From an optimization exercise on the open Yosys and OpenROAD flow, aimed at small area; shortcuts taken in it are not production practice.
The RTL was checked by simulation tests, not by an equivalence proof against the original design.
Not every run is shown, and edits may drop behaviour that the tests do not exercise.
Power is estimated from default activity; no workload was simulated.

$ cat flow/design.v
`timescale 1ns / 1ps
module StartCastle(clk_vga, CurrentX, CurrentY, mapData, wall);
	input clk_vga;
	input [9:0]CurrentX;
	input [8:0]CurrentY;
	input [7:0]wall;
	output [7:0]mapData;
	reg [7:0]mColor;
	always @(posedge clk_vga) begin
		if(CurrentY < 40) begin
			mColor[7:0] <= wall;
		end
		else if(CurrentX < 40) begin
			mColor[7:0] <= wall;
		end
		else if(~(CurrentX < 600)) begin
			mColor[7:0] <= wall;
		end
		else if((~(CurrentY < 440) && (CurrentX < 260)) || (~(CurrentY < 440) && ~(CurrentX < 380))) begin
			mColor[7:0] <= wall;
		end else
			mColor[7:0] <= 8'b10110110;	
	end
	assign mapData = mColor;
endmodule
`timescale 1ns / 1ps
module HallwayTop(clk_vga, CurrentX, CurrentY, mapData, wall);
	input clk_vga;
	input [9:0]CurrentX;
	input [8:0]CurrentY;
	input [7:0]wall;
	output [7:0]mapData;
	reg [7:0]mColor;
	always @(posedge clk_vga) begin
		if(~(CurrentY < 440)) begin
			mColor[7:0] <= wall;
		end
		else if(CurrentX > 600)begin
			mColor[7:0] <= wall;
		end
		else if(((CurrentY < 40) && (CurrentX < 260)) || ((CurrentY < 40) && ~(CurrentX < 380))) begin
			mColor[7:0] <= wall;
		end else
			mColor[7:0] <= 8'b10110110;
	end
	assign mapData = mColor;
endmodule
`timescale 1ns / 1ps
module HallwayLeft(clk_vga, CurrentX, CurrentY, mapData, wall);
	input clk_vga;
	input [9:0]CurrentX;
	input [8:0]CurrentY;
	input [7:0]wall;
	output [7:0]mapData;
	reg [7:0]mColor;
	always @(posedge clk_vga) begin
		if(((CurrentY < 40) && (CurrentX < 260)) || ((CurrentY < 40) && ~(CurrentX < 380))) begin
			mColor[7:0] <= wall;
		end
		else if(CurrentX < 40)
			mColor[7:0] <= wall;
		else if(~(CurrentY < 440)) begin
			mColor[7:0] <= wall;
		end else
			mColor[7:0] <= 8'b10110110;	
		end
	assign mapData = mColor;
endmodule
module Castle(clk_vga, CurrentX, CurrentY, mapData, wall);
	input clk_vga;
	input [9:0]CurrentX;
	input [8:0]CurrentY;
	input [7:0]wall;
	output [7:0]mapData;
	reg [7:0]mColor;
	always @(posedge clk_vga) begin
		if(CurrentX >= 0 && CurrentX <= 31)
			mColor[7:0] <= wall;
		else if(CurrentX >= 608)
			mColor[7:0] <= wall;
		else if(CurrentY >=441 && ( (CurrentX <= 256) || (CurrentX >= 384) ) )
			mColor[7:0] <= wall;
		else if(CurrentY <= 39 && ( (CurrentX <= 159) || (CurrentX >= 480) ) )
			mColor[7:0] <= wall;
		else if( (CurrentX >= 160 && CurrentX <= 175) && (
			(CurrentY <= 199) ) )
			mColor[7:0] <= wall;
		else if( (CurrentX >= 176 && CurrentX <= 191) && (
			(CurrentY >= 40 && CurrentY <= 199) ) )
			mColor[7:0] <= wall;
		else if( (CurrentX >= 192 && CurrentX <= 207) && (
			(CurrentY <= 359) ) )
			mColor[7:0] <= wall;
		else if( (CurrentX >= 208 && CurrentX <= 223) && (
			(CurrentY >= 40 && CurrentY <= 359) ) )
			mColor[7:0] <= wall;
		else if( (CurrentX >= 224 && CurrentX <= 239) && (
			(CurrentY <= 359) ) )
			mColor[7:0] <= wall;
		else if( (CurrentX >= 240 && CurrentX <= 255) && (
			(CurrentY >= 40 && CurrentY <= 359) ) )
			mColor[7:0] <= wall;
		else if( (CurrentX >= 256 && CurrentX <= 271) && (
			(CurrentY <= 359) ) )
			mColor[7:0] <= wall;
		else if( (CurrentX >= 272 && CurrentX <= 287) && (
			(CurrentY >= 120 && CurrentY <= 359) ) )
			mColor[7:0] <= wall;
		else if( (CurrentX >= 288 && CurrentX <= 351) && (
			(CurrentY >= 120 && CurrentY <= 279) ) )
			mColor[7:0] <= wall;
		else if( (CurrentX >= 352 && CurrentX <= 367) && (
			(CurrentY >= 120 && CurrentY <= 359) ) )
			mColor[7:0] <= wall;
		else if( (CurrentX >= 368 && CurrentX <= 383) && (
			(CurrentY <= 359) ) )
			mColor[7:0] <= wall;
		else if( (CurrentX >= 384 && CurrentX <= 399) && (
			(CurrentY >= 40 && CurrentY <= 359) ) )
			mColor[7:0] <= wall;
		else if( (CurrentX >= 400 && CurrentX <= 415) && (
			(CurrentY <= 359) ) )
			mColor[7:0] <= wall;
		else if( (CurrentX >= 416 && CurrentX <= 431) && (
			(CurrentY >= 40 && CurrentY <= 359) ) )
			mColor[7:0] <= wall;
		else if( (CurrentX >= 432 && CurrentX <= 447) && (
			(CurrentY <= 359) ) )
			mColor[7:0] <= wall;
		else if( (CurrentX >= 448 && CurrentX <= 463) && (
			(CurrentY >= 40 && CurrentY <= 199) ) )
			mColor[7:0] <= wall;
		else if( (CurrentX >= 464 && CurrentX <= 479) && (
			(CurrentY <= 199) ) )
			mColor[7:0] <= wall;
		else
			mColor[7:0] <= 8'b10110110;
	end
	assign mapData = mColor;
endmodule
 module CenterMaze(clk_vga, CurrentX, CurrentY, mapData, wall);
	input clk_vga;
	input [9:0]CurrentX;
	input [8:0]CurrentY;
	input [7:0]wall;
	output [7:0]mapData;
	reg [7:0]mColor;
	always @(posedge clk_vga) begin
		if((CurrentX >= 0 && CurrentX <=63) && ( 
			(CurrentY <= 39) ||
			(CurrentY >= 120 && CurrentY <= 199) || 
			(CurrentY >= 280 && CurrentY <= 359) ||
			(CurrentY >= 441) ) )
			mColor[7:0] <= wall;
		else if( (CurrentX >= 64 && CurrentX <= 95) && ( 
			(CurrentY >= 120 && CurrentY <= 199) || 
			(CurrentY >= 441) ) )
			mColor[7:0] <= wall;
		else if( (CurrentX >= 96 && CurrentX <= 127) && ( 
			(CurrentY <= 199) || 
			(CurrentY >= 441) ) ) 
			mColor[7:0] <= wall;
		else if( (CurrentX >= 128 && CurrentX <= 159) && ( 
			(CurrentY >= 120 && CurrentY <= 199) ) )
			mColor[7:0] <= wall;
		else if( (CurrentX >= 160 && CurrentX <= 191) && (
			(CurrentY <= 39) ||
			(CurrentY >= 120) ) )
			mColor[7:0] <= wall;
		else if( (CurrentX >= 192 && CurrentX <= 223) && (
			(CurrentY <= 39) ) )
			mColor[7:0] <= wall;
		else if( (CurrentX >= 224 && CurrentX <= 255) ) 
			mColor[7:0] <= wall;
		else if( (CurrentX >= 256 && CurrentX <= 287) && (
			(CurrentY <= 359) ) )
			mColor[7:0] <= wall;
		else if( (CurrentX >= 352 && CurrentX <= 383) && (
			(CurrentY <= 359) ) )
			mColor[7:0] <= wall;
		else if( (CurrentX >= 384 && CurrentX <= 415) ) 
			mColor[7:0] <= wall;
		else if( (CurrentX >= 416 && CurrentX <= 447) && (
			(CurrentY <= 39) ) )
			mColor[7:0] <= wall;
		else if( (CurrentX >= 448 && CurrentX <= 479) && (
			(CurrentY <= 39) ||
			(CurrentY >= 120) ) )
			mColor[7:0] <= wall;
		else if( (CurrentX >= 480 && CurrentX <= 511) && (
			(CurrentY >= 120 && CurrentY <= 199) ) )
			mColor[7:0] <= wall;
		else if( (CurrentX >= 512 && CurrentX <= 543) && (
			(CurrentY <= 199) || 
			(CurrentY >= 441) ) ) 
			mColor[7:0] <= wall;
		else if( (CurrentX >= 544 && CurrentX <= 575) && ( 
			(CurrentY >= 120 && CurrentY <= 199) || 
			(CurrentY >= 441) ) )
			mColor[7:0] <= wall;
		else if((CurrentX >= 576 && CurrentX <= 640) && ( 
			(CurrentY <= 39) ||
			(CurrentY >= 120 && CurrentY <= 199) || 
			(CurrentY >= 280 && CurrentY <= 359) ||
			(CurrentY >= 441) ) )
			mColor[7:0] <= wall;
		else
			mColor[7:0] <= 8'b10110110;
	end
	assign mapData = mColor;
endmodule
module ECenter(clk_vga, CurrentX, CurrentY, mapData, wall);
	input clk_vga;
	input [9:0]CurrentX;
	input [8:0]CurrentY;
	input [7:0]wall;
	output [7:0]mapData;
	reg [7:0]mColor;
	always @(posedge clk_vga) begin
		if((CurrentX >= 0 && CurrentX <=63) && ( 
			(CurrentY <= 39) || 
			(CurrentY >= 120 && CurrentY <=199) ||
			(CurrentY >= 280 && CurrentY <= 359) ||
			(CurrentY >= 441) ) )
			mColor[7:0] <= wall;
		else if( (CurrentX >= 64 && CurrentX <= 95) && ( 
			(CurrentY <= 39) ||
			(CurrentY >= 280 && CurrentY <= 359) ||
			(CurrentY >= 441) ) )
			mColor[7:0] <= wall;
		else if( (CurrentX >= 96 && CurrentX <= 127) && ( 
			(CurrentY <= 359) || 
			(CurrentY >= 441) ) ) 
			mColor[7:0] <= wall;
		else if( (CurrentX >= 128 && CurrentX <= 159) && ( 
			(CurrentY >= 441) ) ) 
			mColor[7:0] <= wall;
		else if( (CurrentX >= 160 && CurrentX <= 191) && (
			(CurrentY <= 359) || 
			(CurrentY >= 441) ) ) 
			mColor[7:0] <= wall;
		else if( (CurrentX >= 192 && CurrentX <= 223) && (
			(CurrentY >= 280 && CurrentY <= 360) || 
			(CurrentY >= 441) ) )
			mColor[7:0] <= wall;
		else if( (CurrentX >= 224 && CurrentX <= 255) && (
			(CurrentY <= 199) || 
			(CurrentY >= 280 && CurrentY <= 359))) 
			mColor[7:0] <= wall;
		else if( (CurrentX >= 256 && CurrentX <= 287) && (
			(CurrentY >= 120 && CurrentY <= 199) ||
			(CurrentY >= 280 && CurrentY <= 359) ) )
			mColor[7:0] <= wall;
		else if( (CurrentX >= 288 && CurrentX <= 351) && (
			(CurrentY <= 39) ||
			(CurrentY >= 120 && CurrentY <= 199) ||
			(CurrentY >= 280 && CurrentY <= 359) ) )
			mColor[7:0] <= wall;
		else if( (CurrentX >= 352 && CurrentX <= 383) && (
			(CurrentY >= 120 && CurrentY <= 199) ||
			(CurrentY >= 280 && CurrentY <= 359) ) )
			mColor[7:0] <= wall;
		else if( (CurrentX >= 384 && CurrentX <= 415) && (
			(CurrentY <= 199) || 
			(CurrentY >= 280 && CurrentY <= 359))) 
			mColor[7:0] <= wall;
		else if( (CurrentX >= 416 && CurrentX <= 447) && (
			(CurrentY >= 280 && CurrentY <= 360) || 
			(CurrentY >= 441) ) )
			mColor[7:0] <= wall;
		else if( (CurrentX >= 448 && CurrentX <= 479) && (
			(CurrentY <= 359) || 
			(CurrentY >= 441) ) ) 
			mColor[7:0] <= wall;
		else if( (CurrentX >= 480 && CurrentX <= 511) && (
			(CurrentY >= 441) ) ) 
			mColor[7:0] <= wall;
		else if( (CurrentX >= 512 && CurrentX <= 543) && (
			(CurrentY <= 359) || 
			(CurrentY >= 441) ) ) 
			mColor[7:0] <= wall;
		else if( (CurrentX >= 544 && CurrentX <= 575) && ( 
			(CurrentY <= 39) ||
			(CurrentY >= 280 && CurrentY <= 359) ||
			(CurrentY >= 441) ) )
			mColor[7:0] <= wall;
		else if((CurrentX >= 576 && CurrentX <= 640) && ( 
			(CurrentY <= 39) || 
			(CurrentY >= 120 && CurrentY <=199) ||
			(CurrentY >= 280 && CurrentY <= 359) ||
			(CurrentY >= 441) ) )
			mColor[7:0] <= wall;
		else
			mColor[7:0] <= 8'b10110110;
	end
	assign mapData = mColor;
endmodule
module NCenterMaze(clk_vga, CurrentX, CurrentY, mapData, wall);
	input clk_vga;
	input [9:0] CurrentX;
	input [8:0] CurrentY;
	input [7:0] wall;
	output [7:0] mapData;
	reg [7:0] mColor;
	always @(posedge clk_vga) begin
		if((CurrentX >= 0 && CurrentX <=63) && (
			(CurrentY <= 39) ||
			(CurrentY >= 120 && CurrentY <= 359) || 
			(CurrentY >= 441) ) )
			mColor[7:0] <= wall;
		else if( (CurrentX >= 64 && CurrentX <= 95) && ( 
			(CurrentY <= 39) || 
			(CurrentY >= 280 && CurrentY <= 359) ) )
			mColor[7:0] <= wall;
		else if( (CurrentX >= 96 && CurrentX <= 127) && ( 
			(CurrentY <= 39) || 
			(CurrentY >= 280) ) )
			mColor[7:0] <= wall;
		else if( (CurrentX >= 128 && CurrentX <= 159) && ( 
			(CurrentY <= 359) ) )
			mColor[7:0] <= wall;
		else if( (CurrentX >= 160 && CurrentX <= 224) && (
			(CurrentY <= 39) ||
			(CurrentY >= 280 && CurrentY <= 359) ||
			(CurrentY >= 441) ) )
			mColor[7:0] <= wall;
		else if( (CurrentX >= 224 && CurrentX <= 255) && (
			(CurrentY <= 199) || 
			(CurrentY >= 280 && CurrentY <= 359) ||
			(CurrentY >= 441) ) )
			mColor[7:0] <= wall;
		else if( (CurrentX >= 256 && CurrentX <= 287) && (
			(CurrentY >= 120 && CurrentY <= 199) ||
			(CurrentY >= 280) ) )
			mColor[7:0] <= wall;
		else if( (CurrentX >= 352 && CurrentX <= 383) && (
			(CurrentY >= 120 && CurrentY <= 199) ||
			(CurrentY >= 280) ) )
			mColor[7:0] <= wall;
		else if( (CurrentX >= 384 && CurrentX <= 415) && (
			(CurrentY <= 199) || 
			(CurrentY >= 280 && CurrentY <= 359) ||
			(CurrentY >= 441) ) )
			mColor[7:0] <= wall;
		else if( (CurrentX >= 416 && CurrentX <= 479) && (
			(CurrentY <= 39) ||
			(CurrentY >= 280 && CurrentY <= 359) ||
			(CurrentY >= 441) ) )
			mColor[7:0] <= wall;
		else if( (CurrentX >= 480 && CurrentX <= 511) && (
			(CurrentY <= 359) ) )
			mColor[7:0] <= wall;
		else if( (CurrentX >= 512 && CurrentX <= 543) && (
			(CurrentY <= 39) || 
			(CurrentY >= 280) ) )
			mColor[7:0] <= wall;
		else if( (CurrentX >= 544 && CurrentX <= 575) && ( 
			(CurrentY <= 39) || 
			(CurrentY >= 280 && CurrentY <= 359) ) )
			mColor[7:0] <= wall;
		else if((CurrentX >= 576 && CurrentX <= 640) && ( 
			(CurrentY <= 39) ||
			(CurrentY >= 120 && CurrentY <= 359) || 
			(CurrentY >= 441) ) )
			mColor[7:0] <= wall;
		else
			mColor[7:0] <= 8'b10110110;
	end
	assign mapData = mColor;
endmodule
module SCenterMaze(clk_vga, CurrentX, CurrentY, mapData, wall);
	input clk_vga;
	input [9:0]CurrentX;
	input [8:0]CurrentY;
	input [7:0]wall;
	output [7:0]mapData;
	reg [7:0]mColor;
	always @(posedge clk_vga) begin
		if((CurrentX >= 0 && CurrentX <=63) && ( 
			(CurrentY <= 39) ||
			(CurrentY >= 120 && CurrentY <= 359) || 
			(CurrentY >= 441) ) )
			mColor[7:0] <= wall;
		else if( (CurrentX >= 64 && CurrentX <= 95) && ( 
			(CurrentY <= 39) ||
			(CurrentY >= 280 && CurrentY <= 359) || 
			(CurrentY >= 441) ) )
			mColor[7:0] <= wall;
		else if( (CurrentX >= 96 && CurrentX <= 127) && ( 
			(CurrentY <= 199) || 
			(CurrentY >= 281) ) ) 
			mColor[7:0] <= wall;
		else if( (CurrentX >= 128 && CurrentX <= 159) && ( 
			(CurrentY >= 120 && CurrentY <= 199) || 
			(CurrentY >= 441) ) )
			mColor[7:0] <= wall;
		else if( (CurrentX >= 160 && CurrentX <= 191) && (
			(CurrentY <= 39) ||
			(CurrentY >= 120 && CurrentY <= 199) ||
			(CurrentY >= 441) ) )
			mColor[7:0] <= wall;
		else if( (CurrentX >= 192 && CurrentX <= 223) && (
			(CurrentY >= 120 && CurrentY <= 199) || 
			(CurrentY >= 441) ) )
			mColor[7:0] <= wall;
		else if( (CurrentX >= 224 && CurrentX <= 255) && (
			(CurrentY <= 199) || 
			(CurrentY >= 441) ) ) 
			mColor[7:0] <= wall;
		else if( (CurrentX >= 256 && CurrentX <= 383) && (
			(CurrentY >= 441) ) )
			mColor[7:0] <= wall;
		else if( (CurrentX >= 384 && CurrentX <= 415) && (
			(CurrentY <= 199) || 
			(CurrentY >= 441) ) ) 
			mColor[7:0] <= wall;
		else if( (CurrentX >= 416 && CurrentX <= 447) && (
			(CurrentY >= 120 && CurrentY <= 199) || 
			(CurrentY >= 441) ) )
			mColor[7:0] <= wall;
		else if( (CurrentX >= 448 && CurrentX <= 479) && (
			(CurrentY <= 39) ||
			(CurrentY >= 120 && CurrentY <= 199) ||
			(CurrentY >= 441) ) )
			mColor[7:0] <= wall;
		else if( (CurrentX >= 480 && CurrentX <= 511) && (
			(CurrentY >= 120 && CurrentY <= 199) || 
			(CurrentY >= 441) ) )
			mColor[7:0] <= wall;
		else if( (CurrentX >= 512 && CurrentX <= 543) && (
			(CurrentY <= 199) || 
			(CurrentY >= 281) ) ) 
			mColor[7:0] <= wall;
		else if( (CurrentX >= 544 && CurrentX <= 575) && ( 
			(CurrentY <= 39) ||
			(CurrentY >= 280 && CurrentY <= 359) || 
			(CurrentY >= 441) ) )
			mColor[7:0] <= wall;
		else if((CurrentX >= 576 && CurrentX <= 640) && ( 
			(CurrentY <= 39) ||
			(CurrentY >= 120 && CurrentY <= 359) || 
			(CurrentY >= 441) ) )
			mColor[7:0] <= wall;
		else
			mColor[7:0] <= 8'b10110110;
	end
	assign mapData = mColor;
endmodule
module SWMaze(clk_vga, CurrentX, CurrentY, mapData, wall);
	input clk_vga;
	input [9:0]CurrentX;
	input [8:0]CurrentY;
	input [7:0]wall;
	output [7:0]mapData;
	reg [7:0]mColor;
	always @(posedge clk_vga) begin
		if((CurrentY < 40) && (CurrentX >= 0))
			mColor[7:0] <= wall;
		else if((CurrentX >= 0 && CurrentX <=63) && ( 
			(CurrentY >= 120 && CurrentY <= 359) || 
			(CurrentY >= 441) ) )
			mColor[7:0] <= wall;
		else if( (CurrentX >= 64 && CurrentX <= 95) && ( 
			(CurrentY >= 120 && CurrentY <= 199) || 
			(CurrentY >= 441) ) )
			mColor[7:0] <= wall;
		else if( (CurrentX >= 96 && CurrentX <= 127) && ( 
			(CurrentY >= 120 && CurrentY <= 199) || 
			(CurrentY >= 280) ) ) 
			mColor[7:0] <= wall;
		else if( (CurrentX >= 128 && CurrentX <= 159) && ( 
			(CurrentY >= 120 && CurrentY <= 199) || 
			(CurrentY >= 280 && CurrentY <= 359) ) )
			mColor[7:0] <= wall;
		else if( (CurrentX >= 160 && CurrentX <= 191) && (
			(CurrentY >= 280 && CurrentY <= 359) ||
			(CurrentY >= 400) ) )
			mColor[7:0] <= wall;
		else if( (CurrentX >= 192 && CurrentX <= 223) && (
			(CurrentY >= 120 && CurrentY <= 199) || 
			(CurrentY >= 280 && CurrentY <= 359) ) )
			mColor[7:0] <= wall;
		else if( (CurrentX >= 224 && CurrentX <= 255) && (
			(CurrentY >= 120 && CurrentY <= 199) || 
			(CurrentY >= 280) ) ) 
			mColor[7:0] <= wall;
		else if( (CurrentX >= 256 && CurrentX <= 287) && (
			(CurrentY >= 120 && CurrentY <= 199) ) )
			mColor[7:0] <= wall;
		else if( (CurrentX >= 288 && CurrentX <= 351) && (
			(CurrentY >= 120) ) )
			mColor[7:0] <= wall;
		else if( (CurrentX >= 352 && CurrentX <= 383) && (
			(CurrentY >= 120 && CurrentY <= 199) ) )
			mColor[7:0] <= wall;
		else if( (CurrentX >= 384 && CurrentX <= 415) && (
			(CurrentY >= 120 && CurrentY <= 199) || 
			(CurrentY >= 280) ) ) 
			mColor[7:0] <= wall;
		else if( (CurrentX >= 416 && CurrentX <= 447) && (
			(CurrentY >= 120 && CurrentY <= 199) || 
			(CurrentY >= 280 && CurrentY <= 359) ) )
			mColor[7:0] <= wall;
		else if( (CurrentX >= 448 && CurrentX <= 479) && (
			(CurrentY >= 280 && CurrentY <= 359) ||
			(CurrentY >= 400) ) )
			mColor[7:0] <= wall;
		else if( (CurrentX >= 480 && CurrentX <= 511) && (
			(CurrentY >= 120 && CurrentY <= 199) || 
			(CurrentY >= 280 && CurrentY <= 359) ) )
			mColor[7:0] <= wall;
		else if( (CurrentX >= 512 && CurrentX <= 543) && (
			(CurrentY >= 120 && CurrentY <= 199) || 
			(CurrentY >= 280) ) ) 
			mColor[7:0] <= wall;
		else if( (CurrentX >= 544 && CurrentX <= 575) && ( 
			(CurrentY >= 120 && CurrentY <= 199) || 
			(CurrentY >= 441) ) )
			mColor[7:0] <= wall;
		else if((CurrentX >= 576 && CurrentX <= 640) && ( 
			(CurrentY >= 120 && CurrentY <= 359) || 
			(CurrentY >= 441) ) )
			mColor[7:0] <= wall;
		else
			mColor[7:0] <= 8'b10110110;
	end
	assign mapData = mColor;
endmodule
`timescale 1ns / 1ps
module map_generator(clk_vga, reset, CurrentX, CurrentY, playerColor, mapData,
							mapX, mapY
    );
	input [9:0]CurrentX;
	input [8:0]CurrentY;
	input [7:0]playerColor;
	input [3:0]mapX;
	input [3:0]mapY;
	input clk_vga;
	input reset;
	output [7:0]mapData;
	reg [7:0]mColor;
	wire [7:0] startCastle;
	wire [7:0] hallwayTop;
	wire [7:0] hallwayRight = 8'b00000000;
	wire [7:0] blackKeyRoom = 8'b00000000;
	wire [7:0] hallwayLeft;
	wire [7:0] centerMaze;
	wire [7:0] eCenterMaze;
	wire [7:0] nCenterMaze;
	wire [7:0] sCenterMaze;
	wire [7:0] swMaze;
	wire [7:0] castle;
	StartCastle StartCastle(
		.clk_vga(clk_vga),
		.CurrentX(CurrentX),
		.CurrentY(CurrentY),
		.mapData(startCastle),
		.wall(playerColor)
	);
	HallwayTop HallwayTop(
		.clk_vga(clk_vga),
		.CurrentX(CurrentX),
		.CurrentY(CurrentY),
		.mapData(hallwayTop),
		.wall(playerColor)
	);
	HallwayLeft HallwayLeft(
		.clk_vga(clk_vga),
		.CurrentX(CurrentX),
		.CurrentY(CurrentY),
		.mapData(hallwayLeft),
		.wall(playerColor)
	);
	Castle Castle(
		.clk_vga(clk_vga),
		.CurrentX(CurrentX),
		.CurrentY(CurrentY),
		.mapData(castle),
		.wall(playerColor)
	);
	CenterMaze CenterMaze(
		.clk_vga(clk_vga),
		.CurrentX(CurrentX),
		.CurrentY(CurrentY),
		.mapData(centerMaze),
		.wall(playerColor)
	);
	ECenter ECenterMaze(
		.clk_vga(clk_vga),
		.CurrentX(CurrentX),
		.CurrentY(CurrentY),
		.mapData(eCenterMaze),
		.wall(playerColor)
	);
	NCenterMaze NCenterMaze(
		.clk_vga(clk_vga),
		.CurrentX(CurrentX),
		.CurrentY(CurrentY),
		.mapData(nCenterMaze),
		.wall(playerColor)
	);
	SCenterMaze SCenterMaze(
		.clk_vga(clk_vga),
		.CurrentX(CurrentX),
		.CurrentY(CurrentY),
		.mapData(sCenterMaze),
		.wall(playerColor)
	);
	SWMaze SWMaze(
		.clk_vga(clk_vga),
		.CurrentX(CurrentX),
		.CurrentY(CurrentY),
		.mapData(swMaze),
		.wall(playerColor)
	);
	always @(posedge clk_vga) begin
			if(mapX == 3 && mapY == 5)
				mColor[7:0] <= startCastle[7:0]; 
			else if(mapX == 3 && mapY == 6)
				mColor[7:0] <= hallwayTop[7:0]; 
			else if(mapX == 4 && mapY == 6)
				mColor[7:0] <= hallwayRight[7:0];
			else if(mapX == 4 && mapY == 7)
				mColor[7:0] <= blackKeyRoom[7:0];
			else if(mapX == 2 && mapY == 6)
				mColor[7:0] <= hallwayLeft;
			else if(mapX == 1 && mapY == 6) 
				mColor[7:0] <= sCenterMaze;
			else if(mapX == 2 && mapY == 4)
				mColor[7:0] <= swMaze;
			else if(mapX == 2 && mapY == 5)
				mColor[7:0] <= eCenterMaze;
			else if(mapX == 1 && mapY == 5)
				mColor[7:0] <= centerMaze;
			else if(mapX == 1 && mapY == 4)
				mColor[7:0] <= nCenterMaze;
			else if(mapX == 1 && mapY == 3)
				mColor[7:0] <= castle;
			else if(mapX == 1 && mapY == 2)
				mColor[7:0] <= startCastle;
			else begin
				mColor[7:0] <= 8'b00000000;
			end
		end
	assign mapData[7:0] = mColor[7:0];
endmodule
`timescale 1ns / 1ps
module vga_driver(clk, vs_vga, hs_vga, RED, GREEN, BLUE, CURX, CURY, COLOR, RESET);
	input clk;
	output vs_vga;
	output hs_vga;
	output [2:0] RED;
	output [2:0] GREEN;
	output [1:0] BLUE;
	reg VS;
	reg HS;
	input RESET;
	input [7:0] COLOR;
	output [9:0] CURX;
	output [8:0] CURY;
	parameter HDisplayArea = 640;   
	parameter HLimit = 800;         
	parameter HFrontPorch = 16; 	  
	parameter HBackPorch = 48;		  
	parameter HSyncWidth = 96;		  
	parameter VDisplayArea = 480;   
	parameter VLimit = 525; 		  
	parameter VFrontPorch = 10;	  
	parameter VBackPorch = 33;		  
	parameter VSyncWidth = 2;		  
	reg [9:0] CurHPos;  
	reg [9:0] CurVPos;  
	reg HBlank_reg, VBlank_reg, Blank;
	reg [9:0] CurrentX;     
	reg [8:0] CurrentY;     
	always @(posedge clk) begin
		if(CurHPos < HLimit-1) begin
			CurHPos <= CurHPos + 1;
		end
		else begin
			CurHPos <= 0;
			if(CurVPos < VLimit-1)
				CurVPos <= CurVPos + 1;
			else
				CurVPos <= 0;
		end
		if(RESET) begin
			CurHPos <= 0;
			CurVPos <= 0;
		end
	end
	always @(posedge clk)
		if((CurHPos < HSyncWidth) && ~RESET)
			HS <= 1;
		else
			HS <= 0;
	always @(posedge clk)
		if((CurVPos < VSyncWidth) && ~RESET)
			VS <= 1;
		else
			VS <= 0;
	always @(posedge clk) 
		if((CurHPos >= HSyncWidth + HFrontPorch) && (CurHPos < HSyncWidth + HFrontPorch + HDisplayArea) || RESET)
			HBlank_reg <= 0;
		else
			HBlank_reg <= 1;
	always @(posedge clk)
		if((CurVPos >= VSyncWidth + VFrontPorch) && (CurVPos < VSyncWidth + VFrontPorch + VDisplayArea) || RESET)
			VBlank_reg <= 0;
		else
			VBlank_reg <= 1;
	always @(posedge clk)
		if((HBlank_reg || VBlank_reg) && ~RESET)
			Blank <= 1;
		else
			Blank <= 0;
	always @(posedge clk)
		if(HBlank_reg && ~RESET)
			CurrentX <= 0;
		else
			CurrentX <= CurHPos - HSyncWidth - HFrontPorch;
	always @(posedge clk) 
		if(VBlank_reg && ~RESET)
			CurrentY <= 0;
		else
			CurrentY <= CurVPos - VSyncWidth - VFrontPorch;
	assign CURX = CurrentX;
	assign CURY = CurrentY;
	assign hs_vga = HS;
	assign vs_vga = VS;
	assign RED = (Blank) ? 3'b000 : COLOR[7:5];
	assign GREEN = (Blank) ? 3'b000 : COLOR[4:2];
	assign BLUE = (Blank) ? 2'b00 : COLOR[1:0];
endmodule
`timescale 1ns / 1ps
module main(clk, vs_vga, hs_vga, RED, GREEN, BLUE, SWITCH, BUTTON);
	input [3:0] SWITCH;
	input [3:0] BUTTON;
	input clk;
	output [2:0] RED;
	output [2:0] GREEN;
	output [1:0] BLUE;
	output vs_vga;
	output hs_vga;
	parameter TICK_BITS = 9;
	wire [9:0] CurrentX;
	wire [8:0] CurrentY;
	wire [7:0] mapData;
	wire reset = SWITCH[3];
	reg [TICK_BITS-1:0] counter;
	reg turn;
	wire tick = (counter == {TICK_BITS{1'b1}}) && ~turn;
	reg [9:0] playerPosX;
	reg [8:0] playerPosY;
	reg [7:0] playerColor;
	reg [3:0] mapX;
	reg [3:0] mapY;
	reg [1:0] dragState;
	reg [9:0] grundleX;
	reg [8:0] grundleY;
	localparam [3:0] grundleMapX = 3;
	localparam [3:0] grundleMapY = 5;
	reg itemGet;
	reg [9:0] swordX;
	reg [8:0] swordY;
	parameter swordMapX = 3;
	parameter swordMapY = 5;
	reg [7:0] color;
	reg collision;
	vga_driver vga(.clk(clk),
	               .vs_vga(vs_vga),
						.hs_vga(hs_vga),
						.RED(RED),
						.GREEN(GREEN),
						.BLUE(BLUE),
						.CURX(CurrentX), 
						.CURY(CurrentY), 
						.COLOR(color),
						.RESET(SWITCH[3])
	);
	map_generator map(.clk_vga(clk),
						.CurrentX(CurrentX),
						.CurrentY(CurrentY),
						.reset(SWITCH[3]),
						.mapData(mapData),
						.playerColor(playerColor),
						.mapX(mapX),
						.mapY(mapY)
	);
	always @(posedge clk)begin
		if(reset) begin
			counter <= 0;
			turn <= 0;
		end
		else if(counter < {TICK_BITS{1'b1}})
			counter <= counter +1;
		else begin
			counter <= 0;
			turn <= ~turn;
		end
	end
	always @(posedge clk) begin
		if(reset) begin
			playerPosX <= 320;
			playerPosY <= 380;
			mapX <= 3;
			mapY <= 5;
			playerColor <= 8'b11111100;
		end
		else if(tick) begin
		if(~(dragState == 1))begin
			if(BUTTON[0] && (playerPosX < 624)) begin
				if(collision)begin
					playerPosX <= playerPosX - 7;
				end
				else begin
					playerPosX <= playerPosX + 1;
				end
			end
			if (BUTTON[1] && (playerPosY < 470)) begin
				if(collision) begin
					playerPosY <= playerPosY - 7;
					end
				else begin
					playerPosY <= playerPosY + 1;
				end
			end
			if(BUTTON[2] && ~(playerPosY <= 10)) begin
				if(collision) begin
					playerPosY <= playerPosY + 7;
					end
				else begin
					playerPosY <= playerPosY - 1;
				end
			end
			if(BUTTON[3] && ~(playerPosX <= 16)) begin
				if(collision) begin
					playerPosX <= playerPosX + 7;
					end
				else begin
					playerPosX <= playerPosX - 1;
				end
			end
		end
		if(~(playerPosX < 624) && ~(mapX == 8)) begin
			if(mapX == 1 && mapY == 6) begin
				mapX <= 1;
				mapY <= 4;
			end
			else if(mapX == 2 && mapY == 5) begin
				mapX <= 1;
				mapY <= 5;
			end
			else if(mapX == 2 && mapY == 4) begin
				mapX <= 1;
				mapY <= 6;
			end
			else begin
				mapX <= mapX + 1;
			end
			playerPosX <= 20;
		end
		else if(~(playerPosY < 470) && ~(mapY == 8)) begin
			playerPosY <= 14;
			mapY <= mapY + 1;
		end
		else if(playerPosY <= 10 && ~(mapY == 0)) begin
			playerPosY <= 466;
			mapY <= mapY - 1;
		end
		else if(playerPosX <= 16 && ~(mapX == 0)) begin
			if(mapX == 1 && mapY == 6) begin
				mapX <= 2;
				mapY <= 4;
			end
			else if(mapX == 1 && mapY == 5) begin
				mapX <= 2;
				mapY <= 5;
			end
			else if(mapX == 1 && mapY == 4) begin
				mapX <= 1;
				mapY <= 6;
			end
			else begin
				mapX <= mapX - 1;
			end
			playerPosX <= 619;
		end
		if(mapX == 3 && mapY <= 5) begin
			if(itemGet == 1 && dragState == 2)begin
				playerColor[3:0] <= playerPosX[3:0];
				playerColor[7:4] <= playerPosY[7:4];
			end
			else
				playerColor[7:0] <= 8'b11111100;		
		end
		else if(mapX == 1) begin
			if(mapY == 2)
				playerColor[7:0] <= 8'b10000111;
			else if(mapY == 3)
				playerColor[7:0] <= 8'b00000000;
			else
				playerColor[7:0] <= 8'b00100111;
		end
		else if(mapX == 2	&& mapY < 6)
			playerColor[7:0] <= 8'b00100111;
		else if(mapX == 2 && mapY == 6)
			playerColor[7:0] <= 8'b01111000;
		else if(mapX == 3 && mapY == 6)
			playerColor[7:0] <= 8'b00011100;
		else
			playerColor[7:0] <= 8'b11111111;
		end
	end
	always @(posedge clk) begin
		if(reset) begin
			dragState <= 0;
			grundleX <= 160;
			grundleY <= 240;
		end
		else if(tick) begin
		if(mapX == grundleMapX && mapY == grundleMapY && dragState == 0) begin
			if(playerPosX > grundleX)
				grundleX <= grundleX + 1;
			if(playerPosY > grundleY)
				grundleY <= grundleY + 1;
			if(playerPosX < grundleX)
				grundleX <= grundleX - 1;
			if(playerPosY < grundleY)
				grundleY <= grundleY - 1;	
			if(playerPosX == grundleX && playerPosY == grundleY)
				if(itemGet == 1)
					dragState <= 2;
				else
					dragState <= 1;
			else 
				dragState <= 0;
		end
		end
	end
	always @(posedge clk)begin
		if(reset) begin
			itemGet <= 0;
			swordX <= 560;
			swordY <= 240;
		end
		else if(tick) begin
		if(mapX == swordMapX && mapY == swordMapY) begin
			if((playerPosX > swordX -28 && playerPosX < swordX -24) &&  (playerPosY > swordY -4 && playerPosY < swordY +8))begin
				itemGet <= 1;
			end
		end
		if(itemGet == 1) begin
			swordX <= playerPosX +32;
			swordY <= playerPosY;
		end
		end
	end
	always @(posedge clk) begin
			if((mapX == grundleMapX && mapY == grundleMapY && dragState == 0) 
				&& (
						(((CurrentX >= grundleX -12) && (CurrentX < grundleX -8)) && (
								((CurrentY >= grundleY) && (CurrentY <= grundleY+8)) || 
								((CurrentY >= grundleY + 32) && (CurrentY <= grundleY + 52)) ||
								((CurrentY >= grundleY + 60) && (CurrentY <= grundleY + 68))
							))
						||	(((CurrentX >= grundleX -8) && (CurrentX < grundleX -4)) && (
								((CurrentY >= grundleY) && (CurrentY <= grundleY+8)) ||
								((CurrentY >= grundleY +28) && (CurrentY <= grundleY +52)) ||
								((CurrentY >= grundleY +64) && (CurrentY <= grundleY +68))
							))
						|| (((CurrentX >= grundleX -4) && (CurrentX < grundleX)) && (
								((CurrentY >= grundleY) && (CurrentY <= grundleY+8)) ||
								((CurrentY >= grundleY +24) && (CurrentY <= grundleY +36)) ||
								((CurrentY >= grundleY +48) && (CurrentY <= grundleY +56)) ||
								((CurrentY >= grundleY +64) && (CurrentY <= grundleY +72))
							))
						|| (((CurrentX >= grundleX) && (CurrentX < grundleX +4)) && (
								((CurrentY >= grundleY) && (CurrentY <= grundleY+8)) ||
								((CurrentY >= grundleY +20) && (CurrentY <= grundleY +32)) ||
								((CurrentY >= grundleY +48) && (CurrentY <= grundleY +56)) ||
								((CurrentY >= grundleY +68) && (CurrentY <= grundleY +72))
							))
						|| (((CurrentX >= grundleX +4) && (CurrentX < grundleX +8)) && (
								((CurrentY >= grundleY -4) && (CurrentY <= grundleY)) ||
								((CurrentY >= grundleY +4) && (CurrentY <= grundleY +12)) ||
								((CurrentY >= grundleY +20) && (CurrentY <= grundleY +32)) ||
								((CurrentY >= grundleY +48) && (CurrentY <= grundleY +64)) ||
								((CurrentY >= grundleY +68) && (CurrentY <= grundleY +72))
							))
						|| (((CurrentX >= grundleX +8) && (CurrentX < grundleX +12)) && (
								((CurrentY >= grundleY -8) && (CurrentY <= grundleY)) ||
								((CurrentY >= grundleY +4) && (CurrentY <= grundleY +32)) ||
								((CurrentY >= grundleY +44) && (CurrentY <= grundleY +56)) ||
								((CurrentY >= grundleY +60) && (CurrentY <= grundleY +64)) ||
								((CurrentY >= grundleY +68) && (CurrentY <= grundleY +72))
							))
						|| (((CurrentX >= grundleX +12) && (CurrentX < grundleX +16)) && (
								((CurrentY >= grundleY -8) && (CurrentY <= grundleY +12)) ||
								((CurrentY >= grundleY +20) && (CurrentY <= grundleY +52)) ||
								((CurrentY >= grundleY +60) && (CurrentY <= grundleY +72))
							))
						|| (((CurrentX >= grundleX +16) && (CurrentX < grundleX +20)) && (
								((CurrentY >= grundleY -4) && (CurrentY <= grundleY +4)) ||
								((CurrentY >= grundleY +24) && (CurrentY <= grundleY +52))
							))
						)
			) begin
						color[7:0] <= 8'b00011100;
			end
			else if((mapX == grundleMapX && mapY == grundleMapY && dragState == 1) 
				&& (
						(((CurrentX >= grundleX -12) && (CurrentX < grundleX -8)) && (
								((CurrentY >= grundleY -16) && (CurrentY <= grundleY -12)) || 
								((CurrentY >= grundleY +20) && (CurrentY <= grundleY +24)) ||
								((CurrentY >= grundleY +60) && (CurrentY <= grundleY +72))
							))
						||	(((CurrentX >= grundleX -8) && (CurrentX < grundleX -4)) && (
								((CurrentY >= grundleY -12) && (CurrentY <= grundleY -8)) ||
								((CurrentY >= grundleY +16) && (CurrentY <= grundleY +20)) ||
								((CurrentY >= grundleY +32) && (CurrentY <= grundleY +48)) ||
								((CurrentY >= grundleY +60) && (CurrentY <= grundleY +64)) ||
								((CurrentY >= grundleY +68) && (CurrentY <= grundleY +72))
							))
						|| (((CurrentX >= grundleX -4) && (CurrentX < grundleX)) && (
								((CurrentY >= grundleY -8) && (CurrentY <= grundleY -4)) ||
								((CurrentY >= grundleY +12) && (CurrentY <= grundleY +16)) ||
								((CurrentY >= grundleY +28) && (CurrentY <= grundleY +52)) ||
								((CurrentY >= grundleY +60) && (CurrentY <= grundleY +64)) ||
								((CurrentY >= grundleY +68) && (CurrentY <= grundleY +72))
							))
						|| (((CurrentX >= grundleX) && (CurrentX < grundleX +4)) && (
								((CurrentY >= grundleY -4) && (CurrentY <= grundleY)) ||
								((CurrentY >= grundleY +8) && (CurrentY <= grundleY +12)) ||
								((CurrentY >= grundleY +24) && (CurrentY <= grundleY +56)) ||
								((CurrentY >= grundleY +60) && (CurrentY <= grundleY +64))
							))
						|| (((CurrentX >= grundleX +4) && (CurrentX < grundleX +8)) && (
								((CurrentY >= grundleY -4) && (CurrentY <= grundleY +12)) ||
								((CurrentY >= grundleY +20) && (CurrentY <= grundleY +64))
							))
						|| (((CurrentX >= grundleX +8) && (CurrentX < grundleX +12)) && (
								((CurrentY >= grundleY -8) && (CurrentY <= grundleY)) ||
								((CurrentY >= grundleY +4) && (CurrentY <= grundleY +56))
							))
						|| (((CurrentX >= grundleX +12) && (CurrentX < grundleX +16)) && (
								((CurrentY >= grundleY -8) && (CurrentY <= grundleY +12)) ||
								((CurrentY >= grundleY +20) && (CurrentY <= grundleY +52))
							))
						|| (((CurrentX >= grundleX +16) && (CurrentX < grundleX +20)) && (
								((CurrentY >= grundleY -4) && (CurrentY <= grundleY +4)) ||
								((CurrentY >= grundleY +28) && (CurrentY <= grundleY +48))
						))
					)
			) begin
						color[7:0] <= 8'b00011100;
			end
			else if((mapX == grundleMapX && mapY == grundleMapY && dragState == 2) 
				&& (
						(((CurrentX >= grundleX -12) && (CurrentX < grundleX -8)) && (
								((CurrentY >= grundleY +16) && (CurrentY <= grundleY +36))
							))
						||	(((CurrentX >= grundleX -8) && (CurrentX < grundleX -4)) && (
								((CurrentY >= grundleY +12) && (CurrentY <= grundleY +20)) ||
								((CurrentY >= grundleY +24) && (CurrentY <= grundleY +44)) ||
								((CurrentY >= grundleY +48) && (CurrentY <= grundleY +60))
							))
						|| (((CurrentX >= grundleX -4) && (CurrentX < grundleX)) && (
								((CurrentY >= grundleY +12) && (CurrentY <= grundleY +16)) ||
								((CurrentY >= grundleY +24) && (CurrentY <= grundleY +52)) ||
								((CurrentY >= grundleY +56) && (CurrentY <= grundleY +60))
							))
						|| (((CurrentX >= grundleX) && (CurrentX < grundleX +4)) && (
								((CurrentY >= grundleY +8) && (CurrentY <= grundleY +16)) ||
								((CurrentY >= grundleY +24) && (CurrentY <= grundleY +44)) ||
								((CurrentY >= grundleY +56) && (CurrentY <= grundleY +60))
							))
						|| (((CurrentX >= grundleX +4) && (CurrentX < grundleX +8)) && (
								((CurrentY >= grundleY -8) && (CurrentY <= grundleY +20)) ||
								((CurrentY >= grundleY +24) && (CurrentY <= grundleY +44)) ||
								((CurrentY >= grundleY +48) && (CurrentY <= grundleY +52)) ||
								((CurrentY >= grundleY +56) && (CurrentY <= grundleY +60))
							))
						|| (((CurrentX >= grundleX +8) && (CurrentX < grundleX +12)) && (
								((CurrentY >= grundleY -8) && (CurrentY <= grundleY +8)) ||
								((CurrentY >= grundleY +12) && (CurrentY <= grundleY +20)) ||
								((CurrentY >= grundleY +24) && (CurrentY <= grundleY +40)) ||
								((CurrentY >= grundleY +48) && (CurrentY <= grundleY +52)) ||
								((CurrentY >= grundleY +56) && (CurrentY <= grundleY +60)) 
							))
						|| (((CurrentX >= grundleX +12) && (CurrentX < grundleX +16)) && (
								((CurrentY >= grundleY +4) && (CurrentY <= grundleY +20)) ||
								((CurrentY >= grundleY +28) && (CurrentY <= grundleY +40)) ||
								((CurrentY >= grundleY +48) && (CurrentY <= grundleY +60)) 
							))
						|| (((CurrentX >= grundleX +16) && (CurrentX < grundleX +20)) && (
								((CurrentY >= grundleY +8) && (CurrentY <= grundleY +16))
						))
					)
			) begin
				color[7:0] <= 8'b00011100;
			end
			else if((dragState == 2) && (
					(((CurrentX >= swordX) && (CurrentX < swordX +4)) && (
								((CurrentY >= swordY) && (CurrentY <= swordY +12))
					))
				|| (((CurrentX >= swordX +4) && (CurrentX < swordX +8)) && (
								((CurrentY >= swordY +8) && (CurrentY <= swordY +20)) ||
								((CurrentY >= swordY +32) && (CurrentY <= swordY +36))
					))
				|| (((CurrentX >= swordX +8) && (CurrentX < swordX +12)) && (
								((CurrentY >= swordY +12) && (CurrentY <= swordY +24)) ||
								((CurrentY >= swordY +32) && (CurrentY <= swordY +36))
					))
				|| (((CurrentX >= swordX +12) && (CurrentX < swordX +16)) && (
								((CurrentY >= swordY +12) && (CurrentY <= swordY +36))
					))
				|| (((CurrentX >= swordX +16) && (CurrentX < swordX +20)) && (
								((CurrentY >= swordY +12) && (CurrentY <= swordY +36))
					))
				|| (((CurrentX >= swordX +20) && (CurrentX < swordX +24)) && (
								((CurrentY >= swordY +12) && (CurrentY <= swordY +24)) ||
								((CurrentY >= swordY +32) && (CurrentY <= swordY +36))
					))
				|| (((CurrentX >= swordX +24) && (CurrentX < swordX +28)) && (
								((CurrentY >= swordY +8) && (CurrentY <= swordY +20)) ||
								((CurrentY >= swordY +32) && (CurrentY <= swordY +36))
					))
				|| (((CurrentX >= swordX +28) && (CurrentX < swordX +32)) && (
								((CurrentY >= swordY) && (CurrentY <= swordY +12))
					))
				) 
			) begin
				color[3:0] <= playerPosX[3:0];
				color[7:4] <= playerPosY[7:4];
			end
			else if((((mapX == swordMapX && mapY == swordMapY) || (itemGet == 1)) && ~(dragState == 2)) && (
					(((CurrentY >= swordY -8) && (CurrentY < swordY -4)) && (
								((CurrentX >= swordX -20) && (CurrentX <= swordX -16))
					))
				|| (((CurrentY >= swordY -4) && (CurrentY < swordY)) && (
								((CurrentX >= swordX -24) && (CurrentX <= swordX -20))
					))
				|| (((CurrentY >= swordY) && (CurrentY < swordY +4)) && (
								((CurrentX >= swordX -28) && (CurrentX <= swordX))
					))
				|| (((CurrentY >= swordY +4) && (CurrentY < swordY +8)) && (
								((CurrentX >= swordX -24) && (CurrentX <= swordX -20))
					))
				|| (((CurrentY >= swordY +8) && (CurrentY < swordY +12)) && (
								((CurrentX >= swordX -20) && (CurrentX <= swordX -16))
					))
				)	
			)
				color[7:0] <= 8'b11111100;
			else if((CurrentY < playerPosY+9) && (CurrentX < playerPosX+9) && ~(CurrentY < playerPosY-9) && ~(CurrentX < playerPosX-9))begin
					color[7:0] <= playerColor[7:0];
					if(mapData[7:0] == playerColor[7:0] && ~(mapX == 1 && mapY == 3 && CurrentX > 256 && CurrentX < 384)) begin
						collision <= 1;
					end
					else begin
						collision <= 0;
					end
			end
			else
				color[7:0] <= mapData;
			if(reset)
				collision <= 0;
		end
endmodule
$ cat flow/run.sh
#!/bin/bash
# synth_recipe.tcl (not shown) runs the flow's synth.tcl, then flattens the netlist and writes it again
# the make line also repeats each setting of config.mk as NAME=value (left out here)
make -C /OpenROAD-flow-scripts/flow DESIGN_CONFIG=/design/flow/config.mk WORK_HOME=/design/flow/orfs CLKGATE_MAP_FILE= SYNTH_SCRIPT=/design/flow/synth_recipe.tcl finish
$ cat flow/config.mk
export PLATFORM = sky130hd
export DESIGN_NAME = main
export DESIGN_NICKNAME = main
export VERILOG_FILES = /design/flow/design.v
export SDC_FILE = /design/flow/constraint.sdc
export NUM_CORES = 4
export LEC_CHECK = 0
export CAP_MARGIN = 20
export CORE_MARGIN = 2
export CORE_UTILIZATION = 40
export SLEW_MARGIN = 20
$ cat flow/constraint.sdc
create_clock -name core_clock -period 20.0 [get_ports {clk}]
set_input_delay 4.0000 -clock core_clock [delete_from_list [all_inputs] [get_ports {clk}]]
set_output_delay 4.0000 -clock core_clock [all_outputs]
set_load 0.01 [all_outputs]
==> results.cfg, run 1 <==
[status]
run_status = timing/DRC/antenna clean

[routing]
drtAntennaViolNets = 0
met2_length_um = 37700

[layout]
n_fill_cell = 6681
inverters = 181
synthToLayoutAreaGrowth_pct = 7.19
diodes = 0
clkCellAreaFrac_pct = 3.24

[power]
switching_share_pct = 29.4
internal_power_uw = 819
power.total_uw = 1160

[worst_hold_path]
min_path_cells = 2
worstHoldStart = swordX[1]
worstHoldPathType = flop to flop

[floorplanning]
fp.dieW_um = 262
core_um2 = 66000

[logic_synthesis]
netlist_instances = 3460
synthTopCellsByArea = ha_1 24%, dfxtp_1 16%, xnor2_1 8.0%, a21oi_1 5.4%, nor2_1 4.3%
synth_xor_xnor_area_share_pct = 9.24
yosysTopAreaCell = ha_1
synthMuxAreaShare_pct = 0.993
syn_area_per_cell_um2 = 7.72
syn_nets = 3973
yosysSeqAreaShare_pct = 16.4
synth_compound_area_share_pct = 25.2
synth_edf_count = 0
yosys.area.top_type_share_pct = 23.5

[clock_tree]
clk_path_buf_depth = 3
cts_resized = 0
path_clk_slew_ns = 0.06
clock-sinks = 219
cts_tree = built
root_buffer = clkbuf_16

[grt]
grt_max_degree = 79
grt-ovfl-total = 0

[sta]
maxSlewHeadroom_pct = 32.1
fmax_mhz = 165
setup_viol = 0
hold_viol = 0
finalMaxSlewViolations = 0

[placed_design]
port_buffers = 15
hpwl_um = 62300
placed_cell_area_um2 = 27700
place_congestion = 0.938

[critical_path]
path_buf_inv = 1
cp.arrival_ns = 6.54
cp-start-kind = input pin
regToRegSetupSlack_ns = 14.04
max_stage_delay_ns = 0.75
crit_family = simple AND/OR/NAND/NOR gates
worst_r2r_path_depth = 16
worstPathCellList = clkdlybuf4s50_1 -> nor2b_1 -> nor2_1 -> a221o_1 -> nand3_1 -> nand2_1 -> a221oi_1
[run 1: power groups by stage]
stage	clock network (uW)	logic [uW]	registers, uW
after floorplan	0	123	467
after global placement	0	184	466
after detailed placement	0	185	466
after CTS	524	186	456
after global routing	542	209	457
final	515	189	456
[run 1: through the flow]
stage | worst slack, ns | hold slack, ns | std cells | util, %
4_1_cts | 14.07 | 0.463 | 4283 | 43.4
3_3_place_gp | 13.43 | 0.445 | 4233 | 42.0
2_1_floorplan | 14.61 | 0.426 | 3460 | -
5_1_grt | 13.92 | 0.500 | 4283 | 43.4
6_report | 13.92 | 0.463 | 4283 | 43.4
3_5_place_dp | 13.48 | 0.455 | 4233 | 42.0
[run 1: how the worst max path moves through the flow]
stage          cells after the start       from       endpoint
3_3_place_gp                       7  BUTTON[3]  playerPosX[4]
3_5_place_dp                       8  BUTTON[3]  playerPosX[5]
4_1_cts                            7  BUTTON[3]  playerPosX[4]
5_1_grt                            7  BUTTON[3]  playerPosX[4]
6_report                           7  BUTTON[3]  playerPosX[4]
2_1_floorplan                      7  BUTTON[3]  playerPosX[4]
[run 1: metal layers]
layer	vias up	track usage, %
met5	-	0
met4	2	7.08
met3	139	2.19
met2	813	39.2
li1	12500	-
met1	11900	33.5
Figure 1. Cell outlines without signal wires (run 1).
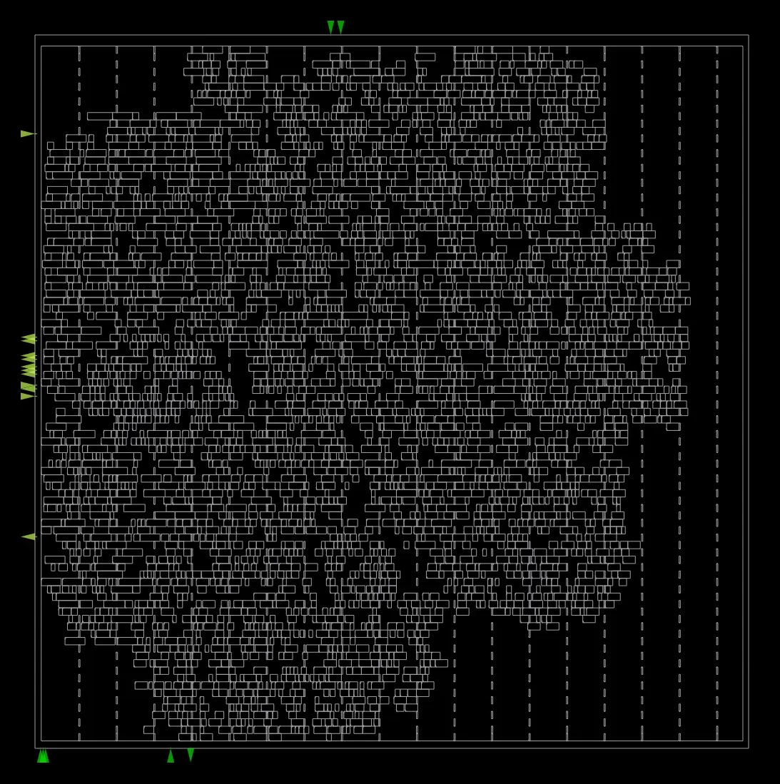
tap cells: 864
final core area utilization: 43.4%
non-filler instance count after layout: 4283
sequential cell area share: 15.3%

Figure 2. Sequential cells colored by instance or generate block (run 1).
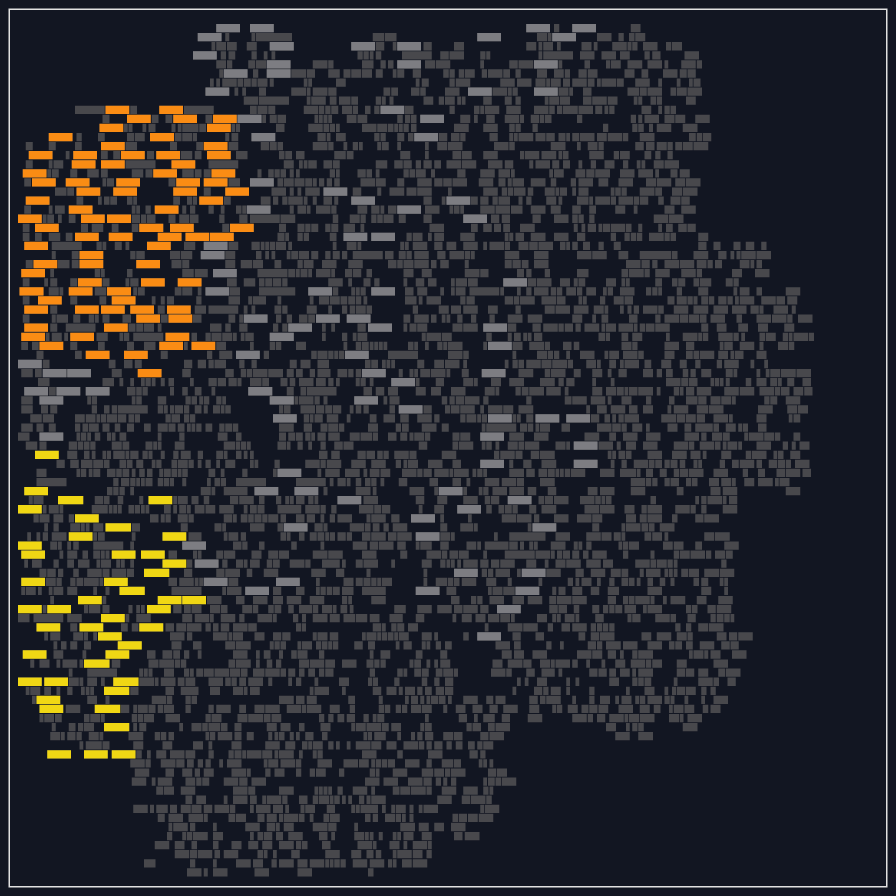
- yellow: vga (sequential cells 44)
- orange: map (sequential cells 80; where upper left)
- not colored: 95
Die ar.: 68900 um2

Figure 3. Metal layers overlaid (run 1).
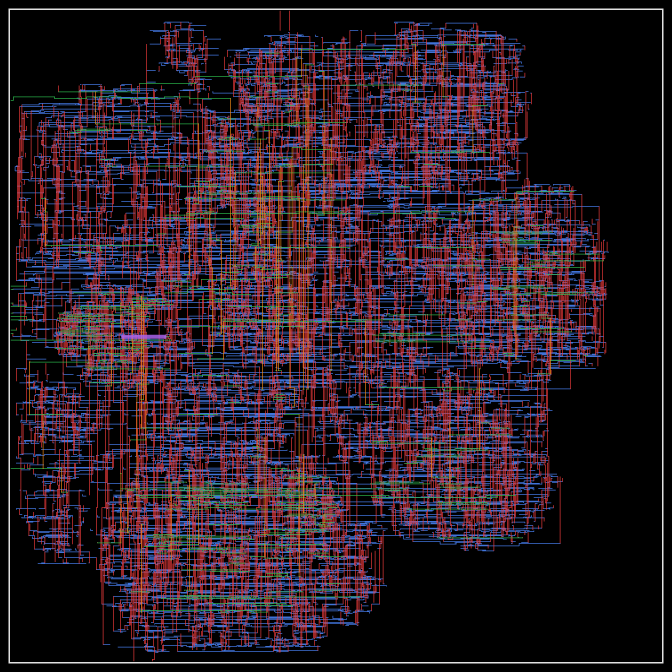
- purple: metal 5 (wire length 16.6 um)
- blue: metal 1 (wire length 40.4 mm)
- orange: metal 4 (wire length 2450 um)
- red: metal 2 (wire length 37.7 mm)
- green: metal 3 (wire length 4860 um)
Total Wirelength: 85400 um
routed vias: 25400
wire per inst: 19.9 um
gr usage total: 24.0%

Figure 4. Floorplan with the power grid (run 1).
Pins as bars on the die edge. Tap cells in gray.
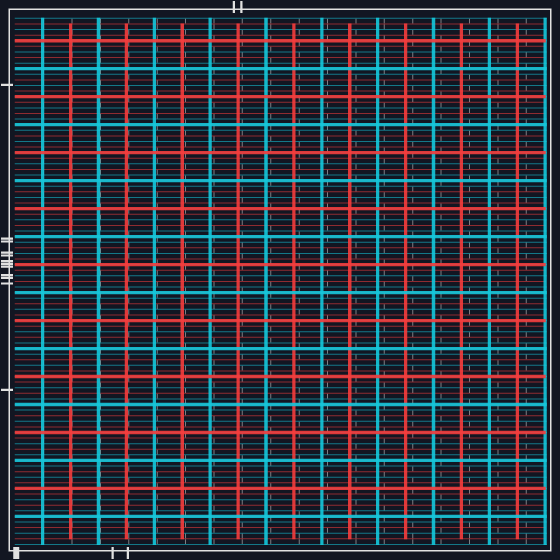

## Run 2: files that changed since run 1, shown whole
==> flow/design.v <==
`timescale 1ns / 1ps
module main(clk, vs_vga, hs_vga, RED, GREEN, BLUE, SWITCH, BUTTON);
	input [3:0] SWITCH;
	input [3:0] BUTTON;
	input clk;
	output [2:0] RED;
	output [2:0] GREEN;
	output [1:0] BLUE;
	output vs_vga;
	output hs_vga;
	wire reset = SWITCH[3];
	reg [9:0] xc;
	reg [9:0] yc;
	reg hs, vs, rst_d;
	wire xc_wrap = (xc == 10'd799);
	wire xc_687 = (xc == 10'd687);
	wire [9:0] xc_inc = inc10(xc);
	wire [9:0] yc_inc = (yc == 10'd524) ? 10'd0 : inc10(yc);
	wire [9:0] yc_next = xc_687 ? yc_inc : yc;
	always @(posedge clk) begin
		rst_d <= reset;
		if (reset) begin
			xc <= 10'd687;
			yc <= 10'd512;
		end else begin
			xc <= xc_wrap ? 10'd0 : xc_inc;
			yc <= yc_next;
		end
		hs <= ~reset && GE(xc, 687) && LE(xc, 782);
		vs <= ~reset && (yc_next == 10'd513 || yc_next == 10'd514);
	end
	assign hs_vga = hs;
	assign vs_vga = vs;
	wire x_in = GE(xc, 1) && LE(xc, 640);
	wire y_lt480 = LT(yc, 480);
	wire y_in = y_lt480 || (xc == 10'd688 && yc == 10'd480);
	wire [9:0] CurrentX = x_in ? xc : 10'd0;
	wire [8:0] CurrentY = y_in ? yc[8:0] : 9'd0;
	wire blank_next = ~rst_d && (GE(xc, 640) || ~y_lt480);
	reg [9:0] counter;
	wire tick = (counter == 10'd511);
	always @(posedge clk)
		if (reset) counter <= 10'd0;
		else counter <= inc10(counter);
	reg [9:0] playerPosX;
	reg [8:0] playerPosY;
	reg [2:0] pcClass;       
	reg [3:0] mapX;
	reg [3:0] mapY;
	reg [1:0] dragState;
	reg [9:0] grundleX;
	reg [8:0] grundleY;
	reg itemGet;
	reg [9:0] swordX;
	reg [8:0] swordY;
	reg collision;
	function [7:0] pc_decode; input [2:0] c; input [9:0] sx; input [8:0] sy;
		case (c)
			3'd0: pc_decode = 8'b11111100;
			3'd1: pc_decode = 8'b10000111;
			3'd2: pc_decode = 8'b00000000;
			3'd3: pc_decode = 8'b00100111;
			3'd4: pc_decode = 8'b01111000;
			3'd5: pc_decode = 8'b00011100;
			3'd6: pc_decode = 8'b11111111;
			default: pc_decode = {sy[7:4], sx[3:0]};
		endcase
	endfunction
	wire [7:0] playerColor = pc_decode(pcClass, swordX, swordY);
	wire [9:0] pX_n;
	wire [8:0] pY_n;
	wire [3:0] mX_n;
	wire [3:0] mY_n;
	wire [2:0] pc_n;
	wire [9:0] gX_n;
	wire [8:0] gY_n;
	wire [1:0] dS_n;
	wire iG_n;
	wire [9:0] sX_n;
	wire [8:0] sY_n;
	step step_i(.BUTTON(BUTTON), .collision(collision),
		.playerPosX(playerPosX), .playerPosY(playerPosY), .mapX(mapX), .mapY(mapY),
		.dragState(dragState), .grundleX(grundleX), .grundleY(grundleY), .itemGet(itemGet),
		.swordX(swordX), .swordY(swordY),
		.pX_n(pX_n), .pY_n(pY_n), .mX_n(mX_n), .mY_n(mY_n), .pc_n(pc_n),
		.gX_n(gX_n), .gY_n(gY_n), .dS_n(dS_n), .iG_n(iG_n), .sX_n(sX_n), .sY_n(sY_n));
	wire [3:0] mapX_d = reset ? 4'd3 : (tick ? mX_n : mapX);
	wire [3:0] mapY_d = reset ? 4'd5 : (tick ? mY_n : mapY);
	always @(posedge clk) begin
		mapX <= mapX_d;
		mapY <= mapY_d;
		if (reset) begin
			playerPosX <= 10'd320;
			playerPosY <= 9'd380;
			pcClass <= 3'd0;
			dragState <= 2'd0;
			grundleX <= 10'd160;
			grundleY <= 9'd240;
			itemGet <= 1'b0;
			swordX <= 10'd560;
			swordY <= 9'd240;
		end else if (tick) begin
			playerPosX <= pX_n;
			playerPosY <= pY_n;
			pcClass <= pc_n;
			dragState <= dS_n;
			grundleX <= gX_n;
			grundleY <= gY_n;
			itemGet <= iG_n;
			swordX <= sX_n;
			swordY <= sY_n;
		end
	end
	wire [7:0] roomColor;
	rooms rooms_i(.mapX(mapX_d), .mapY(mapY_d), .CurrentX(CurrentX), .CurrentY(CurrentY),
		.playerColor(playerColor), .color(roomColor));
	reg [7:0] mapStage;
	reg [7:0] mapData;
	always @(posedge clk) begin
		mapStage <= roomColor;
		mapData <= mapStage;
	end
	wire [7:0] color_n;
	wire collision_n;
	render render_i(.CurrentX(CurrentX), .CurrentY(CurrentY), .mapX(mapX), .mapY(mapY),
		.dragState(dragState), .grundleX(grundleX), .grundleY(grundleY), .itemGet(itemGet),
		.swordX(swordX), .swordY(swordY), .playerPosX(playerPosX), .playerPosY(playerPosY),
		.playerColor(playerColor), .mapData(mapData), .collision_in(collision),
		.color(color_n), .collision(collision_n));
	reg [7:0] color;
	always @(posedge clk) begin
		color <= blank_next ? 8'd0 : color_n;
		collision <= ~reset & collision_n;
	end
	assign RED = color[7:5];
	assign GREEN = color[4:2];
	assign BLUE = color[1:0];
	function [11:0] add12; input [11:0] a; input [11:0] b; input cin;
		integer i; reg c;
		begin
			c = cin;
			for (i = 0; i < 12; i = i + 1) begin
				add12[i] = a[i] ^ b[i] ^ c;
				c = (a[i] & b[i]) | (c & (a[i] ^ b[i]));
			end
		end
	endfunction
	function [9:0] add10; input [9:0] a; input [9:0] b;
		reg [11:0] t; begin t = add12({2'b0, a}, {2'b0, b}, 1'b0); add10 = t[9:0]; end
	endfunction
	function [8:0] add9; input [8:0] a; input [8:0] b;
		reg [11:0] t; begin t = add12({3'b0, a}, {3'b0, b}, 1'b0); add9 = t[8:0]; end
	endfunction
	function [3:0] add4; input [3:0] a; input [3:0] b;
		reg [11:0] t; begin t = add12({8'b0, a}, {8'b0, b}, 1'b0); add4 = t[3:0]; end
	endfunction
	function [9:0] inc10; input [9:0] a;
		reg [11:0] t; begin t = add12({2'b0, a}, 12'd0, 1'b1); inc10 = t[9:0]; end
	endfunction
	function [10:0] sub11; input [10:0] a; input [10:0] b;
		reg [11:0] t; begin t = add12({1'b0, a}, ~{1'b0, b}, 1'b1); sub11 = t[10:0]; end
	endfunction
	function [9:0] sub10; input [9:0] a; input [9:0] b;
		reg [11:0] t; begin t = add12({2'b0, a}, ~{2'b0, b}, 1'b1); sub10 = t[9:0]; end
	endfunction
	function LT; input [11:0] a; input [11:0] b;
		integer i; reg c;
		begin
			c = 1'b1;
			for (i = 0; i < 12; i = i + 1)
				c = (a[i] & ~b[i]) | (c & ~(a[i] ^ b[i]));
			LT = ~c;
		end
	endfunction
	function GE; input [11:0] a; input [11:0] b; GE = ~LT(a, b); endfunction
	function GT; input [11:0] a; input [11:0] b; GT = LT(b, a); endfunction
	function LE; input [11:0] a; input [11:0] b; LE = ~LT(b, a); endfunction
endmodule
module step(BUTTON, collision, playerPosX, playerPosY, mapX, mapY, dragState,
		grundleX, grundleY, itemGet, swordX, swordY,
		pX_n, pY_n, mX_n, mY_n, pc_n, gX_n, gY_n, dS_n, iG_n, sX_n, sY_n);
	input [3:0] BUTTON;
	input collision;
	input [9:0] playerPosX;
	input [8:0] playerPosY;
	input [3:0] mapX, mapY;
	input [1:0] dragState;
	input [9:0] grundleX;
	input [8:0] grundleY;
	input itemGet;
	input [9:0] swordX;
	input [8:0] swordY;
	output reg [9:0] pX_n;
	output reg [8:0] pY_n;
	output reg [3:0] mX_n, mY_n;
	output reg [2:0] pc_n;
	output [9:0] gX_n;
	output [8:0] gY_n;
	output [1:0] dS_n;
	output iG_n;
	output [9:0] sX_n;
	output [8:0] sY_n;
	wire startRoom = (mapX == 4'd3) && (mapY == 4'd5);
	wire xr = ~LT(playerPosX, 624);       
	wire xl = LE(playerPosX, 16);         
	wire yd = ~LT(playerPosY, 470);
	wire yu = LE(playerPosY, 10);
	wire mvL = BUTTON[3] & ~xl;
	wire mvR = BUTTON[0] & ~xr;
	wire mvU = BUTTON[2] & ~yu;
	wire mvD = BUTTON[1] & ~yd;
	wire canMove = (dragState != 2'd1);
	wire xmove = canMove & (mvL | mvR);
	wire xneg = mvL ^ collision;          
	wire ymove = canMove & (mvU | mvD);
	wire yneg = mvU ^ collision;
	wire [9:0] xdelta = xmove ? (xneg ? (collision ? 10'h3F9 : 10'h3FF) : (collision ? 10'd7 : 10'd1)) : 10'd0;
	wire [8:0] ydelta = ymove ? (yneg ? (collision ? 9'h1F9 : 9'h1FF) : (collision ? 9'd7 : 9'd1)) : 9'd0;
	wire [9:0] pX_mv = add10(playerPosX, xdelta);
	wire [8:0] pY_mv = add9(playerPosY, ydelta);
	wire trR = xr & (mapX != 4'd8);
	wire trD = yd & (mapY != 4'd8);
	wire trU = yu & (mapY != 4'd0);
	wire trL = xl & (mapX != 4'd0);
	always @(*) begin
		pX_n = pX_mv;
		pY_n = pY_mv;
		mX_n = mapX;
		mY_n = mapY;
		if (trR) begin
			if (mapX == 4'd1 && mapY == 4'd6) begin
				mX_n = 4'd1; mY_n = 4'd4;
			end else if (mapX == 4'd2 && mapY == 4'd5) begin
				mX_n = 4'd1; mY_n = 4'd5;
			end else if (mapX == 4'd2 && mapY == 4'd4) begin
				mX_n = 4'd1; mY_n = 4'd6;
			end else
				mX_n = add4(mapX, 4'd1);
			pX_n = 10'd20;
		end else if (trD) begin
			pY_n = 9'd14;
			mY_n = add4(mapY, 4'd1);
		end else if (trU) begin
			pY_n = 9'd466;
			mY_n = add4(mapY, 4'hF);
		end else if (trL) begin
			if (mapX == 4'd1 && mapY == 4'd6) begin
				mX_n = 4'd2; mY_n = 4'd4;
			end else if (mapX == 4'd1 && mapY == 4'd5) begin
				mX_n = 4'd2; mY_n = 4'd5;
			end else if (mapX == 4'd1 && mapY == 4'd4) begin
				mX_n = 4'd1; mY_n = 4'd6;
			end else
				mX_n = add4(mapX, 4'hF);
			pX_n = 10'd619;
		end
		if (mapX == 4'd3 && LE(mapY, 5))
			pc_n = (itemGet && dragState == 2'd2) ? 3'd7 : 3'd0;
		else if (mapX == 4'd1)
			pc_n = (mapY == 4'd2) ? 3'd1 : (mapY == 4'd3) ? 3'd2 : 3'd3;
		else if (mapX == 4'd2 && LT(mapY, 6))
			pc_n = 3'd3;
		else if (mapX == 4'd2 && mapY == 4'd6)
			pc_n = 3'd4;
		else if (mapX == 4'd3 && mapY == 4'd6)
			pc_n = 3'd5;
		else
			pc_n = 3'd6;
	end
	wire chase = startRoom && (dragState == 2'd0);
	wire [10:0] dgx = sub11({1'b0, playerPosX}, {1'b0, grundleX});
	wire [9:0] dgy = sub10({1'b0, playerPosY}, {1'b0, grundleY});
	wire gx_eq = (dgx == 11'd0);
	wire gy_eq = (dgy == 10'd0);
	assign gX_n = (chase & ~gx_eq) ? add10(grundleX, dgx[10] ? 10'h3FF : 10'd1) : grundleX;
	assign gY_n = (chase & ~gy_eq) ? add9(grundleY, dgy[9] ? 9'h1FF : 9'd1) : grundleY;
	assign dS_n = (chase & gx_eq & gy_eq) ? (itemGet ? 2'd2 : 2'd1) : dragState;
	wire pick = startRoom && GE(playerPosX, 533) && LE(playerPosX, 535) &&
	            GE(playerPosY, 237) && LE(playerPosY, 247);
	assign iG_n = itemGet | pick;
	assign sX_n = itemGet ? add10(playerPosX, 10'd32) : swordX;
	assign sY_n = itemGet ? playerPosY : swordY;
	function [11:0] add12; input [11:0] a; input [11:0] b; input cin;
		integer i; reg c;
		begin
			c = cin;
			for (i = 0; i < 12; i = i + 1) begin
				add12[i] = a[i] ^ b[i] ^ c;
				c = (a[i] & b[i]) | (c & (a[i] ^ b[i]));
			end
		end
	endfunction
	function [9:0] add10; input [9:0] a; input [9:0] b;
		reg [11:0] t; begin t = add12({2'b0, a}, {2'b0, b}, 1'b0); add10 = t[9:0]; end
	endfunction
	function [8:0] add9; input [8:0] a; input [8:0] b;
		reg [11:0] t; begin t = add12({3'b0, a}, {3'b0, b}, 1'b0); add9 = t[8:0]; end
	endfunction
	function [3:0] add4; input [3:0] a; input [3:0] b;
		reg [11:0] t; begin t = add12({8'b0, a}, {8'b0, b}, 1'b0); add4 = t[3:0]; end
	endfunction
	function [9:0] inc10; input [9:0] a;
		reg [11:0] t; begin t = add12({2'b0, a}, 12'd0, 1'b1); inc10 = t[9:0]; end
	endfunction
	function [10:0] sub11; input [10:0] a; input [10:0] b;
		reg [11:0] t; begin t = add12({1'b0, a}, ~{1'b0, b}, 1'b1); sub11 = t[10:0]; end
	endfunction
	function [9:0] sub10; input [9:0] a; input [9:0] b;
		reg [11:0] t; begin t = add12({2'b0, a}, ~{2'b0, b}, 1'b1); sub10 = t[9:0]; end
	endfunction
	function LT; input [11:0] a; input [11:0] b;
		integer i; reg c;
		begin
			c = 1'b1;
			for (i = 0; i < 12; i = i + 1)
				c = (a[i] & ~b[i]) | (c & ~(a[i] ^ b[i]));
			LT = ~c;
		end
	endfunction
	function GE; input [11:0] a; input [11:0] b; GE = ~LT(a, b); endfunction
	function GT; input [11:0] a; input [11:0] b; GT = LT(b, a); endfunction
	function LE; input [11:0] a; input [11:0] b; LE = ~LT(b, a); endfunction
endmodule
module rooms(mapX, mapY, CurrentX, CurrentY, playerColor, color);
	input [3:0] mapX, mapY;
	input [9:0] CurrentX;
	input [8:0] CurrentY;
	input [7:0] playerColor;
	output [7:0] color;
	localparam [7:0] GREY = 8'b10110110;
	function wall_start; input [9:0] X; input [8:0] Y;
		wall_start = (LT(Y, 40)) || (LT(X, 40)) || ~(LT(X, 600)) || (~(LT(Y, 440)) && ((LT(X, 260)) || ~(LT(X, 380))));
	endfunction
	function wall_htop; input [9:0] X; input [8:0] Y;
		wall_htop = ~(LT(Y, 440)) || (GT(X, 600)) || ((LT(Y, 40)) && ((LT(X, 260)) || ~(LT(X, 380))));
	endfunction
	function wall_hleft; input [9:0] X; input [8:0] Y;
		wall_hleft = ((LT(Y, 40)) && ((LT(X, 260)) || ~(LT(X, 380)))) || (LT(X, 40)) || ~(LT(Y, 440));
	endfunction
	function wall_castle; input [9:0] X; input [8:0] Y;
		wall_castle = (LE(X, 31)) || (GE(X, 608)) ||
			(GE(Y, 441) && (LE(X, 256) || GE(X, 384))) ||
			(LE(Y, 39) && (LE(X, 159) || GE(X, 480))) ||
			(GE(X, 160) && LE(X, 175) && LE(Y, 199)) ||
			(GE(X, 176) && LE(X, 191) && GE(Y, 40) && LE(Y, 199)) ||
			(GE(X, 192) && LE(X, 207) && LE(Y, 359)) ||
			(GE(X, 208) && LE(X, 223) && GE(Y, 40) && LE(Y, 359)) ||
			(GE(X, 224) && LE(X, 239) && LE(Y, 359)) ||
			(GE(X, 240) && LE(X, 255) && GE(Y, 40) && LE(Y, 359)) ||
			(GE(X, 256) && LE(X, 271) && LE(Y, 359)) ||
			(GE(X, 272) && LE(X, 287) && GE(Y, 120) && LE(Y, 359)) ||
			(GE(X, 288) && LE(X, 351) && GE(Y, 120) && LE(Y, 279)) ||
			(GE(X, 352) && LE(X, 367) && GE(Y, 120) && LE(Y, 359)) ||
			(GE(X, 368) && LE(X, 383) && LE(Y, 359)) ||
			(GE(X, 384) && LE(X, 399) && GE(Y, 40) && LE(Y, 359)) ||
			(GE(X, 400) && LE(X, 415) && LE(Y, 359)) ||
			(GE(X, 416) && LE(X, 431) && GE(Y, 40) && LE(Y, 359)) ||
			(GE(X, 432) && LE(X, 447) && LE(Y, 359)) ||
			(GE(X, 448) && LE(X, 463) && GE(Y, 40) && LE(Y, 199)) ||
			(GE(X, 464) && LE(X, 479) && LE(Y, 199));
	endfunction
	function wall_center; input [9:0] X; input [8:0] Y;
		wall_center =
			(LE(X, 63) && (LE(Y, 39) || (GE(Y, 120) && LE(Y, 199)) || (GE(Y, 280) && LE(Y, 359)) || GE(Y, 441))) ||
			(GE(X, 64) && LE(X, 95) && ((GE(Y, 120) && LE(Y, 199)) || GE(Y, 441))) ||
			(GE(X, 96) && LE(X, 127) && (LE(Y, 199) || GE(Y, 441))) ||
			(GE(X, 128) && LE(X, 159) && (GE(Y, 120) && LE(Y, 199))) ||
			(GE(X, 160) && LE(X, 191) && (LE(Y, 39) || GE(Y, 120))) ||
			(GE(X, 192) && LE(X, 223) && (LE(Y, 39))) ||
			(GE(X, 224) && LE(X, 255)) ||
			(GE(X, 256) && LE(X, 287) && (LE(Y, 359))) ||
			(GE(X, 352) && LE(X, 383) && (LE(Y, 359))) ||
			(GE(X, 384) && LE(X, 415)) ||
			(GE(X, 416) && LE(X, 447) && (LE(Y, 39))) ||
			(GE(X, 448) && LE(X, 479) && (LE(Y, 39) || GE(Y, 120))) ||
			(GE(X, 480) && LE(X, 511) && (GE(Y, 120) && LE(Y, 199))) ||
			(GE(X, 512) && LE(X, 543) && (LE(Y, 199) || GE(Y, 441))) ||
			(GE(X, 544) && LE(X, 575) && ((GE(Y, 120) && LE(Y, 199)) || GE(Y, 441))) ||
			(GE(X, 576) && LE(X, 640) && (LE(Y, 39) || (GE(Y, 120) && LE(Y, 199)) || (GE(Y, 280) && LE(Y, 359)) || GE(Y, 441)));
	endfunction
	function wall_ecenter; input [9:0] X; input [8:0] Y;
		wall_ecenter =
			(LE(X, 63) && (LE(Y, 39) || (GE(Y, 120) && LE(Y, 199)) || (GE(Y, 280) && LE(Y, 359)) || GE(Y, 441))) ||
			(GE(X, 64) && LE(X, 95) && (LE(Y, 39) || (GE(Y, 280) && LE(Y, 359)) || GE(Y, 441))) ||
			(GE(X, 96) && LE(X, 127) && (LE(Y, 359) || GE(Y, 441))) ||
			(GE(X, 128) && LE(X, 159) && (GE(Y, 441))) ||
			(GE(X, 160) && LE(X, 191) && (LE(Y, 359) || GE(Y, 441))) ||
			(GE(X, 192) && LE(X, 223) && ((GE(Y, 280) && LE(Y, 360)) || GE(Y, 441))) ||
			(GE(X, 224) && LE(X, 255) && (LE(Y, 199) || (GE(Y, 280) && LE(Y, 359)))) ||
			(GE(X, 256) && LE(X, 287) && ((GE(Y, 120) && LE(Y, 199)) || (GE(Y, 280) && LE(Y, 359)))) ||
			(GE(X, 288) && LE(X, 351) && (LE(Y, 39) || (GE(Y, 120) && LE(Y, 199)) || (GE(Y, 280) && LE(Y, 359)))) ||
			(GE(X, 352) && LE(X, 383) && ((GE(Y, 120) && LE(Y, 199)) || (GE(Y, 280) && LE(Y, 359)))) ||
			(GE(X, 384) && LE(X, 415) && (LE(Y, 199) || (GE(Y, 280) && LE(Y, 359)))) ||
			(GE(X, 416) && LE(X, 447) && ((GE(Y, 280) && LE(Y, 360)) || GE(Y, 441))) ||
			(GE(X, 448) && LE(X, 479) && (LE(Y, 359) || GE(Y, 441))) ||
			(GE(X, 480) && LE(X, 511) && (GE(Y, 441))) ||
			(GE(X, 512) && LE(X, 543) && (LE(Y, 359) || GE(Y, 441))) ||
			(GE(X, 544) && LE(X, 575) && (LE(Y, 39) || (GE(Y, 280) && LE(Y, 359)) || GE(Y, 441))) ||
			(GE(X, 576) && LE(X, 640) && (LE(Y, 39) || (GE(Y, 120) && LE(Y, 199)) || (GE(Y, 280) && LE(Y, 359)) || GE(Y, 441)));
	endfunction
	function wall_ncenter; input [9:0] X; input [8:0] Y;
		wall_ncenter =
			(LE(X, 63) && (LE(Y, 39) || (GE(Y, 120) && LE(Y, 359)) || GE(Y, 441))) ||
			(GE(X, 64) && LE(X, 95) && (LE(Y, 39) || (GE(Y, 280) && LE(Y, 359)))) ||
			(GE(X, 96) && LE(X, 127) && (LE(Y, 39) || GE(Y, 280))) ||
			(GE(X, 128) && LE(X, 159) && (LE(Y, 359))) ||
			(GE(X, 160) && LE(X, 224) && (LE(Y, 39) || (GE(Y, 280) && LE(Y, 359)) || GE(Y, 441))) ||
			(GE(X, 224) && LE(X, 255) && (LE(Y, 199) || (GE(Y, 280) && LE(Y, 359)) || GE(Y, 441))) ||
			(GE(X, 256) && LE(X, 287) && ((GE(Y, 120) && LE(Y, 199)) || GE(Y, 280))) ||
			(GE(X, 352) && LE(X, 383) && ((GE(Y, 120) && LE(Y, 199)) || GE(Y, 280))) ||
			(GE(X, 384) && LE(X, 415) && (LE(Y, 199) || (GE(Y, 280) && LE(Y, 359)) || GE(Y, 441))) ||
			(GE(X, 416) && LE(X, 479) && (LE(Y, 39) || (GE(Y, 280) && LE(Y, 359)) || GE(Y, 441))) ||
			(GE(X, 480) && LE(X, 511) && (LE(Y, 359))) ||
			(GE(X, 512) && LE(X, 543) && (LE(Y, 39) || GE(Y, 280))) ||
			(GE(X, 544) && LE(X, 575) && (LE(Y, 39) || (GE(Y, 280) && LE(Y, 359)))) ||
			(GE(X, 576) && LE(X, 640) && (LE(Y, 39) || (GE(Y, 120) && LE(Y, 359)) || GE(Y, 441)));
	endfunction
	function wall_scenter; input [9:0] X; input [8:0] Y;
		wall_scenter =
			(LE(X, 63) && (LE(Y, 39) || (GE(Y, 120) && LE(Y, 359)) || GE(Y, 441))) ||
			(GE(X, 64) && LE(X, 95) && (LE(Y, 39) || (GE(Y, 280) && LE(Y, 359)) || GE(Y, 441))) ||
			(GE(X, 96) && LE(X, 127) && (LE(Y, 199) || GE(Y, 281))) ||
			(GE(X, 128) && LE(X, 159) && ((GE(Y, 120) && LE(Y, 199)) || GE(Y, 441))) ||
			(GE(X, 160) && LE(X, 191) && (LE(Y, 39) || (GE(Y, 120) && LE(Y, 199)) || GE(Y, 441))) ||
			(GE(X, 192) && LE(X, 223) && ((GE(Y, 120) && LE(Y, 199)) || GE(Y, 441))) ||
			(GE(X, 224) && LE(X, 255) && (LE(Y, 199) || GE(Y, 441))) ||
			(GE(X, 256) && LE(X, 383) && (GE(Y, 441))) ||
			(GE(X, 384) && LE(X, 415) && (LE(Y, 199) || GE(Y, 441))) ||
			(GE(X, 416) && LE(X, 447) && ((GE(Y, 120) && LE(Y, 199)) || GE(Y, 441))) ||
			(GE(X, 448) && LE(X, 479) && (LE(Y, 39) || (GE(Y, 120) && LE(Y, 199)) || GE(Y, 441))) ||
			(GE(X, 480) && LE(X, 511) && ((GE(Y, 120) && LE(Y, 199)) || GE(Y, 441))) ||
			(GE(X, 512) && LE(X, 543) && (LE(Y, 199) || GE(Y, 281))) ||
			(GE(X, 544) && LE(X, 575) && (LE(Y, 39) || (GE(Y, 280) && LE(Y, 359)) || GE(Y, 441))) ||
			(GE(X, 576) && LE(X, 640) && (LE(Y, 39) || (GE(Y, 120) && LE(Y, 359)) || GE(Y, 441)));
	endfunction
	function wall_swmaze; input [9:0] X; input [8:0] Y;
		wall_swmaze = (LT(Y, 40)) ||
			(LE(X, 63) && ((GE(Y, 120) && LE(Y, 359)) || GE(Y, 441))) ||
			(GE(X, 64) && LE(X, 95) && ((GE(Y, 120) && LE(Y, 199)) || GE(Y, 441))) ||
			(GE(X, 96) && LE(X, 127) && ((GE(Y, 120) && LE(Y, 199)) || GE(Y, 280))) ||
			(GE(X, 128) && LE(X, 159) && ((GE(Y, 120) && LE(Y, 199)) || (GE(Y, 280) && LE(Y, 359)))) ||
			(GE(X, 160) && LE(X, 191) && ((GE(Y, 280) && LE(Y, 359)) || GE(Y, 400))) ||
			(GE(X, 192) && LE(X, 223) && ((GE(Y, 120) && LE(Y, 199)) || (GE(Y, 280) && LE(Y, 359)))) ||
			(GE(X, 224) && LE(X, 255) && ((GE(Y, 120) && LE(Y, 199)) || GE(Y, 280))) ||
			(GE(X, 256) && LE(X, 287) && (GE(Y, 120) && LE(Y, 199))) ||
			(GE(X, 288) && LE(X, 351) && (GE(Y, 120))) ||
			(GE(X, 352) && LE(X, 383) && (GE(Y, 120) && LE(Y, 199))) ||
			(GE(X, 384) && LE(X, 415) && ((GE(Y, 120) && LE(Y, 199)) || GE(Y, 280))) ||
			(GE(X, 416) && LE(X, 447) && ((GE(Y, 120) && LE(Y, 199)) || (GE(Y, 280) && LE(Y, 359)))) ||
			(GE(X, 448) && LE(X, 479) && ((GE(Y, 280) && LE(Y, 359)) || GE(Y, 400))) ||
			(GE(X, 480) && LE(X, 511) && ((GE(Y, 120) && LE(Y, 199)) || (GE(Y, 280) && LE(Y, 359)))) ||
			(GE(X, 512) && LE(X, 543) && ((GE(Y, 120) && LE(Y, 199)) || GE(Y, 280))) ||
			(GE(X, 544) && LE(X, 575) && ((GE(Y, 120) && LE(Y, 199)) || GE(Y, 441))) ||
			(GE(X, 576) && LE(X, 640) && ((GE(Y, 120) && LE(Y, 359)) || GE(Y, 441)));
	endfunction
	reg room_ok, room_wall;
	always @(*) begin
		room_ok = 1'b1;
		case ({mapX, mapY})
			8'h35, 8'h12: room_wall = wall_start(CurrentX, CurrentY);
			8'h36: room_wall = wall_htop(CurrentX, CurrentY);
			8'h26: room_wall = wall_hleft(CurrentX, CurrentY);
			8'h16: room_wall = wall_scenter(CurrentX, CurrentY);
			8'h24: room_wall = wall_swmaze(CurrentX, CurrentY);
			8'h25: room_wall = wall_ecenter(CurrentX, CurrentY);
			8'h15: room_wall = wall_center(CurrentX, CurrentY);
			8'h14: room_wall = wall_ncenter(CurrentX, CurrentY);
			8'h13: room_wall = wall_castle(CurrentX, CurrentY);
			default: begin room_wall = 1'b0; room_ok = 1'b0; end
		endcase
	end
	assign color = room_ok ? (room_wall ? playerColor : GREY) : 8'd0;
	function [11:0] add12; input [11:0] a; input [11:0] b; input cin;
		integer i; reg c;
		begin
			c = cin;
			for (i = 0; i < 12; i = i + 1) begin
				add12[i] = a[i] ^ b[i] ^ c;
				c = (a[i] & b[i]) | (c & (a[i] ^ b[i]));
			end
		end
	endfunction
	function [9:0] add10; input [9:0] a; input [9:0] b;
		reg [11:0] t; begin t = add12({2'b0, a}, {2'b0, b}, 1'b0); add10 = t[9:0]; end
	endfunction
	function [8:0] add9; input [8:0] a; input [8:0] b;
		reg [11:0] t; begin t = add12({3'b0, a}, {3'b0, b}, 1'b0); add9 = t[8:0]; end
	endfunction
	function [3:0] add4; input [3:0] a; input [3:0] b;
		reg [11:0] t; begin t = add12({8'b0, a}, {8'b0, b}, 1'b0); add4 = t[3:0]; end
	endfunction
	function [9:0] inc10; input [9:0] a;
		reg [11:0] t; begin t = add12({2'b0, a}, 12'd0, 1'b1); inc10 = t[9:0]; end
	endfunction
	function [10:0] sub11; input [10:0] a; input [10:0] b;
		reg [11:0] t; begin t = add12({1'b0, a}, ~{1'b0, b}, 1'b1); sub11 = t[10:0]; end
	endfunction
	function [9:0] sub10; input [9:0] a; input [9:0] b;
		reg [11:0] t; begin t = add12({2'b0, a}, ~{2'b0, b}, 1'b1); sub10 = t[9:0]; end
	endfunction
	function LT; input [11:0] a; input [11:0] b;
		integer i; reg c;
		begin
			c = 1'b1;
			for (i = 0; i < 12; i = i + 1)
				c = (a[i] & ~b[i]) | (c & ~(a[i] ^ b[i]));
			LT = ~c;
		end
	endfunction
	function GE; input [11:0] a; input [11:0] b; GE = ~LT(a, b); endfunction
	function GT; input [11:0] a; input [11:0] b; GT = LT(b, a); endfunction
	function LE; input [11:0] a; input [11:0] b; LE = ~LT(b, a); endfunction
endmodule
module render(CurrentX, CurrentY, mapX, mapY, dragState, grundleX, grundleY, itemGet,
		swordX, swordY, playerPosX, playerPosY, playerColor, mapData, collision_in,
		color, collision);
	input [9:0] CurrentX;
	input [8:0] CurrentY;
	input [3:0] mapX, mapY;
	input [1:0] dragState;
	input [9:0] grundleX;
	input [8:0] grundleY;
	input itemGet;
	input [9:0] swordX;
	input [8:0] swordY;
	input [9:0] playerPosX;
	input [8:0] playerPosY;
	input [7:0] playerColor;
	input [7:0] mapData;
	input collision_in;
	output reg [7:0] color;
	output reg collision;
function [23:0] g_main; input [4:0] i; begin case (i)
  5'd0: g_main = 24'h19f030;
  5'd1: g_main = 24'h11f830;
  5'd2: g_main = 24'h331c30;
  5'd3: g_main = 24'h230e30;
  5'd4: g_main = 24'h2f0e60;
  5'd5: g_main = 24'h2b8fe0;
  5'd6: g_main = 24'h39fe00;
  5'd7: g_main = 24'h01fc00;
  5'd8: g_main = 24'h380200;
  5'd9: g_main = 24'h28f100;
  5'd10: g_main = 24'h29f880;
  5'd11: g_main = 24'h0bfc40;
  5'd12: g_main = 24'h0ffe00;
  5'd13: g_main = 24'h03ffe0;
  5'd14: g_main = 24'h01fe00;
  5'd15: g_main = 24'h00f800;
  5'd16: g_main = 24'h001f00;
  5'd17: g_main = 24'h077d80;
  5'd18: g_main = 24'h05fc80;
  5'd19: g_main = 24'h047cc0;
  5'd20: g_main = 24'h057c00;
  5'd21: g_main = 24'h053d80;
  5'd22: g_main = 24'h0739e0;
  5'd23: g_main = 24'h0000c0;
  default: g_main = 24'h0; endcase end endfunction
function [23:0] g_neg; input [4:0] i; begin case (i)
  5'd4: g_neg = 24'h000008;
  5'd5: g_neg = 24'h00000c;
  5'd6: g_neg = 24'h00007c;
  5'd7: g_neg = 24'h000018;
  5'd8: g_neg = 24'h000001;
  5'd9: g_neg = 24'h000002;
  5'd10: g_neg = 24'h000004;
  5'd11: g_neg = 24'h000008;
  5'd12: g_neg = 24'h000078;
  5'd13: g_neg = 24'h00000c;
  5'd14: g_neg = 24'h00007c;
  5'd15: g_neg = 24'h000018;
  5'd20: g_neg = 24'h0001fc;
  5'd21: g_neg = 24'h00003c;
  default: g_neg = 24'h0; endcase end endfunction
function [1:0] g_thr; input [4:0] i; begin case (i)
  5'd4: g_thr = 2'd0;
  5'd5: g_thr = 2'd1;
  5'd6: g_thr = 2'd1;
  5'd7: g_thr = 2'd0;
  5'd8: g_thr = 2'd3;
  5'd9: g_thr = 2'd2;
  5'd10: g_thr = 2'd1;
  5'd11: g_thr = 2'd0;
  5'd12: g_thr = 2'd0;
  5'd13: g_thr = 2'd1;
  5'd14: g_thr = 2'd1;
  5'd15: g_thr = 2'd0;
  5'd20: g_thr = 2'd1;
  5'd21: g_thr = 2'd1;
  default: g_thr = 2'd0; endcase end endfunction
function [15:0] c_mask; input [2:0] i; begin case (i)
  3'd0: c_mask = 16'h001c;
  3'd1: c_mask = 16'h0470;
  3'd2: c_mask = 16'h04e0;
  3'd3: c_mask = 16'h07e0;
  3'd4: c_mask = 16'h07e0;
  3'd5: c_mask = 16'h04e0;
  3'd6: c_mask = 16'h0470;
  3'd7: c_mask = 16'h001c;
  default: c_mask = 16'h0; endcase end endfunction
	wire startRoom = (mapX == 4'd3) && (mapY == 4'd5);
	wire [11:0] gdx = add12(add12({2'b0, CurrentX}, 12'd12, 1'b0), ~{2'b0, grundleX}, 1'b1);
	wire [11:0] gdy = add12(add12({3'b0, CurrentY}, 12'd16, 1'b0), ~{3'b0, grundleY}, 1'b1);
	wire [4:0] gidx = {dragState, gdx[4:2]};
	wire [31:0] gm = {8'd0, g_main(gidx)};
	wire [31:0] gn = {8'd0, g_neg(gidx)};
	wire [1:0] gt = g_thr(gidx);
	wire [4:0] gq = gdy[6:2];
	wire [4:0] gq1 = gq - 5'd1;
	wire gr0 = (gdy[1:0] == 2'd0);
	wire gm_on = gm[gq] | (gr0 & (gq != 5'd0) & gm[gq1]);
	wire gn_on = gn[gq] | (gr0 & (gq != 5'd0) & gn[gq1]);
	wire gy_ok = (gt == 2'd0) ? GE(grundleY, 4) :
	             (gt == 2'd1) ? GE(grundleY, 8) :
	             (gt == 2'd2) ? GE(grundleY, 12) : GE(grundleY, 16);
	wire gx_ok = (gdx[4:2] == 3'd0) ? GE(grundleX, 12) :
	             (gdx[4:2] == 3'd1) ? GE(grundleX, 8) :
	             (gdx[4:2] == 3'd2) ? GE(grundleX, 4) : 1'b1;
	wire grundle_on = startRoom && (dragState != 2'd3) &&
	                  (gdx[11:5] == 7'd0) && (gdy[11:7] == 5'd0) && gx_ok &&
	                  (gm_on | (gy_ok & gn_on));
	wire [11:0] sdx = add12(add12({2'b0, CurrentX}, 12'd28, 1'b0), ~{2'b0, swordX}, 1'b1);
	wire [11:0] sdy = add12(add12({3'b0, CurrentY}, 12'd8, 1'b0), ~{3'b0, swordY}, 1'b1);
	wire s_win = (sdx[11:6] == 6'd0) && (sdy[11:6] == 6'd0);
	wire [15:0] cm = c_mask(sdx[4:2] + 3'd1);
	wire [3:0] cq = sdy[5:2];
	wire [3:0] cq1 = cq - 4'd1;
	wire c_on = s_win && GE(sdx[5:2], 7) && LE(sdx[5:2], 14) &&
	            (cm[cq] | ((sdy[1:0] == 2'd0) & (cq != 4'd0) & cm[cq1]));
	wire challice_on = (dragState == 2'd2) && c_on;
	wire [5:0] sx6 = sdx[5:0];
	wire sw_r0 = GE(swordY, 8) && GE(swordX, 20) && GE(sx6, 8) && LE(sx6, 12);
	wire sw_r1 = GE(swordY, 4) && GE(swordX, 24) && GE(sx6, 4) && LE(sx6, 8);
	wire sw_r2 = GE(swordX, 28) && LE(sx6, 28);
	wire sw_r3 = GE(swordX, 24) && GE(sx6, 4) && LE(sx6, 8);
	wire sw_r4 = GE(swordX, 20) && GE(sx6, 8) && LE(sx6, 12);
	wire [2:0] sk = sdy[4:2];
	wire sw_on = s_win && (sdy[5] == 1'b0) &&
	             ((sk == 3'd0 && sw_r0) || (sk == 3'd1 && sw_r1) || (sk == 3'd2 && sw_r2) ||
	              (sk == 3'd3 && sw_r3) || (sk == 3'd4 && sw_r4));
	wire sword_on = (startRoom || itemGet) && (dragState != 2'd2) && sw_on;
	wire [11:0] pxd = add12(add12({2'b0, CurrentX}, 12'd9, 1'b0), ~{2'b0, playerPosX}, 1'b1);
	wire [11:0] pyd = add12(add12({3'b0, CurrentY}, 12'd9, 1'b0), ~{3'b0, playerPosY}, 1'b1);
	wire player_on = GE(playerPosX, 9) && GE(playerPosY, 9) &&
	                 LT(pxd, 18) && LT(pyd, 18);
	wire noCollideZone = (mapX == 4'd1) && (mapY == 4'd3) && GT(CurrentX, 256) && LT(CurrentX, 384);
	always @(*) begin
		collision = collision_in;
		if (grundle_on)
			color = 8'b00011100;
		else if (challice_on)
			color = {playerPosY[7:4], playerPosX[3:0]};
		else if (sword_on)
			color = 8'b11111100;
		else if (player_on) begin
			color = playerColor;
			collision = (mapData == playerColor) && ~noCollideZone;
		end else
			color = mapData;
	end
	function [11:0] add12; input [11:0] a; input [11:0] b; input cin;
		integer i; reg c;
		begin
			c = cin;
			for (i = 0; i < 12; i = i + 1) begin
				add12[i] = a[i] ^ b[i] ^ c;
				c = (a[i] & b[i]) | (c & (a[i] ^ b[i]));
			end
		end
	endfunction
	function [9:0] add10; input [9:0] a; input [9:0] b;
		reg [11:0] t; begin t = add12({2'b0, a}, {2'b0, b}, 1'b0); add10 = t[9:0]; end
	endfunction
	function [8:0] add9; input [8:0] a; input [8:0] b;
		reg [11:0] t; begin t = add12({3'b0, a}, {3'b0, b}, 1'b0); add9 = t[8:0]; end
	endfunction
	function [3:0] add4; input [3:0] a; input [3:0] b;
		reg [11:0] t; begin t = add12({8'b0, a}, {8'b0, b}, 1'b0); add4 = t[3:0]; end
	endfunction
	function [9:0] inc10; input [9:0] a;
		reg [11:0] t; begin t = add12({2'b0, a}, 12'd0, 1'b1); inc10 = t[9:0]; end
	endfunction
	function [10:0] sub11; input [10:0] a; input [10:0] b;
		reg [11:0] t; begin t = add12({1'b0, a}, ~{1'b0, b}, 1'b1); sub11 = t[10:0]; end
	endfunction
	function [9:0] sub10; input [9:0] a; input [9:0] b;
		reg [11:0] t; begin t = add12({2'b0, a}, ~{2'b0, b}, 1'b1); sub10 = t[9:0]; end
	endfunction
	function LT; input [11:0] a; input [11:0] b;
		integer i; reg c;
		begin
			c = 1'b1;
			for (i = 0; i < 12; i = i + 1)
				c = (a[i] & ~b[i]) | (c & ~(a[i] ^ b[i]));
			LT = ~c;
		end
	endfunction
	function GE; input [11:0] a; input [11:0] b; GE = ~LT(a, b); endfunction
	function GT; input [11:0] a; input [11:0] b; GT = LT(b, a); endfunction
	function LE; input [11:0] a; input [11:0] b; LE = ~LT(b, a); endfunction
endmodule
Figure 5. Floorplan with the power grid (run 2).
Pins as bars on the die edge. Tap cells in gray.
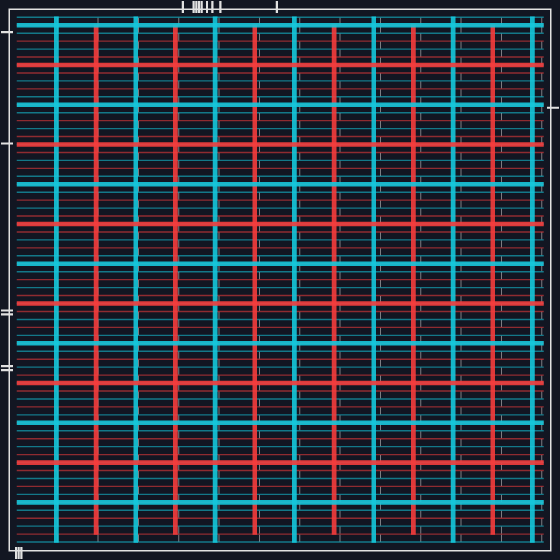
- red: VDD
- cyan: VSS
- met5 straps: 13
- tap cells: 442
- met1 rails: 67
- rows: 66
- met4 straps: 13
VDD IR max: 0.0623 mV
Horiz. Die Dim: 185 um
Die H: 185 um
CORE AREA: 32400 um2

Figure 6. Metal layers overlaid (run 2).
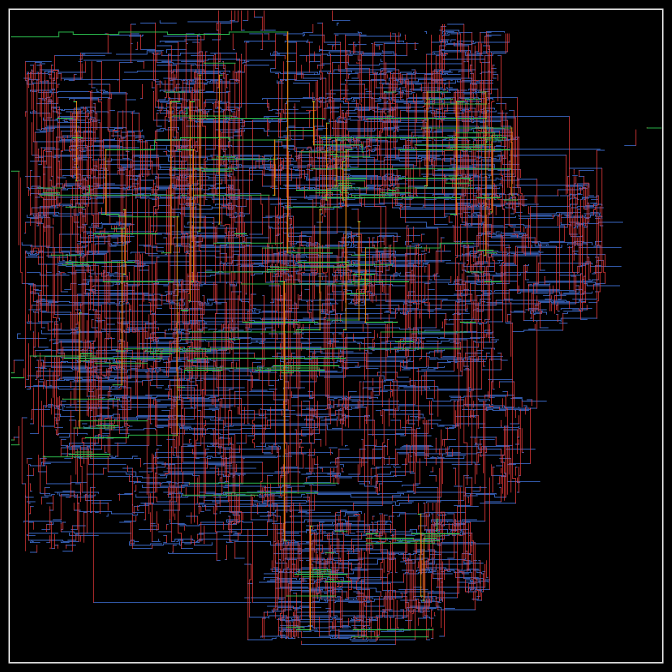
- green: metal 3 (wire length 2110 um)
- blue: metal 1 (wire length 17300 um)
- red: metal 2 (wire length 17600 um)
- orange: metal 4 (wire length 980 um)

==> results.cfg, run 2 <==
[critical_path]
cp.arrival_ns = 8.67
rr_endpoint = color[0]
cp-start-kind = flop
regToRegSetupSlack_ns = 11.66
crit_family = adder cells
max_stage_delay_ns = 0.81
worst_r2r_path_depth = 26
worst-path-max-fanout = 7
path_buf_inv = 4

[logic_synthesis]
synth_compound_area_share_pct = 20.0
yosysTopAreaCell = dfxtp_1
synth_xor_xnor_area_share_pct = 1.94
yosysUniqueCellTypes = 95
synthTopCellsByArea = dfxtp_1 20%, fa_1 15%, ha_1 12%, nand2_1 5.0%, inv_1 4.6%
synthMuxAreaShare_pct = 3.73
synth_edf_count = 0
syn_area_per_cell_um2 = 8.20
netlist_instances = 1593
yosys.area.top_type_share_pct = 19.8
synth_warnings = 4
yosysSeqAreaShare_pct = 19.8
syn_nets = 1825

[grt]
grt_use_total_pct = 23.1
grt-ovfl-total = 0
met2_usage_pct = 37.7
grtUsageMet3_pct = 2.87
grt_max_degree = 76
grt_use_met1_pct = 31.6

[routing]
routed.top_layer = met4
wl_met3_um = 2110
met2_length_um = 17600
drc = 0
vias = 11600
drtAntennaViolNets = 0
wirelength_um = 38000
wl_per_cell_um = 18.9
first_pass_iters = 5

[sta]
maxSlewHeadroom_pct = 30.7
hold_viol = 0
setup_viol = 0
fmax_mhz = 120
rsz0062_at_grt = false
finalMaxSlewViolations = 0
setup_slack_ns = 11.66
holdWs_ns = 0.328

[layout]
diodes = 0
fin_cells = 2015
mostFrequentLayoutCell = nand2_1
nClkBuffers = 17
synthToLayoutAreaGrowth_pct = 8.51
seq_area_share_pct = 18.2
final_core_util_pct = 43.8
inverters = 160
n_fill_cell = 3266
signal_buffers = 28
clkCellAreaFrac_pct = 4.36
multi_input_area_um2 = 9580

[clock_tree]
h-tree-depth = 4
cts_tree = built
cts_resized = 0
clk_path_buf_depth = 2
clock-sinks = 129
path_clk_slew_ns = 0.08
root_buffer = clkbuf_16

[placed_design]
dp.cells = 1983
hpwl_um = 29100
placed_cell_area_um2 = 13600
port_buffers = 15
dp_slack_ns = 11.82
place_congestion = 0.943

[power]
powerClk_uw = 332
switching_share_pct = 31.3
internal_power_uw = 497
power.total_uw = 724
seq_power_uw = 284
p_comb_uw = 107
power_leader = the clock network

[floorplanning]
n_tap_cell = 442
dieArea_um2 = 34100

[worst_hold_path]
min_path_cells = 0
worstHoldPathType = flop to flop
worstHoldStart = mapStage[6]

[status]
run_status = timing/DRC/antenna clean
## run 2: cell count changes after synthesis, sizes merged, moves of 53 or more
cell    before  now
xnor2      245   16
nand2      239  174
ha         502  128
o21ai      203   82
nor2       305  135
dfxtp      219  129
nor2b       87   25
a21oi      290  107
clkbuf     126   67
o21a        57    4
nand3      112   34
fa           2   95
## run 2: worst register-to-register path, delay by kind of cell (launching register included)
| kind | cells | cell delay, ns |
|---|---|---|
| AND/OR/NAND/NOR | 7 | 2.40 |
| buffers and inverters | 4 | 0.32 |
| adder cells (fa/ha/maj) | 11 | 3.83 |
| AO/OA/AOI/OAI | 3 | 0.91 |
| multiplexers | 1 | 0.42 |
| flip-flops | 1 | 0.34 |
## run 2: how the worst max path moves through the flow
stage	startpoint	to	slack [ns]	cells after the start
global route	xc[0]	color[0]	11.36	26
CTS	xc[0]	color[0]	11.76	26
finish	xc[0]	color[0]	11.66	26
floorplan	playerPosX[0]	grundleX[9]	12.48	27
detailed placement	xc[0]	color[0]	11.82	26
global placement	xc[0]	color[0]	11.82	26
## run 2: cell families after synthesis
logic type	after synthesis
fa+ha+maj	224
simple gates	544
compound gates	391
buf+inv	240
flops	129
xor+xnor	29
mux	36
--- run 3 (changed files replaced; the others as in run 2) ---
==> flow/design.v <==
`timescale 1ns / 1ps
module main(clk, vs_vga, hs_vga, RED, GREEN, BLUE, SWITCH, BUTTON);
	input [3:0] SWITCH;
	input [3:0] BUTTON;
	input clk;
	output [2:0] RED;
	output [2:0] GREEN;
	output [1:0] BLUE;
	output vs_vga;
	output hs_vga;
	wire reset = SWITCH[3];
	reg [9:0] xc;
	reg [9:0] yc;
	reg hs, vs, rst_d;
	wire xc_wrap = (xc == 10'd799);
	wire xc_687 = (xc == 10'd687);
	wire [9:0] xc_inc = inc10(xc);
	wire [9:0] yc_inc = (yc == 10'd524) ? 10'd0 : inc10(yc);
	wire [9:0] yc_next = xc_687 ? yc_inc : yc;
	always @(posedge clk) begin
		rst_d <= reset;
		if (reset) begin
			xc <= 10'd687;
			yc <= 10'd512;
		end else begin
			xc <= xc_wrap ? 10'd0 : xc_inc;
			yc <= yc_next;
		end
		hs <= ~reset && GE(xc, 687) && LE(xc, 782);
		vs <= ~reset && (yc_next == 10'd513 || yc_next == 10'd514);
	end
	assign hs_vga = hs;
	assign vs_vga = vs;
	wire x_in = GE(xc, 1) && LE(xc, 640);
	wire y_lt480 = LT(yc, 480);
	wire y_in = y_lt480 || (xc == 10'd688 && yc == 10'd480);
	wire [9:0] CurrentX = x_in ? xc : 10'd0;
	wire [8:0] CurrentY = y_in ? yc[8:0] : 9'd0;
	wire blank_next = ~rst_d && (GE(xc, 640) || ~y_lt480);
	reg [9:0] counter;
	wire tick = (counter == 10'd511);
	always @(posedge clk)
		if (reset) counter <= 10'd0;
		else counter <= inc10(counter);
	reg [9:0] playerPosX;
	reg [8:0] playerPosY;
	reg [2:0] pcClass;       
	reg [3:0] mapX;
	reg [3:0] mapY;
	reg [1:0] dragState;
	reg [9:0] grundleX;
	reg [8:0] grundleY;
	reg itemGet;
	reg [9:0] swordX;
	reg [8:0] swordY;
	reg collision;
	function [7:0] pc_decode; input [2:0] c; input [9:0] sx; input [8:0] sy;
		case (c)
			3'd0: pc_decode = 8'b11111100;
			3'd1: pc_decode = 8'b10000111;
			3'd2: pc_decode = 8'b00000000;
			3'd3: pc_decode = 8'b00100111;
			3'd4: pc_decode = 8'b01111000;
			3'd5: pc_decode = 8'b00011100;
			3'd6: pc_decode = 8'b11111111;
			default: pc_decode = {sy[7:4], sx[3:0]};
		endcase
	endfunction
	wire [7:0] playerColor = pc_decode(pcClass, swordX, swordY);
	wire [9:0] pX_n;
	wire [8:0] pY_n;
	wire [3:0] mX_n;
	wire [3:0] mY_n;
	wire [2:0] pc_n;
	wire [9:0] gX_n;
	wire [8:0] gY_n;
	wire [1:0] dS_n;
	wire iG_n;
	wire [9:0] sX_n;
	wire [8:0] sY_n;
	step step_i(.BUTTON(BUTTON), .collision(collision),
		.playerPosX(playerPosX), .playerPosY(playerPosY), .mapX(mapX), .mapY(mapY),
		.dragState(dragState), .grundleX(grundleX), .grundleY(grundleY), .itemGet(itemGet),
		.swordX(swordX), .swordY(swordY),
		.pX_n(pX_n), .pY_n(pY_n), .mX_n(mX_n), .mY_n(mY_n), .pc_n(pc_n),
		.gX_n(gX_n), .gY_n(gY_n), .dS_n(dS_n), .iG_n(iG_n), .sX_n(sX_n), .sY_n(sY_n));
	wire [3:0] mapX_d = reset ? 4'd3 : (tick ? mX_n : mapX);
	wire [3:0] mapY_d = reset ? 4'd5 : (tick ? mY_n : mapY);
	always @(posedge clk) begin
		mapX <= mapX_d;
		mapY <= mapY_d;
		if (reset) begin
			playerPosX <= 10'd320;
			playerPosY <= 9'd380;
			pcClass <= 3'd0;
			dragState <= 2'd0;
			grundleX <= 10'd160;
			grundleY <= 9'd240;
			itemGet <= 1'b0;
			swordX <= 10'd560;
			swordY <= 9'd240;
		end else if (tick) begin
			playerPosX <= pX_n;
			playerPosY <= pY_n;
			pcClass <= pc_n;
			dragState <= dS_n;
			grundleX <= gX_n;
			grundleY <= gY_n;
			itemGet <= iG_n;
			swordX <= sX_n;
			swordY <= sY_n;
		end
	end
	wire [7:0] roomColor;
	rooms rooms_i(.mapX(mapX_d), .mapY(mapY_d), .CurrentX(CurrentX), .CurrentY(CurrentY),
		.playerColor(playerColor), .color(roomColor));
	reg [7:0] mapStage;
	reg [7:0] mapData;
	always @(posedge clk) begin
		mapStage <= roomColor;
		mapData <= mapStage;
	end
	wire [7:0] color_n;
	wire collision_n;
	render render_i(.CurrentX(CurrentX), .CurrentY(CurrentY), .mapX(mapX), .mapY(mapY),
		.dragState(dragState), .grundleX(grundleX), .grundleY(grundleY), .itemGet(itemGet),
		.swordX(swordX), .swordY(swordY), .playerPosX(playerPosX), .playerPosY(playerPosY),
		.playerColor(playerColor), .mapData(mapData), .collision_in(collision),
		.color(color_n), .collision(collision_n));
	reg [7:0] color;
	always @(posedge clk) begin
		color <= blank_next ? 8'd0 : color_n;
		collision <= ~reset & collision_n;
	end
	assign RED = color[7:5];
	assign GREEN = color[4:2];
	assign BLUE = color[1:0];
	function [11:0] add12; input [11:0] a; input [11:0] b; input cin;
		integer i; reg c;
		begin
			c = cin;
			for (i = 0; i < 12; i = i + 1) begin
				add12[i] = a[i] ^ b[i] ^ c;
				c = (a[i] & b[i]) | (c & (a[i] ^ b[i]));
			end
		end
	endfunction
	function [9:0] add10; input [9:0] a; input [9:0] b;
		reg [11:0] t; begin t = add12({2'b0, a}, {2'b0, b}, 1'b0); add10 = t[9:0]; end
	endfunction
	function [8:0] add9; input [8:0] a; input [8:0] b;
		reg [11:0] t; begin t = add12({3'b0, a}, {3'b0, b}, 1'b0); add9 = t[8:0]; end
	endfunction
	function [3:0] add4; input [3:0] a; input [3:0] b;
		reg [11:0] t; begin t = add12({8'b0, a}, {8'b0, b}, 1'b0); add4 = t[3:0]; end
	endfunction
	function [9:0] inc10; input [9:0] a;
		reg [11:0] t; begin t = add12({2'b0, a}, 12'd0, 1'b1); inc10 = t[9:0]; end
	endfunction
	function [10:0] sub11; input [10:0] a; input [10:0] b;
		reg [11:0] t; begin t = add12({1'b0, a}, ~{1'b0, b}, 1'b1); sub11 = t[10:0]; end
	endfunction
	function [9:0] sub10; input [9:0] a; input [9:0] b;
		reg [11:0] t; begin t = add12({2'b0, a}, ~{2'b0, b}, 1'b1); sub10 = t[9:0]; end
	endfunction
	function LT; input [11:0] a; input [11:0] b;
		integer i; reg c;
		begin
			c = 1'b1;
			for (i = 0; i < 12; i = i + 1)
				c = (a[i] & ~b[i]) | (c & ~(a[i] ^ b[i]));
			LT = ~c;
		end
	endfunction
	function GE; input [11:0] a; input [11:0] b; GE = ~LT(a, b); endfunction
	function GT; input [11:0] a; input [11:0] b; GT = LT(b, a); endfunction
	function LE; input [11:0] a; input [11:0] b; LE = ~LT(b, a); endfunction
endmodule
module step(BUTTON, collision, playerPosX, playerPosY, mapX, mapY, dragState,
		grundleX, grundleY, itemGet, swordX, swordY,
		pX_n, pY_n, mX_n, mY_n, pc_n, gX_n, gY_n, dS_n, iG_n, sX_n, sY_n);
	input [3:0] BUTTON;
	input collision;
	input [9:0] playerPosX;
	input [8:0] playerPosY;
	input [3:0] mapX, mapY;
	input [1:0] dragState;
	input [9:0] grundleX;
	input [8:0] grundleY;
	input itemGet;
	input [9:0] swordX;
	input [8:0] swordY;
	output reg [9:0] pX_n;
	output reg [8:0] pY_n;
	output reg [3:0] mX_n, mY_n;
	output reg [2:0] pc_n;
	output [9:0] gX_n;
	output [8:0] gY_n;
	output [1:0] dS_n;
	output iG_n;
	output [9:0] sX_n;
	output [8:0] sY_n;
	wire startRoom = (mapX == 4'd3) && (mapY == 4'd5);
	wire xr = ~LT(playerPosX, 624);       
	wire xl = LE(playerPosX, 16);         
	wire yd = ~LT(playerPosY, 470);
	wire yu = LE(playerPosY, 10);
	wire mvL = BUTTON[3] & ~xl;
	wire mvR = BUTTON[0] & ~xr;
	wire mvU = BUTTON[2] & ~yu;
	wire mvD = BUTTON[1] & ~yd;
	wire canMove = (dragState != 2'd1);
	wire xmove = canMove & (mvL | mvR);
	wire xneg = mvL ^ collision;          
	wire ymove = canMove & (mvU | mvD);
	wire yneg = mvU ^ collision;
	wire [9:0] xdelta = xmove ? (xneg ? (collision ? 10'h3F9 : 10'h3FF) : (collision ? 10'd7 : 10'd1)) : 10'd0;
	wire [8:0] ydelta = ymove ? (yneg ? (collision ? 9'h1F9 : 9'h1FF) : (collision ? 9'd7 : 9'd1)) : 9'd0;
	wire [9:0] pX_mv = add10(playerPosX, xdelta);
	wire [8:0] pY_mv = add9(playerPosY, ydelta);
	wire trR = xr & (mapX != 4'd8);
	wire trD = yd & (mapY != 4'd8);
	wire trU = yu & (mapY != 4'd0);
	wire trL = xl & (mapX != 4'd0);
	always @(*) begin
		pX_n = pX_mv;
		pY_n = pY_mv;
		mX_n = mapX;
		mY_n = mapY;
		if (trR) begin
			if (mapX == 4'd1 && mapY == 4'd6) begin
				mX_n = 4'd1; mY_n = 4'd4;
			end else if (mapX == 4'd2 && mapY == 4'd5) begin
				mX_n = 4'd1; mY_n = 4'd5;
			end else if (mapX == 4'd2 && mapY == 4'd4) begin
				mX_n = 4'd1; mY_n = 4'd6;
			end else
				mX_n = add4(mapX, 4'd1);
			pX_n = 10'd20;
		end else if (trD) begin
			pY_n = 9'd14;
			mY_n = add4(mapY, 4'd1);
		end else if (trU) begin
			pY_n = 9'd466;
			mY_n = add4(mapY, 4'hF);
		end else if (trL) begin
			if (mapX == 4'd1 && mapY == 4'd6) begin
				mX_n = 4'd2; mY_n = 4'd4;
			end else if (mapX == 4'd1 && mapY == 4'd5) begin
				mX_n = 4'd2; mY_n = 4'd5;
			end else if (mapX == 4'd1 && mapY == 4'd4) begin
				mX_n = 4'd1; mY_n = 4'd6;
			end else
				mX_n = add4(mapX, 4'hF);
			pX_n = 10'd619;
		end
		if (mapX == 4'd3 && LE(mapY, 5))
			pc_n = (itemGet && dragState == 2'd2) ? 3'd7 : 3'd0;
		else if (mapX == 4'd1)
			pc_n = (mapY == 4'd2) ? 3'd1 : (mapY == 4'd3) ? 3'd2 : 3'd3;
		else if (mapX == 4'd2 && LT(mapY, 6))
			pc_n = 3'd3;
		else if (mapX == 4'd2 && mapY == 4'd6)
			pc_n = 3'd4;
		else if (mapX == 4'd3 && mapY == 4'd6)
			pc_n = 3'd5;
		else
			pc_n = 3'd6;
	end
	wire chase = startRoom && (dragState == 2'd0);
	wire [10:0] dgx = sub11({1'b0, playerPosX}, {1'b0, grundleX});
	wire [9:0] dgy = sub10({1'b0, playerPosY}, {1'b0, grundleY});
	wire gx_eq = (dgx == 11'd0);
	wire gy_eq = (dgy == 10'd0);
	assign gX_n = (chase & ~gx_eq) ? add10(grundleX, dgx[10] ? 10'h3FF : 10'd1) : grundleX;
	assign gY_n = (chase & ~gy_eq) ? add9(grundleY, dgy[9] ? 9'h1FF : 9'd1) : grundleY;
	assign dS_n = (chase & gx_eq & gy_eq) ? (itemGet ? 2'd2 : 2'd1) : dragState;
	wire pick = startRoom && GE(playerPosX, 533) && LE(playerPosX, 535) &&
	            GE(playerPosY, 237) && LE(playerPosY, 247);
	assign iG_n = itemGet | pick;
	assign sX_n = itemGet ? add10(playerPosX, 10'd32) : swordX;
	assign sY_n = itemGet ? playerPosY : swordY;
	function [11:0] add12; input [11:0] a; input [11:0] b; input cin;
		integer i; reg c;
		begin
			c = cin;
			for (i = 0; i < 12; i = i + 1) begin
				add12[i] = a[i] ^ b[i] ^ c;
				c = (a[i] & b[i]) | (c & (a[i] ^ b[i]));
			end
		end
	endfunction
	function [9:0] add10; input [9:0] a; input [9:0] b;
		reg [11:0] t; begin t = add12({2'b0, a}, {2'b0, b}, 1'b0); add10 = t[9:0]; end
	endfunction
	function [8:0] add9; input [8:0] a; input [8:0] b;
		reg [11:0] t; begin t = add12({3'b0, a}, {3'b0, b}, 1'b0); add9 = t[8:0]; end
	endfunction
	function [3:0] add4; input [3:0] a; input [3:0] b;
		reg [11:0] t; begin t = add12({8'b0, a}, {8'b0, b}, 1'b0); add4 = t[3:0]; end
	endfunction
	function [9:0] inc10; input [9:0] a;
		reg [11:0] t; begin t = add12({2'b0, a}, 12'd0, 1'b1); inc10 = t[9:0]; end
	endfunction
	function [10:0] sub11; input [10:0] a; input [10:0] b;
		reg [11:0] t; begin t = add12({1'b0, a}, ~{1'b0, b}, 1'b1); sub11 = t[10:0]; end
	endfunction
	function [9:0] sub10; input [9:0] a; input [9:0] b;
		reg [11:0] t; begin t = add12({2'b0, a}, ~{2'b0, b}, 1'b1); sub10 = t[9:0]; end
	endfunction
	function LT; input [11:0] a; input [11:0] b;
		integer i; reg c;
		begin
			c = 1'b1;
			for (i = 0; i < 12; i = i + 1)
				c = (a[i] & ~b[i]) | (c & ~(a[i] ^ b[i]));
			LT = ~c;
		end
	endfunction
	function GE; input [11:0] a; input [11:0] b; GE = ~LT(a, b); endfunction
	function GT; input [11:0] a; input [11:0] b; GT = LT(b, a); endfunction
	function LE; input [11:0] a; input [11:0] b; LE = ~LT(b, a); endfunction
endmodule
module rooms(mapX, mapY, CurrentX, CurrentY, playerColor, color);
	input [3:0] mapX, mapY;
	input [9:0] CurrentX;
	input [8:0] CurrentY;
	input [7:0] playerColor;
	output [7:0] color;
	localparam [7:0] GREY = 8'b10110110;
	wire room_ok, room_wall;
	rooms_core core(.mapX(mapX), .mapY(mapY), .CurrentX(CurrentX), .CurrentY(CurrentY), .ok(room_ok), .wall(room_wall));
	assign color = room_ok ? (room_wall ? playerColor : GREY) : 8'd0;
	function [11:0] add12; input [11:0] a; input [11:0] b; input cin;
		integer i; reg c;
		begin
			c = cin;
			for (i = 0; i < 12; i = i + 1) begin
				add12[i] = a[i] ^ b[i] ^ c;
				c = (a[i] & b[i]) | (c & (a[i] ^ b[i]));
			end
		end
	endfunction
	function [9:0] add10; input [9:0] a; input [9:0] b;
		reg [11:0] t; begin t = add12({2'b0, a}, {2'b0, b}, 1'b0); add10 = t[9:0]; end
	endfunction
	function [8:0] add9; input [8:0] a; input [8:0] b;
		reg [11:0] t; begin t = add12({3'b0, a}, {3'b0, b}, 1'b0); add9 = t[8:0]; end
	endfunction
	function [3:0] add4; input [3:0] a; input [3:0] b;
		reg [11:0] t; begin t = add12({8'b0, a}, {8'b0, b}, 1'b0); add4 = t[3:0]; end
	endfunction
	function [9:0] inc10; input [9:0] a;
		reg [11:0] t; begin t = add12({2'b0, a}, 12'd0, 1'b1); inc10 = t[9:0]; end
	endfunction
	function [10:0] sub11; input [10:0] a; input [10:0] b;
		reg [11:0] t; begin t = add12({1'b0, a}, ~{1'b0, b}, 1'b1); sub11 = t[10:0]; end
	endfunction
	function [9:0] sub10; input [9:0] a; input [9:0] b;
		reg [11:0] t; begin t = add12({2'b0, a}, ~{2'b0, b}, 1'b1); sub10 = t[9:0]; end
	endfunction
	function LT; input [11:0] a; input [11:0] b;
		integer i; reg c;
		begin
			c = 1'b1;
			for (i = 0; i < 12; i = i + 1)
				c = (a[i] & ~b[i]) | (c & ~(a[i] ^ b[i]));
			LT = ~c;
		end
	endfunction
	function GE; input [11:0] a; input [11:0] b; GE = ~LT(a, b); endfunction
	function GT; input [11:0] a; input [11:0] b; GT = LT(b, a); endfunction
	function LE; input [11:0] a; input [11:0] b; LE = ~LT(b, a); endfunction
endmodule
module render(CurrentX, CurrentY, mapX, mapY, dragState, grundleX, grundleY, itemGet,
		swordX, swordY, playerPosX, playerPosY, playerColor, mapData, collision_in,
		color, collision);
	input [9:0] CurrentX;
	input [8:0] CurrentY;
	input [3:0] mapX, mapY;
	input [1:0] dragState;
	input [9:0] grundleX;
	input [8:0] grundleY;
	input itemGet;
	input [9:0] swordX;
	input [8:0] swordY;
	input [9:0] playerPosX;
	input [8:0] playerPosY;
	input [7:0] playerColor;
	input [7:0] mapData;
	input collision_in;
	output reg [7:0] color;
	output reg collision;
	wire startRoom = (mapX == 4'd3) && (mapY == 4'd5);
	wire [10:0] ge = sub11({1'b0, CurrentX}, {1'b0, grundleX});
	wire [9:0] gf = sub10({1'b0, CurrentY}, {1'b0, grundleY});
	wire grundle_on;
	grundle_core gcore(.dragState(dragState), .startRoom(startRoom), .ge(ge), .gf(gf),
		.grundleX(grundleX), .grundleY(grundleY), .on(grundle_on));
	wire [10:0] se = sub11({1'b0, CurrentX}, {1'b0, swordX});
	wire [9:0] sf = sub10({1'b0, CurrentY}, {1'b0, swordY});
	wire challice_on, sword_on;
	sword_core score(.dragState(dragState), .itemGet(itemGet), .startRoom(startRoom), .se(se), .sf(sf),
		.swordX(swordX), .swordY(swordY), .challice_on(challice_on), .sword_on(sword_on));
	wire [10:0] pe = sub11({1'b0, CurrentX}, {1'b0, playerPosX});
	wire [9:0] pf = sub10({1'b0, CurrentY}, {1'b0, playerPosY});
	wire p_xin = (pe[10:4] == 7'd0) ? LE(pe[3:0], 8) : ((pe[10:4] == 7'h7F) && GE(pe[3:0], 7));
	wire p_yin = (pf[9:4] == 6'd0) ? LE(pf[3:0], 8) : ((pf[9:4] == 6'h3F) && GE(pf[3:0], 7));
	wire player_on = GE(playerPosX, 9) && GE(playerPosY, 9) && p_xin && p_yin;
	wire noCollideZone = (mapX == 4'd1) && (mapY == 4'd3) && GT(CurrentX, 256) && LT(CurrentX, 384);
	always @(*) begin
		collision = collision_in;
		if (grundle_on)
			color = 8'b00011100;
		else if (challice_on)
			color = {playerPosY[7:4], playerPosX[3:0]};
		else if (sword_on)
			color = 8'b11111100;
		else if (player_on) begin
			color = playerColor;
			collision = (mapData == playerColor) && ~noCollideZone;
		end else
			color = mapData;
	end
	function [11:0] add12; input [11:0] a; input [11:0] b; input cin;
		integer i; reg c;
		begin
			c = cin;
			for (i = 0; i < 12; i = i + 1) begin
				add12[i] = a[i] ^ b[i] ^ c;
				c = (a[i] & b[i]) | (c & (a[i] ^ b[i]));
			end
		end
	endfunction
	function [9:0] add10; input [9:0] a; input [9:0] b;
		reg [11:0] t; begin t = add12({2'b0, a}, {2'b0, b}, 1'b0); add10 = t[9:0]; end
	endfunction
	function [8:0] add9; input [8:0] a; input [8:0] b;
		reg [11:0] t; begin t = add12({3'b0, a}, {3'b0, b}, 1'b0); add9 = t[8:0]; end
	endfunction
	function [3:0] add4; input [3:0] a; input [3:0] b;
		reg [11:0] t; begin t = add12({8'b0, a}, {8'b0, b}, 1'b0); add4 = t[3:0]; end
	endfunction
	function [9:0] inc10; input [9:0] a;
		reg [11:0] t; begin t = add12({2'b0, a}, 12'd0, 1'b1); inc10 = t[9:0]; end
	endfunction
	function [10:0] sub11; input [10:0] a; input [10:0] b;
		reg [11:0] t; begin t = add12({1'b0, a}, ~{1'b0, b}, 1'b1); sub11 = t[10:0]; end
	endfunction
	function [9:0] sub10; input [9:0] a; input [9:0] b;
		reg [11:0] t; begin t = add12({2'b0, a}, ~{2'b0, b}, 1'b1); sub10 = t[9:0]; end
	endfunction
	function LT; input [11:0] a; input [11:0] b;
		integer i; reg c;
		begin
			c = 1'b1;
			for (i = 0; i < 12; i = i + 1)
				c = (a[i] & ~b[i]) | (c & ~(a[i] ^ b[i]));
			LT = ~c;
		end
	endfunction
	function GE; input [11:0] a; input [11:0] b; GE = ~LT(a, b); endfunction
	function GT; input [11:0] a; input [11:0] b; GT = LT(b, a); endfunction
	function LE; input [11:0] a; input [11:0] b; LE = ~LT(b, a); endfunction
endmodule
module rooms_core(mapX, mapY, CurrentX, CurrentY, ok, wall);
  input [3:0] mapX;
  wire [3:0] mapX;
  input [3:0] mapY;
  wire [3:0] mapY;
  input [9:0] CurrentX;
  wire [9:0] CurrentX;
  input [8:0] CurrentY;
  wire [8:0] CurrentY;
  output ok;
  wire ok;
  output wall;
  wire wall;
  wire _000_;
  wire _001_;
  wire _002_;
  wire _003_;
  wire _004_;
  wire _005_;
  wire _006_;
  wire _007_;
  wire _008_;
  wire _009_;
  wire _010_;
  wire _011_;
  wire _012_;
  wire _013_;
  wire _014_;
  wire _015_;
  wire _016_;
  wire _017_;
  wire _018_;
  wire _019_;
  wire _020_;
  wire _021_;
  wire _022_;
  wire _023_;
  wire _024_;
  wire _025_;
  wire _026_;
  wire _027_;
  wire _028_;
  wire _029_;
  wire _030_;
  wire _031_;
  wire _032_;
  wire _033_;
  wire _034_;
  wire _035_;
  wire _036_;
  wire _037_;
  wire _038_;
  wire _039_;
  wire _040_;
  wire _041_;
  wire _042_;
  wire _043_;
  wire _044_;
  wire _045_;
  wire _046_;
  wire _047_;
  wire _048_;
  wire _049_;
  wire _050_;
  wire _051_;
  wire _052_;
  wire _053_;
  wire _054_;
  wire _055_;
  wire _056_;
  wire _057_;
  wire _058_;
  wire _059_;
  wire _060_;
  wire _061_;
  wire _062_;
  wire _063_;
  wire _064_;
  wire _065_;
  wire _066_;
  wire _067_;
  wire _068_;
  wire _069_;
  wire _070_;
  wire _071_;
  wire _072_;
  wire _073_;
  wire _074_;
  wire _075_;
  wire _076_;
  wire _077_;
  wire _078_;
  wire _079_;
  wire _080_;
  wire _081_;
  wire _082_;
  wire _083_;
  wire _084_;
  wire _085_;
  wire _086_;
  wire _087_;
  wire _088_;
  wire _089_;
  wire _090_;
  wire _091_;
  wire _092_;
  wire _093_;
  wire _094_;
  wire _095_;
  wire _096_;
  wire _097_;
  wire _098_;
  wire _099_;
  wire _100_;
  wire _101_;
  wire _102_;
  wire _103_;
  wire _104_;
  wire _105_;
  wire _106_;
  wire _107_;
  wire _108_;
  wire _109_;
  wire _110_;
  wire _111_;
  wire _112_;
  wire _113_;
  wire _114_;
  wire _115_;
  wire _116_;
  wire _117_;
  wire _118_;
  wire _119_;
  wire _120_;
  wire _121_;
  wire _122_;
  wire _123_;
  wire _124_;
  wire _125_;
  wire _126_;
  wire _127_;
  wire _128_;
  wire _129_;
  wire _130_;
  wire _131_;
  wire _132_;
  wire _133_;
  wire _134_;
  wire _135_;
  wire _136_;
  wire _137_;
  wire _138_;
  wire _139_;
  wire _140_;
  wire _141_;
  wire _142_;
  wire _143_;
  wire _144_;
  wire _145_;
  wire _146_;
  wire _147_;
  wire _148_;
  wire _149_;
  wire _150_;
  wire _151_;
  wire _152_;
  wire _153_;
  wire _154_;
  wire _155_;
  wire _156_;
  wire _157_;
  wire _158_;
  wire _159_;
  wire _160_;
  wire _161_;
  wire _162_;
  wire _163_;
  wire _164_;
  wire _165_;
  wire _166_;
  wire _167_;
  wire _168_;
  wire _169_;
  wire _170_;
  wire _171_;
  wire _172_;
  wire _173_;
  wire _174_;
  wire _175_;
  wire _176_;
  wire _177_;
  wire _178_;
  wire _179_;
  wire _180_;
  wire _181_;
  wire _182_;
  wire _183_;
  wire _184_;
  wire _185_;
  wire _186_;
  wire _187_;
  wire _188_;
  wire _189_;
  wire _190_;
  wire _191_;
  wire _192_;
  wire _193_;
  wire _194_;
  wire _195_;
  wire _196_;
  wire _197_;
  wire _198_;
  wire _199_;
  wire _200_;
  wire _201_;
  wire _202_;
  wire _203_;
  wire _204_;
  wire _205_;
  wire _206_;
  wire _207_;
  wire _208_;
  wire _209_;
  wire _210_;
  wire _211_;
  wire _212_;
  wire _213_;
  wire _214_;
  wire _215_;
  wire _216_;
  wire _217_;
  wire _218_;
  wire _219_;
  wire _220_;
  wire _221_;
  wire _222_;
  wire _223_;
  wire _224_;
  wire _225_;
  wire _226_;
  wire _227_;
  wire _228_;
  wire _229_;
  wire _230_;
  assign _161_ = 4'h1 >> { CurrentX[6], CurrentX[8] };
  assign _162_ = 4'h8 >> { CurrentX[6], CurrentX[8] };
  assign _163_ = 4'h1 >> { _162_, _161_ };
  assign _164_ = 4'h4 >> { CurrentX[7], CurrentX[9] };
  assign _165_ = 4'h1 >> { CurrentX[5], CurrentX[8] };
  assign _166_ = 4'h8 >> { CurrentX[5], CurrentX[8] };
  assign _167_ = 4'h1 >> { _166_, _165_ };
  assign _168_ = 4'h8 >> { _167_, _164_ };
  assign _169_ = 4'h8 >> { _168_, _163_ };
  assign _170_ = 4'h1 >> { CurrentY[7], CurrentY[8] };
  assign _171_ = 4'h8 >> { CurrentY[3], CurrentY[4] };
  assign _172_ = 4'h8 >> { _171_, CurrentY[5] };
  assign _173_ = 4'h8 >> { _172_, CurrentY[6] };
  assign _174_ = 4'h2 >> { _173_, _170_ };
  assign _175_ = 4'h8 >> { CurrentY[7], CurrentY[8] };
  assign _176_ = 4'h1 >> { _172_, CurrentY[6] };
  assign _177_ = 4'h2 >> { _176_, _175_ };
  assign _178_ = 4'h1 >> { CurrentY[0], CurrentY[1] };
  assign _179_ = 4'h4 >> { _178_, CurrentY[2] };
  assign _180_ = 4'h4 >> { _179_, CurrentY[6] };
  assign _181_ = 4'h2 >> { _180_, _177_ };
  assign _182_ = 4'h1 >> { _181_, _174_ };
  assign _183_ = 4'h2 >> { _182_, _169_ };
  assign _184_ = 4'h1 >> { CurrentX[5], CurrentX[6] };
  assign _185_ = 4'h8 >> { CurrentX[5], CurrentX[6] };
  assign _186_ = 4'h1 >> { _185_, _184_ };
  assign _187_ = 4'h1 >> { _165_, CurrentX[9] };
  assign _188_ = 4'h8 >> { _165_, CurrentX[9] };
  assign _189_ = 4'h1 >> { _188_, _187_ };
  assign _190_ = 4'h1 >> { _189_, CurrentX[7] };
  assign _191_ = 4'h1 >> { CurrentY[3], CurrentY[4] };
  assign _192_ = 4'h2 >> { _191_, CurrentY[5] };
  assign _193_ = 4'h8 >> { _192_, CurrentY[6] };
  assign _194_ = 4'h1 >> { _193_, CurrentY[7] };
  assign _195_ = 4'h2 >> { _194_, CurrentY[8] };
  assign _196_ = 4'h1 >> CurrentY[6:5];
  assign _197_ = 4'h4 >> { _196_, _171_ };
  assign _198_ = 4'h2 >> { _197_, CurrentY[8] };
  assign _199_ = 4'h1 >> { _198_, _195_ };
  assign _200_ = 4'h2 >> { _199_, _190_ };
  assign _201_ = 4'h4 >> { _191_, CurrentY[5] };
  assign _202_ = 4'h8 >> { CurrentY[6], CurrentY[7] };
  assign _203_ = 4'h4 >> { _202_, _201_ };
  assign _204_ = 4'h1 >> { _203_, CurrentY[8] };
  assign _205_ = 4'h8 >> { _198_, _194_ };
  assign _206_ = 4'h1 >> { _205_, _204_ };
  assign _207_ = 4'h2 >> { CurrentX[7], CurrentX[8] };
  assign _208_ = 4'h4 >> { _207_, CurrentX[9] };
  assign _209_ = 4'h4 >> { _208_, _174_ };
  assign _210_ = 4'h1 >> { _209_, _168_ };
  assign _211_ = 4'h1 >> { _210_, _206_ };
  assign _212_ = 4'h2 >> { _167_, _164_ };
  assign _213_ = 4'h8 >> { _212_, _199_ };
  assign _214_ = 4'h1 >> { _213_, _211_ };
  assign _215_ = 4'h4 >> { _214_, _200_ };
  assign _216_ = 4'h1 >> { _215_, _186_ };
  assign _217_ = 4'h1 >> { _192_, CurrentY[6] };
  assign _218_ = 4'h8 >> { _217_, _170_ };
  assign _219_ = 4'h1 >> { _218_, _205_ };
  assign _220_ = 4'h1 >> { CurrentX[7], CurrentX[8] };
  assign _221_ = 4'h1 >> { _220_, _164_ };
  assign _222_ = 4'h1 >> { _221_, _219_ };
  assign _223_ = 4'h8 >> { _186_, _164_ };
  assign _224_ = 4'h8 >> { _223_, _181_ };
  assign _225_ = 4'h1 >> { _224_, _222_ };
  assign _226_ = 4'h4 >> { _225_, _216_ };
  assign _227_ = 4'h1 >> { _226_, mapY[1] };
  assign _228_ = 4'h1 >> { _227_, _183_ };
  assign _229_ = 4'h1 >> { _228_, mapX[1] };
  assign _230_ = 4'h1 >> { CurrentX[6], CurrentX[9] };
  assign _000_ = 4'h8 >> { CurrentX[6], CurrentX[9] };
  assign _001_ = 4'h1 >> { _000_, _230_ };
  assign _002_ = 4'h2 >> { _001_, _220_ };
  assign _003_ = 4'h1 >> CurrentX[1:0];
  assign _004_ = 4'h1 >> { CurrentX[3], CurrentX[4] };
  assign _005_ = 4'h4 >> { _184_, CurrentX[2] };
  assign _006_ = 4'h8 >> { _005_, _004_ };
  assign _007_ = 4'h8 >> { _006_, _003_ };
  assign _008_ = 4'h4 >> { _221_, CurrentX[8] };
  assign _009_ = 4'h8 >> { _008_, _007_ };
  assign _010_ = 4'h1 >> { _009_, _002_ };
  assign _011_ = 4'h4 >> { _010_, mapX[1] };
  assign _012_ = 4'h1 >> { _186_, CurrentX[8] };
  assign _013_ = 4'h8 >> { _012_, _190_ };
  assign _014_ = 4'h4 >> { _204_, _174_ };
  assign _015_ = 4'h1 >> { _014_, _181_ };
  assign _016_ = 4'h2 >> { _015_, _220_ };
  assign _017_ = 4'h1 >> { _016_, _169_ };
  assign _018_ = 4'h4 >> { _017_, _013_ };
  assign _019_ = 4'h2 >> { _014_, _199_ };
  assign _020_ = 4'h1 >> { _019_, _018_ };
  assign _021_ = 4'h8 >> { _208_, _186_ };
  assign _022_ = 4'h4 >> { _195_, _181_ };
  assign _023_ = 4'h1 >> { _022_, _010_ };
  assign _024_ = 4'h1 >> { _023_, _021_ };
  assign _025_ = 4'h1 >> { _024_, _174_ };
  assign _026_ = 4'h4 >> { _196_, CurrentY[4] };
  assign _027_ = 4'h8 >> { _175_, _167_ };
  assign _028_ = 4'h4 >> { _027_, _026_ };
  assign _029_ = 4'h1 >> { _028_, _205_ };
  assign _030_ = 4'h2 >> { _029_, _164_ };
  assign _031_ = 4'h4 >> { _014_, CurrentX[9] };
  assign _032_ = 4'h4 >> { _031_, _168_ };
  assign _033_ = 4'h1 >> { _032_, _218_ };
  assign _034_ = 4'h4 >> { _033_, _030_ };
  assign _035_ = 4'h4 >> { _034_, _025_ };
  assign _036_ = 4'h4 >> { _035_, _020_ };
  assign _037_ = 4'h1 >> { _036_, _011_ };
  assign _038_ = 4'h4 >> { _179_, CurrentY[7] };
  assign _039_ = 4'h8 >> { _038_, _196_ };
  assign _040_ = 4'h1 >> { _039_, _199_ };
  assign _041_ = 4'h1 >> { _040_, _204_ };
  assign _042_ = 4'h4 >> { _181_, CurrentX[9] };
  assign _043_ = 4'h1 >> { _042_, _013_ };
  assign _044_ = 4'h1 >> { _043_, _041_ };
  assign _045_ = 4'h8 >> { _220_, _186_ };
  assign _046_ = 4'h4 >> { _219_, _181_ };
  assign _047_ = 4'h2 >> { _046_, _045_ };
  assign _048_ = 4'h8 >> { _218_, _167_ };
  assign _049_ = 4'h1 >> { _048_, _014_ };
  assign _050_ = 4'h2 >> { _049_, _164_ };
  assign _051_ = 4'h1 >> { _050_, mapX[1] };
  assign _052_ = 4'h4 >> { _051_, _047_ };
  assign _053_ = 4'h4 >> { _052_, _044_ };
  assign _054_ = 4'h2 >> { _053_, mapY[1] };
  assign _055_ = 4'h1 >> { _054_, _037_ };
  assign _056_ = 4'h4 >> { _055_, _229_ };
  assign _057_ = 4'h4 >> { mapY[2], mapY[0] };
  assign _058_ = 4'h8 >> { _230_, _220_ };
  assign _059_ = 4'h2 >> { _004_, CurrentX[5] };
  assign _060_ = 4'h2 >> { _059_, _058_ };
  assign _061_ = 4'h2 >> { _060_, mapY[1] };
  assign _062_ = 4'h4 >> { _061_, mapX[0] };
  assign _063_ = 4'h8 >> mapX[1:0];
  assign _064_ = 4'h1 >> { _045_, _164_ };
  assign _065_ = 4'h4 >> { _064_, _190_ };
  assign _066_ = 4'h8 >> { CurrentX[3], CurrentX[4] };
  assign _067_ = 4'h8 >> { _066_, _000_ };
  assign _068_ = 4'h4 >> { _003_, CurrentX[2] };
  assign _069_ = 4'h2 >> { _068_, _067_ };
  assign _070_ = 4'h1 >> { _069_, _065_ };
  assign _071_ = 4'h2 >> { _070_, _061_ };
  assign _072_ = 4'h2 >> { _071_, _063_ };
  assign _073_ = 4'h1 >> { _072_, _062_ };
  assign _074_ = 4'h8 >> { _185_, CurrentX[4] };
  assign _075_ = 4'h8 >> CurrentX[3:2];
  assign _076_ = 4'h8 >> { _075_, _074_ };
  assign _077_ = 4'h2 >> { _006_, _208_ };
  assign _078_ = 4'h4 >> { _077_, _076_ };
  assign _079_ = 4'h2 >> { _078_, _218_ };
  assign _080_ = 4'h1 >> { _079_, _177_ };
  assign _081_ = 4'h4 >> { _080_, _073_ };
  assign _082_ = 4'h2 >> { _081_, _057_ };
  assign _083_ = 4'h4 >> { _082_, _056_ };
  assign _084_ = 4'h4 >> { _208_, _195_ };
  assign _085_ = 4'h1 >> { _084_, _031_ };
  assign _086_ = 4'h1 >> { _085_, _186_ };
  assign _087_ = 4'h8 >> { _223_, _217_ };
  assign _088_ = 4'h1 >> { _087_, _013_ };
  assign _089_ = 4'h2 >> { _088_, _174_ };
  assign _090_ = 4'h2 >> { _174_, _168_ };
  assign _091_ = 4'h1 >> { _090_, mapX[1] };
  assign _092_ = 4'h4 >> { _091_, _089_ };
  assign _093_ = 4'h4 >> { _092_, _086_ };
  assign _094_ = 4'h8 >> { _093_, _017_ };
  assign _095_ = 4'h4 >> { _168_, _163_ };
  assign _096_ = 4'h1 >> { _095_, _013_ };
  assign _097_ = 4'h1 >> { _096_, _022_ };
  assign _098_ = 4'h8 >> { _021_, _218_ };
  assign _099_ = 4'h1 >> { _098_, mapX[0] };
  assign _100_ = 4'h4 >> { _099_, _211_ };
  assign _101_ = 4'h4 >> { _100_, _097_ };
  assign _102_ = 4'h8 >> { _198_, _186_ };
  assign _103_ = 4'h4 >> { _038_, CurrentY[4] };
  assign _104_ = 4'h1 >> { _103_, _194_ };
  assign _105_ = 4'h2 >> { _104_, _102_ };
  assign _106_ = 4'h1 >> { _105_, _181_ };
  assign _107_ = 4'h2 >> { _106_, _212_ };
  assign _108_ = 4'h1 >> { _107_, _047_ };
  assign _109_ = 4'h8 >> { _108_, _101_ };
  assign _110_ = 4'h1 >> { _109_, _094_ };
  assign _111_ = 4'h8 >> { _015_, _219_ };
  assign _112_ = 4'h1 >> { _111_, _010_ };
  assign _113_ = 4'h1 >> { _112_, _110_ };
  assign _114_ = 4'h2 >> { _113_, mapY[0] };
  assign _115_ = 4'h2 >> { _114_, mapY[2] };
  assign _116_ = 4'h8 >> { _204_, _186_ };
  assign _117_ = 4'h1 >> { _116_, _163_ };
  assign _118_ = 4'h2 >> { _117_, CurrentX[7] };
  assign _119_ = 4'h2 >> { _118_, _079_ };
  assign _120_ = 4'h2 >> { mapY[2], mapY[0] };
  assign _121_ = 4'h2 >> { _007_, _208_ };
  assign _122_ = 4'h2 >> { _121_, _181_ };
  assign _123_ = 4'h2 >> { _122_, _120_ };
  assign _124_ = 4'h2 >> { _078_, _177_ };
  assign _125_ = 4'h8 >> { _058_, _004_ };
  assign _126_ = 4'h1 >> { _125_, _067_ };
  assign _127_ = 4'h4 >> { _126_, _218_ };
  assign _128_ = 4'h4 >> { _127_, _124_ };
  assign _129_ = 4'h1 >> { _128_, _123_ };
  assign _130_ = 4'h2 >> { _063_, mapY[2] };
  assign _131_ = 4'h1 >> { _130_, _065_ };
  assign _132_ = 4'h4 >> { _131_, _129_ };
  assign _133_ = 4'h4 >> { _132_, _119_ };
  assign _134_ = 4'h1 >> { _133_, _115_ };
  assign _135_ = 4'h1 >> { CurrentX[4], CurrentX[8] };
  assign _136_ = 4'h8 >> { CurrentX[4], CurrentX[8] };
  assign _137_ = 4'h1 >> { _136_, _135_ };
  assign _138_ = 4'h8 >> { _137_, _218_ };
  assign _139_ = 4'h2 >> { _138_, _118_ };
  assign _140_ = 4'h2 >> { _102_, _209_ };
  assign _141_ = 4'h4 >> { _184_, CurrentX[4] };
  assign _142_ = 4'h1 >> { _141_, _074_ };
  assign _143_ = 4'h2 >> { _142_, _207_ };
  assign _144_ = 4'h1 >> { _143_, _140_ };
  assign _145_ = 4'h4 >> { _144_, _139_ };
  assign _146_ = 4'h4 >> { _120_, _195_ };
  assign _147_ = 4'h4 >> { _146_, _145_ };
  assign _148_ = 4'h1 >> { _147_, _134_ };
  assign _149_ = 4'h4 >> { _148_, _083_ };
  assign _150_ = 4'h1 >> { mapX[1], mapY[2] };
  assign _151_ = 4'h2 >> { _057_, mapY[1] };
  assign _152_ = 4'h4 >> { _151_, _150_ };
  assign _153_ = 4'h8 >> { mapY[2], mapY[0] };
  assign _154_ = 4'h1 >> { _153_, mapY[1] };
  assign _155_ = 4'h4 >> { _154_, _130_ };
  assign _156_ = 4'h1 >> mapX[1:0];
  assign _157_ = 4'h1 >> { mapX[3], mapY[3] };
  assign _158_ = 4'h4 >> { _157_, mapX[2] };
  assign _159_ = 4'h4 >> { _158_, _156_ };
  assign _160_ = 4'h4 >> { _159_, _155_ };
  assign ok = 4'h4 >> { _160_, _152_ };
  assign wall = 4'h4 >> { ok, _149_ };
endmodule
module grundle_core(dragState, startRoom, ge, gf, grundleX, grundleY, on);
  input [1:0] dragState;
  wire [1:0] dragState;
  input startRoom;
  wire startRoom;
  input [10:0] ge;
  wire [10:0] ge;
  input [9:0] gf;
  wire [9:0] gf;
  input [9:0] grundleX;
  wire [9:0] grundleX;
  input [8:0] grundleY;
  wire [8:0] grundleY;
  output on;
  wire on;
  wire _000_;
  wire _001_;
  wire _002_;
  wire _003_;
  wire _004_;
  wire _005_;
  wire _006_;
  wire _007_;
  wire _008_;
  wire _009_;
  wire _010_;
  wire _011_;
  wire _012_;
  wire _013_;
  wire _014_;
  wire _015_;
  wire _016_;
  wire _017_;
  wire _018_;
  wire _019_;
  wire _020_;
  wire _021_;
  wire _022_;
  wire _023_;
  wire _024_;
  wire _025_;
  wire _026_;
  wire _027_;
  wire _028_;
  wire _029_;
  wire _030_;
  wire _031_;
  wire _032_;
  wire _033_;
  wire _034_;
  wire _035_;
  wire _036_;
  wire _037_;
  wire _038_;
  wire _039_;
  wire _040_;
  wire _041_;
  wire _042_;
  wire _043_;
  wire _044_;
  wire _045_;
  wire _046_;
  wire _047_;
  wire _048_;
  wire _049_;
  wire _050_;
  wire _051_;
  wire _052_;
  wire _053_;
  wire _054_;
  wire _055_;
  wire _056_;
  wire _057_;
  wire _058_;
  wire _059_;
  wire _060_;
  wire _061_;
  wire _062_;
  wire _063_;
  wire _064_;
  wire _065_;
  wire _066_;
  wire _067_;
  wire _068_;
  wire _069_;
  wire _070_;
  wire _071_;
  wire _072_;
  wire _073_;
  wire _074_;
  wire _075_;
  wire _076_;
  wire _077_;
  wire _078_;
  wire _079_;
  wire _080_;
  wire _081_;
  wire _082_;
  wire _083_;
  wire _084_;
  wire _085_;
  wire _086_;
  wire _087_;
  wire _088_;
  wire _089_;
  wire _090_;
  wire _091_;
  wire _092_;
  wire _093_;
  wire _094_;
  wire _095_;
  wire _096_;
  wire _097_;
  wire _098_;
  wire _099_;
  wire _100_;
  wire _101_;
  wire _102_;
  wire _103_;
  wire _104_;
  wire _105_;
  wire _106_;
  wire _107_;
  wire _108_;
  wire _109_;
  wire _110_;
  wire _111_;
  wire _112_;
  wire _113_;
  wire _114_;
  wire _115_;
  wire _116_;
  wire _117_;
  wire _118_;
  wire _119_;
  wire _120_;
  wire _121_;
  wire _122_;
  wire _123_;
  wire _124_;
  wire _125_;
  wire _126_;
  wire _127_;
  wire _128_;
  wire _129_;
  wire _130_;
  wire _131_;
  wire _132_;
  wire _133_;
  wire _134_;
  wire _135_;
  wire _136_;
  wire _137_;
  wire _138_;
  wire _139_;
  wire _140_;
  wire _141_;
  wire _142_;
  wire _143_;
  wire _144_;
  wire _145_;
  wire _146_;
  wire _147_;
  wire _148_;
  wire _149_;
  wire _150_;
  wire _151_;
  wire _152_;
  wire _153_;
  wire _154_;
  wire _155_;
  wire _156_;
  wire _157_;
  wire _158_;
  wire _159_;
  wire _160_;
  wire _161_;
  wire _162_;
  wire _163_;
  wire _164_;
  wire _165_;
  wire _166_;
  wire _167_;
  wire _168_;
  wire _169_;
  wire _170_;
  wire _171_;
  wire _172_;
  wire _173_;
  wire _174_;
  wire _175_;
  wire _176_;
  wire _177_;
  wire _178_;
  wire _179_;
  wire _180_;
  wire _181_;
  wire _182_;
  wire _183_;
  wire _184_;
  wire _185_;
  wire _186_;
  wire _187_;
  wire _188_;
  wire _189_;
  wire _190_;
  wire _191_;
  wire _192_;
  wire _193_;
  wire _194_;
  wire _195_;
  wire _196_;
  wire _197_;
  wire _198_;
  wire _199_;
  wire _200_;
  wire _201_;
  wire _202_;
  wire _203_;
  wire _204_;
  wire _205_;
  wire _206_;
  wire _207_;
  wire _208_;
  wire _209_;
  wire _210_;
  wire _211_;
  wire _212_;
  wire _213_;
  wire _214_;
  wire _215_;
  wire _216_;
  wire _217_;
  wire _218_;
  wire _219_;
  wire _220_;
  wire _221_;
  wire _222_;
  wire _223_;
  wire _224_;
  wire _225_;
  wire _226_;
  wire _227_;
  wire _228_;
  wire _229_;
  wire _230_;
  wire _231_;
  wire _232_;
  wire _233_;
  wire _234_;
  wire _235_;
  wire _236_;
  wire _237_;
  wire _238_;
  wire _239_;
  wire _240_;
  wire _241_;
  wire _242_;
  wire _243_;
  wire _244_;
  wire _245_;
  wire _246_;
  wire _247_;
  wire _248_;
  wire _249_;
  wire _250_;
  wire _251_;
  wire _252_;
  wire _253_;
  wire _254_;
  wire _255_;
  wire _256_;
  wire _257_;
  wire _258_;
  wire _259_;
  wire _260_;
  wire _261_;
  wire _262_;
  wire _263_;
  wire _264_;
  wire _265_;
  wire _266_;
  wire _267_;
  wire _268_;
  wire _269_;
  wire _270_;
  wire _271_;
  assign _211_ = 4'h8 >> { ge[2], ge[3] };
  assign _212_ = 4'h1 >> { dragState[1], ge[4] };
  assign _213_ = 4'h4 >> { _212_, _211_ };
  assign _214_ = 4'h4 >> { _213_, dragState[0] };
  assign _215_ = 4'h8 >> { _214_, ge[2] };
  assign _216_ = 4'h1 >> dragState;
  assign _217_ = 4'h4 >> { ge[3], ge[4] };
  assign _218_ = 4'h2 >> { _217_, _216_ };
  assign _219_ = 4'h1 >> { dragState[1], ge[2] };
  assign _220_ = 4'h4 >> { _219_, ge[4] };
  assign _221_ = 4'h4 >> { _220_, _218_ };
  assign _222_ = 4'h1 >> { _221_, _215_ };
  assign _223_ = 4'h2 >> { _222_, gf[2] };
  assign _224_ = 4'h4 >> { gf[3], dragState[1] };
  assign _225_ = 4'h2 >> { _224_, gf[5] };
  assign _226_ = 4'h4 >> { gf[2], ge[4] };
  assign _227_ = 4'h8 >> { ge[3], ge[4] };
  assign _228_ = 4'h4 >> { _227_, ge[2] };
  assign _229_ = 4'h2 >> { gf[2], ge[4] };
  assign _230_ = 4'h1 >> { _229_, _228_ };
  assign _231_ = 4'h4 >> { _230_, _226_ };
  assign _232_ = 4'h1 >> { ge[2], ge[3] };
  assign _233_ = 4'h4 >> { _232_, _216_ };
  assign _234_ = 4'h8 >> { _216_, ge[4] };
  assign _235_ = 4'h4 >> { gf[4], gf[5] };
  assign _236_ = 4'h4 >> { _235_, _234_ };
  assign _237_ = 4'h4 >> { _236_, _233_ };
  assign _238_ = 4'h4 >> { _237_, _231_ };
  assign _239_ = 4'h1 >> { _238_, _225_ };
  assign _240_ = 4'h8 >> { _217_, gf[2] };
  assign _241_ = 4'h1 >> { dragState[1], ge[3] };
  assign _242_ = 4'h2 >> { ge[3], ge[4] };
  assign _243_ = 4'h2 >> { _242_, dragState[1] };
  assign _244_ = 4'h1 >> { _243_, _241_ };
  assign _245_ = 4'h1 >> { _244_, _240_ };
  assign _246_ = 4'h2 >> { _245_, gf[3] };
  assign _247_ = 4'h1 >> { _246_, _239_ };
  assign _248_ = 4'h1 >> { _247_, _223_ };
  assign _249_ = 4'h2 >> { dragState[1], gf[2] };
  assign _250_ = 4'h4 >> { _249_, _227_ };
  assign _251_ = 4'h2 >> { _232_, ge[4] };
  assign _252_ = 4'h2 >> { _251_, gf[2] };
  assign _253_ = 4'h1 >> { _252_, _211_ };
  assign _254_ = 4'h1 >> { _251_, _241_ };
  assign _255_ = 4'h2 >> { _254_, _253_ };
  assign _256_ = 4'h8 >> { _242_, ge[2] };
  assign _257_ = 4'h2 >> { gf[2], ge[3] };
  assign _258_ = 4'h4 >> { _257_, ge[2] };
  assign _259_ = 4'h1 >> { _258_, _256_ };
  assign _260_ = 4'h1 >> { _259_, dragState[1] };
  assign _261_ = 4'h2 >> { _260_, _255_ };
  assign _262_ = 4'h1 >> { _261_, ge[3] };
  assign _263_ = 4'h1 >> { _262_, _250_ };
  assign _264_ = 4'h1 >> { _263_, gf[3] };
  assign _265_ = 4'h1 >> { _264_, _248_ };
  assign _266_ = 4'h1 >> gf[3:2];
  assign _267_ = 4'h8 >> { gf[4], gf[5] };
  assign _268_ = 4'h4 >> { _267_, _266_ };
  assign _269_ = 4'h8 >> { dragState[1], ge[2] };
  assign _270_ = 4'h1 >> { _219_, ge[4] };
  assign _271_ = 4'h4 >> { _270_, _269_ };
  assign _000_ = 4'h2 >> { _271_, ge[3] };
  assign _001_ = 4'h1 >> { _232_, ge[4] };
  assign _002_ = 4'h8 >> { _232_, ge[4] };
  assign _003_ = 4'h1 >> { _002_, dragState[0] };
  assign _004_ = 4'h4 >> { _003_, _001_ };
  assign _005_ = 4'h2 >> { _004_, _000_ };
  assign _006_ = 4'h1 >> { _232_, _211_ };
  assign _007_ = 4'h2 >> { _006_, dragState[1] };
  assign _008_ = 4'h8 >> { dragState[1], ge[3] };
  assign _009_ = 4'h1 >> { _008_, _007_ };
  assign _010_ = 4'h1 >> { _009_, _257_ };
  assign _011_ = 4'h1 >> { _010_, _005_ };
  assign _012_ = 4'h8 >> { _266_, _235_ };
  assign _013_ = 4'h4 >> { _012_, _011_ };
  assign _014_ = 4'h1 >> { _013_, _268_ };
  assign _015_ = 4'h4 >> { _014_, _265_ };
  assign _016_ = 4'h4 >> { _271_, _223_ };
  assign _017_ = 4'h1 >> { _240_, _218_ };
  assign _018_ = 4'h1 >> { gf[4], gf[5] };
  assign _019_ = 4'h4 >> { _018_, _002_ };
  assign _020_ = 4'h4 >> { _019_, _017_ };
  assign _021_ = 4'h4 >> { _020_, _016_ };
  assign _022_ = 4'h4 >> { _021_, gf[2] };
  assign _023_ = 4'h4 >> { _251_, gf[2] };
  assign _024_ = 4'h2 >> { _023_, _253_ };
  assign _025_ = 4'h2 >> { _257_, ge[2] };
  assign _026_ = 4'h4 >> { _025_, _024_ };
  assign _027_ = 4'h8 >> { gf[3], ge[4] };
  assign _028_ = 4'h1 >> { _027_, gf[4] };
  assign _029_ = 4'h4 >> { _028_, _226_ };
  assign _030_ = 4'h1 >> { _029_, _026_ };
  assign _031_ = 4'h8 >> gf[3:2];
  assign _032_ = 4'h1 >> { _251_, gf[5] };
  assign _033_ = 4'h1 >> { _032_, _031_ };
  assign _034_ = 4'h4 >> { _033_, _030_ };
  assign _035_ = 4'h8 >> { _241_, grundleY[2] };
  assign _036_ = 4'h1 >> { _035_, grundleY[3] };
  assign _037_ = 4'h4 >> { _228_, grundleY[2] };
  assign _038_ = 4'h1 >> { _037_, _256_ };
  assign _039_ = 4'h4 >> { _038_, _036_ };
  assign _040_ = 4'h1 >> grundleY[5:4];
  assign _041_ = 4'h1 >> grundleY[7:6];
  assign _042_ = 4'h4 >> { _041_, grundleY[8] };
  assign _043_ = 4'h8 >> { _042_, _040_ };
  assign _044_ = 4'h4 >> { _043_, _039_ };
  assign _045_ = 4'h1 >> { _007_, _004_ };
  assign _046_ = 4'h4 >> { _045_, _044_ };
  assign _047_ = 4'h2 >> { _031_, gf[5] };
  assign _048_ = 4'h8 >> { _047_, _251_ };
  assign _049_ = 4'h2 >> { _048_, _030_ };
  assign _050_ = 4'h2 >> { _049_, _046_ };
  assign _051_ = 4'h4 >> { _050_, _034_ };
  assign _052_ = 4'h1 >> { _051_, _022_ };
  assign _053_ = 4'h4 >> { _052_, _015_ };
  assign _054_ = 4'h1 >> { _031_, dragState[1] };
  assign _055_ = 4'h8 >> { _054_, _019_ };
  assign _056_ = 4'h2 >> { _055_, _014_ };
  assign _057_ = 4'h8 >> { _021_, _266_ };
  assign _058_ = 4'h1 >> { _211_, dragState[0] };
  assign _059_ = 4'h2 >> { _058_, ge[4] };
  assign _060_ = 4'h1 >> { _027_, dragState[0] };
  assign _061_ = 4'h4 >> { _266_, ge[3] };
  assign _062_ = 4'h1 >> { _061_, _060_ };
  assign _063_ = 4'h4 >> { _062_, _059_ };
  assign _064_ = 4'h1 >> { gf[3], ge[2] };
  assign _065_ = 4'h2 >> { _064_, _242_ };
  assign _066_ = 4'h1 >> { _031_, _217_ };
  assign _067_ = 4'h4 >> { gf[2], ge[2] };
  assign _068_ = 4'h8 >> { _067_, _066_ };
  assign _069_ = 4'h1 >> { _068_, _065_ };
  assign _070_ = 4'h1 >> { _069_, _216_ };
  assign _071_ = 4'h1 >> { _070_, _224_ };
  assign _072_ = 4'h4 >> { gf[5], gf[6] };
  assign _073_ = 4'h8 >> { _234_, _211_ };
  assign _074_ = 4'h2 >> { _213_, gf[4] };
  assign _075_ = 4'h4 >> { _074_, _073_ };
  assign _076_ = 4'h1 >> { _075_, _031_ };
  assign _077_ = 4'h2 >> { _076_, _072_ };
  assign _078_ = 4'h4 >> { _077_, _071_ };
  assign _079_ = 4'h1 >> { gf[0], gf[1] };
  assign _080_ = 4'h4 >> { _079_, _078_ };
  assign _081_ = 4'h4 >> { _080_, _063_ };
  assign _082_ = 4'h4 >> { _081_, _057_ };
  assign _083_ = 4'h4 >> { _082_, _056_ };
  assign _084_ = 4'h4 >> { _083_, _053_ };
  assign _085_ = 4'h2 >> { _229_, ge[2] };
  assign _086_ = 4'h8 >> { _085_, ge[4] };
  assign _087_ = 4'h2 >> { _086_, _267_ };
  assign _088_ = 4'h8 >> { _087_, _046_ };
  assign _089_ = 4'h8 >> { _088_, _255_ };
  assign _090_ = 4'h1 >> { _089_, _019_ };
  assign _091_ = 4'h2 >> { _024_, _216_ };
  assign _092_ = 4'h8 >> { _256_, dragState[0] };
  assign _093_ = 4'h8 >> { dragState[0], gf[2] };
  assign _094_ = 4'h8 >> { _093_, _227_ };
  assign _095_ = 4'h1 >> { _094_, _092_ };
  assign _096_ = 4'h4 >> { _095_, _091_ };
  assign _097_ = 4'h1 >> { _096_, gf[3] };
  assign _098_ = 4'h4 >> { _097_, _090_ };
  assign _099_ = 4'h2 >> { _255_, gf[3] };
  assign _100_ = 4'h8 >> { _099_, _088_ };
  assign _101_ = 4'h2 >> { _100_, gf[6] };
  assign _102_ = 4'h4 >> { _101_, _098_ };
  assign _103_ = 4'h4 >> { _102_, _084_ };
  assign _104_ = 4'h1 >> { _085_, _223_ };
  assign _105_ = 4'h1 >> { _104_, ge[3] };
  assign _106_ = 4'h4 >> { _240_, dragState[0] };
  assign _107_ = 4'h1 >> { _106_, _094_ };
  assign _108_ = 4'h4 >> { _107_, _105_ };
  assign _109_ = 4'h1 >> { _108_, dragState[1] };
  assign _110_ = 4'h4 >> { dragState[1], gf[2] };
  assign _111_ = 4'h4 >> { _110_, _242_ };
  assign _112_ = 4'h1 >> { _111_, _109_ };
  assign _113_ = 4'h2 >> { _112_, _267_ };
  assign _114_ = 4'h1 >> { _222_, gf[2] };
  assign _115_ = 4'h2 >> { _260_, gf[4] };
  assign _116_ = 4'h2 >> { _115_, _011_ };
  assign _117_ = 4'h4 >> { _116_, _114_ };
  assign _118_ = 4'h4 >> { _257_, ge[4] };
  assign _119_ = 4'h1 >> { _118_, _242_ };
  assign _120_ = 4'h8 >> { _007_, gf[4] };
  assign _121_ = 4'h4 >> { _120_, _119_ };
  assign _122_ = 4'h2 >> { _230_, dragState[0] };
  assign _123_ = 4'h1 >> { _122_, gf[5] };
  assign _124_ = 4'h4 >> { _123_, _121_ };
  assign _125_ = 4'h4 >> { _124_, _117_ };
  assign _126_ = 4'h2 >> { _125_, gf[3] };
  assign _127_ = 4'h4 >> { _126_, _113_ };
  assign _128_ = 4'h8 >> { _227_, ge[2] };
  assign _129_ = 4'h2 >> { _128_, dragState[1] };
  assign _130_ = 4'h8 >> { _129_, _000_ };
  assign _131_ = 4'h1 >> { _216_, _211_ };
  assign _132_ = 4'h4 >> { _131_, _001_ };
  assign _133_ = 4'h1 >> { _132_, gf[2] };
  assign _134_ = 4'h2 >> { _133_, _075_ };
  assign _135_ = 4'h4 >> { _134_, _130_ };
  assign _136_ = 4'h2 >> { gf[2], ge[2] };
  assign _137_ = 4'h4 >> { _136_, _241_ };
  assign _138_ = 4'h1 >> { _008_, gf[4] };
  assign _139_ = 4'h4 >> { _138_, _137_ };
  assign _140_ = 4'h2 >> { _139_, gf[5] };
  assign _141_ = 4'h4 >> { _140_, _135_ };
  assign _142_ = 4'h2 >> { _119_, dragState[1] };
  assign _143_ = 4'h1 >> { _258_, _250_ };
  assign _144_ = 4'h4 >> { _143_, _142_ };
  assign _145_ = 4'h2 >> { _144_, _237_ };
  assign _146_ = 4'h1 >> { _145_, gf[3] };
  assign _147_ = 4'h4 >> { _146_, _141_ };
  assign _148_ = 4'h4 >> { _147_, _021_ };
  assign _149_ = 4'h1 >> { _148_, _127_ };
  assign _150_ = 4'h8 >> { _052_, _015_ };
  assign _151_ = 4'h2 >> { _150_, _080_ };
  assign _152_ = 4'h2 >> { _249_, ge[2] };
  assign _153_ = 4'h2 >> { _152_, gf[3] };
  assign _154_ = 4'h4 >> { _067_, dragState[1] };
  assign _155_ = 4'h2 >> { _110_, gf[4] };
  assign _156_ = 4'h1 >> { _155_, _154_ };
  assign _157_ = 4'h8 >> { _156_, _032_ };
  assign _158_ = 4'h4 >> { _157_, _153_ };
  assign _159_ = 4'h8 >> { _158_, _222_ };
  assign _160_ = 4'h8 >> { _159_, _046_ };
  assign _161_ = 4'h1 >> { _160_, gf[6] };
  assign _162_ = 4'h4 >> { _161_, _151_ };
  assign _163_ = 4'h4 >> { _162_, _149_ };
  assign _164_ = 4'h1 >> { _163_, _103_ };
  assign _165_ = 4'h4 >> { _072_, gf[4] };
  assign _166_ = 4'h4 >> { _165_, _073_ };
  assign _167_ = 4'h4 >> { _166_, _092_ };
  assign _168_ = 4'h4 >> { _066_, _242_ };
  assign _169_ = 4'h2 >> { _168_, _129_ };
  assign _170_ = 4'h8 >> { _240_, gf[3] };
  assign _171_ = 4'h2 >> { _170_, _214_ };
  assign _172_ = 4'h1 >> { _171_, _169_ };
  assign _173_ = 4'h8 >> { _172_, _167_ };
  assign _174_ = 4'h1 >> { _173_, _164_ };
  assign _175_ = 4'h1 >> { _211_, grundleX[3] };
  assign _176_ = 4'h2 >> { _175_, grundleX[2] };
  assign _177_ = 4'h1 >> grundleX[6:5];
  assign _178_ = 4'h1 >> grundleX[8:7];
  assign _179_ = 4'h8 >> { _178_, _177_ };
  assign _180_ = 4'h8 >> { ge[3], grundleX[3] };
  assign _181_ = 4'h1 >> { grundleX[4], grundleX[9] };
  assign _182_ = 4'h4 >> { _181_, _180_ };
  assign _183_ = 4'h8 >> { _182_, _179_ };
  assign _184_ = 4'h4 >> { _183_, _176_ };
  assign _185_ = 4'h8 >> { ge[9], ge[10] };
  assign _186_ = 4'h8 >> ge[6:5];
  assign _187_ = 4'h8 >> ge[8:7];
  assign _188_ = 4'h8 >> { _187_, _186_ };
  assign _189_ = 4'h8 >> { _188_, _185_ };
  assign _190_ = 4'h8 >> { _189_, _251_ };
  assign _191_ = 4'h4 >> { _190_, _184_ };
  assign _192_ = 4'h1 >> { ge[9], ge[10] };
  assign _193_ = 4'h1 >> ge[6:5];
  assign _194_ = 4'h1 >> ge[8:7];
  assign _195_ = 4'h8 >> { _194_, _193_ };
  assign _196_ = 4'h8 >> { _195_, _192_ };
  assign _197_ = 4'h4 >> { _196_, _251_ };
  assign _198_ = 4'h1 >> { _197_, _191_ };
  assign _199_ = 4'h8 >> { gf[4], gf[6] };
  assign _200_ = 4'h1 >> gf[8:7];
  assign _201_ = 4'h4 >> { _200_, gf[9] };
  assign _202_ = 4'h4 >> { _201_, _199_ };
  assign _203_ = 4'h8 >> gf[8:7];
  assign _204_ = 4'h8 >> { _203_, gf[9] };
  assign _205_ = 4'h8 >> { _204_, _199_ };
  assign _206_ = 4'h1 >> { _205_, _202_ };
  assign _207_ = 4'h8 >> dragState;
  assign _208_ = 4'h2 >> { _207_, startRoom };
  assign _209_ = 4'h4 >> { _208_, _206_ };
  assign _210_ = 4'h4 >> { _209_, _198_ };
  assign on = 4'h4 >> { _210_, _174_ };
endmodule
module sword_core(dragState, itemGet, startRoom, se, sf, swordX, swordY, challice_on, sword_on);
  input [1:0] dragState;
  wire [1:0] dragState;
  input itemGet;
  wire itemGet;
  input startRoom;
  wire startRoom;
  input [10:0] se;
  wire [10:0] se;
  input [9:0] sf;
  wire [9:0] sf;
  input [9:0] swordX;
  wire [9:0] swordX;
  input [8:0] swordY;
  wire [8:0] swordY;
  output challice_on;
  wire challice_on;
  output sword_on;
  wire sword_on;
  wire _000_;
  wire _001_;
  wire _002_;
  wire _003_;
  wire _004_;
  wire _005_;
  wire _006_;
  wire _007_;
  wire _008_;
  wire _009_;
  wire _010_;
  wire _011_;
  wire _012_;
  wire _013_;
  wire _014_;
  wire _015_;
  wire _016_;
  wire _017_;
  wire _018_;
  wire _019_;
  wire _020_;
  wire _021_;
  wire _022_;
  wire _023_;
  wire _024_;
  wire _025_;
  wire _026_;
  wire _027_;
  wire _028_;
  wire _029_;
  wire _030_;
  wire _031_;
  wire _032_;
  wire _033_;
  wire _034_;
  wire _035_;
  wire _036_;
  wire _037_;
  wire _038_;
  wire _039_;
  wire _040_;
  wire _041_;
  wire _042_;
  wire _043_;
  wire _044_;
  wire _045_;
  wire _046_;
  wire _047_;
  wire _048_;
  wire _049_;
  wire _050_;
  wire _051_;
  wire _052_;
  wire _053_;
  wire _054_;
  wire _055_;
  wire _056_;
  wire _057_;
  wire _058_;
  wire _059_;
  wire _060_;
  wire _061_;
  wire _062_;
  wire _063_;
  wire _064_;
  wire _065_;
  wire _066_;
  wire _067_;
  wire _068_;
  wire _069_;
  wire _070_;
  wire _071_;
  wire _072_;
  wire _073_;
  wire _074_;
  wire _075_;
  wire _076_;
  wire _077_;
  wire _078_;
  wire _079_;
  wire _080_;
  wire _081_;
  wire _082_;
  wire _083_;
  wire _084_;
  wire _085_;
  wire _086_;
  wire _087_;
  wire _088_;
  wire _089_;
  wire _090_;
  wire _091_;
  wire _092_;
  wire _093_;
  wire _094_;
  wire _095_;
  wire _096_;
  wire _097_;
  wire _098_;
  wire _099_;
  assign _043_ = 4'h1 >> { swordX[5], swordX[9] };
  assign _044_ = 4'h1 >> swordX[7:6];
  assign _045_ = 4'h4 >> { _044_, swordX[8] };
  assign _046_ = 4'h8 >> { _045_, _043_ };
  assign _047_ = 4'h4 >> { _046_, swordX[2] };
  assign _048_ = 4'h1 >> { se[0], se[1] };
  assign _049_ = 4'h1 >> { _048_, se[5] };
  assign _050_ = 4'h1 >> { sf[3], sf[4] };
  assign _051_ = 4'h4 >> { _050_, _049_ };
  assign _052_ = 4'h4 >> { _051_, _047_ };
  assign _053_ = 4'h4 >> se[4:3];
  assign _054_ = 4'h2 >> se[4:3];
  assign _055_ = 4'h1 >> { _054_, _053_ };
  assign _056_ = 4'h1 >> { se[4], se[2] };
  assign _057_ = 4'h8 >> { se[4], se[2] };
  assign _058_ = 4'h1 >> { _057_, _056_ };
  assign _059_ = 4'h4 >> { _058_, _055_ };
  assign _060_ = 4'h1 >> swordY[6:5];
  assign _061_ = 4'h4 >> { _060_, swordY[7] };
  assign _062_ = 4'h2 >> { swordY[8], sf[4] };
  assign _063_ = 4'h1 >> swordY[4:3];
  assign _064_ = 4'h8 >> { _063_, _062_ };
  assign _065_ = 4'h8 >> { _064_, _061_ };
  assign _066_ = 4'h2 >> { _048_, se[4] };
  assign _067_ = 4'h2 >> { _066_, sf[3] };
  assign _068_ = 4'h4 >> { _067_, _065_ };
  assign _069_ = 4'h8 >> { _068_, _059_ };
  assign _070_ = 4'h1 >> { _069_, _052_ };
  assign _071_ = 4'h1 >> { _070_, sf[2] };
  assign _072_ = 4'h2 >> { _048_, se[2] };
  assign _073_ = 4'h8 >> { sf[3], sf[4] };
  assign _074_ = 4'h1 >> { _073_, _050_ };
  assign _075_ = 4'h8 >> { _054_, sf[2] };
  assign _076_ = 4'h4 >> { _075_, _074_ };
  assign _077_ = 4'h4 >> { _076_, _072_ };
  assign _078_ = 4'h1 >> { _077_, _071_ };
  assign _079_ = 4'h4 >> { _065_, swordY[2] };
  assign _080_ = 4'h2 >> { sf[4], sf[5] };
  assign _081_ = 4'h1 >> { startRoom, itemGet };
  assign _082_ = 4'h2 >> { dragState[0], dragState[1] };
  assign _083_ = 4'h1 >> { _082_, _081_ };
  assign _084_ = 4'h4 >> { _083_, _080_ };
  assign _085_ = 4'h4 >> { _084_, _079_ };
  assign _086_ = 4'h4 >> { sf[4], sf[5] };
  assign _087_ = 4'h2 >> { _086_, se[5] };
  assign _088_ = 4'h8 >> { _056_, _055_ };
  assign _089_ = 4'h1 >> { _088_, _087_ };
  assign _090_ = 4'h8 >> { sf[3], sf[5] };
  assign _091_ = 4'h8 >> sf[7:6];
  assign _092_ = 4'h8 >> { sf[8], sf[9] };
  assign _093_ = 4'h8 >> { _092_, _091_ };
  assign _094_ = 4'h8 >> { _093_, _090_ };
  assign _095_ = 4'h1 >> sf[7:6];
  assign _096_ = 4'h1 >> { sf[8], sf[9] };
  assign _097_ = 4'h8 >> { _096_, _095_ };
  assign _098_ = 4'h4 >> { _097_, _090_ };
  assign _099_ = 4'h1 >> { _098_, _094_ };
  assign _000_ = 4'h1 >> { _099_, _089_ };
  assign _001_ = 4'h8 >> { _000_, _085_ };
  assign _002_ = 4'h1 >> { se[9], se[10] };
  assign _003_ = 4'h1 >> { se[5], se[6] };
  assign _004_ = 4'h1 >> { se[7], se[8] };
  assign _005_ = 4'h8 >> { _004_, _003_ };
  assign _006_ = 4'h8 >> { _005_, _002_ };
  assign _007_ = 4'h8 >> { se[9], se[10] };
  assign _008_ = 4'h8 >> { se[8], se[6] };
  assign _009_ = 4'h8 >> { _008_, se[7] };
  assign _010_ = 4'h8 >> { _009_, _007_ };
  assign _011_ = 4'h4 >> { _010_, _088_ };
  assign _012_ = 4'h1 >> { _011_, _006_ };
  assign _013_ = 4'h2 >> { sf[2], sf[3] };
  assign _014_ = 4'h8 >> { _013_, swordX[2] };
  assign _015_ = 4'h1 >> { _014_, swordX[3] };
  assign _016_ = 4'h2 >> { _015_, swordX[4] };
  assign _017_ = 4'h2 >> { _016_, _046_ };
  assign _018_ = 4'h1 >> { _017_, _012_ };
  assign _019_ = 4'h8 >> { _018_, _001_ };
  assign sword_on = 4'h4 >> { _019_, _078_ };
  assign _020_ = 4'h2 >> { _058_, _055_ };
  assign _021_ = 4'h2 >> { _020_, _074_ };
  assign _022_ = 4'h1 >> { sf[0], sf[1] };
  assign _023_ = 4'h2 >> { _022_, sf[2] };
  assign _024_ = 4'h8 >> { _023_, sf[3] };
  assign _025_ = 4'h4 >> { _020_, sf[4] };
  assign _026_ = 4'h4 >> { _025_, _024_ };
  assign _027_ = 4'h1 >> { _026_, _021_ };
  assign _028_ = 4'h4 >> { _013_, _055_ };
  assign _029_ = 4'h4 >> { sf[2], sf[3] };
  assign _030_ = 4'h8 >> { _029_, _058_ };
  assign _031_ = 4'h1 >> { _030_, _028_ };
  assign _032_ = 4'h4 >> { _031_, sf[5] };
  assign _033_ = 4'h4 >> { _032_, _027_ };
  assign _034_ = 4'h2 >> { _031_, _022_ };
  assign _035_ = 4'h1 >> { _034_, _059_ };
  assign _036_ = 4'h2 >> { _035_, _086_ };
  assign _037_ = 4'h2 >> { _023_, _080_ };
  assign _038_ = 4'h8 >> { _037_, _027_ };
  assign _039_ = 4'h1 >> { _038_, _036_ };
  assign _040_ = 4'h4 >> { _039_, _033_ };
  assign _041_ = 4'h8 >> { _006_, _082_ };
  assign _042_ = 4'h4 >> { _041_, _099_ };
  assign challice_on = 4'h4 >> { _042_, _040_ };
endmodule
Figure 7. Cell outlines without signal wires (run 3).
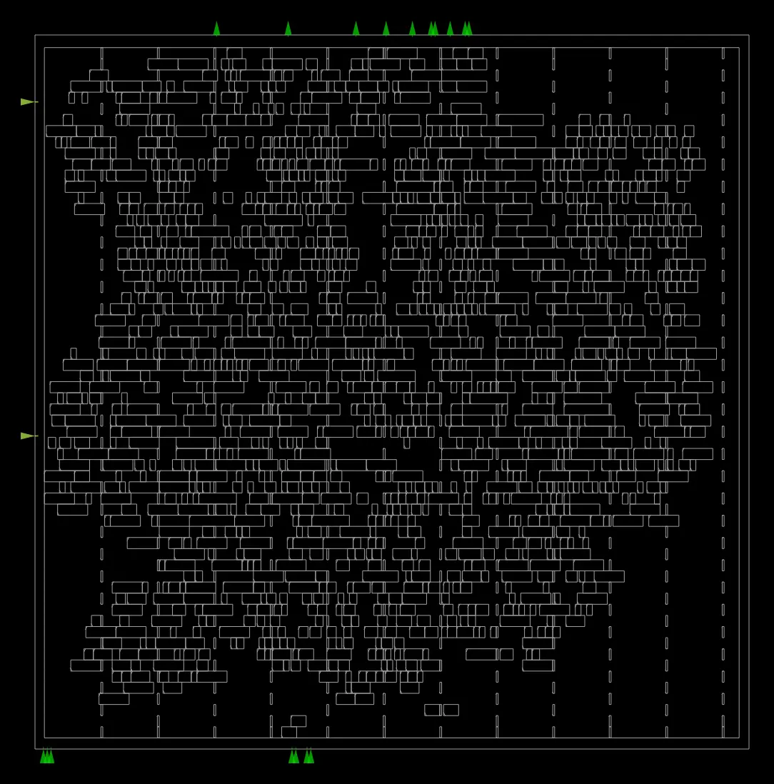
Rows: 62
fillcell total: 2879

Figure 8. Placement by cell class (run 3).
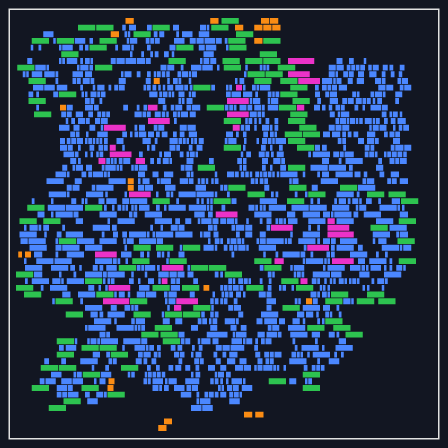
- magenta: clock drivers and dummy loads (cells 32; share of their area 5.1%)
- green: sequential cells (cells 129; share of their area 21%)
- blue: combinational and other logic (cells 1211; share of their area 72%)
- orange: remaining buffers and delay cells (cells 24; share of their area 1.7%)
sequential cell area share: 20.4%
final std cell area, no fill: 12600 um2

==> results.cfg, run 3 <==
[floorplanning]
n_tap_cell = 384
fp.dieW_um = 174
core_um2 = 28600
start_util_pct = 40.6
dieArea_um2 = 30400
die_y_um = 174

[sta]
rsz0062_at_grt = false
setup_slack_ns = 11.79
finalMaxSlewViolations = 0
setup_viol = 0
holdWs_ns = 0.326
fmax_mhz = 122
maxSlewHeadroom_pct = 21.9
hold_viol = 0

[placed_design]
dp_slack_ns = 11.80
hpwl_um = 26000
port_buffers = 15
dp.cells = 1748
place_congestion = 0.959
placed_cell_area_um2 = 12000

[logic_synthesis]
syn_nets = 1589
yosysTopAreaCell = dfxtp_1
netlist_instances = 1420
yosys.area.top_type_share_pct = 22.2
synth_warnings = 3
synthTopCellsByArea = dfxtp_1 22%, fa_1 16%, ha_1 7.0%, nand2_1 4.7%, a21oi_1 4.7%
syn_area_per_cell_um2 = 8.18
yosysSeqAreaShare_pct = 22.2
synth_edf_count = 0

[critical_path]
startpoint = playerPosX[0]
regToRegSetupSlack_ns = 11.79
rr_endpoint = grundleX[9]
max_stage_delay_ns = 0.68
worst_r2r_path_depth = 26
cp.arrival_ns = 8.53
cp-end-kind = flop
worst-path-max-fanout = 9
path_buf_inv = 4
worstReg2RegStart = playerPosX[0]
crit_slowest_cell = dfxtp_1
crit_family = adder cells

[layout]
nClkBuffers = 17
fin_cells = 1780
clkCellAreaFrac_pct = 4.94
inverters = 132
diodes = 0
final_core_util_pct = 44.1
mostFrequentLayoutCell = nand2_1
signal_buffers = 24
multi_input_area_um2 = 8240

[power]
power.total_uw = 673
max-vdd-ir-drop_mv = 0.0483
internal_power_uw = 485
switching_share_pct = 27.9

[clock_tree]
cts_resized = 0
root_buffer = clkbuf_16
cts_tree = built
h-tree-depth = 4
path_clk_slew_ns = 0.07
clock-sinks = 129
clk_path_buf_depth = 2

[routing]
met2_length_um = 16200
wl_per_cell_um = 19.6
first_pass_iters = 7
routed.top_layer = met4
drtAntennaViolNets = 0
vias = 10600
wirelength_um = 35000
wl_met3_um = 2040
drc = 0

[grt]
grtUsageMet3_pct = 3.85
met2_usage_pct = 37.6
grt-ovfl-total = 0
grt_max_degree = 49
grt_use_met1_pct = 32.4
grt_use_total_pct = 23.4

[worst_hold_path]
worstHoldStart = mapStage[6]
min_path_cells = 0

[status]
run_status = timing/DRC/antenna clean
## run 3: changes by cell type after synthesis, sizes merged, moves of 7 or more
cell / change
a21boi: -7
o21ai: -10
a31oi: -8
inv: -28
o2111ai: +7
mux4: -10
nor4: -8
ha: -63
nor2: -20
nand2: -27
mux2i: -8
## run 3: kinds of logic after synthesis
family          share of synthesized area, %
mux                                     1.57
compound gates                          22.3
xor+xnor                                2.11
fa+ha+maj                               23.4
buf+inv                                 6.96
simple gates                            21.4
flops                                   22.2
## run 3: worst max path at each step
| stage | slack [ns] | depth (start not counted) | endpoint |
|---|---|---|---|
| global route | 11.47 | 26 | grundleX[9] |
| floorplan | 12.41 | 26 | grundleX[9] |
| finish | 11.79 | 26 | grundleX[9] |
| detailed placement | 11.80 | 19 | playerPosX[9] |
| CTS | 11.79 | 26 | grundleX[9] |
| global placement | 11.87 | 19 | playerPosX[9] |
## run 3: power groups by stage
stage / registers [uW] / clock network (uW) / logic (uW)
floorplan: 273 / 0 / 43.9
global placement: 279 / 0 / 55.5
detailed placement: 279 / 0 / 56.7
CTS: 274 / 346 / 57.0
global route: 275 / 357 / 64.8
finish: 274 / 341 / 57.3
--- run 4 (diff from run 3) ---
--- a/flow/design.v
+++ b/flow/design.v
@@ -38,10 +38,11 @@
 	wire [8:0] CurrentY = y_in ? yc[8:0] : 9'd0;
 	wire blank_next = ~rst_d && (GE(xc, 640) || ~y_lt480);
 	reg [9:0] counter;
-	wire tick = (counter == 10'd511);
+	wire tick = (counter == 10'd132);
+	wire cnt_fb = counter[9] ^ counter[6] ^ (counter[8:0] == 9'd0);
 	always @(posedge clk)
 		if (reset) counter <= 10'd0;
-		else counter <= inc10(counter);
+		else counter <= {counter[8:0], cnt_fb};
 	reg [9:0] playerPosX;
 	reg [8:0] playerPosY;
 	reg [2:0] pcClass;       
@@ -78,14 +79,14 @@
 	wire iG_n;
 	wire [9:0] sX_n;
 	wire [8:0] sY_n;
-	step step_i(.BUTTON(BUTTON), .collision(collision),
-		.playerPosX(playerPosX), .playerPosY(playerPosY), .mapX(mapX), .mapY(mapY),
+	step step_i(.tick(tick), .BUTTON(BUTTON), .collision(collision),
+		.playerPosX(playerPosX), .playerPosY(playerPosY), .mapX(mapX), .mapY(mapY), .pcClass(pcClass),
 		.dragState(dragState), .grundleX(grundleX), .grundleY(grundleY), .itemGet(itemGet),
 		.swordX(swordX), .swordY(swordY),
 		.pX_n(pX_n), .pY_n(pY_n), .mX_n(mX_n), .mY_n(mY_n), .pc_n(pc_n),
 		.gX_n(gX_n), .gY_n(gY_n), .dS_n(dS_n), .iG_n(iG_n), .sX_n(sX_n), .sY_n(sY_n));
-	wire [3:0] mapX_d = reset ? 4'd3 : (tick ? mX_n : mapX);
-	wire [3:0] mapY_d = reset ? 4'd5 : (tick ? mY_n : mapY);
+	wire [3:0] mapX_d = reset ? 4'd3 : mX_n;
+	wire [3:0] mapY_d = reset ? 4'd5 : mY_n;
 	always @(posedge clk) begin
 		mapX <= mapX_d;
 		mapY <= mapY_d;
@@ -99,7 +100,7 @@
 			itemGet <= 1'b0;
 			swordX <= 10'd560;
 			swordY <= 9'd240;
-		end else if (tick) begin
+		end else begin
 			playerPosX <= pX_n;
 			playerPosY <= pY_n;
 			pcClass <= pc_n;
@@ -176,24 +177,26 @@
 	function GT; input [11:0] a; input [11:0] b; GT = LT(b, a); endfunction
 	function LE; input [11:0] a; input [11:0] b; LE = ~LT(b, a); endfunction
 endmodule
-module step(BUTTON, collision, playerPosX, playerPosY, mapX, mapY, dragState,
+module step(tick, BUTTON, collision, playerPosX, playerPosY, mapX, mapY, pcClass, dragState,
 		grundleX, grundleY, itemGet, swordX, swordY,
 		pX_n, pY_n, mX_n, mY_n, pc_n, gX_n, gY_n, dS_n, iG_n, sX_n, sY_n);
+	input tick;
 	input [3:0] BUTTON;
 	input collision;
 	input [9:0] playerPosX;
 	input [8:0] playerPosY;
 	input [3:0] mapX, mapY;
+	input [2:0] pcClass;
 	input [1:0] dragState;
 	input [9:0] grundleX;
 	input [8:0] grundleY;
 	input itemGet;
 	input [9:0] swordX;
 	input [8:0] swordY;
-	output reg [9:0] pX_n;
-	output reg [8:0] pY_n;
+	output [9:0] pX_n;
+	output [8:0] pY_n;
 	output reg [3:0] mX_n, mY_n;
-	output reg [2:0] pc_n;
+	output [2:0] pc_n;
 	output [9:0] gX_n;
 	output [8:0] gY_n;
 	output [1:0] dS_n;
@@ -209,22 +212,22 @@
 	wire mvR = BUTTON[0] & ~xr;
 	wire mvU = BUTTON[2] & ~yu;
 	wire mvD = BUTTON[1] & ~yd;
-	wire canMove = (dragState != 2'd1);
+	wire canMove = tick & (dragState != 2'd1);
 	wire xmove = canMove & (mvL | mvR);
 	wire xneg = mvL ^ collision;          
 	wire ymove = canMove & (mvU | mvD);
 	wire yneg = mvU ^ collision;
-	wire [9:0] xdelta = xmove ? (xneg ? (collision ? 10'h3F9 : 10'h3FF) : (collision ? 10'd7 : 10'd1)) : 10'd0;
-	wire [8:0] ydelta = ymove ? (yneg ? (collision ? 9'h1F9 : 9'h1FF) : (collision ? 9'd7 : 9'd1)) : 9'd0;
+	wire [9:0] xdelta = {{7{xmove & xneg}}, xmove & (xneg ^ collision), xmove & (xneg ^ collision), xmove};
+	wire [8:0] ydelta = {{6{ymove & yneg}}, ymove & (yneg ^ collision), ymove & (yneg ^ collision), ymove};
 	wire [9:0] pX_mv = add10(playerPosX, xdelta);
 	wire [8:0] pY_mv = add9(playerPosY, ydelta);
-	wire trR = xr & (mapX != 4'd8);
-	wire trD = yd & (mapY != 4'd8);
-	wire trU = yu & (mapY != 4'd0);
-	wire trL = xl & (mapX != 4'd0);
+	wire trR = tick & xr & (mapX != 4'd8);
+	wire trD = tick & ~trR & yd & (mapY != 4'd8);
+	wire trU = tick & ~trR & ~trD & yu & (mapY != 4'd0);
+	wire trL = tick & ~trR & ~trD & ~trU & xl & (mapX != 4'd0);
+	assign pX_n = trR ? 10'd20 : trL ? 10'd619 : pX_mv;
+	assign pY_n = trD ? 9'd14 : trU ? 9'd466 : pY_mv;
 	always @(*) begin
-		pX_n = pX_mv;
-		pY_n = pY_mv;
 		mX_n = mapX;
 		mY_n = mapY;
 		if (trR) begin
@@ -236,12 +239,9 @@
 				mX_n = 4'd1; mY_n = 4'd6;
 			end else
 				mX_n = add4(mapX, 4'd1);
-			pX_n = 10'd20;
 		end else if (trD) begin
-			pY_n = 9'd14;
 			mY_n = add4(mapY, 4'd1);
 		end else if (trU) begin
-			pY_n = 9'd466;
 			mY_n = add4(mapY, 4'hF);
 		end else if (trL) begin
 			if (mapX == 4'd1 && mapY == 4'd6) begin
@@ -252,34 +252,44 @@
 				mX_n = 4'd1; mY_n = 4'd6;
 			end else
 				mX_n = add4(mapX, 4'hF);
-			pX_n = 10'd619;
 		end
+	end
+	reg [2:0] pc_s;
+	always @(*) begin
 		if (mapX == 4'd3 && LE(mapY, 5))
-			pc_n = (itemGet && dragState == 2'd2) ? 3'd7 : 3'd0;
+			pc_s = (itemGet && dragState == 2'd2) ? 3'd7 : 3'd0;
 		else if (mapX == 4'd1)
-			pc_n = (mapY == 4'd2) ? 3'd1 : (mapY == 4'd3) ? 3'd2 : 3'd3;
+			pc_s = (mapY == 4'd2) ? 3'd1 : (mapY == 4'd3) ? 3'd2 : 3'd3;
 		else if (mapX == 4'd2 && LT(mapY, 6))
-			pc_n = 3'd3;
+			pc_s = 3'd3;
 		else if (mapX == 4'd2 && mapY == 4'd6)
-			pc_n = 3'd4;
+			pc_s = 3'd4;
 		else if (mapX == 4'd3 && mapY == 4'd6)
-			pc_n = 3'd5;
+			pc_s = 3'd5;
 		else
-			pc_n = 3'd6;
+			pc_s = 3'd6;
 	end
-	wire chase = startRoom && (dragState == 2'd0);
+	assign pc_n = tick ? pc_s : pcClass;
+	wire chase = tick && startRoom && (dragState == 2'd0);
 	wire [10:0] dgx = sub11({1'b0, playerPosX}, {1'b0, grundleX});
 	wire [9:0] dgy = sub10({1'b0, playerPosY}, {1'b0, grundleY});
 	wire gx_eq = (dgx == 11'd0);
 	wire gy_eq = (dgy == 10'd0);
-	assign gX_n = (chase & ~gx_eq) ? add10(grundleX, dgx[10] ? 10'h3FF : 10'd1) : grundleX;
-	assign gY_n = (chase & ~gy_eq) ? add9(grundleY, dgy[9] ? 9'h1FF : 9'd1) : grundleY;
+	wire gx_dec = chase & ~gx_eq & dgx[10];
+	wire gx_inc = chase & ~gx_eq & ~dgx[10];
+	wire gy_dec = chase & ~gy_eq & dgy[9];
+	wire gy_inc = chase & ~gy_eq & ~dgy[9];
+	wire [11:0] gX_s = add12({2'b0, grundleX}, {12{gx_dec}}, gx_inc);
+	wire [11:0] gY_s = add12({3'b0, grundleY}, {12{gy_dec}}, gy_inc);
+	assign gX_n = gX_s[9:0];
+	assign gY_n = gY_s[8:0];
 	assign dS_n = (chase & gx_eq & gy_eq) ? (itemGet ? 2'd2 : 2'd1) : dragState;
 	wire pick = startRoom && GE(playerPosX, 533) && LE(playerPosX, 535) &&
 	            GE(playerPosY, 237) && LE(playerPosY, 247);
-	assign iG_n = itemGet | pick;
-	assign sX_n = itemGet ? add10(playerPosX, 10'd32) : swordX;
-	assign sY_n = itemGet ? playerPosY : swordY;
+	assign iG_n = itemGet | (tick & pick);
+	wire carry = tick & itemGet;
+	assign sX_n = carry ? add10(playerPosX, 10'd32) : swordX;
+	assign sY_n = carry ? playerPosY : swordY;
 	function [11:0] add12; input [11:0] a; input [11:0] b; input cin;
 		integer i; reg c;
 		begin
Figure 9. Placement by cell class (run 4).
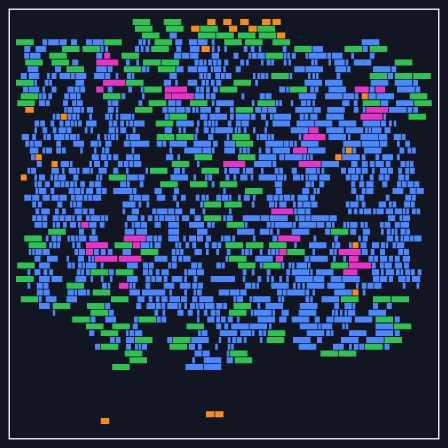
- magenta: clock drivers and dummy loads (cells 32; share of their area 4.9%)
- orange: remaining buffers and delay cells (cells 23; share of their area 1.8%)
- green: sequential cells (cells 129; share of their area 22%)
- blue: combinational and other logic (cells 1150; share of their area 72%)
final core area utilization: 44.4%
Rows: 61

==> results.cfg, run 4 <==
[placed_design]
dp_slack_ns = 10.75
place_congestion = 0.963
hpwl_um = 25000
dp.cells = 1680
placed_cell_area_um2 = 11700
port_buffers = 15

[layout]
synthToLayoutAreaGrowth_pct = 9.19
diodes = 0
final_area_um2 = 12300
fin_nets = 1484
final_layout_size_suffix_gt1_share_pct = 7.20
fin_cells = 1712
n_fill_cell = 2808
layout_common_cells = 129 x nand2_1, 129 x dfxtp_1, 120 x inv_1

[sta]
maxSlewHeadroom_pct = 32.4
rsz0062_at_grt = false
worst_slew_pin_slew_ns = 1.01
setup_viol = 0
min_period_ns = 9.38
hold_viol = 0
fin_skew_ns = 0.0129
setup_slack_ns = 10.62
setup-tns-final_ns = 0
fmax_mhz = 107
fin_crit_sh_pct = 46.9
holdWs_ns = 0.328
finalMaxSlewViolations = 0

[clock_tree]
h-tree-depth = 4
insertion_delay_ns = 0.43
cts_setup_buffers = 0
clk_path_buf_depth = 2
cts_tree = built
path_clk_slew_ns = 0.07
hold_buffers = 0
root_buffer = clkbuf_16
clock-sinks = 129
cts_resized = 0

[routing]
via_per_inst = 5.82
vias = 9968
first_pass_iters = 5
drtIter0Drc = 854
met1_length_um = 14400
routed.top_layer = met4
drtAntennaViolNets = 0
met2_length_um = 15100
wl_met3_um = 1970
wl_per_cell_um = 18.9
wirelength_um = 32300
drc = 0

[logic_synthesis]
synth_xor_xnor_area_share_pct = 2.25
syn_nets = 1504
yosysSeqAreaShare_pct = 22.9
syn_area_per_cell_um2 = 8.43
netlist_area_um2 = 11300
yosys.area.top_type_share_pct = 22.9
yosysTopAreaCell = dfxtp_1
synth_compound_area_share_pct = 21.6
synthMuxAreaShare_pct = 1.31
synth-async-reset-ratio_pct = 0
synth_top_family_by_area = adder cells
netlist_instances = 1341
synth-adder-area-share_pct = 23.5
synth_edf_count = 0
synth_commonest_cells = 129 x dfxtp_1, 129 x nand2_1, 120 x inv_1
synthTopCellsByArea = dfxtp_1 23%, fa_1 17%, ha_1 6.3%, nand2_1 4.3%, inv_1 4.0%
synth-main-ff-cell = dfxtp_1
yosysUniqueCellTypes = 94
synth_warnings = 3
synthSimpleGateAreaFrac_pct = 22.4

[critical_path]
cp.required_ns = 20.28
worst-path-max-fanout = 10
cp.arrival_ns = 9.66
cp_common_cell = fa_1
crit_slowest_cell = nor3_1
cp-end-kind = flop
path_buf_inv = 3
max_stage_delay_ns = 0.52
crit_type = flop to flop
crit_family = adder cells

[power]
max-vdd-ir-drop_mv = 0.0522
power.total_uw = 629
power_density_nw_per_um2 = 51.0
p_leak_uw = 0.00498

[grt]
grt_max_degree = 57
grt_busiest_layer = met2
met2_usage_pct = 37.1
grt_pass1_wl_um = 52200
grt_use_total_pct = 22.7
grt_use_met1_pct = 30.6
grtUsageMet3_pct = 4.21
grt-ovfl-total = 0
grt_pass1_vias = 9667

[floorplanning]
start_util_pct = 40.7
dieArea_um2 = 29600
io_pins = 19

[status]
run_status = timing/DRC/antenna clean

[worst_hold_path]
worstHoldPathType = flop to flop

[run]
cap_violations = 0
Figure 10. Floorplan with the power grid (run 4).
Pins as bars on the die edge. Tap cells in gray.
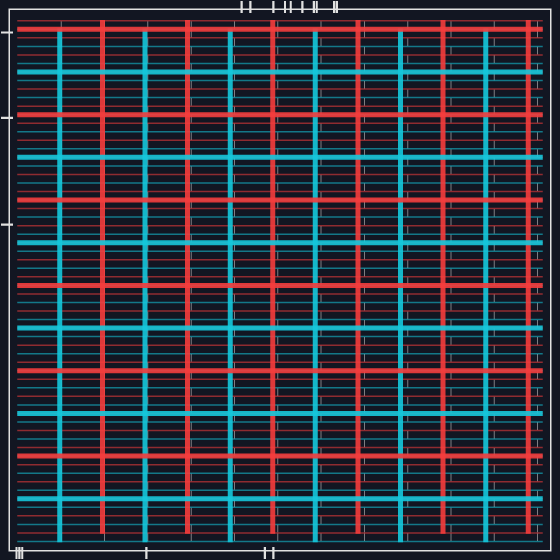
- cyan: VSS
- red: VDD
- met1 rails: 62
- tap cells: 378
- met4 straps: 12
CORE AREA: 27800 um2
Horiz. Die Dim: 172 um

## run 4: kinds of logic after synthesis
group           count (synthesis)
simple gates                  478
compound gates                354
buf+inv                       183
fa+ha+maj                     154
flops                         129
xor+xnor                       29
mux                            14
## run 4: where the power goes
group          leakage (uW)  total, uW  internal, uW  switching (uW)
Sequential          0.00105        271           263            8.82
Combinational       0.00365       45.5          18.8            26.7
Clock              0.000281        312           167             145
Total               0.00498        629           448             181
## run 4: final timing paths
path	slack, ns	depth (start not counted)	from	to
setup reg to reg	10.62	28	playerPosX[0]	grundleX[9]
hold / removal	0.33	0	mapStage[5]	mapData[5]
hold reg to reg	0.33	0	mapStage[5]	mapData[5]
setup / recovery	10.62	28	playerPosX[0]	grundleX[9]
## run 4: layout make-up
class | instances | area [um2] | area share [%]
multi-input combinational | 1029 | 8030 | 65.1
sequential | 129 | 2580 | 20.9
tap | 378 | 473 | 3.83
inverter | 121 | 454 | 3.68
clock buffer | 17 | 425 | 3.45
timing repair buffer | 23 | 208 | 1.68
clock inverter | 15 | 161 | 1.31
==> run 5: too many edits to list; what changed since run 4 <==
flow/design.v: 1736 -> 1746 lines; modules unchanged: 2
  main: edited, 178 -> 178 lines
  step: edited, 154 -> 156 lines
  render: edited, 91 -> 95 lines
  grundle_core: edited, 561 -> 571 lines
  sword_core: edited, 222 -> 216 lines
==> module step as of run 5 <==
module step(tick, BUTTON, collision, playerPosX, playerPosY, mapX, mapY, pcClass, dragState,
		ngX, ngY, itemGet, nsX, nsY,
		pX_n, pY_n, mX_n, mY_n, pc_n, gX_n, gY_n, dS_n, iG_n, sX_n, sY_n);
	input tick;
	input [3:0] BUTTON;
	input collision;
	input [9:0] playerPosX;
	input [8:0] playerPosY;
	input [3:0] mapX, mapY;
	input [2:0] pcClass;
	input [1:0] dragState;
	input [9:0] ngX;          
	input [8:0] ngY;
	input itemGet;
	input [9:0] nsX;          
	input [8:0] nsY;
	output [9:0] pX_n;
	output [8:0] pY_n;
	output reg [3:0] mX_n, mY_n;
	output [2:0] pc_n;
	output [9:0] gX_n;
	output [8:0] gY_n;
	output [1:0] dS_n;
	output iG_n;
	output [9:0] sX_n;
	output [8:0] sY_n;
	wire startRoom = (mapX == 4'd3) && (mapY == 4'd5);
	wire xr = ~LT(playerPosX, 624);       
	wire xl = LE(playerPosX, 16);         
	wire yd = ~LT(playerPosY, 470);
	wire yu = LE(playerPosY, 10);
	wire mvL = BUTTON[3] & ~xl;
	wire mvR = BUTTON[0] & ~xr;
	wire mvU = BUTTON[2] & ~yu;
	wire mvD = BUTTON[1] & ~yd;
	wire canMove = tick & (dragState != 2'd1);
	wire xmove = canMove & (mvL | mvR);
	wire xneg = mvL ^ collision;          
	wire ymove = canMove & (mvU | mvD);
	wire yneg = mvU ^ collision;
	wire [9:0] xdelta = {{7{xmove & xneg}}, xmove & (xneg ^ collision), xmove & (xneg ^ collision), xmove};
	wire [8:0] ydelta = {{6{ymove & yneg}}, ymove & (yneg ^ collision), ymove & (yneg ^ collision), ymove};
	wire [9:0] pX_mv = add10(playerPosX, xdelta);
	wire [8:0] pY_mv = add9(playerPosY, ydelta);
	wire trR = tick & xr & (mapX != 4'd8);
	wire trD = tick & ~trR & yd & (mapY != 4'd8);
	wire trU = tick & ~trR & ~trD & yu & (mapY != 4'd0);
	wire trL = tick & ~trR & ~trD & ~trU & xl & (mapX != 4'd0);
	assign pX_n = trR ? 10'd20 : trL ? 10'd619 : pX_mv;
	assign pY_n = trD ? 9'd14 : trU ? 9'd466 : pY_mv;
	always @(*) begin
		mX_n = mapX;
		mY_n = mapY;
		if (trR) begin
			if (mapX == 4'd1 && mapY == 4'd6) begin
				mX_n = 4'd1; mY_n = 4'd4;
			end else if (mapX == 4'd2 && mapY == 4'd5) begin
				mX_n = 4'd1; mY_n = 4'd5;
			end else if (mapX == 4'd2 && mapY == 4'd4) begin
				mX_n = 4'd1; mY_n = 4'd6;
			end else
				mX_n = add4(mapX, 4'd1);
		end else if (trD) begin
			mY_n = add4(mapY, 4'd1);
		end else if (trU) begin
			mY_n = add4(mapY, 4'hF);
		end else if (trL) begin
			if (mapX == 4'd1 && mapY == 4'd6) begin
				mX_n = 4'd2; mY_n = 4'd4;
			end else if (mapX == 4'd1 && mapY == 4'd5) begin
				mX_n = 4'd2; mY_n = 4'd5;
			end else if (mapX == 4'd1 && mapY == 4'd4) begin
				mX_n = 4'd1; mY_n = 4'd6;
			end else
				mX_n = add4(mapX, 4'hF);
		end
	end
	reg [2:0] pc_s;
	always @(*) begin
		if (mapX == 4'd3 && LE(mapY, 5))
			pc_s = (itemGet && dragState == 2'd2) ? 3'd7 : 3'd0;
		else if (mapX == 4'd1)
			pc_s = (mapY == 4'd2) ? 3'd1 : (mapY == 4'd3) ? 3'd2 : 3'd3;
		else if (mapX == 4'd2 && LT(mapY, 6))
			pc_s = 3'd3;
		else if (mapX == 4'd2 && mapY == 4'd6)
			pc_s = 3'd4;
		else if (mapX == 4'd3 && mapY == 4'd6)
			pc_s = 3'd5;
		else
			pc_s = 3'd6;
	end
	assign pc_n = tick ? pc_s : pcClass;
	wire chase = tick && startRoom && (dragState == 2'd0);
	wire [11:0] dgx12 = add12({2'b0, playerPosX}, {2'b11, ngX}, 1'b1);
	wire [10:0] dgx = dgx12[10:0];
	wire [11:0] dgy12 = add12({3'b0, playerPosY}, {3'b111, ngY}, 1'b1);
	wire [9:0] dgy = dgy12[9:0];
	wire gx_eq = (dgx == 11'd0);
	wire gy_eq = (dgy == 10'd0);
	wire gx_dec = chase & ~gx_eq & dgx[10];
	wire gx_inc = chase & ~gx_eq & ~dgx[10];
	wire gy_dec = chase & ~gy_eq & dgy[9];
	wire gy_inc = chase & ~gy_eq & ~dgy[9];
	wire [11:0] gX_s = add12({2'b0, ngX}, {12{gx_inc}}, gx_dec);
	wire [11:0] gY_s = add12({3'b0, ngY}, {12{gy_inc}}, gy_dec);
	assign gX_n = gX_s[9:0];
	assign gY_n = gY_s[8:0];
	assign dS_n = (chase & gx_eq & gy_eq) ? (itemGet ? 2'd2 : 2'd1) : dragState;
	wire pick = startRoom && GE(playerPosX, 533) && LE(playerPosX, 535) &&
	            GE(playerPosY, 237) && LE(playerPosY, 247);
	assign iG_n = itemGet | (tick & pick);
	wire carry = tick & itemGet;
	assign sX_n = carry ? ~add10(playerPosX, 10'd32) : nsX;
	assign sY_n = carry ? ~playerPosY : nsY;
	function [11:0] add12; input [11:0] a; input [11:0] b; input cin;
		integer i; reg c;
		begin
			c = cin;
			for (i = 0; i < 12; i = i + 1) begin
				add12[i] = a[i] ^ b[i] ^ c;
				c = (a[i] & b[i]) | (c & (a[i] ^ b[i]));
			end
		end
	endfunction
	function [9:0] add10; input [9:0] a; input [9:0] b;
		reg [11:0] t; begin t = add12({2'b0, a}, {2'b0, b}, 1'b0); add10 = t[9:0]; end
	endfunction
	function [8:0] add9; input [8:0] a; input [8:0] b;
		reg [11:0] t; begin t = add12({3'b0, a}, {3'b0, b}, 1'b0); add9 = t[8:0]; end
	endfunction
	function [3:0] add4; input [3:0] a; input [3:0] b;
		reg [11:0] t; begin t = add12({8'b0, a}, {8'b0, b}, 1'b0); add4 = t[3:0]; end
	endfunction
	function [9:0] inc10; input [9:0] a;
		reg [11:0] t; begin t = add12({2'b0, a}, 12'd0, 1'b1); inc10 = t[9:0]; end
	endfunction
	function [10:0] sub11; input [10:0] a; input [10:0] b;
		reg [11:0] t; begin t = add12({1'b0, a}, ~{1'b0, b}, 1'b1); sub11 = t[10:0]; end
	endfunction
	function [9:0] sub10; input [9:0] a; input [9:0] b;
		reg [11:0] t; begin t = add12({2'b0, a}, ~{2'b0, b}, 1'b1); sub10 = t[9:0]; end
	endfunction
	function LT; input [11:0] a; input [11:0] b;
		integer i; reg c;
		begin
			c = 1'b1;
			for (i = 0; i < 12; i = i + 1)
				c = (a[i] & ~b[i]) | (c & ~(a[i] ^ b[i]));
			LT = ~c;
		end
	endfunction
	function GE; input [11:0] a; input [11:0] b; GE = ~LT(a, b); endfunction
	function GT; input [11:0] a; input [11:0] b; GT = LT(b, a); endfunction
	function LE; input [11:0] a; input [11:0] b; LE = ~LT(b, a); endfunction
endmodule
==> module render as of run 5 <==
module render(CurrentX, CurrentY, mapX, mapY, dragState, ngX, ngY, itemGet,
		nsX, nsY, playerPosX, playerPosY, playerColor, mapData, collision_in,
		color, collision);
	input [9:0] CurrentX;
	input [8:0] CurrentY;
	input [3:0] mapX, mapY;
	input [1:0] dragState;
	input [9:0] ngX;          
	input [8:0] ngY;
	input itemGet;
	input [9:0] nsX;          
	input [8:0] nsY;
	input [9:0] playerPosX;
	input [8:0] playerPosY;
	input [7:0] playerColor;
	input [7:0] mapData;
	input collision_in;
	output reg [7:0] color;
	output reg collision;
	wire startRoom = (mapX == 4'd3) && (mapY == 4'd5);
	wire [11:0] ge12 = add12({2'b0, CurrentX}, {2'b11, ngX}, 1'b1);
	wire [10:0] ge = ge12[10:0];
	wire [11:0] gf12 = add12({3'b0, CurrentY}, {3'b111, ngY}, 1'b1);
	wire [9:0] gf = gf12[9:0];
	wire grundle_on;
	grundle_core gcore(.dragState(dragState), .startRoom(startRoom), .ge(ge), .gf(gf),
		.ngX(ngX), .ngY(ngY), .on(grundle_on));
	wire [11:0] se12 = add12({2'b0, CurrentX}, {2'b11, nsX}, 1'b1);
	wire [10:0] se = se12[10:0];
	wire [11:0] sf12 = add12({3'b0, CurrentY}, {3'b111, nsY}, 1'b1);
	wire [9:0] sf = sf12[9:0];
	wire challice_on, sword_on;
	sword_core score(.dragState(dragState), .itemGet(itemGet), .startRoom(startRoom), .se(se), .sf(sf),
		.nsX(nsX), .nsY(nsY), .challice_on(challice_on), .sword_on(sword_on));
	wire [10:0] pe = sub11({1'b0, CurrentX}, {1'b0, playerPosX});
	wire [9:0] pf = sub10({1'b0, CurrentY}, {1'b0, playerPosY});
	wire p_xin = (pe[10:4] == 7'd0) ? LE(pe[3:0], 8) : ((pe[10:4] == 7'h7F) && GE(pe[3:0], 7));
	wire p_yin = (pf[9:4] == 6'd0) ? LE(pf[3:0], 8) : ((pf[9:4] == 6'h3F) && GE(pf[3:0], 7));
	wire player_on = GE(playerPosX, 9) && GE(playerPosY, 9) && p_xin && p_yin;
	wire noCollideZone = (mapX == 4'd1) && (mapY == 4'd3) && GT(CurrentX, 256) && LT(CurrentX, 384);
	always @(*) begin
		collision = collision_in;
		if (grundle_on)
			color = 8'b00011100;
		else if (challice_on)
			color = {playerPosY[7:4], playerPosX[3:0]};
		else if (sword_on)
			color = 8'b11111100;
		else if (player_on) begin
			color = playerColor;
			collision = (mapData == playerColor) && ~noCollideZone;
		end else
			color = mapData;
	end
	function [11:0] add12; input [11:0] a; input [11:0] b; input cin;
		integer i; reg c;
		begin
			c = cin;
			for (i = 0; i < 12; i = i + 1) begin
				add12[i] = a[i] ^ b[i] ^ c;
				c = (a[i] & b[i]) | (c & (a[i] ^ b[i]));
			end
		end
	endfunction
	function [9:0] add10; input [9:0] a; input [9:0] b;
		reg [11:0] t; begin t = add12({2'b0, a}, {2'b0, b}, 1'b0); add10 = t[9:0]; end
	endfunction
	function [8:0] add9; input [8:0] a; input [8:0] b;
		reg [11:0] t; begin t = add12({3'b0, a}, {3'b0, b}, 1'b0); add9 = t[8:0]; end
	endfunction
	function [3:0] add4; input [3:0] a; input [3:0] b;
		reg [11:0] t; begin t = add12({8'b0, a}, {8'b0, b}, 1'b0); add4 = t[3:0]; end
	endfunction
	function [9:0] inc10; input [9:0] a;
		reg [11:0] t; begin t = add12({2'b0, a}, 12'd0, 1'b1); inc10 = t[9:0]; end
	endfunction
	function [10:0] sub11; input [10:0] a; input [10:0] b;
		reg [11:0] t; begin t = add12({1'b0, a}, ~{1'b0, b}, 1'b1); sub11 = t[10:0]; end
	endfunction
	function [9:0] sub10; input [9:0] a; input [9:0] b;
		reg [11:0] t; begin t = add12({2'b0, a}, ~{2'b0, b}, 1'b1); sub10 = t[9:0]; end
	endfunction
	function LT; input [11:0] a; input [11:0] b;
		integer i; reg c;
		begin
			c = 1'b1;
			for (i = 0; i < 12; i = i + 1)
				c = (a[i] & ~b[i]) | (c & ~(a[i] ^ b[i]));
			LT = ~c;
		end
	endfunction
	function GE; input [11:0] a; input [11:0] b; GE = ~LT(a, b); endfunction
	function GT; input [11:0] a; input [11:0] b; GT = LT(b, a); endfunction
	function LE; input [11:0] a; input [11:0] b; LE = ~LT(b, a); endfunction
endmodule
--- a/flow/config.mk
+++ b/flow/config.mk
@@ -9,3 +9,6 @@
 export CORE_MARGIN = 2
 export CORE_UTILIZATION = 40
+export CTS_BUF_LIST = sky130_fd_sc_hd__clkbuf_4 sky130_fd_sc_hd__clkbuf_8
+export CTS_CLUSTER_DIAMETER = 100
+export CTS_CLUSTER_SIZE = 30
 export SLEW_MARGIN = 20
Figure 11. Placement by cell class (run 5).
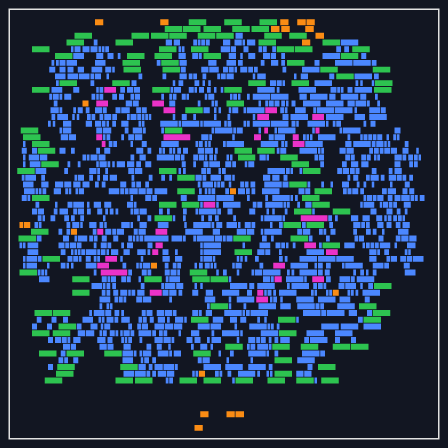
- blue: combinational and other logic (cells 1176; share of their area 73%)
- orange: remaining buffers and delay cells (cells 22; share of their area 1.7%)
- green: sequential cells (cells 129; share of their area 22%)
- magenta: clock drivers and dummy loads (cells 32; share of their area 3.6%)

==> results.cfg, run 5 <==
[logic_synthesis]
yosysSeqAreaShare_pct = 22.8
synth_compound_area_share_pct = 20.4
synth-main-ff-cell = dfxtp_1
synth-adder-area-share_pct = 24.1
synth_xor_xnor_area_share_pct = 2.48
synth_edf_count = 0
syn_area_per_cell_um2 = 8.30
netlist_area_um2 = 11300
synth_warnings = 3
synth_top_family_by_area = adder cells
yosys.area.top_type_share_pct = 22.8
synthSimpleGateAreaFrac_pct = 22.3
yosysUniqueCellTypes = 93
yosysTopAreaCell = dfxtp_1
synth-async-reset-ratio_pct = 0
synthMuxAreaShare_pct = 0.740
syn_nets = 1532
synth_commonest_cells = 139 x nand2_1, 138 x inv_1, 129 x dfxtp_1
synthTopCellsByArea = dfxtp_1 23%, fa_1 17%, ha_1 6.9%, nand2_1 4.6%, inv_1 4.6%

[grt]
grt_pass1_vias = 9886
grt_max_degree = 67
grt_pass1_wl_um = 54000
grt-ovfl-total = 0

[sta]
maxSlewHeadroom_pct = 26.6
min_period_ns = 8.92
holdWs_ns = 0.330
fin_skew_ns = 0.0188
setup_viol = 0
setup_slack_ns = 11.08
fin_crit_sh_pct = 44.6
worst_slew_pin_slew_ns = 1.07
finalMaxSlewViolations = 0
hold_viol = 0
fmax_mhz = 112
setup-tns-final_ns = 0

[layout]
seq_area_um2 = 2580
fin_nets = 1514
multi_input_area_um2 = 7930
fin_cells = 1737
final_layout_size_suffix_gt1_share_pct = 6.25
final_area_um2 = 12100
layout_common_cells = 139 x nand2_1, 138 x inv_1, 129 x dfxtp_1
final_core_util_pct = 43.6
diodes = 0
synthToLayoutAreaGrowth_pct = 7.21
n_fill_cell = 2795

[critical_path]
worst_r2r_path_depth = 29
cp.arrival_ns = 9.27
max_stage_delay_ns = 0.43
worst-path-max-fanout = 10
cp-end-kind = flop
regToRegSetupSlack_ns = 11.08
worstReg2RegStart = playerPosX[0]
path_buf_inv = 3
crit_type = flop to flop
cp.required_ns = 20.34
rr_endpoint = ngX[9]
crit_family = adder cells
crit_slowest_cell = fa_1

[worst_hold_path]
holdPathEnd = mapData[0]
worstHoldPathType = flop to flop
min_path_cells = 0
worstHoldStart = mapStage[0]

[clock_tree]
clock-sinks = 129
h-tree-depth = 4
cts_tree = built
cts_setup_buffers = 0
cts_resized = 0
path_clk_slew_ns = 0.09
insertion_delay_ns = 0.47
root_buffer = clkbuf_8

[placed_design]
place_congestion = 0.933
placed_cell_area_um2 = 11700
dp.cells = 1705
hpwl_um = 25600
dp_slack_ns = 11.06

[floorplanning]
dieArea_um2 = 29700
start_util_pct = 40.6
io_pins = 19
core_um2 = 27900

[power]
power.total_uw = 575
p_leak_uw = 0.00511
power_density_nw_per_um2 = 47.3

[routing]
via_per_inst = 5.86
wl_per_cell_um = 19.4
drtIter0Drc = 1049
drtAntennaViolNets = 0
vias = 10200
first_pass_iters = 6

[status]
run_status = timing/DRC/antenna clean

[run]
cap_violations = 0
Figure 12. Floorplan with the power grid (run 5).
Pins as bars on the die edge. Tap cells in gray.
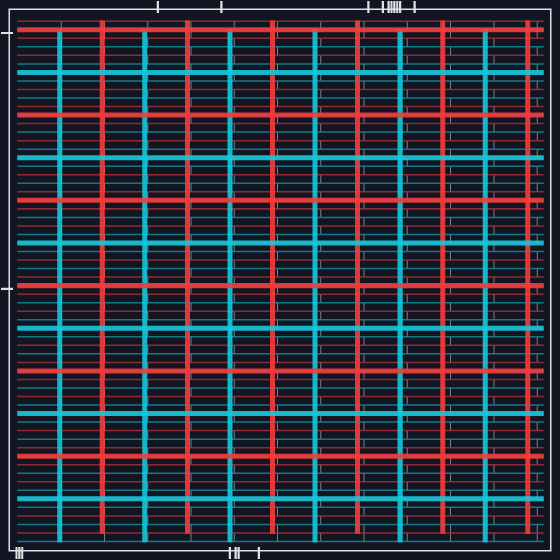
- cyan: VSS
- red: VDD
- met1 rails: 62
- rows: 61
- signal pins: 19
VDD IR max: 0.0332 mV
Die H: 172 um
Horiz. Die Dim: 172 um

==> run 5: report_power, final <==
part	internal, uW	switching (uW)	total [uW]
clock	128	118	246
sequential	263	10.7	273
combinational	21.6	34.0	55.6
total	412	162	575
==> run 5: worst max path at each step <==
stage             startpoint  endpoint  slack (ns)  depth (start not counted)
2_1_floorplan  playerPosX[1]    ngX[9]       11.58                         26
3_3_place_gp   playerPosX[0]    ngX[9]       11.19                         29
3_5_place_dp   playerPosX[0]    ngX[9]       11.06                         29
4_1_cts        playerPosX[0]    ngX[9]       11.08                         29
5_1_grt        playerPosX[0]    ngX[9]       10.79                         29
6_report       playerPosX[0]    ngX[9]       11.08                         29
==> run 5: per-layer routing <==
layer  track usage (%)  vias up  routed length (um)
met5                 0        -                   0
met3              4.94       86                2200
met4              8.18        0                1040
li1                  -     4779                   -
met2              39.1      405               15900
met1              30.9     4907               14600
==> run 5: layout make-up <==
| class | count | area share (%) |
|---|---|---|
| inverters | 142 | 4.39 |
| clock buffers | 19 | 2.10 |
| flip-flops and latches | 129 | 21.3 |
| multi-input cells | 1034 | 65.4 |
| repair buffers | 22 | 1.63 |
| clock inverters | 13 | 1.33 |
| well taps | 378 | 3.90 |
Figure 13. Cell outlines without signal wires (run 5).
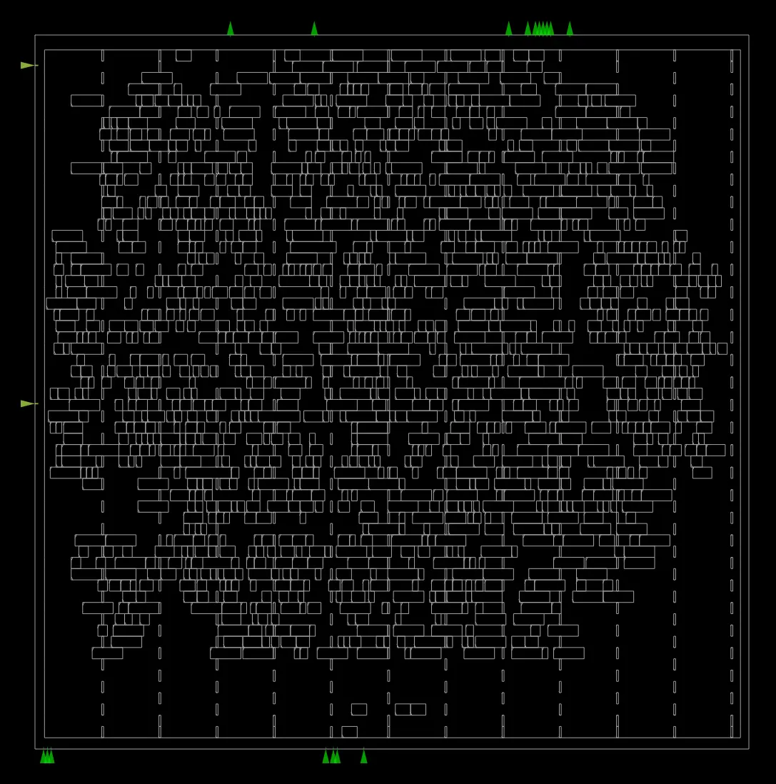

--- run 6 (diff from run 5) ---
--- a/flow/config.mk
+++ b/flow/config.mk
@@ -5,6 +5,7 @@
 export SDC_FILE = /design/flow/constraint.sdc
 export NUM_CORES = 4
 export LEC_CHECK = 0
+export ABC_AREA = 1
 export CAP_MARGIN = 20
 export CORE_MARGIN = 2
 export CORE_UTILIZATION = 40
Figure 14. Cell outlines without signal wires (run 6).
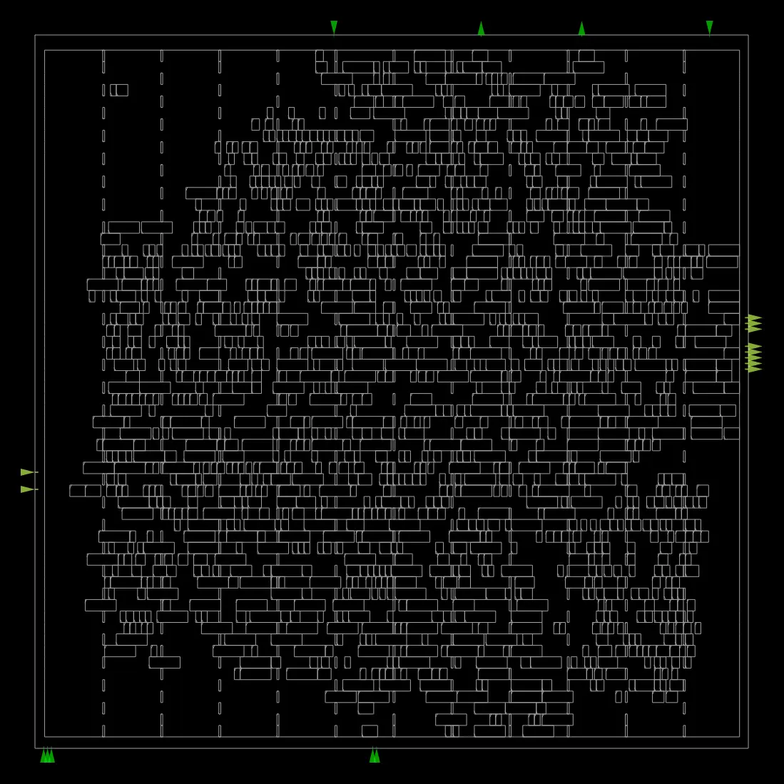
non-filler instance count after layout: 1862
sequential cell area share: 21.9%

Figure 15. Floorplan with the power grid (run 6).
Pins as bars on the die edge. Tap cells in gray.
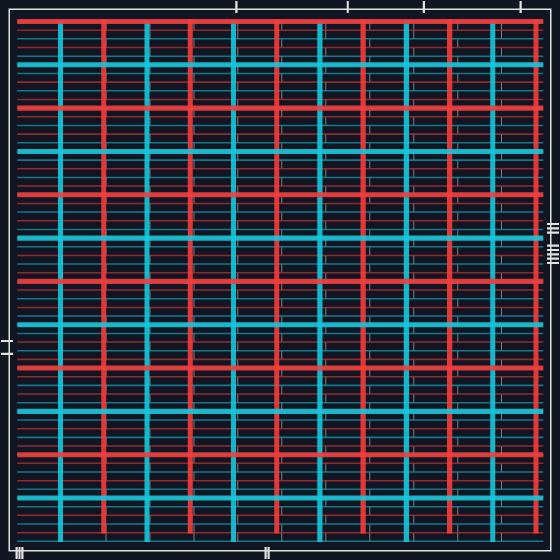
- red: VDD
- cyan: VSS
- signal pins: 19
- met1 rails: 61
- met4 straps: 12
Die H: 170 um
CORE AREA: 27000 um2
VDD IR max: 0.0331 mV

==> results.cfg, run 6 <==
[logic_synthesis]
yosys.area.top_type_share_pct = 23.6
netlist_area_um2 = 11000
yosysTopAreaCell = dfxtp_1
yosysSeqAreaShare_pct = 23.6

[clock_tree]
cts_tree = built
root_buffer = clkbuf_8
insertion_delay_ns = 0.47
path_clk_slew_ns = 0.09

[routing]
routed.top_layer = met4
wl_per_cell_um = 17.4
wl_met3_um = 1990
first_pass_iters = 5

[power]
internal_power_uw = 393
seq_power_uw = 270
p_sw_uw = 218
switching_share_pct = 35.7
comb_power_share_pct = 19.0
power.total_uw = 611
power_leader = registers
p_seq_share_pct = 44.1

[critical_path]
crit_family = adder cells
path_buf_inv = 2
cp-end-kind = flop
worst-path-max-fanout = 9

[placed_design]
hpwl_um = 25600
placed_cell_area_um2 = 11400
dp_slack_ns = 10.81

[status]
run_status = timing/DRC/antenna clean

[layout]
layout_common_cells = 270 x inv_1, 252 x nand2_1, 155 x nor2_1
final_layout_size_suffix_gt1_share_pct = 5.65
diodes = 0
fin_nets = 1676

[sta]
setup-tns-final_ns = 0
setup_slack_ns = 10.83
worst_slew_pin_slew_ns = 0.847
fin_skew_ns = 0.0238
maxSlewHeadroom_pct = 43.2
hold_viol = 0
setup_viol = 0

[floorplanning]
dieArea_um2 = 28700

[grt]
grtUsageMet3_pct = 2.78
grt_use_met1_pct = 33.5
grt_max_degree = 63

[worst_hold_path]
worstHoldPathType = flop to flop
## run 6: cell count changes after synthesis, sizes merged, moves of 14 or more
cell / previous run / this run
nand2b: 14 / 0
inv: 140 / 274
nand2: 139 / 263
o21ai: 62 / 94
nor2: 101 / 163
nand3: 30 / 80
clkbuf: 54 / 19
nor2b: 34 / 0
## run 6: path summary, 6_finish.rpt
kind	from	end	slack, ns	cells after the start
worst min register to register	mapStage[2]	mapData[2]	0.34	0
worst min-delay path	mapStage[2]	mapData[2]	0.34	0
worst max-delay path	playerPosX[1]	ngX[9]	10.83	27
worst max register to register	playerPosX[1]	ngX[9]	10.83	27
## run 6: logic make-up after synthesis
kind of cell               synth area share [%]
AOI/OAI and AO/OA                          15.1
xor gates and xnor gates                   1.28
adders and majority gates                  24.8
buffers and inverters                      10.9
DFF                                        23.6
and+or+nand+nor                            24.4
## run 6: final cells by class
type / count / area [um2]
clock inverter: 15 / 135
fill: 2730 / 15200
tap: 341 / 427
multi-input combinational: 1065 / 7180
inverter: 277 / 1040
clock buffer: 17 / 234
sequential: 129 / 2580
timing repair buffer: 18 / 168
--- run 7 (diff from run 6) ---
--- a/flow/config.mk
+++ b/flow/config.mk
@@ -10,6 +10,6 @@
 export CORE_MARGIN = 2
 export CORE_UTILIZATION = 40
 export CTS_BUF_LIST = sky130_fd_sc_hd__clkbuf_4 sky130_fd_sc_hd__clkbuf_8
-export CTS_CLUSTER_DIAMETER = 100
-export CTS_CLUSTER_SIZE = 30
+export CTS_CLUSTER_DIAMETER = 60
+export CTS_CLUSTER_SIZE = 12
 export SLEW_MARGIN = 20
Figure 16. Metal layers overlaid (run 7).
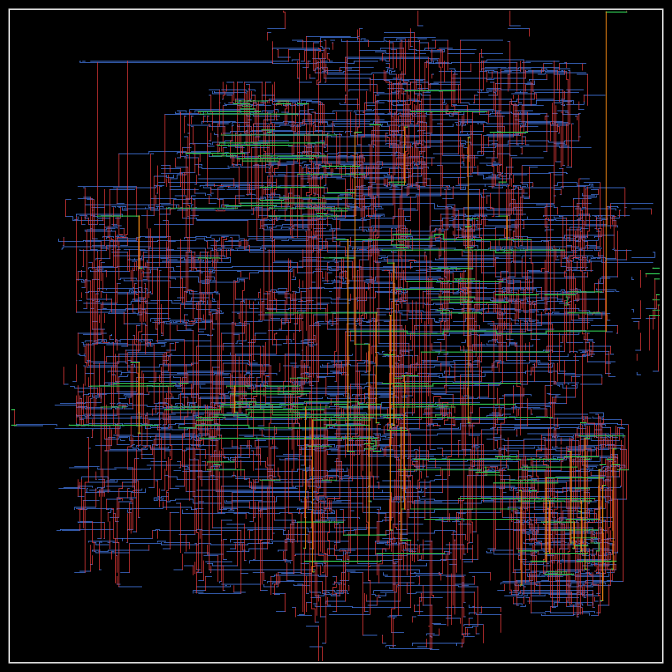
- blue: metal 1 (wire length 15100 um)
- red: metal 2 (wire length 14500 um)
- green: metal 3 (wire length 1990 um)
- orange: metal 4 (wire length 854 um)
Total Wirelength: 32400 um
gr usage total: 23.5%
wire per inst: 17.4 um
routed vias: 9989

==> results.cfg, run 7 <==
[status]
run_status = timing/DRC/antenna clean

[logic_synthesis]
syn_nets = 1668
yosysMostFrequentCell = inv_1
yosysTopAreaCell = dfxtp_1
yosysSeqAreaShare_pct = 23.6
yosys.area.top_type_share_pct = 23.6

[floorplanning]
dieArea_um2 = 28700
core_um2 = 27000
die_y_um = 170

[clock_tree]
root_buffer = clkbuf_8
h-tree-depth = 4
numCtsBuffers = 17
path_clk_slew_ns = 0.09
cts_tree = built
insertion_delay_ns = 0.47

[sta]
worst_slew_pin_slew_ns = 0.847
holdWs_ns = 0.336
fin_skew_ns = 0.0238
hold_viol = 0
setup-tns-final_ns = 0
setup_viol = 0
rsz0062_at_grt = false
maxSlewHeadroom_pct = 43.2

[critical_path]
cp-end-kind = flop
worst-path-max-fanout = 9
startpoint = playerPosX[1]
crit_family = adder cells
path_buf_inv = 2
worstReg2RegStart = playerPosX[1]

[worst_hold_path]
worstHoldStart = mapStage[2]
worstHoldPathType = flop to flop

[power]
internal_power_uw = 393
max-vdd-ir-drop_mv = 0.0331
switching_share_pct = 35.7
seq_power_uw = 270
p_sw_uw = 218
power_leader = registers

[layout]
final_layout_size_suffix_gt1_share_pct = 5.65
diodes = 0
synthToLayoutAreaGrowth_pct = 7.39
n_fill_cell = 2730
layout_common_cells = 270 x inv_1, 252 x nand2_1, 155 x nor2_1
fin_cells = 1862
fin_nets = 1676

[grt]
grt_use_met1_pct = 33.5
grt_max_degree = 63
antenna_found_initial = 0
grtUsageMet3_pct = 2.78

[routing]
routed.top_layer = met4
wl_met3_um = 1990
first_pass_iters = 5

[placed_design]
hpwl_um = 25600
Figure 17. Gate families picked out (run 7).
Bar = 50 um.
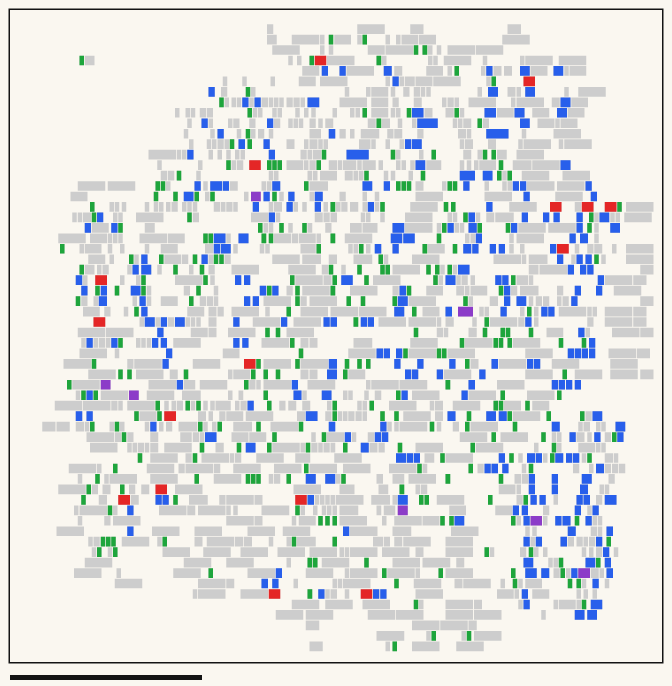
- red: xor and xnor cells (cells 16; most used xor2_1; where all over the die)
- green: inv cells (cells 277; most used inv_1)
- blue: aoi and oai cells (cells 273; most used a21oi_1)
- purple: non-inverting ao/oa cells (cells 7; most used o21a_1)

run 7: cell counts in the layout (fill, tap and decap cells not counted):
No cell type changed its count.
run 7: per-stage QoR:
stage	area [um2]	total power [uW]	worst slack, ns
finish	11800	611	10.83
global route	11800	643	10.35
CTS	11800	615	10.81
detailed placement	11400	389	10.81
global placement	11400	389	10.94
floorplan	11000	356	11.51
run 7: path summary, 6_finish.rpt:
path,end,slack [ns],cells past startpoint
setup / recovery,ngX[9],10.83,27
hold / removal,mapData[2],0.34,0
setup reg to reg,ngX[9],10.83,27
hold reg to reg,mapData[2],0.34,0
run 7: area by class of cell:
cell class	instances	area, um2	area share [%]
flip-flops and latches	129	2580	21.9
multi-input cells	1065	7180	61.0
clock buffers	17	234	1.99
well taps	341	427	3.63
clock inverters	15	135	1.15
inverters	277	1040	8.83
repair buffers	18	168	1.42
run 7: cell families (layout without fill, tap and decap cells):
group,Yosys count,after routing,share of synthesized area [%]
XOR/XNOR,16,16,1.28
adder cells (fa/ha/maj),159,159,24.8
AND/OR/NAND/NOR,610,610,24.4
flip-flops,129,129,23.6
buffers and inverters,306,327,10.9
AO/OA/AOI/OAI,280,280,15.1
--- run 8 (diff from run 7) ---
==> flow/flow/run.sh (new file) <==
#!/bin/bash
# Layout flow: the standard synthesis, then the combinational logic
# between the standard synthesis's cells that are kept as they are (its
# registers with their names, its adder cells and tie cells) is optimised
# again with ABC (&deepsyn), then the standard layout from floorplan on.
# Each tool writes its full output to a log file in this folder.
set -e
LIB=$FLOW_HOME/platforms/$FLOW_PLATFORM/lib/sky130_fd_sc_hd__tt_025C_1v80.lib
YOSYS=$(command -v yosys || echo $FLOW_HOME/../tools/install/yosys/bin/yosys)
R=orfs/results/$FLOW_PLATFORM/main/base

bash standard.sh synth > run_synth.log 2>&1

cp $R/1_2_yosys.v reopt_in.v
python3 flow/cells2expr.py reopt_in.v reopt_conv.v $LIB > reopt_conv.log 2>&1
DONT_USE=$(grep -o 'cell *( *"\?sky130_fd_sc_hd__\(lpflow\|probe\)[a-z0-9_]*' $LIB | sed 's/.*(\s*"\?//' | sort -u | sed 's/^/-dont_use /' | tr '\n' ' ')
$YOSYS -l reopt_yosys.log -p "read_liberty -lib $LIB; read_verilog reopt_conv.v; hierarchy -top $FLOW_TOP; techmap; opt -fast; abc -script flow/deep.script -liberty $LIB $DONT_USE; opt_clean -purge; splitnets; opt_clean -purge; hilomap -singleton -hicell sky130_fd_sc_hd__conb_1 HI -locell sky130_fd_sc_hd__conb_1 LO; insbuf -buf sky130_fd_sc_hd__buf_4 A X; check -assert -mapped; tee -o reopt_stat.txt stat -liberty $LIB; write_verilog -noattr -nohex -nodec reopt_out.v" > /dev/null
cp reopt_out.v $R/1_2_yosys.v

bash standard.sh finish > run_finish.log 2>&1
==> flow/flow/cells2expr.py (new file) <==
#!/usr/bin/env python3
# Replace the combinational standard-cell instances of a mapped netlist with
# continuous assignments of the cell's logic function (from the liberty file).
# Flip-flops, adder cells and tie cells are kept as instances.
# usage: cells2expr.py IN.v OUT.v LIB
import re, sys
LIB = sys.argv[3]
def parse_lib():
    txt = open(LIB).read()
    cells = {}
    for m in re.finditer(r'cell\s*\(\s*"?(sky130_fd_sc_hd__\w+)"?\s*\)\s*\{', txt):
        name = m.group(1)
        start = m.end(); depth = 1; i = start
        while depth:
            c = txt[i]
            if c == '{': depth += 1
            elif c == '}': depth -= 1
            i += 1
        body = txt[start:i]
        outs = {}
        for pm in re.finditer(r'pin\s*\(\s*"?(\w+)"?\s*\)\s*\{', body):
            pn = pm.group(1)
            j = pm.end(); d = 1; k = j
            while d:
                c = body[k]
                if c == '{': d += 1
                elif c == '}': d -= 1
                k += 1
            pb = body[j:k]
            fm = re.search(r'function\s*:\s*"([^"]*)"', pb)
            dm = re.search(r'direction\s*:\s*"?(\w+)"?', pb)
            if fm and dm and dm.group(1) == 'output':
                outs[pn] = fm.group(1)
        cells[name] = outs
    return cells
def lib2v(f):
    # liberty: ! not, & or space and, | or + or, ^ xor, parentheses
    f = f.strip()
    f = re.sub(r'\)\s*\(', ') & (', f)
    f = re.sub(r'(\w|\))\s+(?=[\w(!])', r'\1 & ', f)
    f = f.replace('!', '~').replace('+', '|')
    return f
cells = parse_lib()
src = open(sys.argv[1]).read()
inst_re = re.compile(r'\n(\s*)(sky130_fd_sc_hd__\w+)\s+(\S+)\s*\((.*?)\);', re.S)
res = []; pos = 0; kept = 0; conv = 0
for m in inst_re.finditer(src):
    cell = m.group(2)
    outs = cells[cell]
    if not outs or 'dfxtp' in cell or '__df' in cell or '__fa_' in cell or '__ha_' in cell or 'conb' in cell:
        kept += 1
        continue
    res.append(src[pos:m.start()])
    pins = dict((k, v.strip()) for k, v in re.findall(r'\.(\w+)\(([^()]*)\)', m.group(4)))
    for op, fn in outs.items():
        if op not in pins:
            continue
        e = lib2v(fn)
        e = re.sub(r'\b([A-Za-z_]\w*)\b', lambda mm: '(' + pins[mm.group(1)] + ' )' if mm.group(1) in pins else mm.group(1), e)
        res.append("\n  assign " + pins[op] + " = " + e + ";")
    conv += 1
    pos = m.end()
res.append(src[pos:])
open(sys.argv[2], 'w').write(''.join(res))
print("kept", kept, "converted", conv)
==> flow/flow/deep.script (new file) <==
&get -n
&st
&deepsyn -T 240
&nf
&put
mfs2
&get -n
&st
&dch
&nf
&put
==> flow/standard.sh (new file) <==
#!/bin/bash
# synth_recipe.tcl (not shown) runs the flow's synth.tcl, then flattens the netlist and writes it again
# the make line also repeats each setting of config.mk as NAME=value (left out here)
make -C /OpenROAD-flow-scripts/flow DESIGN_CONFIG=/design/flow/config.mk WORK_HOME=/design/flow/orfs CLKGATE_MAP_FILE= SYNTH_SCRIPT=/design/flow/synth_recipe.tcl "${@:-finish}"
--- a/flow/config.mk
+++ b/flow/config.mk
@@ -10,6 +10,6 @@
 export CORE_MARGIN = 2
 export CORE_UTILIZATION = 40
 export CTS_BUF_LIST = sky130_fd_sc_hd__clkbuf_4 sky130_fd_sc_hd__clkbuf_8
-export CTS_CLUSTER_DIAMETER = 60
-export CTS_CLUSTER_SIZE = 12
+export CTS_CLUSTER_DIAMETER = 100
+export CTS_CLUSTER_SIZE = 30
 export SLEW_MARGIN = 20
removed: flow/run.sh
==> results.cfg, run 8 <==
[sta]
worst_slew_pin_slew_ns = 0.945
rsz0062_at_grt = false
maxSlewHeadroom_pct = 36.8
hold_viol = 0
setup_viol = 0

[layout]
layout_common_cells = 138 x clkinv_1, 129 x dfxtp_1, 107 x nor2_1
synthToLayoutAreaGrowth_pct = 9.79
diodes = 0
fin_nets = 1406
final_layout_size_suffix_gt1_share_pct = 3.04

[routing]
routed.top_layer = met4
drtIter0Drc = 904
wirelength_um = 30900
wl_met3_um = 2040
vias = 9315
first_pass_iters = 5
wl_per_cell_um = 19.6
drtAntennaViolNets = 0

[clock_tree]
cts_tree = built
root_buffer = clkbuf_8
h-tree-depth = 4
insertion_delay_ns = 0.46
numCtsBuffers = 17
path_clk_slew_ns = 0.10
clk_path_buf_depth = 2

[floorplanning]
die_y_um = 164
core_um2 = 25300
dieArea_um2 = 27100

[critical_path]
crit_family = adder cells
cp-end-kind = flop
worst-path-max-fanout = 9
path_buf_inv = 1

[placed_design]
hpwl_um = 24100
place_congestion = 0.945

[worst_hold_path]
worstHoldPathType = flop to flop

[grt]
grtUsageMet3_pct = 3.06
antenna_found_initial = 0
grt_max_degree = 36

[status]
run_status = timing/DRC/antenna clean

[power]
max-vdd-ir-drop_mv = 0.0309
run 8: where the power goes:
group	switching (uW)	internal (uW)
clock network	117	120
registers	9.61	263
logic	32.5	20.3
total	160	403
run 8: worst paths after layout:
path | start | end | slack, ns | cells past startpoint
max | playerPosX[1] | ngX[9] | 10.64 | 26
min reg2reg | mapStage[4] | mapData[4] | 0.33 | 0
min | mapStage[4] | mapData[4] | 0.33 | 0
max reg2reg | playerPosX[1] | ngX[9] | 10.64 | 26
run 8: cell type report:
class,instances,area (um2)
clock buffer,19,262
clock inverter,13,151
fill,2503,13900
inverter,138,518
multi-input combinational,932,7200
sequential,129,2580
tap,330,413
timing repair buffer,20,183
run 8: through the flow:
step	setup WS [ns]	instances	total power (uW)	hold slack [ns]
2_1_floorplan	11.20	1199	309	0.310
3_3_place_gp	10.69	1549	330	0.311
3_5_place_dp	10.54	1549	330	0.312
4_1_cts	10.54	1581	566	0.328
5_1_grt	10.0	1581	584	0.334
6_report	10.64	1581	563	0.328
Figure 18. Placement by cell class (run 8).
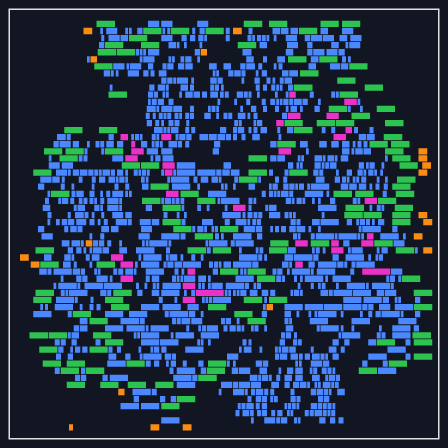
- blue: combinational and other logic (cells 1070; share of their area 71%)
- green: sequential cells (cells 129; share of their area 24%)
- magenta: clock drivers and dummy loads (cells 32; share of their area 3.8%)
- orange: remaining buffers and delay cells (cells 20; share of their area 1.7%)

Figure 19. Metal layers overlaid (run 8).
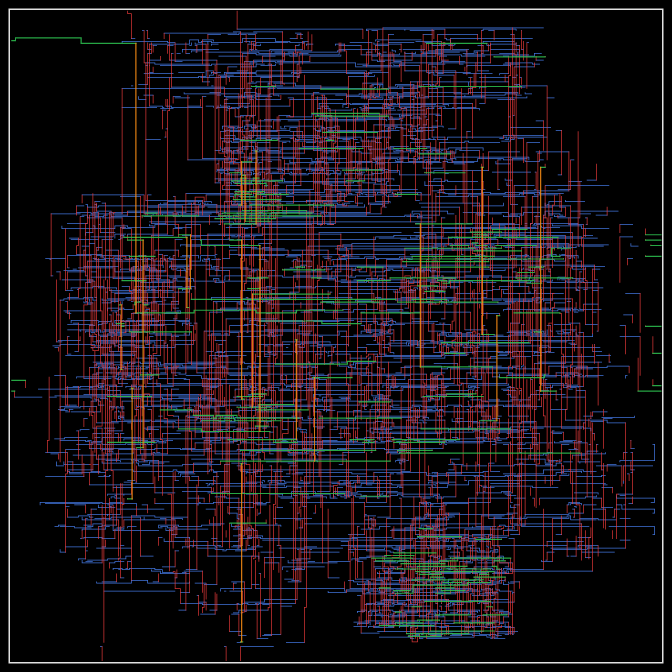
- red: metal 2 (wire length 13400 um)
- orange: metal 4 (wire length 605 um)
- blue: metal 1 (wire length 14800 um)
- green: metal 3 (wire length 2040 um)

--- run 9 (diff from run 8) ---
--- a/flow/flow/run.sh
+++ b/flow/flow/run.sh
@@ -2,7 +2,8 @@
 # Layout flow: the standard synthesis, then the combinational logic
 # between the standard synthesis's cells that are kept as they are (its
 # registers with their names, its adder cells and tie cells) is optimised
-# again with ABC (&deepsyn), then the standard layout from floorplan on.
+# again with ABC (&deepsyn), then the standard layout from floorplan on,
+# with a clock tree built without dummy loads.
 # Each tool writes its full output to a log file in this folder.
 set -e
 LIB=$FLOW_HOME/platforms/$FLOW_PLATFORM/lib/sky130_fd_sc_hd__tt_025C_1v80.lib
@@ -17,4 +18,6 @@
 $YOSYS -l reopt_yosys.log -p "read_liberty -lib $LIB; read_verilog reopt_conv.v; hierarchy -top $FLOW_TOP; techmap; opt -fast; abc -script flow/deep.script -liberty $LIB $DONT_USE; opt_clean -purge; splitnets; opt_clean -purge; hilomap -singleton -hicell sky130_fd_sc_hd__conb_1 HI -locell sky130_fd_sc_hd__conb_1 LO; insbuf -buf sky130_fd_sc_hd__buf_4 A X; check -assert -mapped; tee -o reopt_stat.txt stat -liberty $LIB; write_verilog -noattr -nohex -nodec reopt_out.v" > /dev/null
 cp reopt_out.v $R/1_2_yosys.v
 
+# Clock tree: the standard flow's settings from config.mk, without dummy loads.
+export CTS_ARGS="-sink_clustering_enable -repair_clock_nets -sink_clustering_size 30 -sink_clustering_max_diameter 100 -buf_list {sky130_fd_sc_hd__clkbuf_4 sky130_fd_sc_hd__clkbuf_8} -dont_use_dummy_load"
 bash standard.sh finish > run_finish.log 2>&1
==> flow/flow/deep.script (replaced) <==
&get -n
&st
&deepsyn -T 600
&nf
&put
mfs2
&get -n
&st
&dch
&nf
&put
Figure 20. Gate families picked out (run 9).
Bar = 50 um.
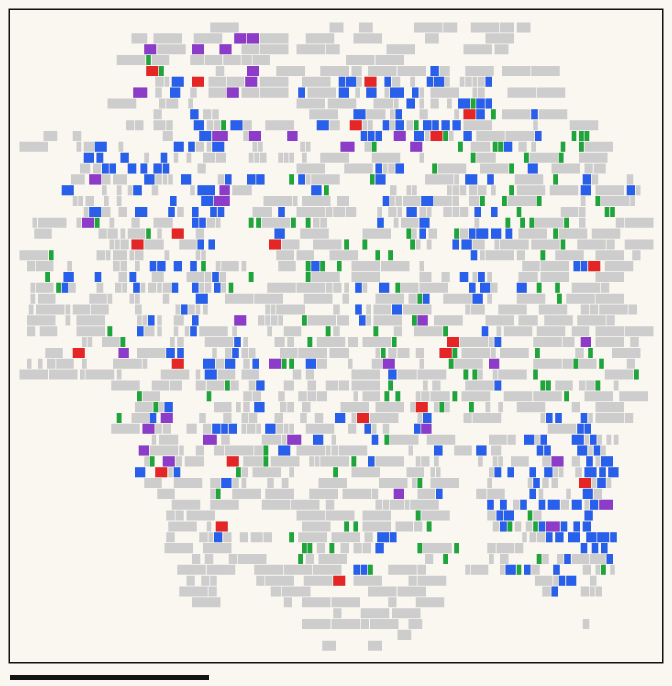
- red: xor and xnor cells (cells 21; most used xor2_1)
- green: inv cells (cells 133; most used clkinv_1)
- blue: aoi and oai cells (cells 235; most used a21oi_1; where all over the die)
- purple: non-inverting ao/oa cells (cells 37; most used a22o_1)
non-filler instance count after layout: 1564
multi-input combinational area share: 64.3%
most common cell after layout, fill and taps aside: clkinv_1

==> results.cfg, run 9 <==
[status]
run_status = timing/DRC/antenna clean

[grt]
grt_use_total_pct = 24.3
grtUsageMet3_pct = 3.58
antenna_found_initial = 0
grt_max_degree = 48
grt_use_met1_pct = 33.0

[sta]
setup_slack_ns = 10.68
hold_viol = 0
maxSlewHeadroom_pct = 30.1
setup_viol = 0
setup-tns-final_ns = 0
fin_crit_sh_pct = 46.6
worst_slew_pin_slew_ns = 1.04
rsz0062_at_grt = false
holdWs_ns = 0.310
min_period_ns = 9.32

[power]
power.total_uw = 489
max-vdd-ir-drop_mv = 0.0349

[worst_hold_path]
worstHoldStart = mapStage[0]
min_path_cells = 0
worstHoldPathType = flop to flop
holdPathEnd = mapData[0]

[clock_tree]
path_clk_slew_ns = 0.08
root_buffer = clkbuf_8
h-tree-depth = 4
cts_tree = built
insertion_delay_ns = 0.46
clk_path_buf_depth = 2
numCtsBuffers = 17

[layout]
fin_nets = 1404
layout_common_cells = 133 x clkinv_1, 129 x dfxtp_1, 125 x nand2_1
synthToLayoutAreaGrowth_pct = 8.49
final_layout_size_suffix_gt1_share_pct = 2.27
diodes = 0

[logic_synthesis]
synth_warnings = 3
netlist_instances = 1193
syn_area_per_cell_um2 = 8.53

[floorplanning]
core_um2 = 25100
die_y_um = 164
dieArea_um2 = 26700

[critical_path]
worstReg2RegStart = playerPosX[1]
regToRegSetupSlack_ns = 10.68
worst_r2r_path_depth = 26
worst-path-max-fanout = 9
cp-end-kind = flop
rr_endpoint = ngX[9]
crit_family = adder cells
crit_type = flop to flop
max_stage_delay_ns = 0.57
path_buf_inv = 1

[routing]
routed.top_layer = met4
drtAntennaViolNets = 0
wl_met3_um = 1900
wl_per_cell_um = 20.1
wirelength_um = 31500
first_pass_iters = 6
vias = 9284
drtIter0Drc = 1072

[placed_design]
hpwl_um = 24400
dp_slack_ns = 10.60
dp.cells = 1547
place_congestion = 0.946
Figure 21. Metal layers overlaid (run 9).
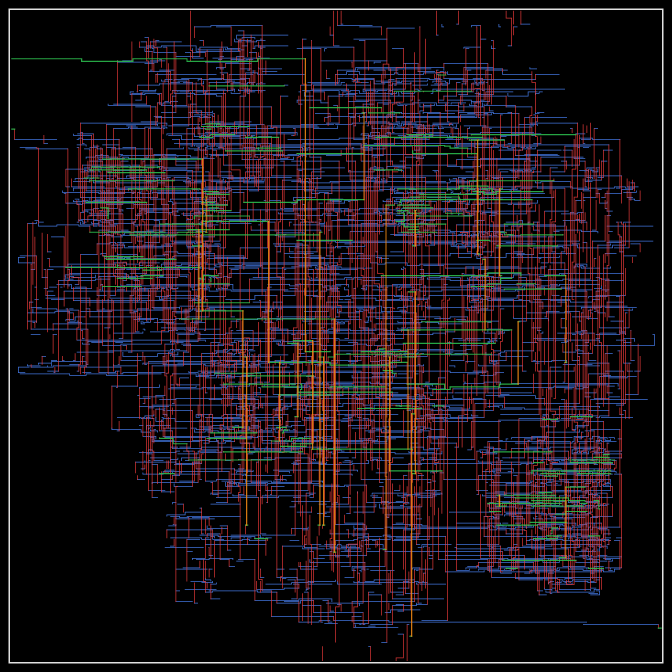
- orange: metal 4 (wire length 892 um)
- green: metal 3 (wire length 1900 um)
- blue: metal 1 (wire length 14100 um)
- red: metal 2 (wire length 14600 um)

-- run 9: changes by cell type in the layout (fill, tap and decap cells not counted), sizes merged, moves of 6 or more --
cell    delta
clkinv     -9
nand2     +23
nand3      -9
nor2      -14
nor3      +10
o211ai     -6
-- run 9: area by class of cell --
cell class	count	area [um2]
multi-input cells	931	7100
fillers	2578	14100
well taps	330	413
clock buffers	17	234
flip-flops and latches	129	2580
repair buffers	24	213
inverters	133	499
-- run 9: how the worst max path moves through the flow --
stage                     cells past startpoint  endpoint           from
after floorplan                              26    ngX[9]  playerPosX[1]
after global placement                       26    ngX[9]  playerPosX[1]
after detailed placement                     26    ngX[9]  playerPosX[1]
after CTS                                    26    ngX[9]  playerPosX[1]
after global routing                         26    ngX[9]  playerPosX[1]
final                                        26    ngX[9]  playerPosX[1]
-- run 9: report_power, final --
part           leakage (uW)  internal, uW  total [uW]  switching [uW]
registers           0.00105           263         272            8.79
logic               0.00297          18.9        48.1            29.1
clock network      0.000122          74.8         169            94.3
total               0.00414           357         489             132
Figure 22. Floorplan with the power grid (run 9).
Pins as bars on the die edge. Tap cells in gray.
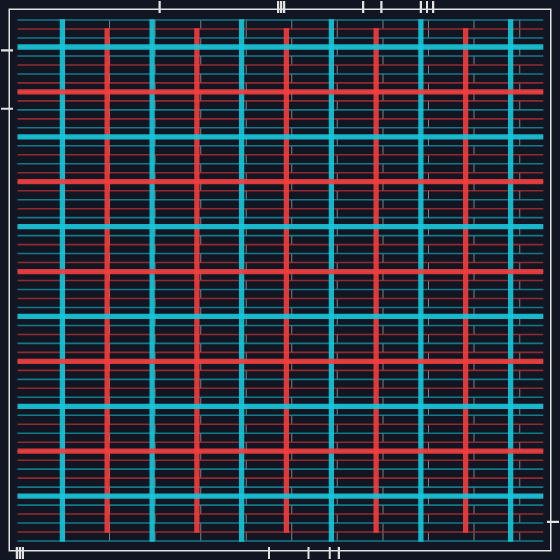

--- run 10 (diff from run 9) ---
==> flow/flow/deep.script (replaced) <==
&get -n
&st
&deepsyn -T 240
&nf
&put
mfs2
&get -n
&st
&dch
&nf
&put
Figure 23. Floorplan with the power grid (run 10).
Pins as bars on the die edge. Tap cells in gray.
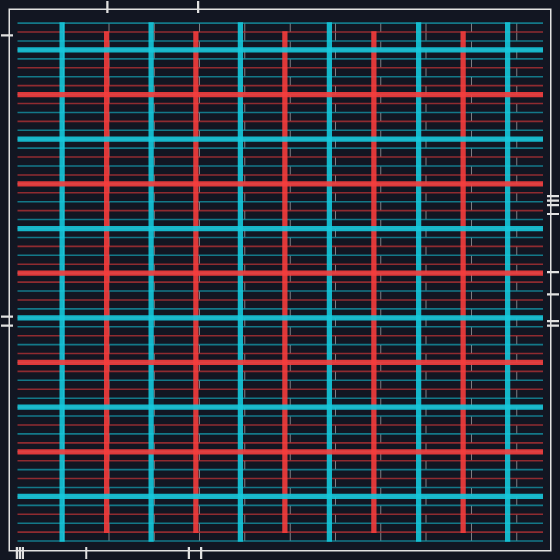
- cyan: VSS
- red: VDD
- met4 straps: 11
- rows: 58
- met5 straps: 11
- signal pins: 19
- tap cells: 330
Horiz. Die Dim: 164 um
VDD IR max: 0.0302 mV
Die H: 164 um
CORE AREA: 25300 um2

==> results.cfg, run 10 <==
[sta]
setup_slack_ns = 10.57
rsz0062_at_grt = false
setup-tns-final_ns = 0
worst_slew_pin_slew_ns = 1.00
fin_skew_ns = 0.0345
setup_viol = 0
finalMaxSlewViolations = 0
min_period_ns = 9.43
maxSlewHeadroom_pct = 32.3
hold_viol = 0
holdWs_ns = 0.318
fmax_mhz = 106
fin_crit_sh_pct = 47.1

[placed_design]
placed_cell_area_um2 = 10900
dp.cells = 1549
hpwl_um = 24100
port_buffers = 15
dp_slack_ns = 10.54
place_congestion = 0.945

[clock_tree]
cts_tree = built
clk_path_buf_depth = 2
root_buffer = clkbuf_8
hold_buffers = 0
numCtsBuffers = 17
cts_setup_buffers = 0
insertion_delay_ns = 0.46
path_clk_slew_ns = 0.09
cts_resized = 0
clock-sinks = 129
h-tree-depth = 4

[power]
powerClk_uw = 167
p_leak_uw = 0.00414
internal_power_uw = 358
p_sw_uw = 134
p_seq_share_pct = 55.4
p_comb_uw = 52.9
power_density_nw_per_um2 = 44.2
switching_share_pct = 27.3
power_leader = registers
comb_power_share_pct = 10.7
power.total_uw = 493
pwr-share-clk_pct = 33.9
seq_power_uw = 273

[critical_path]
path_buf_inv = 1
cp.arrival_ns = 9.77
max_stage_delay_ns = 0.59
crit_type = flop to flop
worst-path-max-fanout = 9
cp-end-kind = flop
crit_family = adder cells
cp.required_ns = 20.35
crit_slowest_cell = fa_1
cp-start-kind = flop
cp_common_cell = fa_1

[status]
run_status = timing/DRC/antenna clean

[floorplanning]
dieArea_um2 = 27100
rows = 58
io_pins = 19
start_util_pct = 40.8

[logic_synthesis]
synth_warnings = 3
syn_nets = 1367
netlist_instances = 1199
syn_area_per_cell_um2 = 8.59
netlist_area_um2 = 10300

[layout]
fin_nets = 1406
final_layout_size_suffix_gt1_share_pct = 1.86
n_fill_cell = 2515
multi_input_area_um2 = 7200
layout_common_cells = 138 x clkinv_1, 129 x dfxtp_1, 107 x nor2_1
final_area_um2 = 11100
synthToLayoutAreaGrowth_pct = 8.05
final_core_util_pct = 44.1
diodes = 0
fin_cells = 1566
seq_area_um2 = 2580
mostFrequentLayoutCell = clkinv_1

[worst_hold_path]
worstHoldPathType = flop to flop

[routing]
first_pass_iters = 6
wirelength_um = 31000
drtAntennaViolNets = 0
vias = 9307
wl_per_cell_um = 19.8
drc = 0
via_per_inst = 5.94
drtIter0Drc = 904

[grt]
grt_pass1_wl_um = 49200
grt_use_total_pct = 23.6
grt_max_degree = 36
grt_pass1_vias = 8758
grt-ovfl-total = 0
antenna_found_initial = 0

[run]
cap_violations = 0
Figure 24. Metal layers overlaid (run 10).
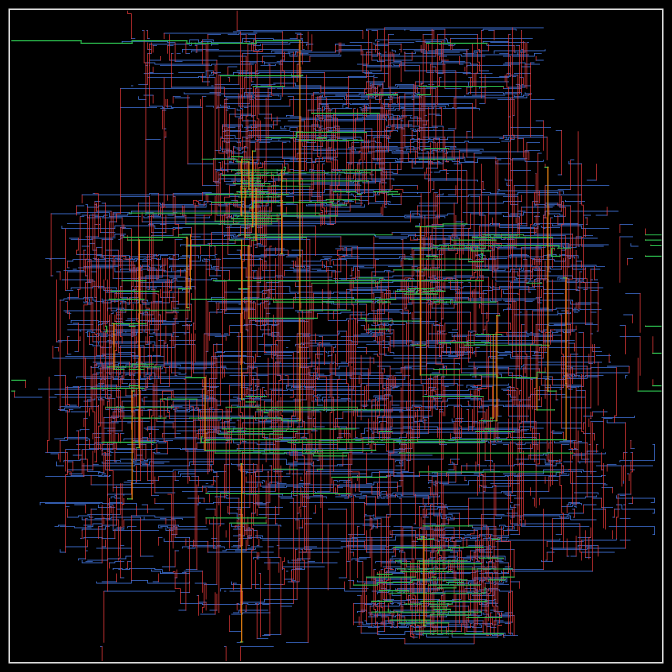
- green: metal 3 (wire length 2380 um)
- blue: metal 1 (wire length 14600 um)
- orange: metal 4 (wire length 637 um)
- red: metal 2 (wire length 13500 um)

-- run 10: cell count changes in the layout (fill, tap and decap cells not counted), moves of 5 or more --
cell / before / now
nor3_1: 45 / 35
nand2_1: 125 / 102
nor2_1: 93 / 107
a31oi_1: 22 / 17
o211ai_1: 4 / 10
clkinv_1: 133 / 138
nand3_1: 45 / 54
nor2b_1: 31 / 26
-- run 10: routing by layer --
metal / up-vias / track usage, % / routed length, um
met1: 4491 / 35.5 / 14600
li1: 4379 / - / -
met4: 0 / 6.56 / 637
met5: - / 0 / 0
met2: 387 / 35.3 / 13500
met3: 50 / 3.47 / 2380
-- run 10: path summary, 6_finish.rpt --
check	start	to	slack (ns)	depth (start not counted)
max	playerPosX[1]	ngX[9]	10.57	26
min	mapStage[4]	mapData[4]	0.32	0
max reg2reg	playerPosX[1]	ngX[9]	10.57	26
min reg2reg	mapStage[4]	mapData[4]	0.32	0
-- run 10: area by class of cell --
| class | count | area share [%] |
|---|---|---|
| clock buffers | 17 | 2.10 |
| flip-flops and latches | 129 | 23.2 |
| repair buffers | 20 | 1.64 |
| well taps | 330 | 3.71 |
| inverters | 138 | 4.65 |
| multi-input cells | 932 | 64.7 |
--- run 11 (diff from run 10) ---
==> flow/flow/deep.script (replaced) <==
&get -n
&st
&deepsyn -T 1000
&nf
&put
mfs2
&get -n
&st
&dch
&nf
&put
Figure 25. Placement by cell class (run 11).
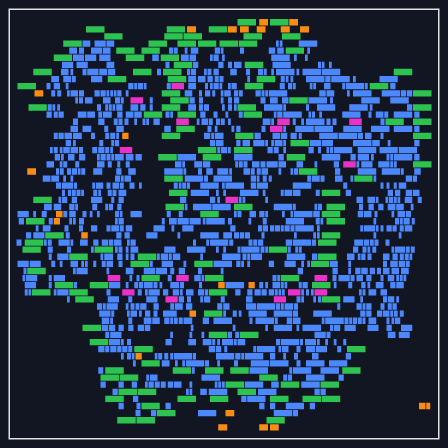
- green: sequential cells (cells 129; share of their area 24%)
- magenta: clock drivers (cells 17; share of their area 2.2%)
- blue: combinational and other logic (cells 1054; share of their area 72%)
- orange: remaining buffers and delay cells (cells 24; share of their area 2.0%)
Rows: 58
CORE AREA: 25100 um2

Figure 26. Gate families picked out (run 11).
Bar = 50 um.
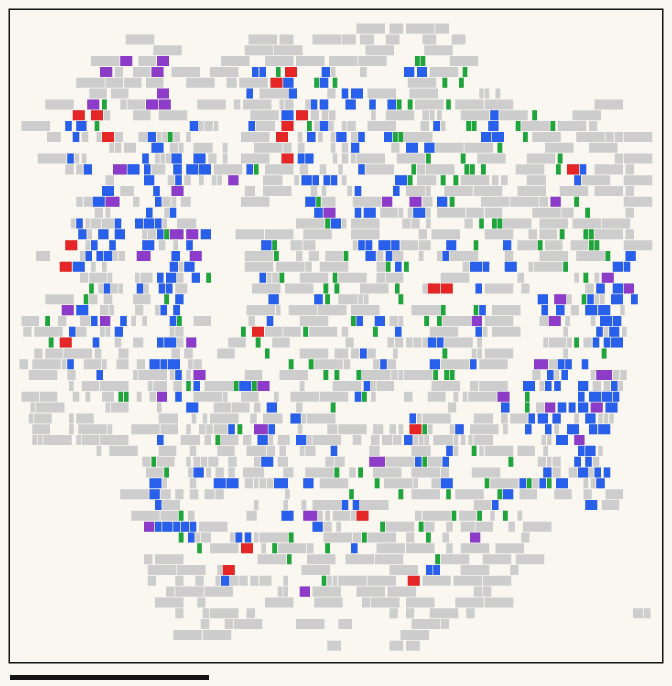
- blue: aoi and oai cells (cells 261; most used a21oi_1)
- purple: non-inverting ao/oa cells (cells 43; most used a22o_1)
- red: xor and xnor cells (cells 21; most used xnor2_1)
- green: inv cells (cells 139; most used clkinv_1)
non-filler instance count after layout: 1554
multi-input combinational area share: 64.2%

==> results.cfg, run 11 <==
[sta]
fin_crit_sh_pct = 47.0
setup_viol = 0
setup_slack_ns = 10.60
fmax_mhz = 106
rsz0062_at_grt = false
worst_slew_pin_slew_ns = 1.09
finalMaxSlewViolations = 0
hold_viol = 0
setup-tns-final_ns = 0
fin_skew_ns = 0.0395
maxSlewHeadroom_pct = 26.8
holdWs_ns = 0.321
min_period_ns = 9.40

[clock_tree]
insertion_delay_ns = 0.46
cts_setup_buffers = 0
path_clk_slew_ns = 0.08
clock-sinks = 129
root_buffer = clkbuf_8
cts_resized = 0
clk_path_buf_depth = 2
h-tree-depth = 4
hold_buffers = 0
numCtsBuffers = 17
cts_tree = built

[critical_path]
cp-end-kind = flop
worst-path-max-fanout = 9
cp.arrival_ns = 9.73
cp.required_ns = 20.33
regToRegSetupSlack_ns = 10.60
rr_endpoint = ngX[9]
max_stage_delay_ns = 0.61
critical_path_depth = 26
crit_type = flop to flop
cp-start-kind = flop
startpoint = playerPosX[1]
worst_r2r_path_depth = 26
crit_path_end = ngX[9]
worstReg2RegStart = playerPosX[1]
cp_common_cell = fa_1
crit_slowest_cell = dfxtp_1
crit_family = adder cells
path_buf_inv = 1

[layout]
n_fill_cell = 2549
diodes = 0
final_core_util_pct = 44.1
final_layout_size_suffix_gt1_share_pct = 2.29
fin_nets = 1394
synthToLayoutAreaGrowth_pct = 8.49
mostFrequentLayoutCell = clkinv_1
layout_common_cells = 139 x clkinv_1, 129 x dfxtp_1, 111 x nand2_1
final_area_um2 = 11100

[power]
power_density_nw_per_um2 = 44.5
p_leak_uw = 0.00416
max-vdd-ir-drop_mv = 0.0288
power.total_uw = 493

[routing]
drtIter0Drc = 834
via_per_inst = 5.99
wl_per_cell_um = 20.2
drc = 0
wirelength_um = 31500
first_pass_iters = 5
vias = 9301
drtAntennaViolNets = 0

[grt]
antenna_found_initial = 0
grt_pass1_vias = 9163
grt_pass1_wl_um = 50600
grt-ovfl-total = 0
grt_use_total_pct = 24.4
grt_max_degree = 52

[worst_hold_path]
worstHoldPathType = flop to flop

[logic_synthesis]
synth_warnings = 3
syn_area_per_cell_um2 = 8.63
netlist_area_um2 = 10200
syn_nets = 1351
netlist_instances = 1183

[status]
run_status = timing/DRC/antenna clean

[floorplanning]
fp.dieW_um = 164
start_util_pct = 40.7
dieArea_um2 = 26800
io_pins = 19
die_y_um = 164

[placed_design]
hpwl_um = 24300
place_congestion = 0.942
dp_slack_ns = 10.51
dp.cells = 1537
placed_cell_area_um2 = 10800
port_buffers = 15

[run]
cap_violations = 0
-- run 11: how the worst min path moves through the flow --
stage	from	endpoint	slack, ns	cells past startpoint
2_1_floorplan	mapStage[0]	mapData[0]	0.31	0
3_3_place_gp	mapStage[2]	mapData[2]	0.31	0
3_5_place_dp	mapStage[0]	mapData[0]	0.31	0
4_1_cts	mapStage[6]	mapData[6]	0.32	0
5_1_grt	mapStage[6]	mapData[6]	0.32	0
6_report	mapStage[6]	mapData[6]	0.32	0
-- run 11: metal layers --
metal  part of all wire, %  up-vias  global-route usage [%]
met2                    48      397                    41.5
li1                      -     4362                       -
met5                     0        -                       0
met1                    43     4450                    31.5
met4                   3.8        0                    9.09
met3                   6.1       92                    3.69
-- run 11: cell type report --
class / instances / area [um2] / share of cell area, %
clock buffer: 17 / 234 / 2.11
tap: 330 / 413 / 3.73
sequential: 129 / 2580 / 23.3
inverter: 139 / 522 / 4.71
timing repair buffer: 24 / 213 / 1.92
multi-input combinational: 915 / 7120 / 64.2
-- run 11: power by group --
part / switching (uW) / internal, uW
registers: 10.3 / 263
clock network: 93.7 / 74.6
logic: 30.1 / 20.7

-- port drivers added, routing unchanged --
In the flow no input, the clock included, has a driving cell. The finished layouts below were timed again as built, in two steps. Step 1 sets driving cells, clkbuf_16 on the clock port and buf_2 on the other inputs (assumed; they add their load-dependent delay and slew). Step 2 also shifts input and output timing later by t, the mid clock arrival at the registers, as if the neighbouring blocks saw the same clock. a / b / c = ideal / step 1 / step 2; a / b = the first two.
run | shift t [ns] | setup slack, ns | slew at the worst register clock pin (ns) | worst data-port slew with drivers (ns) | pins driven straight from the clock port
run 1 | 0.615 | 13.924 / 13.954 / 13.339 | 0.07 / 0.07 | 0.07 | 1
run 2 | 0.487 | 11.658 / 11.658 / 11.658 | 0.08 / 0.08 | 0.04 | 1
run 3 | 0.485 | 11.793 / 11.793 / 11.784 | 0.07 / 0.07 | 0.05 | 1
run 4 | 0.471 | 10.617 / 10.617 / 10.617 | 0.07 / 0.07 | 0.03 | 1
run 5 | 0.502 | 11.076 / 11.076 / 11.076 | 0.09 / 0.09 | 0.04 | 1
run 6 | 0.506 | 10.826 / 10.826 / 10.826 | 0.10 / 0.10 | 0.03 | 1
run 7 | 0.506 | 10.826 / 10.826 / 10.826 | 0.10 / 0.10 | 0.03 | 1
run 8 | 0.490 | 10.637 / 10.637 / 10.637 | 0.10 / 0.10 | 0.03 | 1
run 9 | 0.490 | 10.685 / 10.685 / 10.685 | 0.08 / 0.08 | 0.03 | 1
run 10 | 0.488 | 10.574 / 10.574 / 10.574 | 0.09 / 0.09 | 0.03 | 1
run 11 | 0.486 | 10.599 / 10.599 / 10.599 | 0.09 / 0.09 | 0.03 | 1
After both steps setup and hold are still met in every run listed. The setup slack of run 1, which loses most, moves by +0.030 ns with the drivers and by -0.585 ns with both steps.
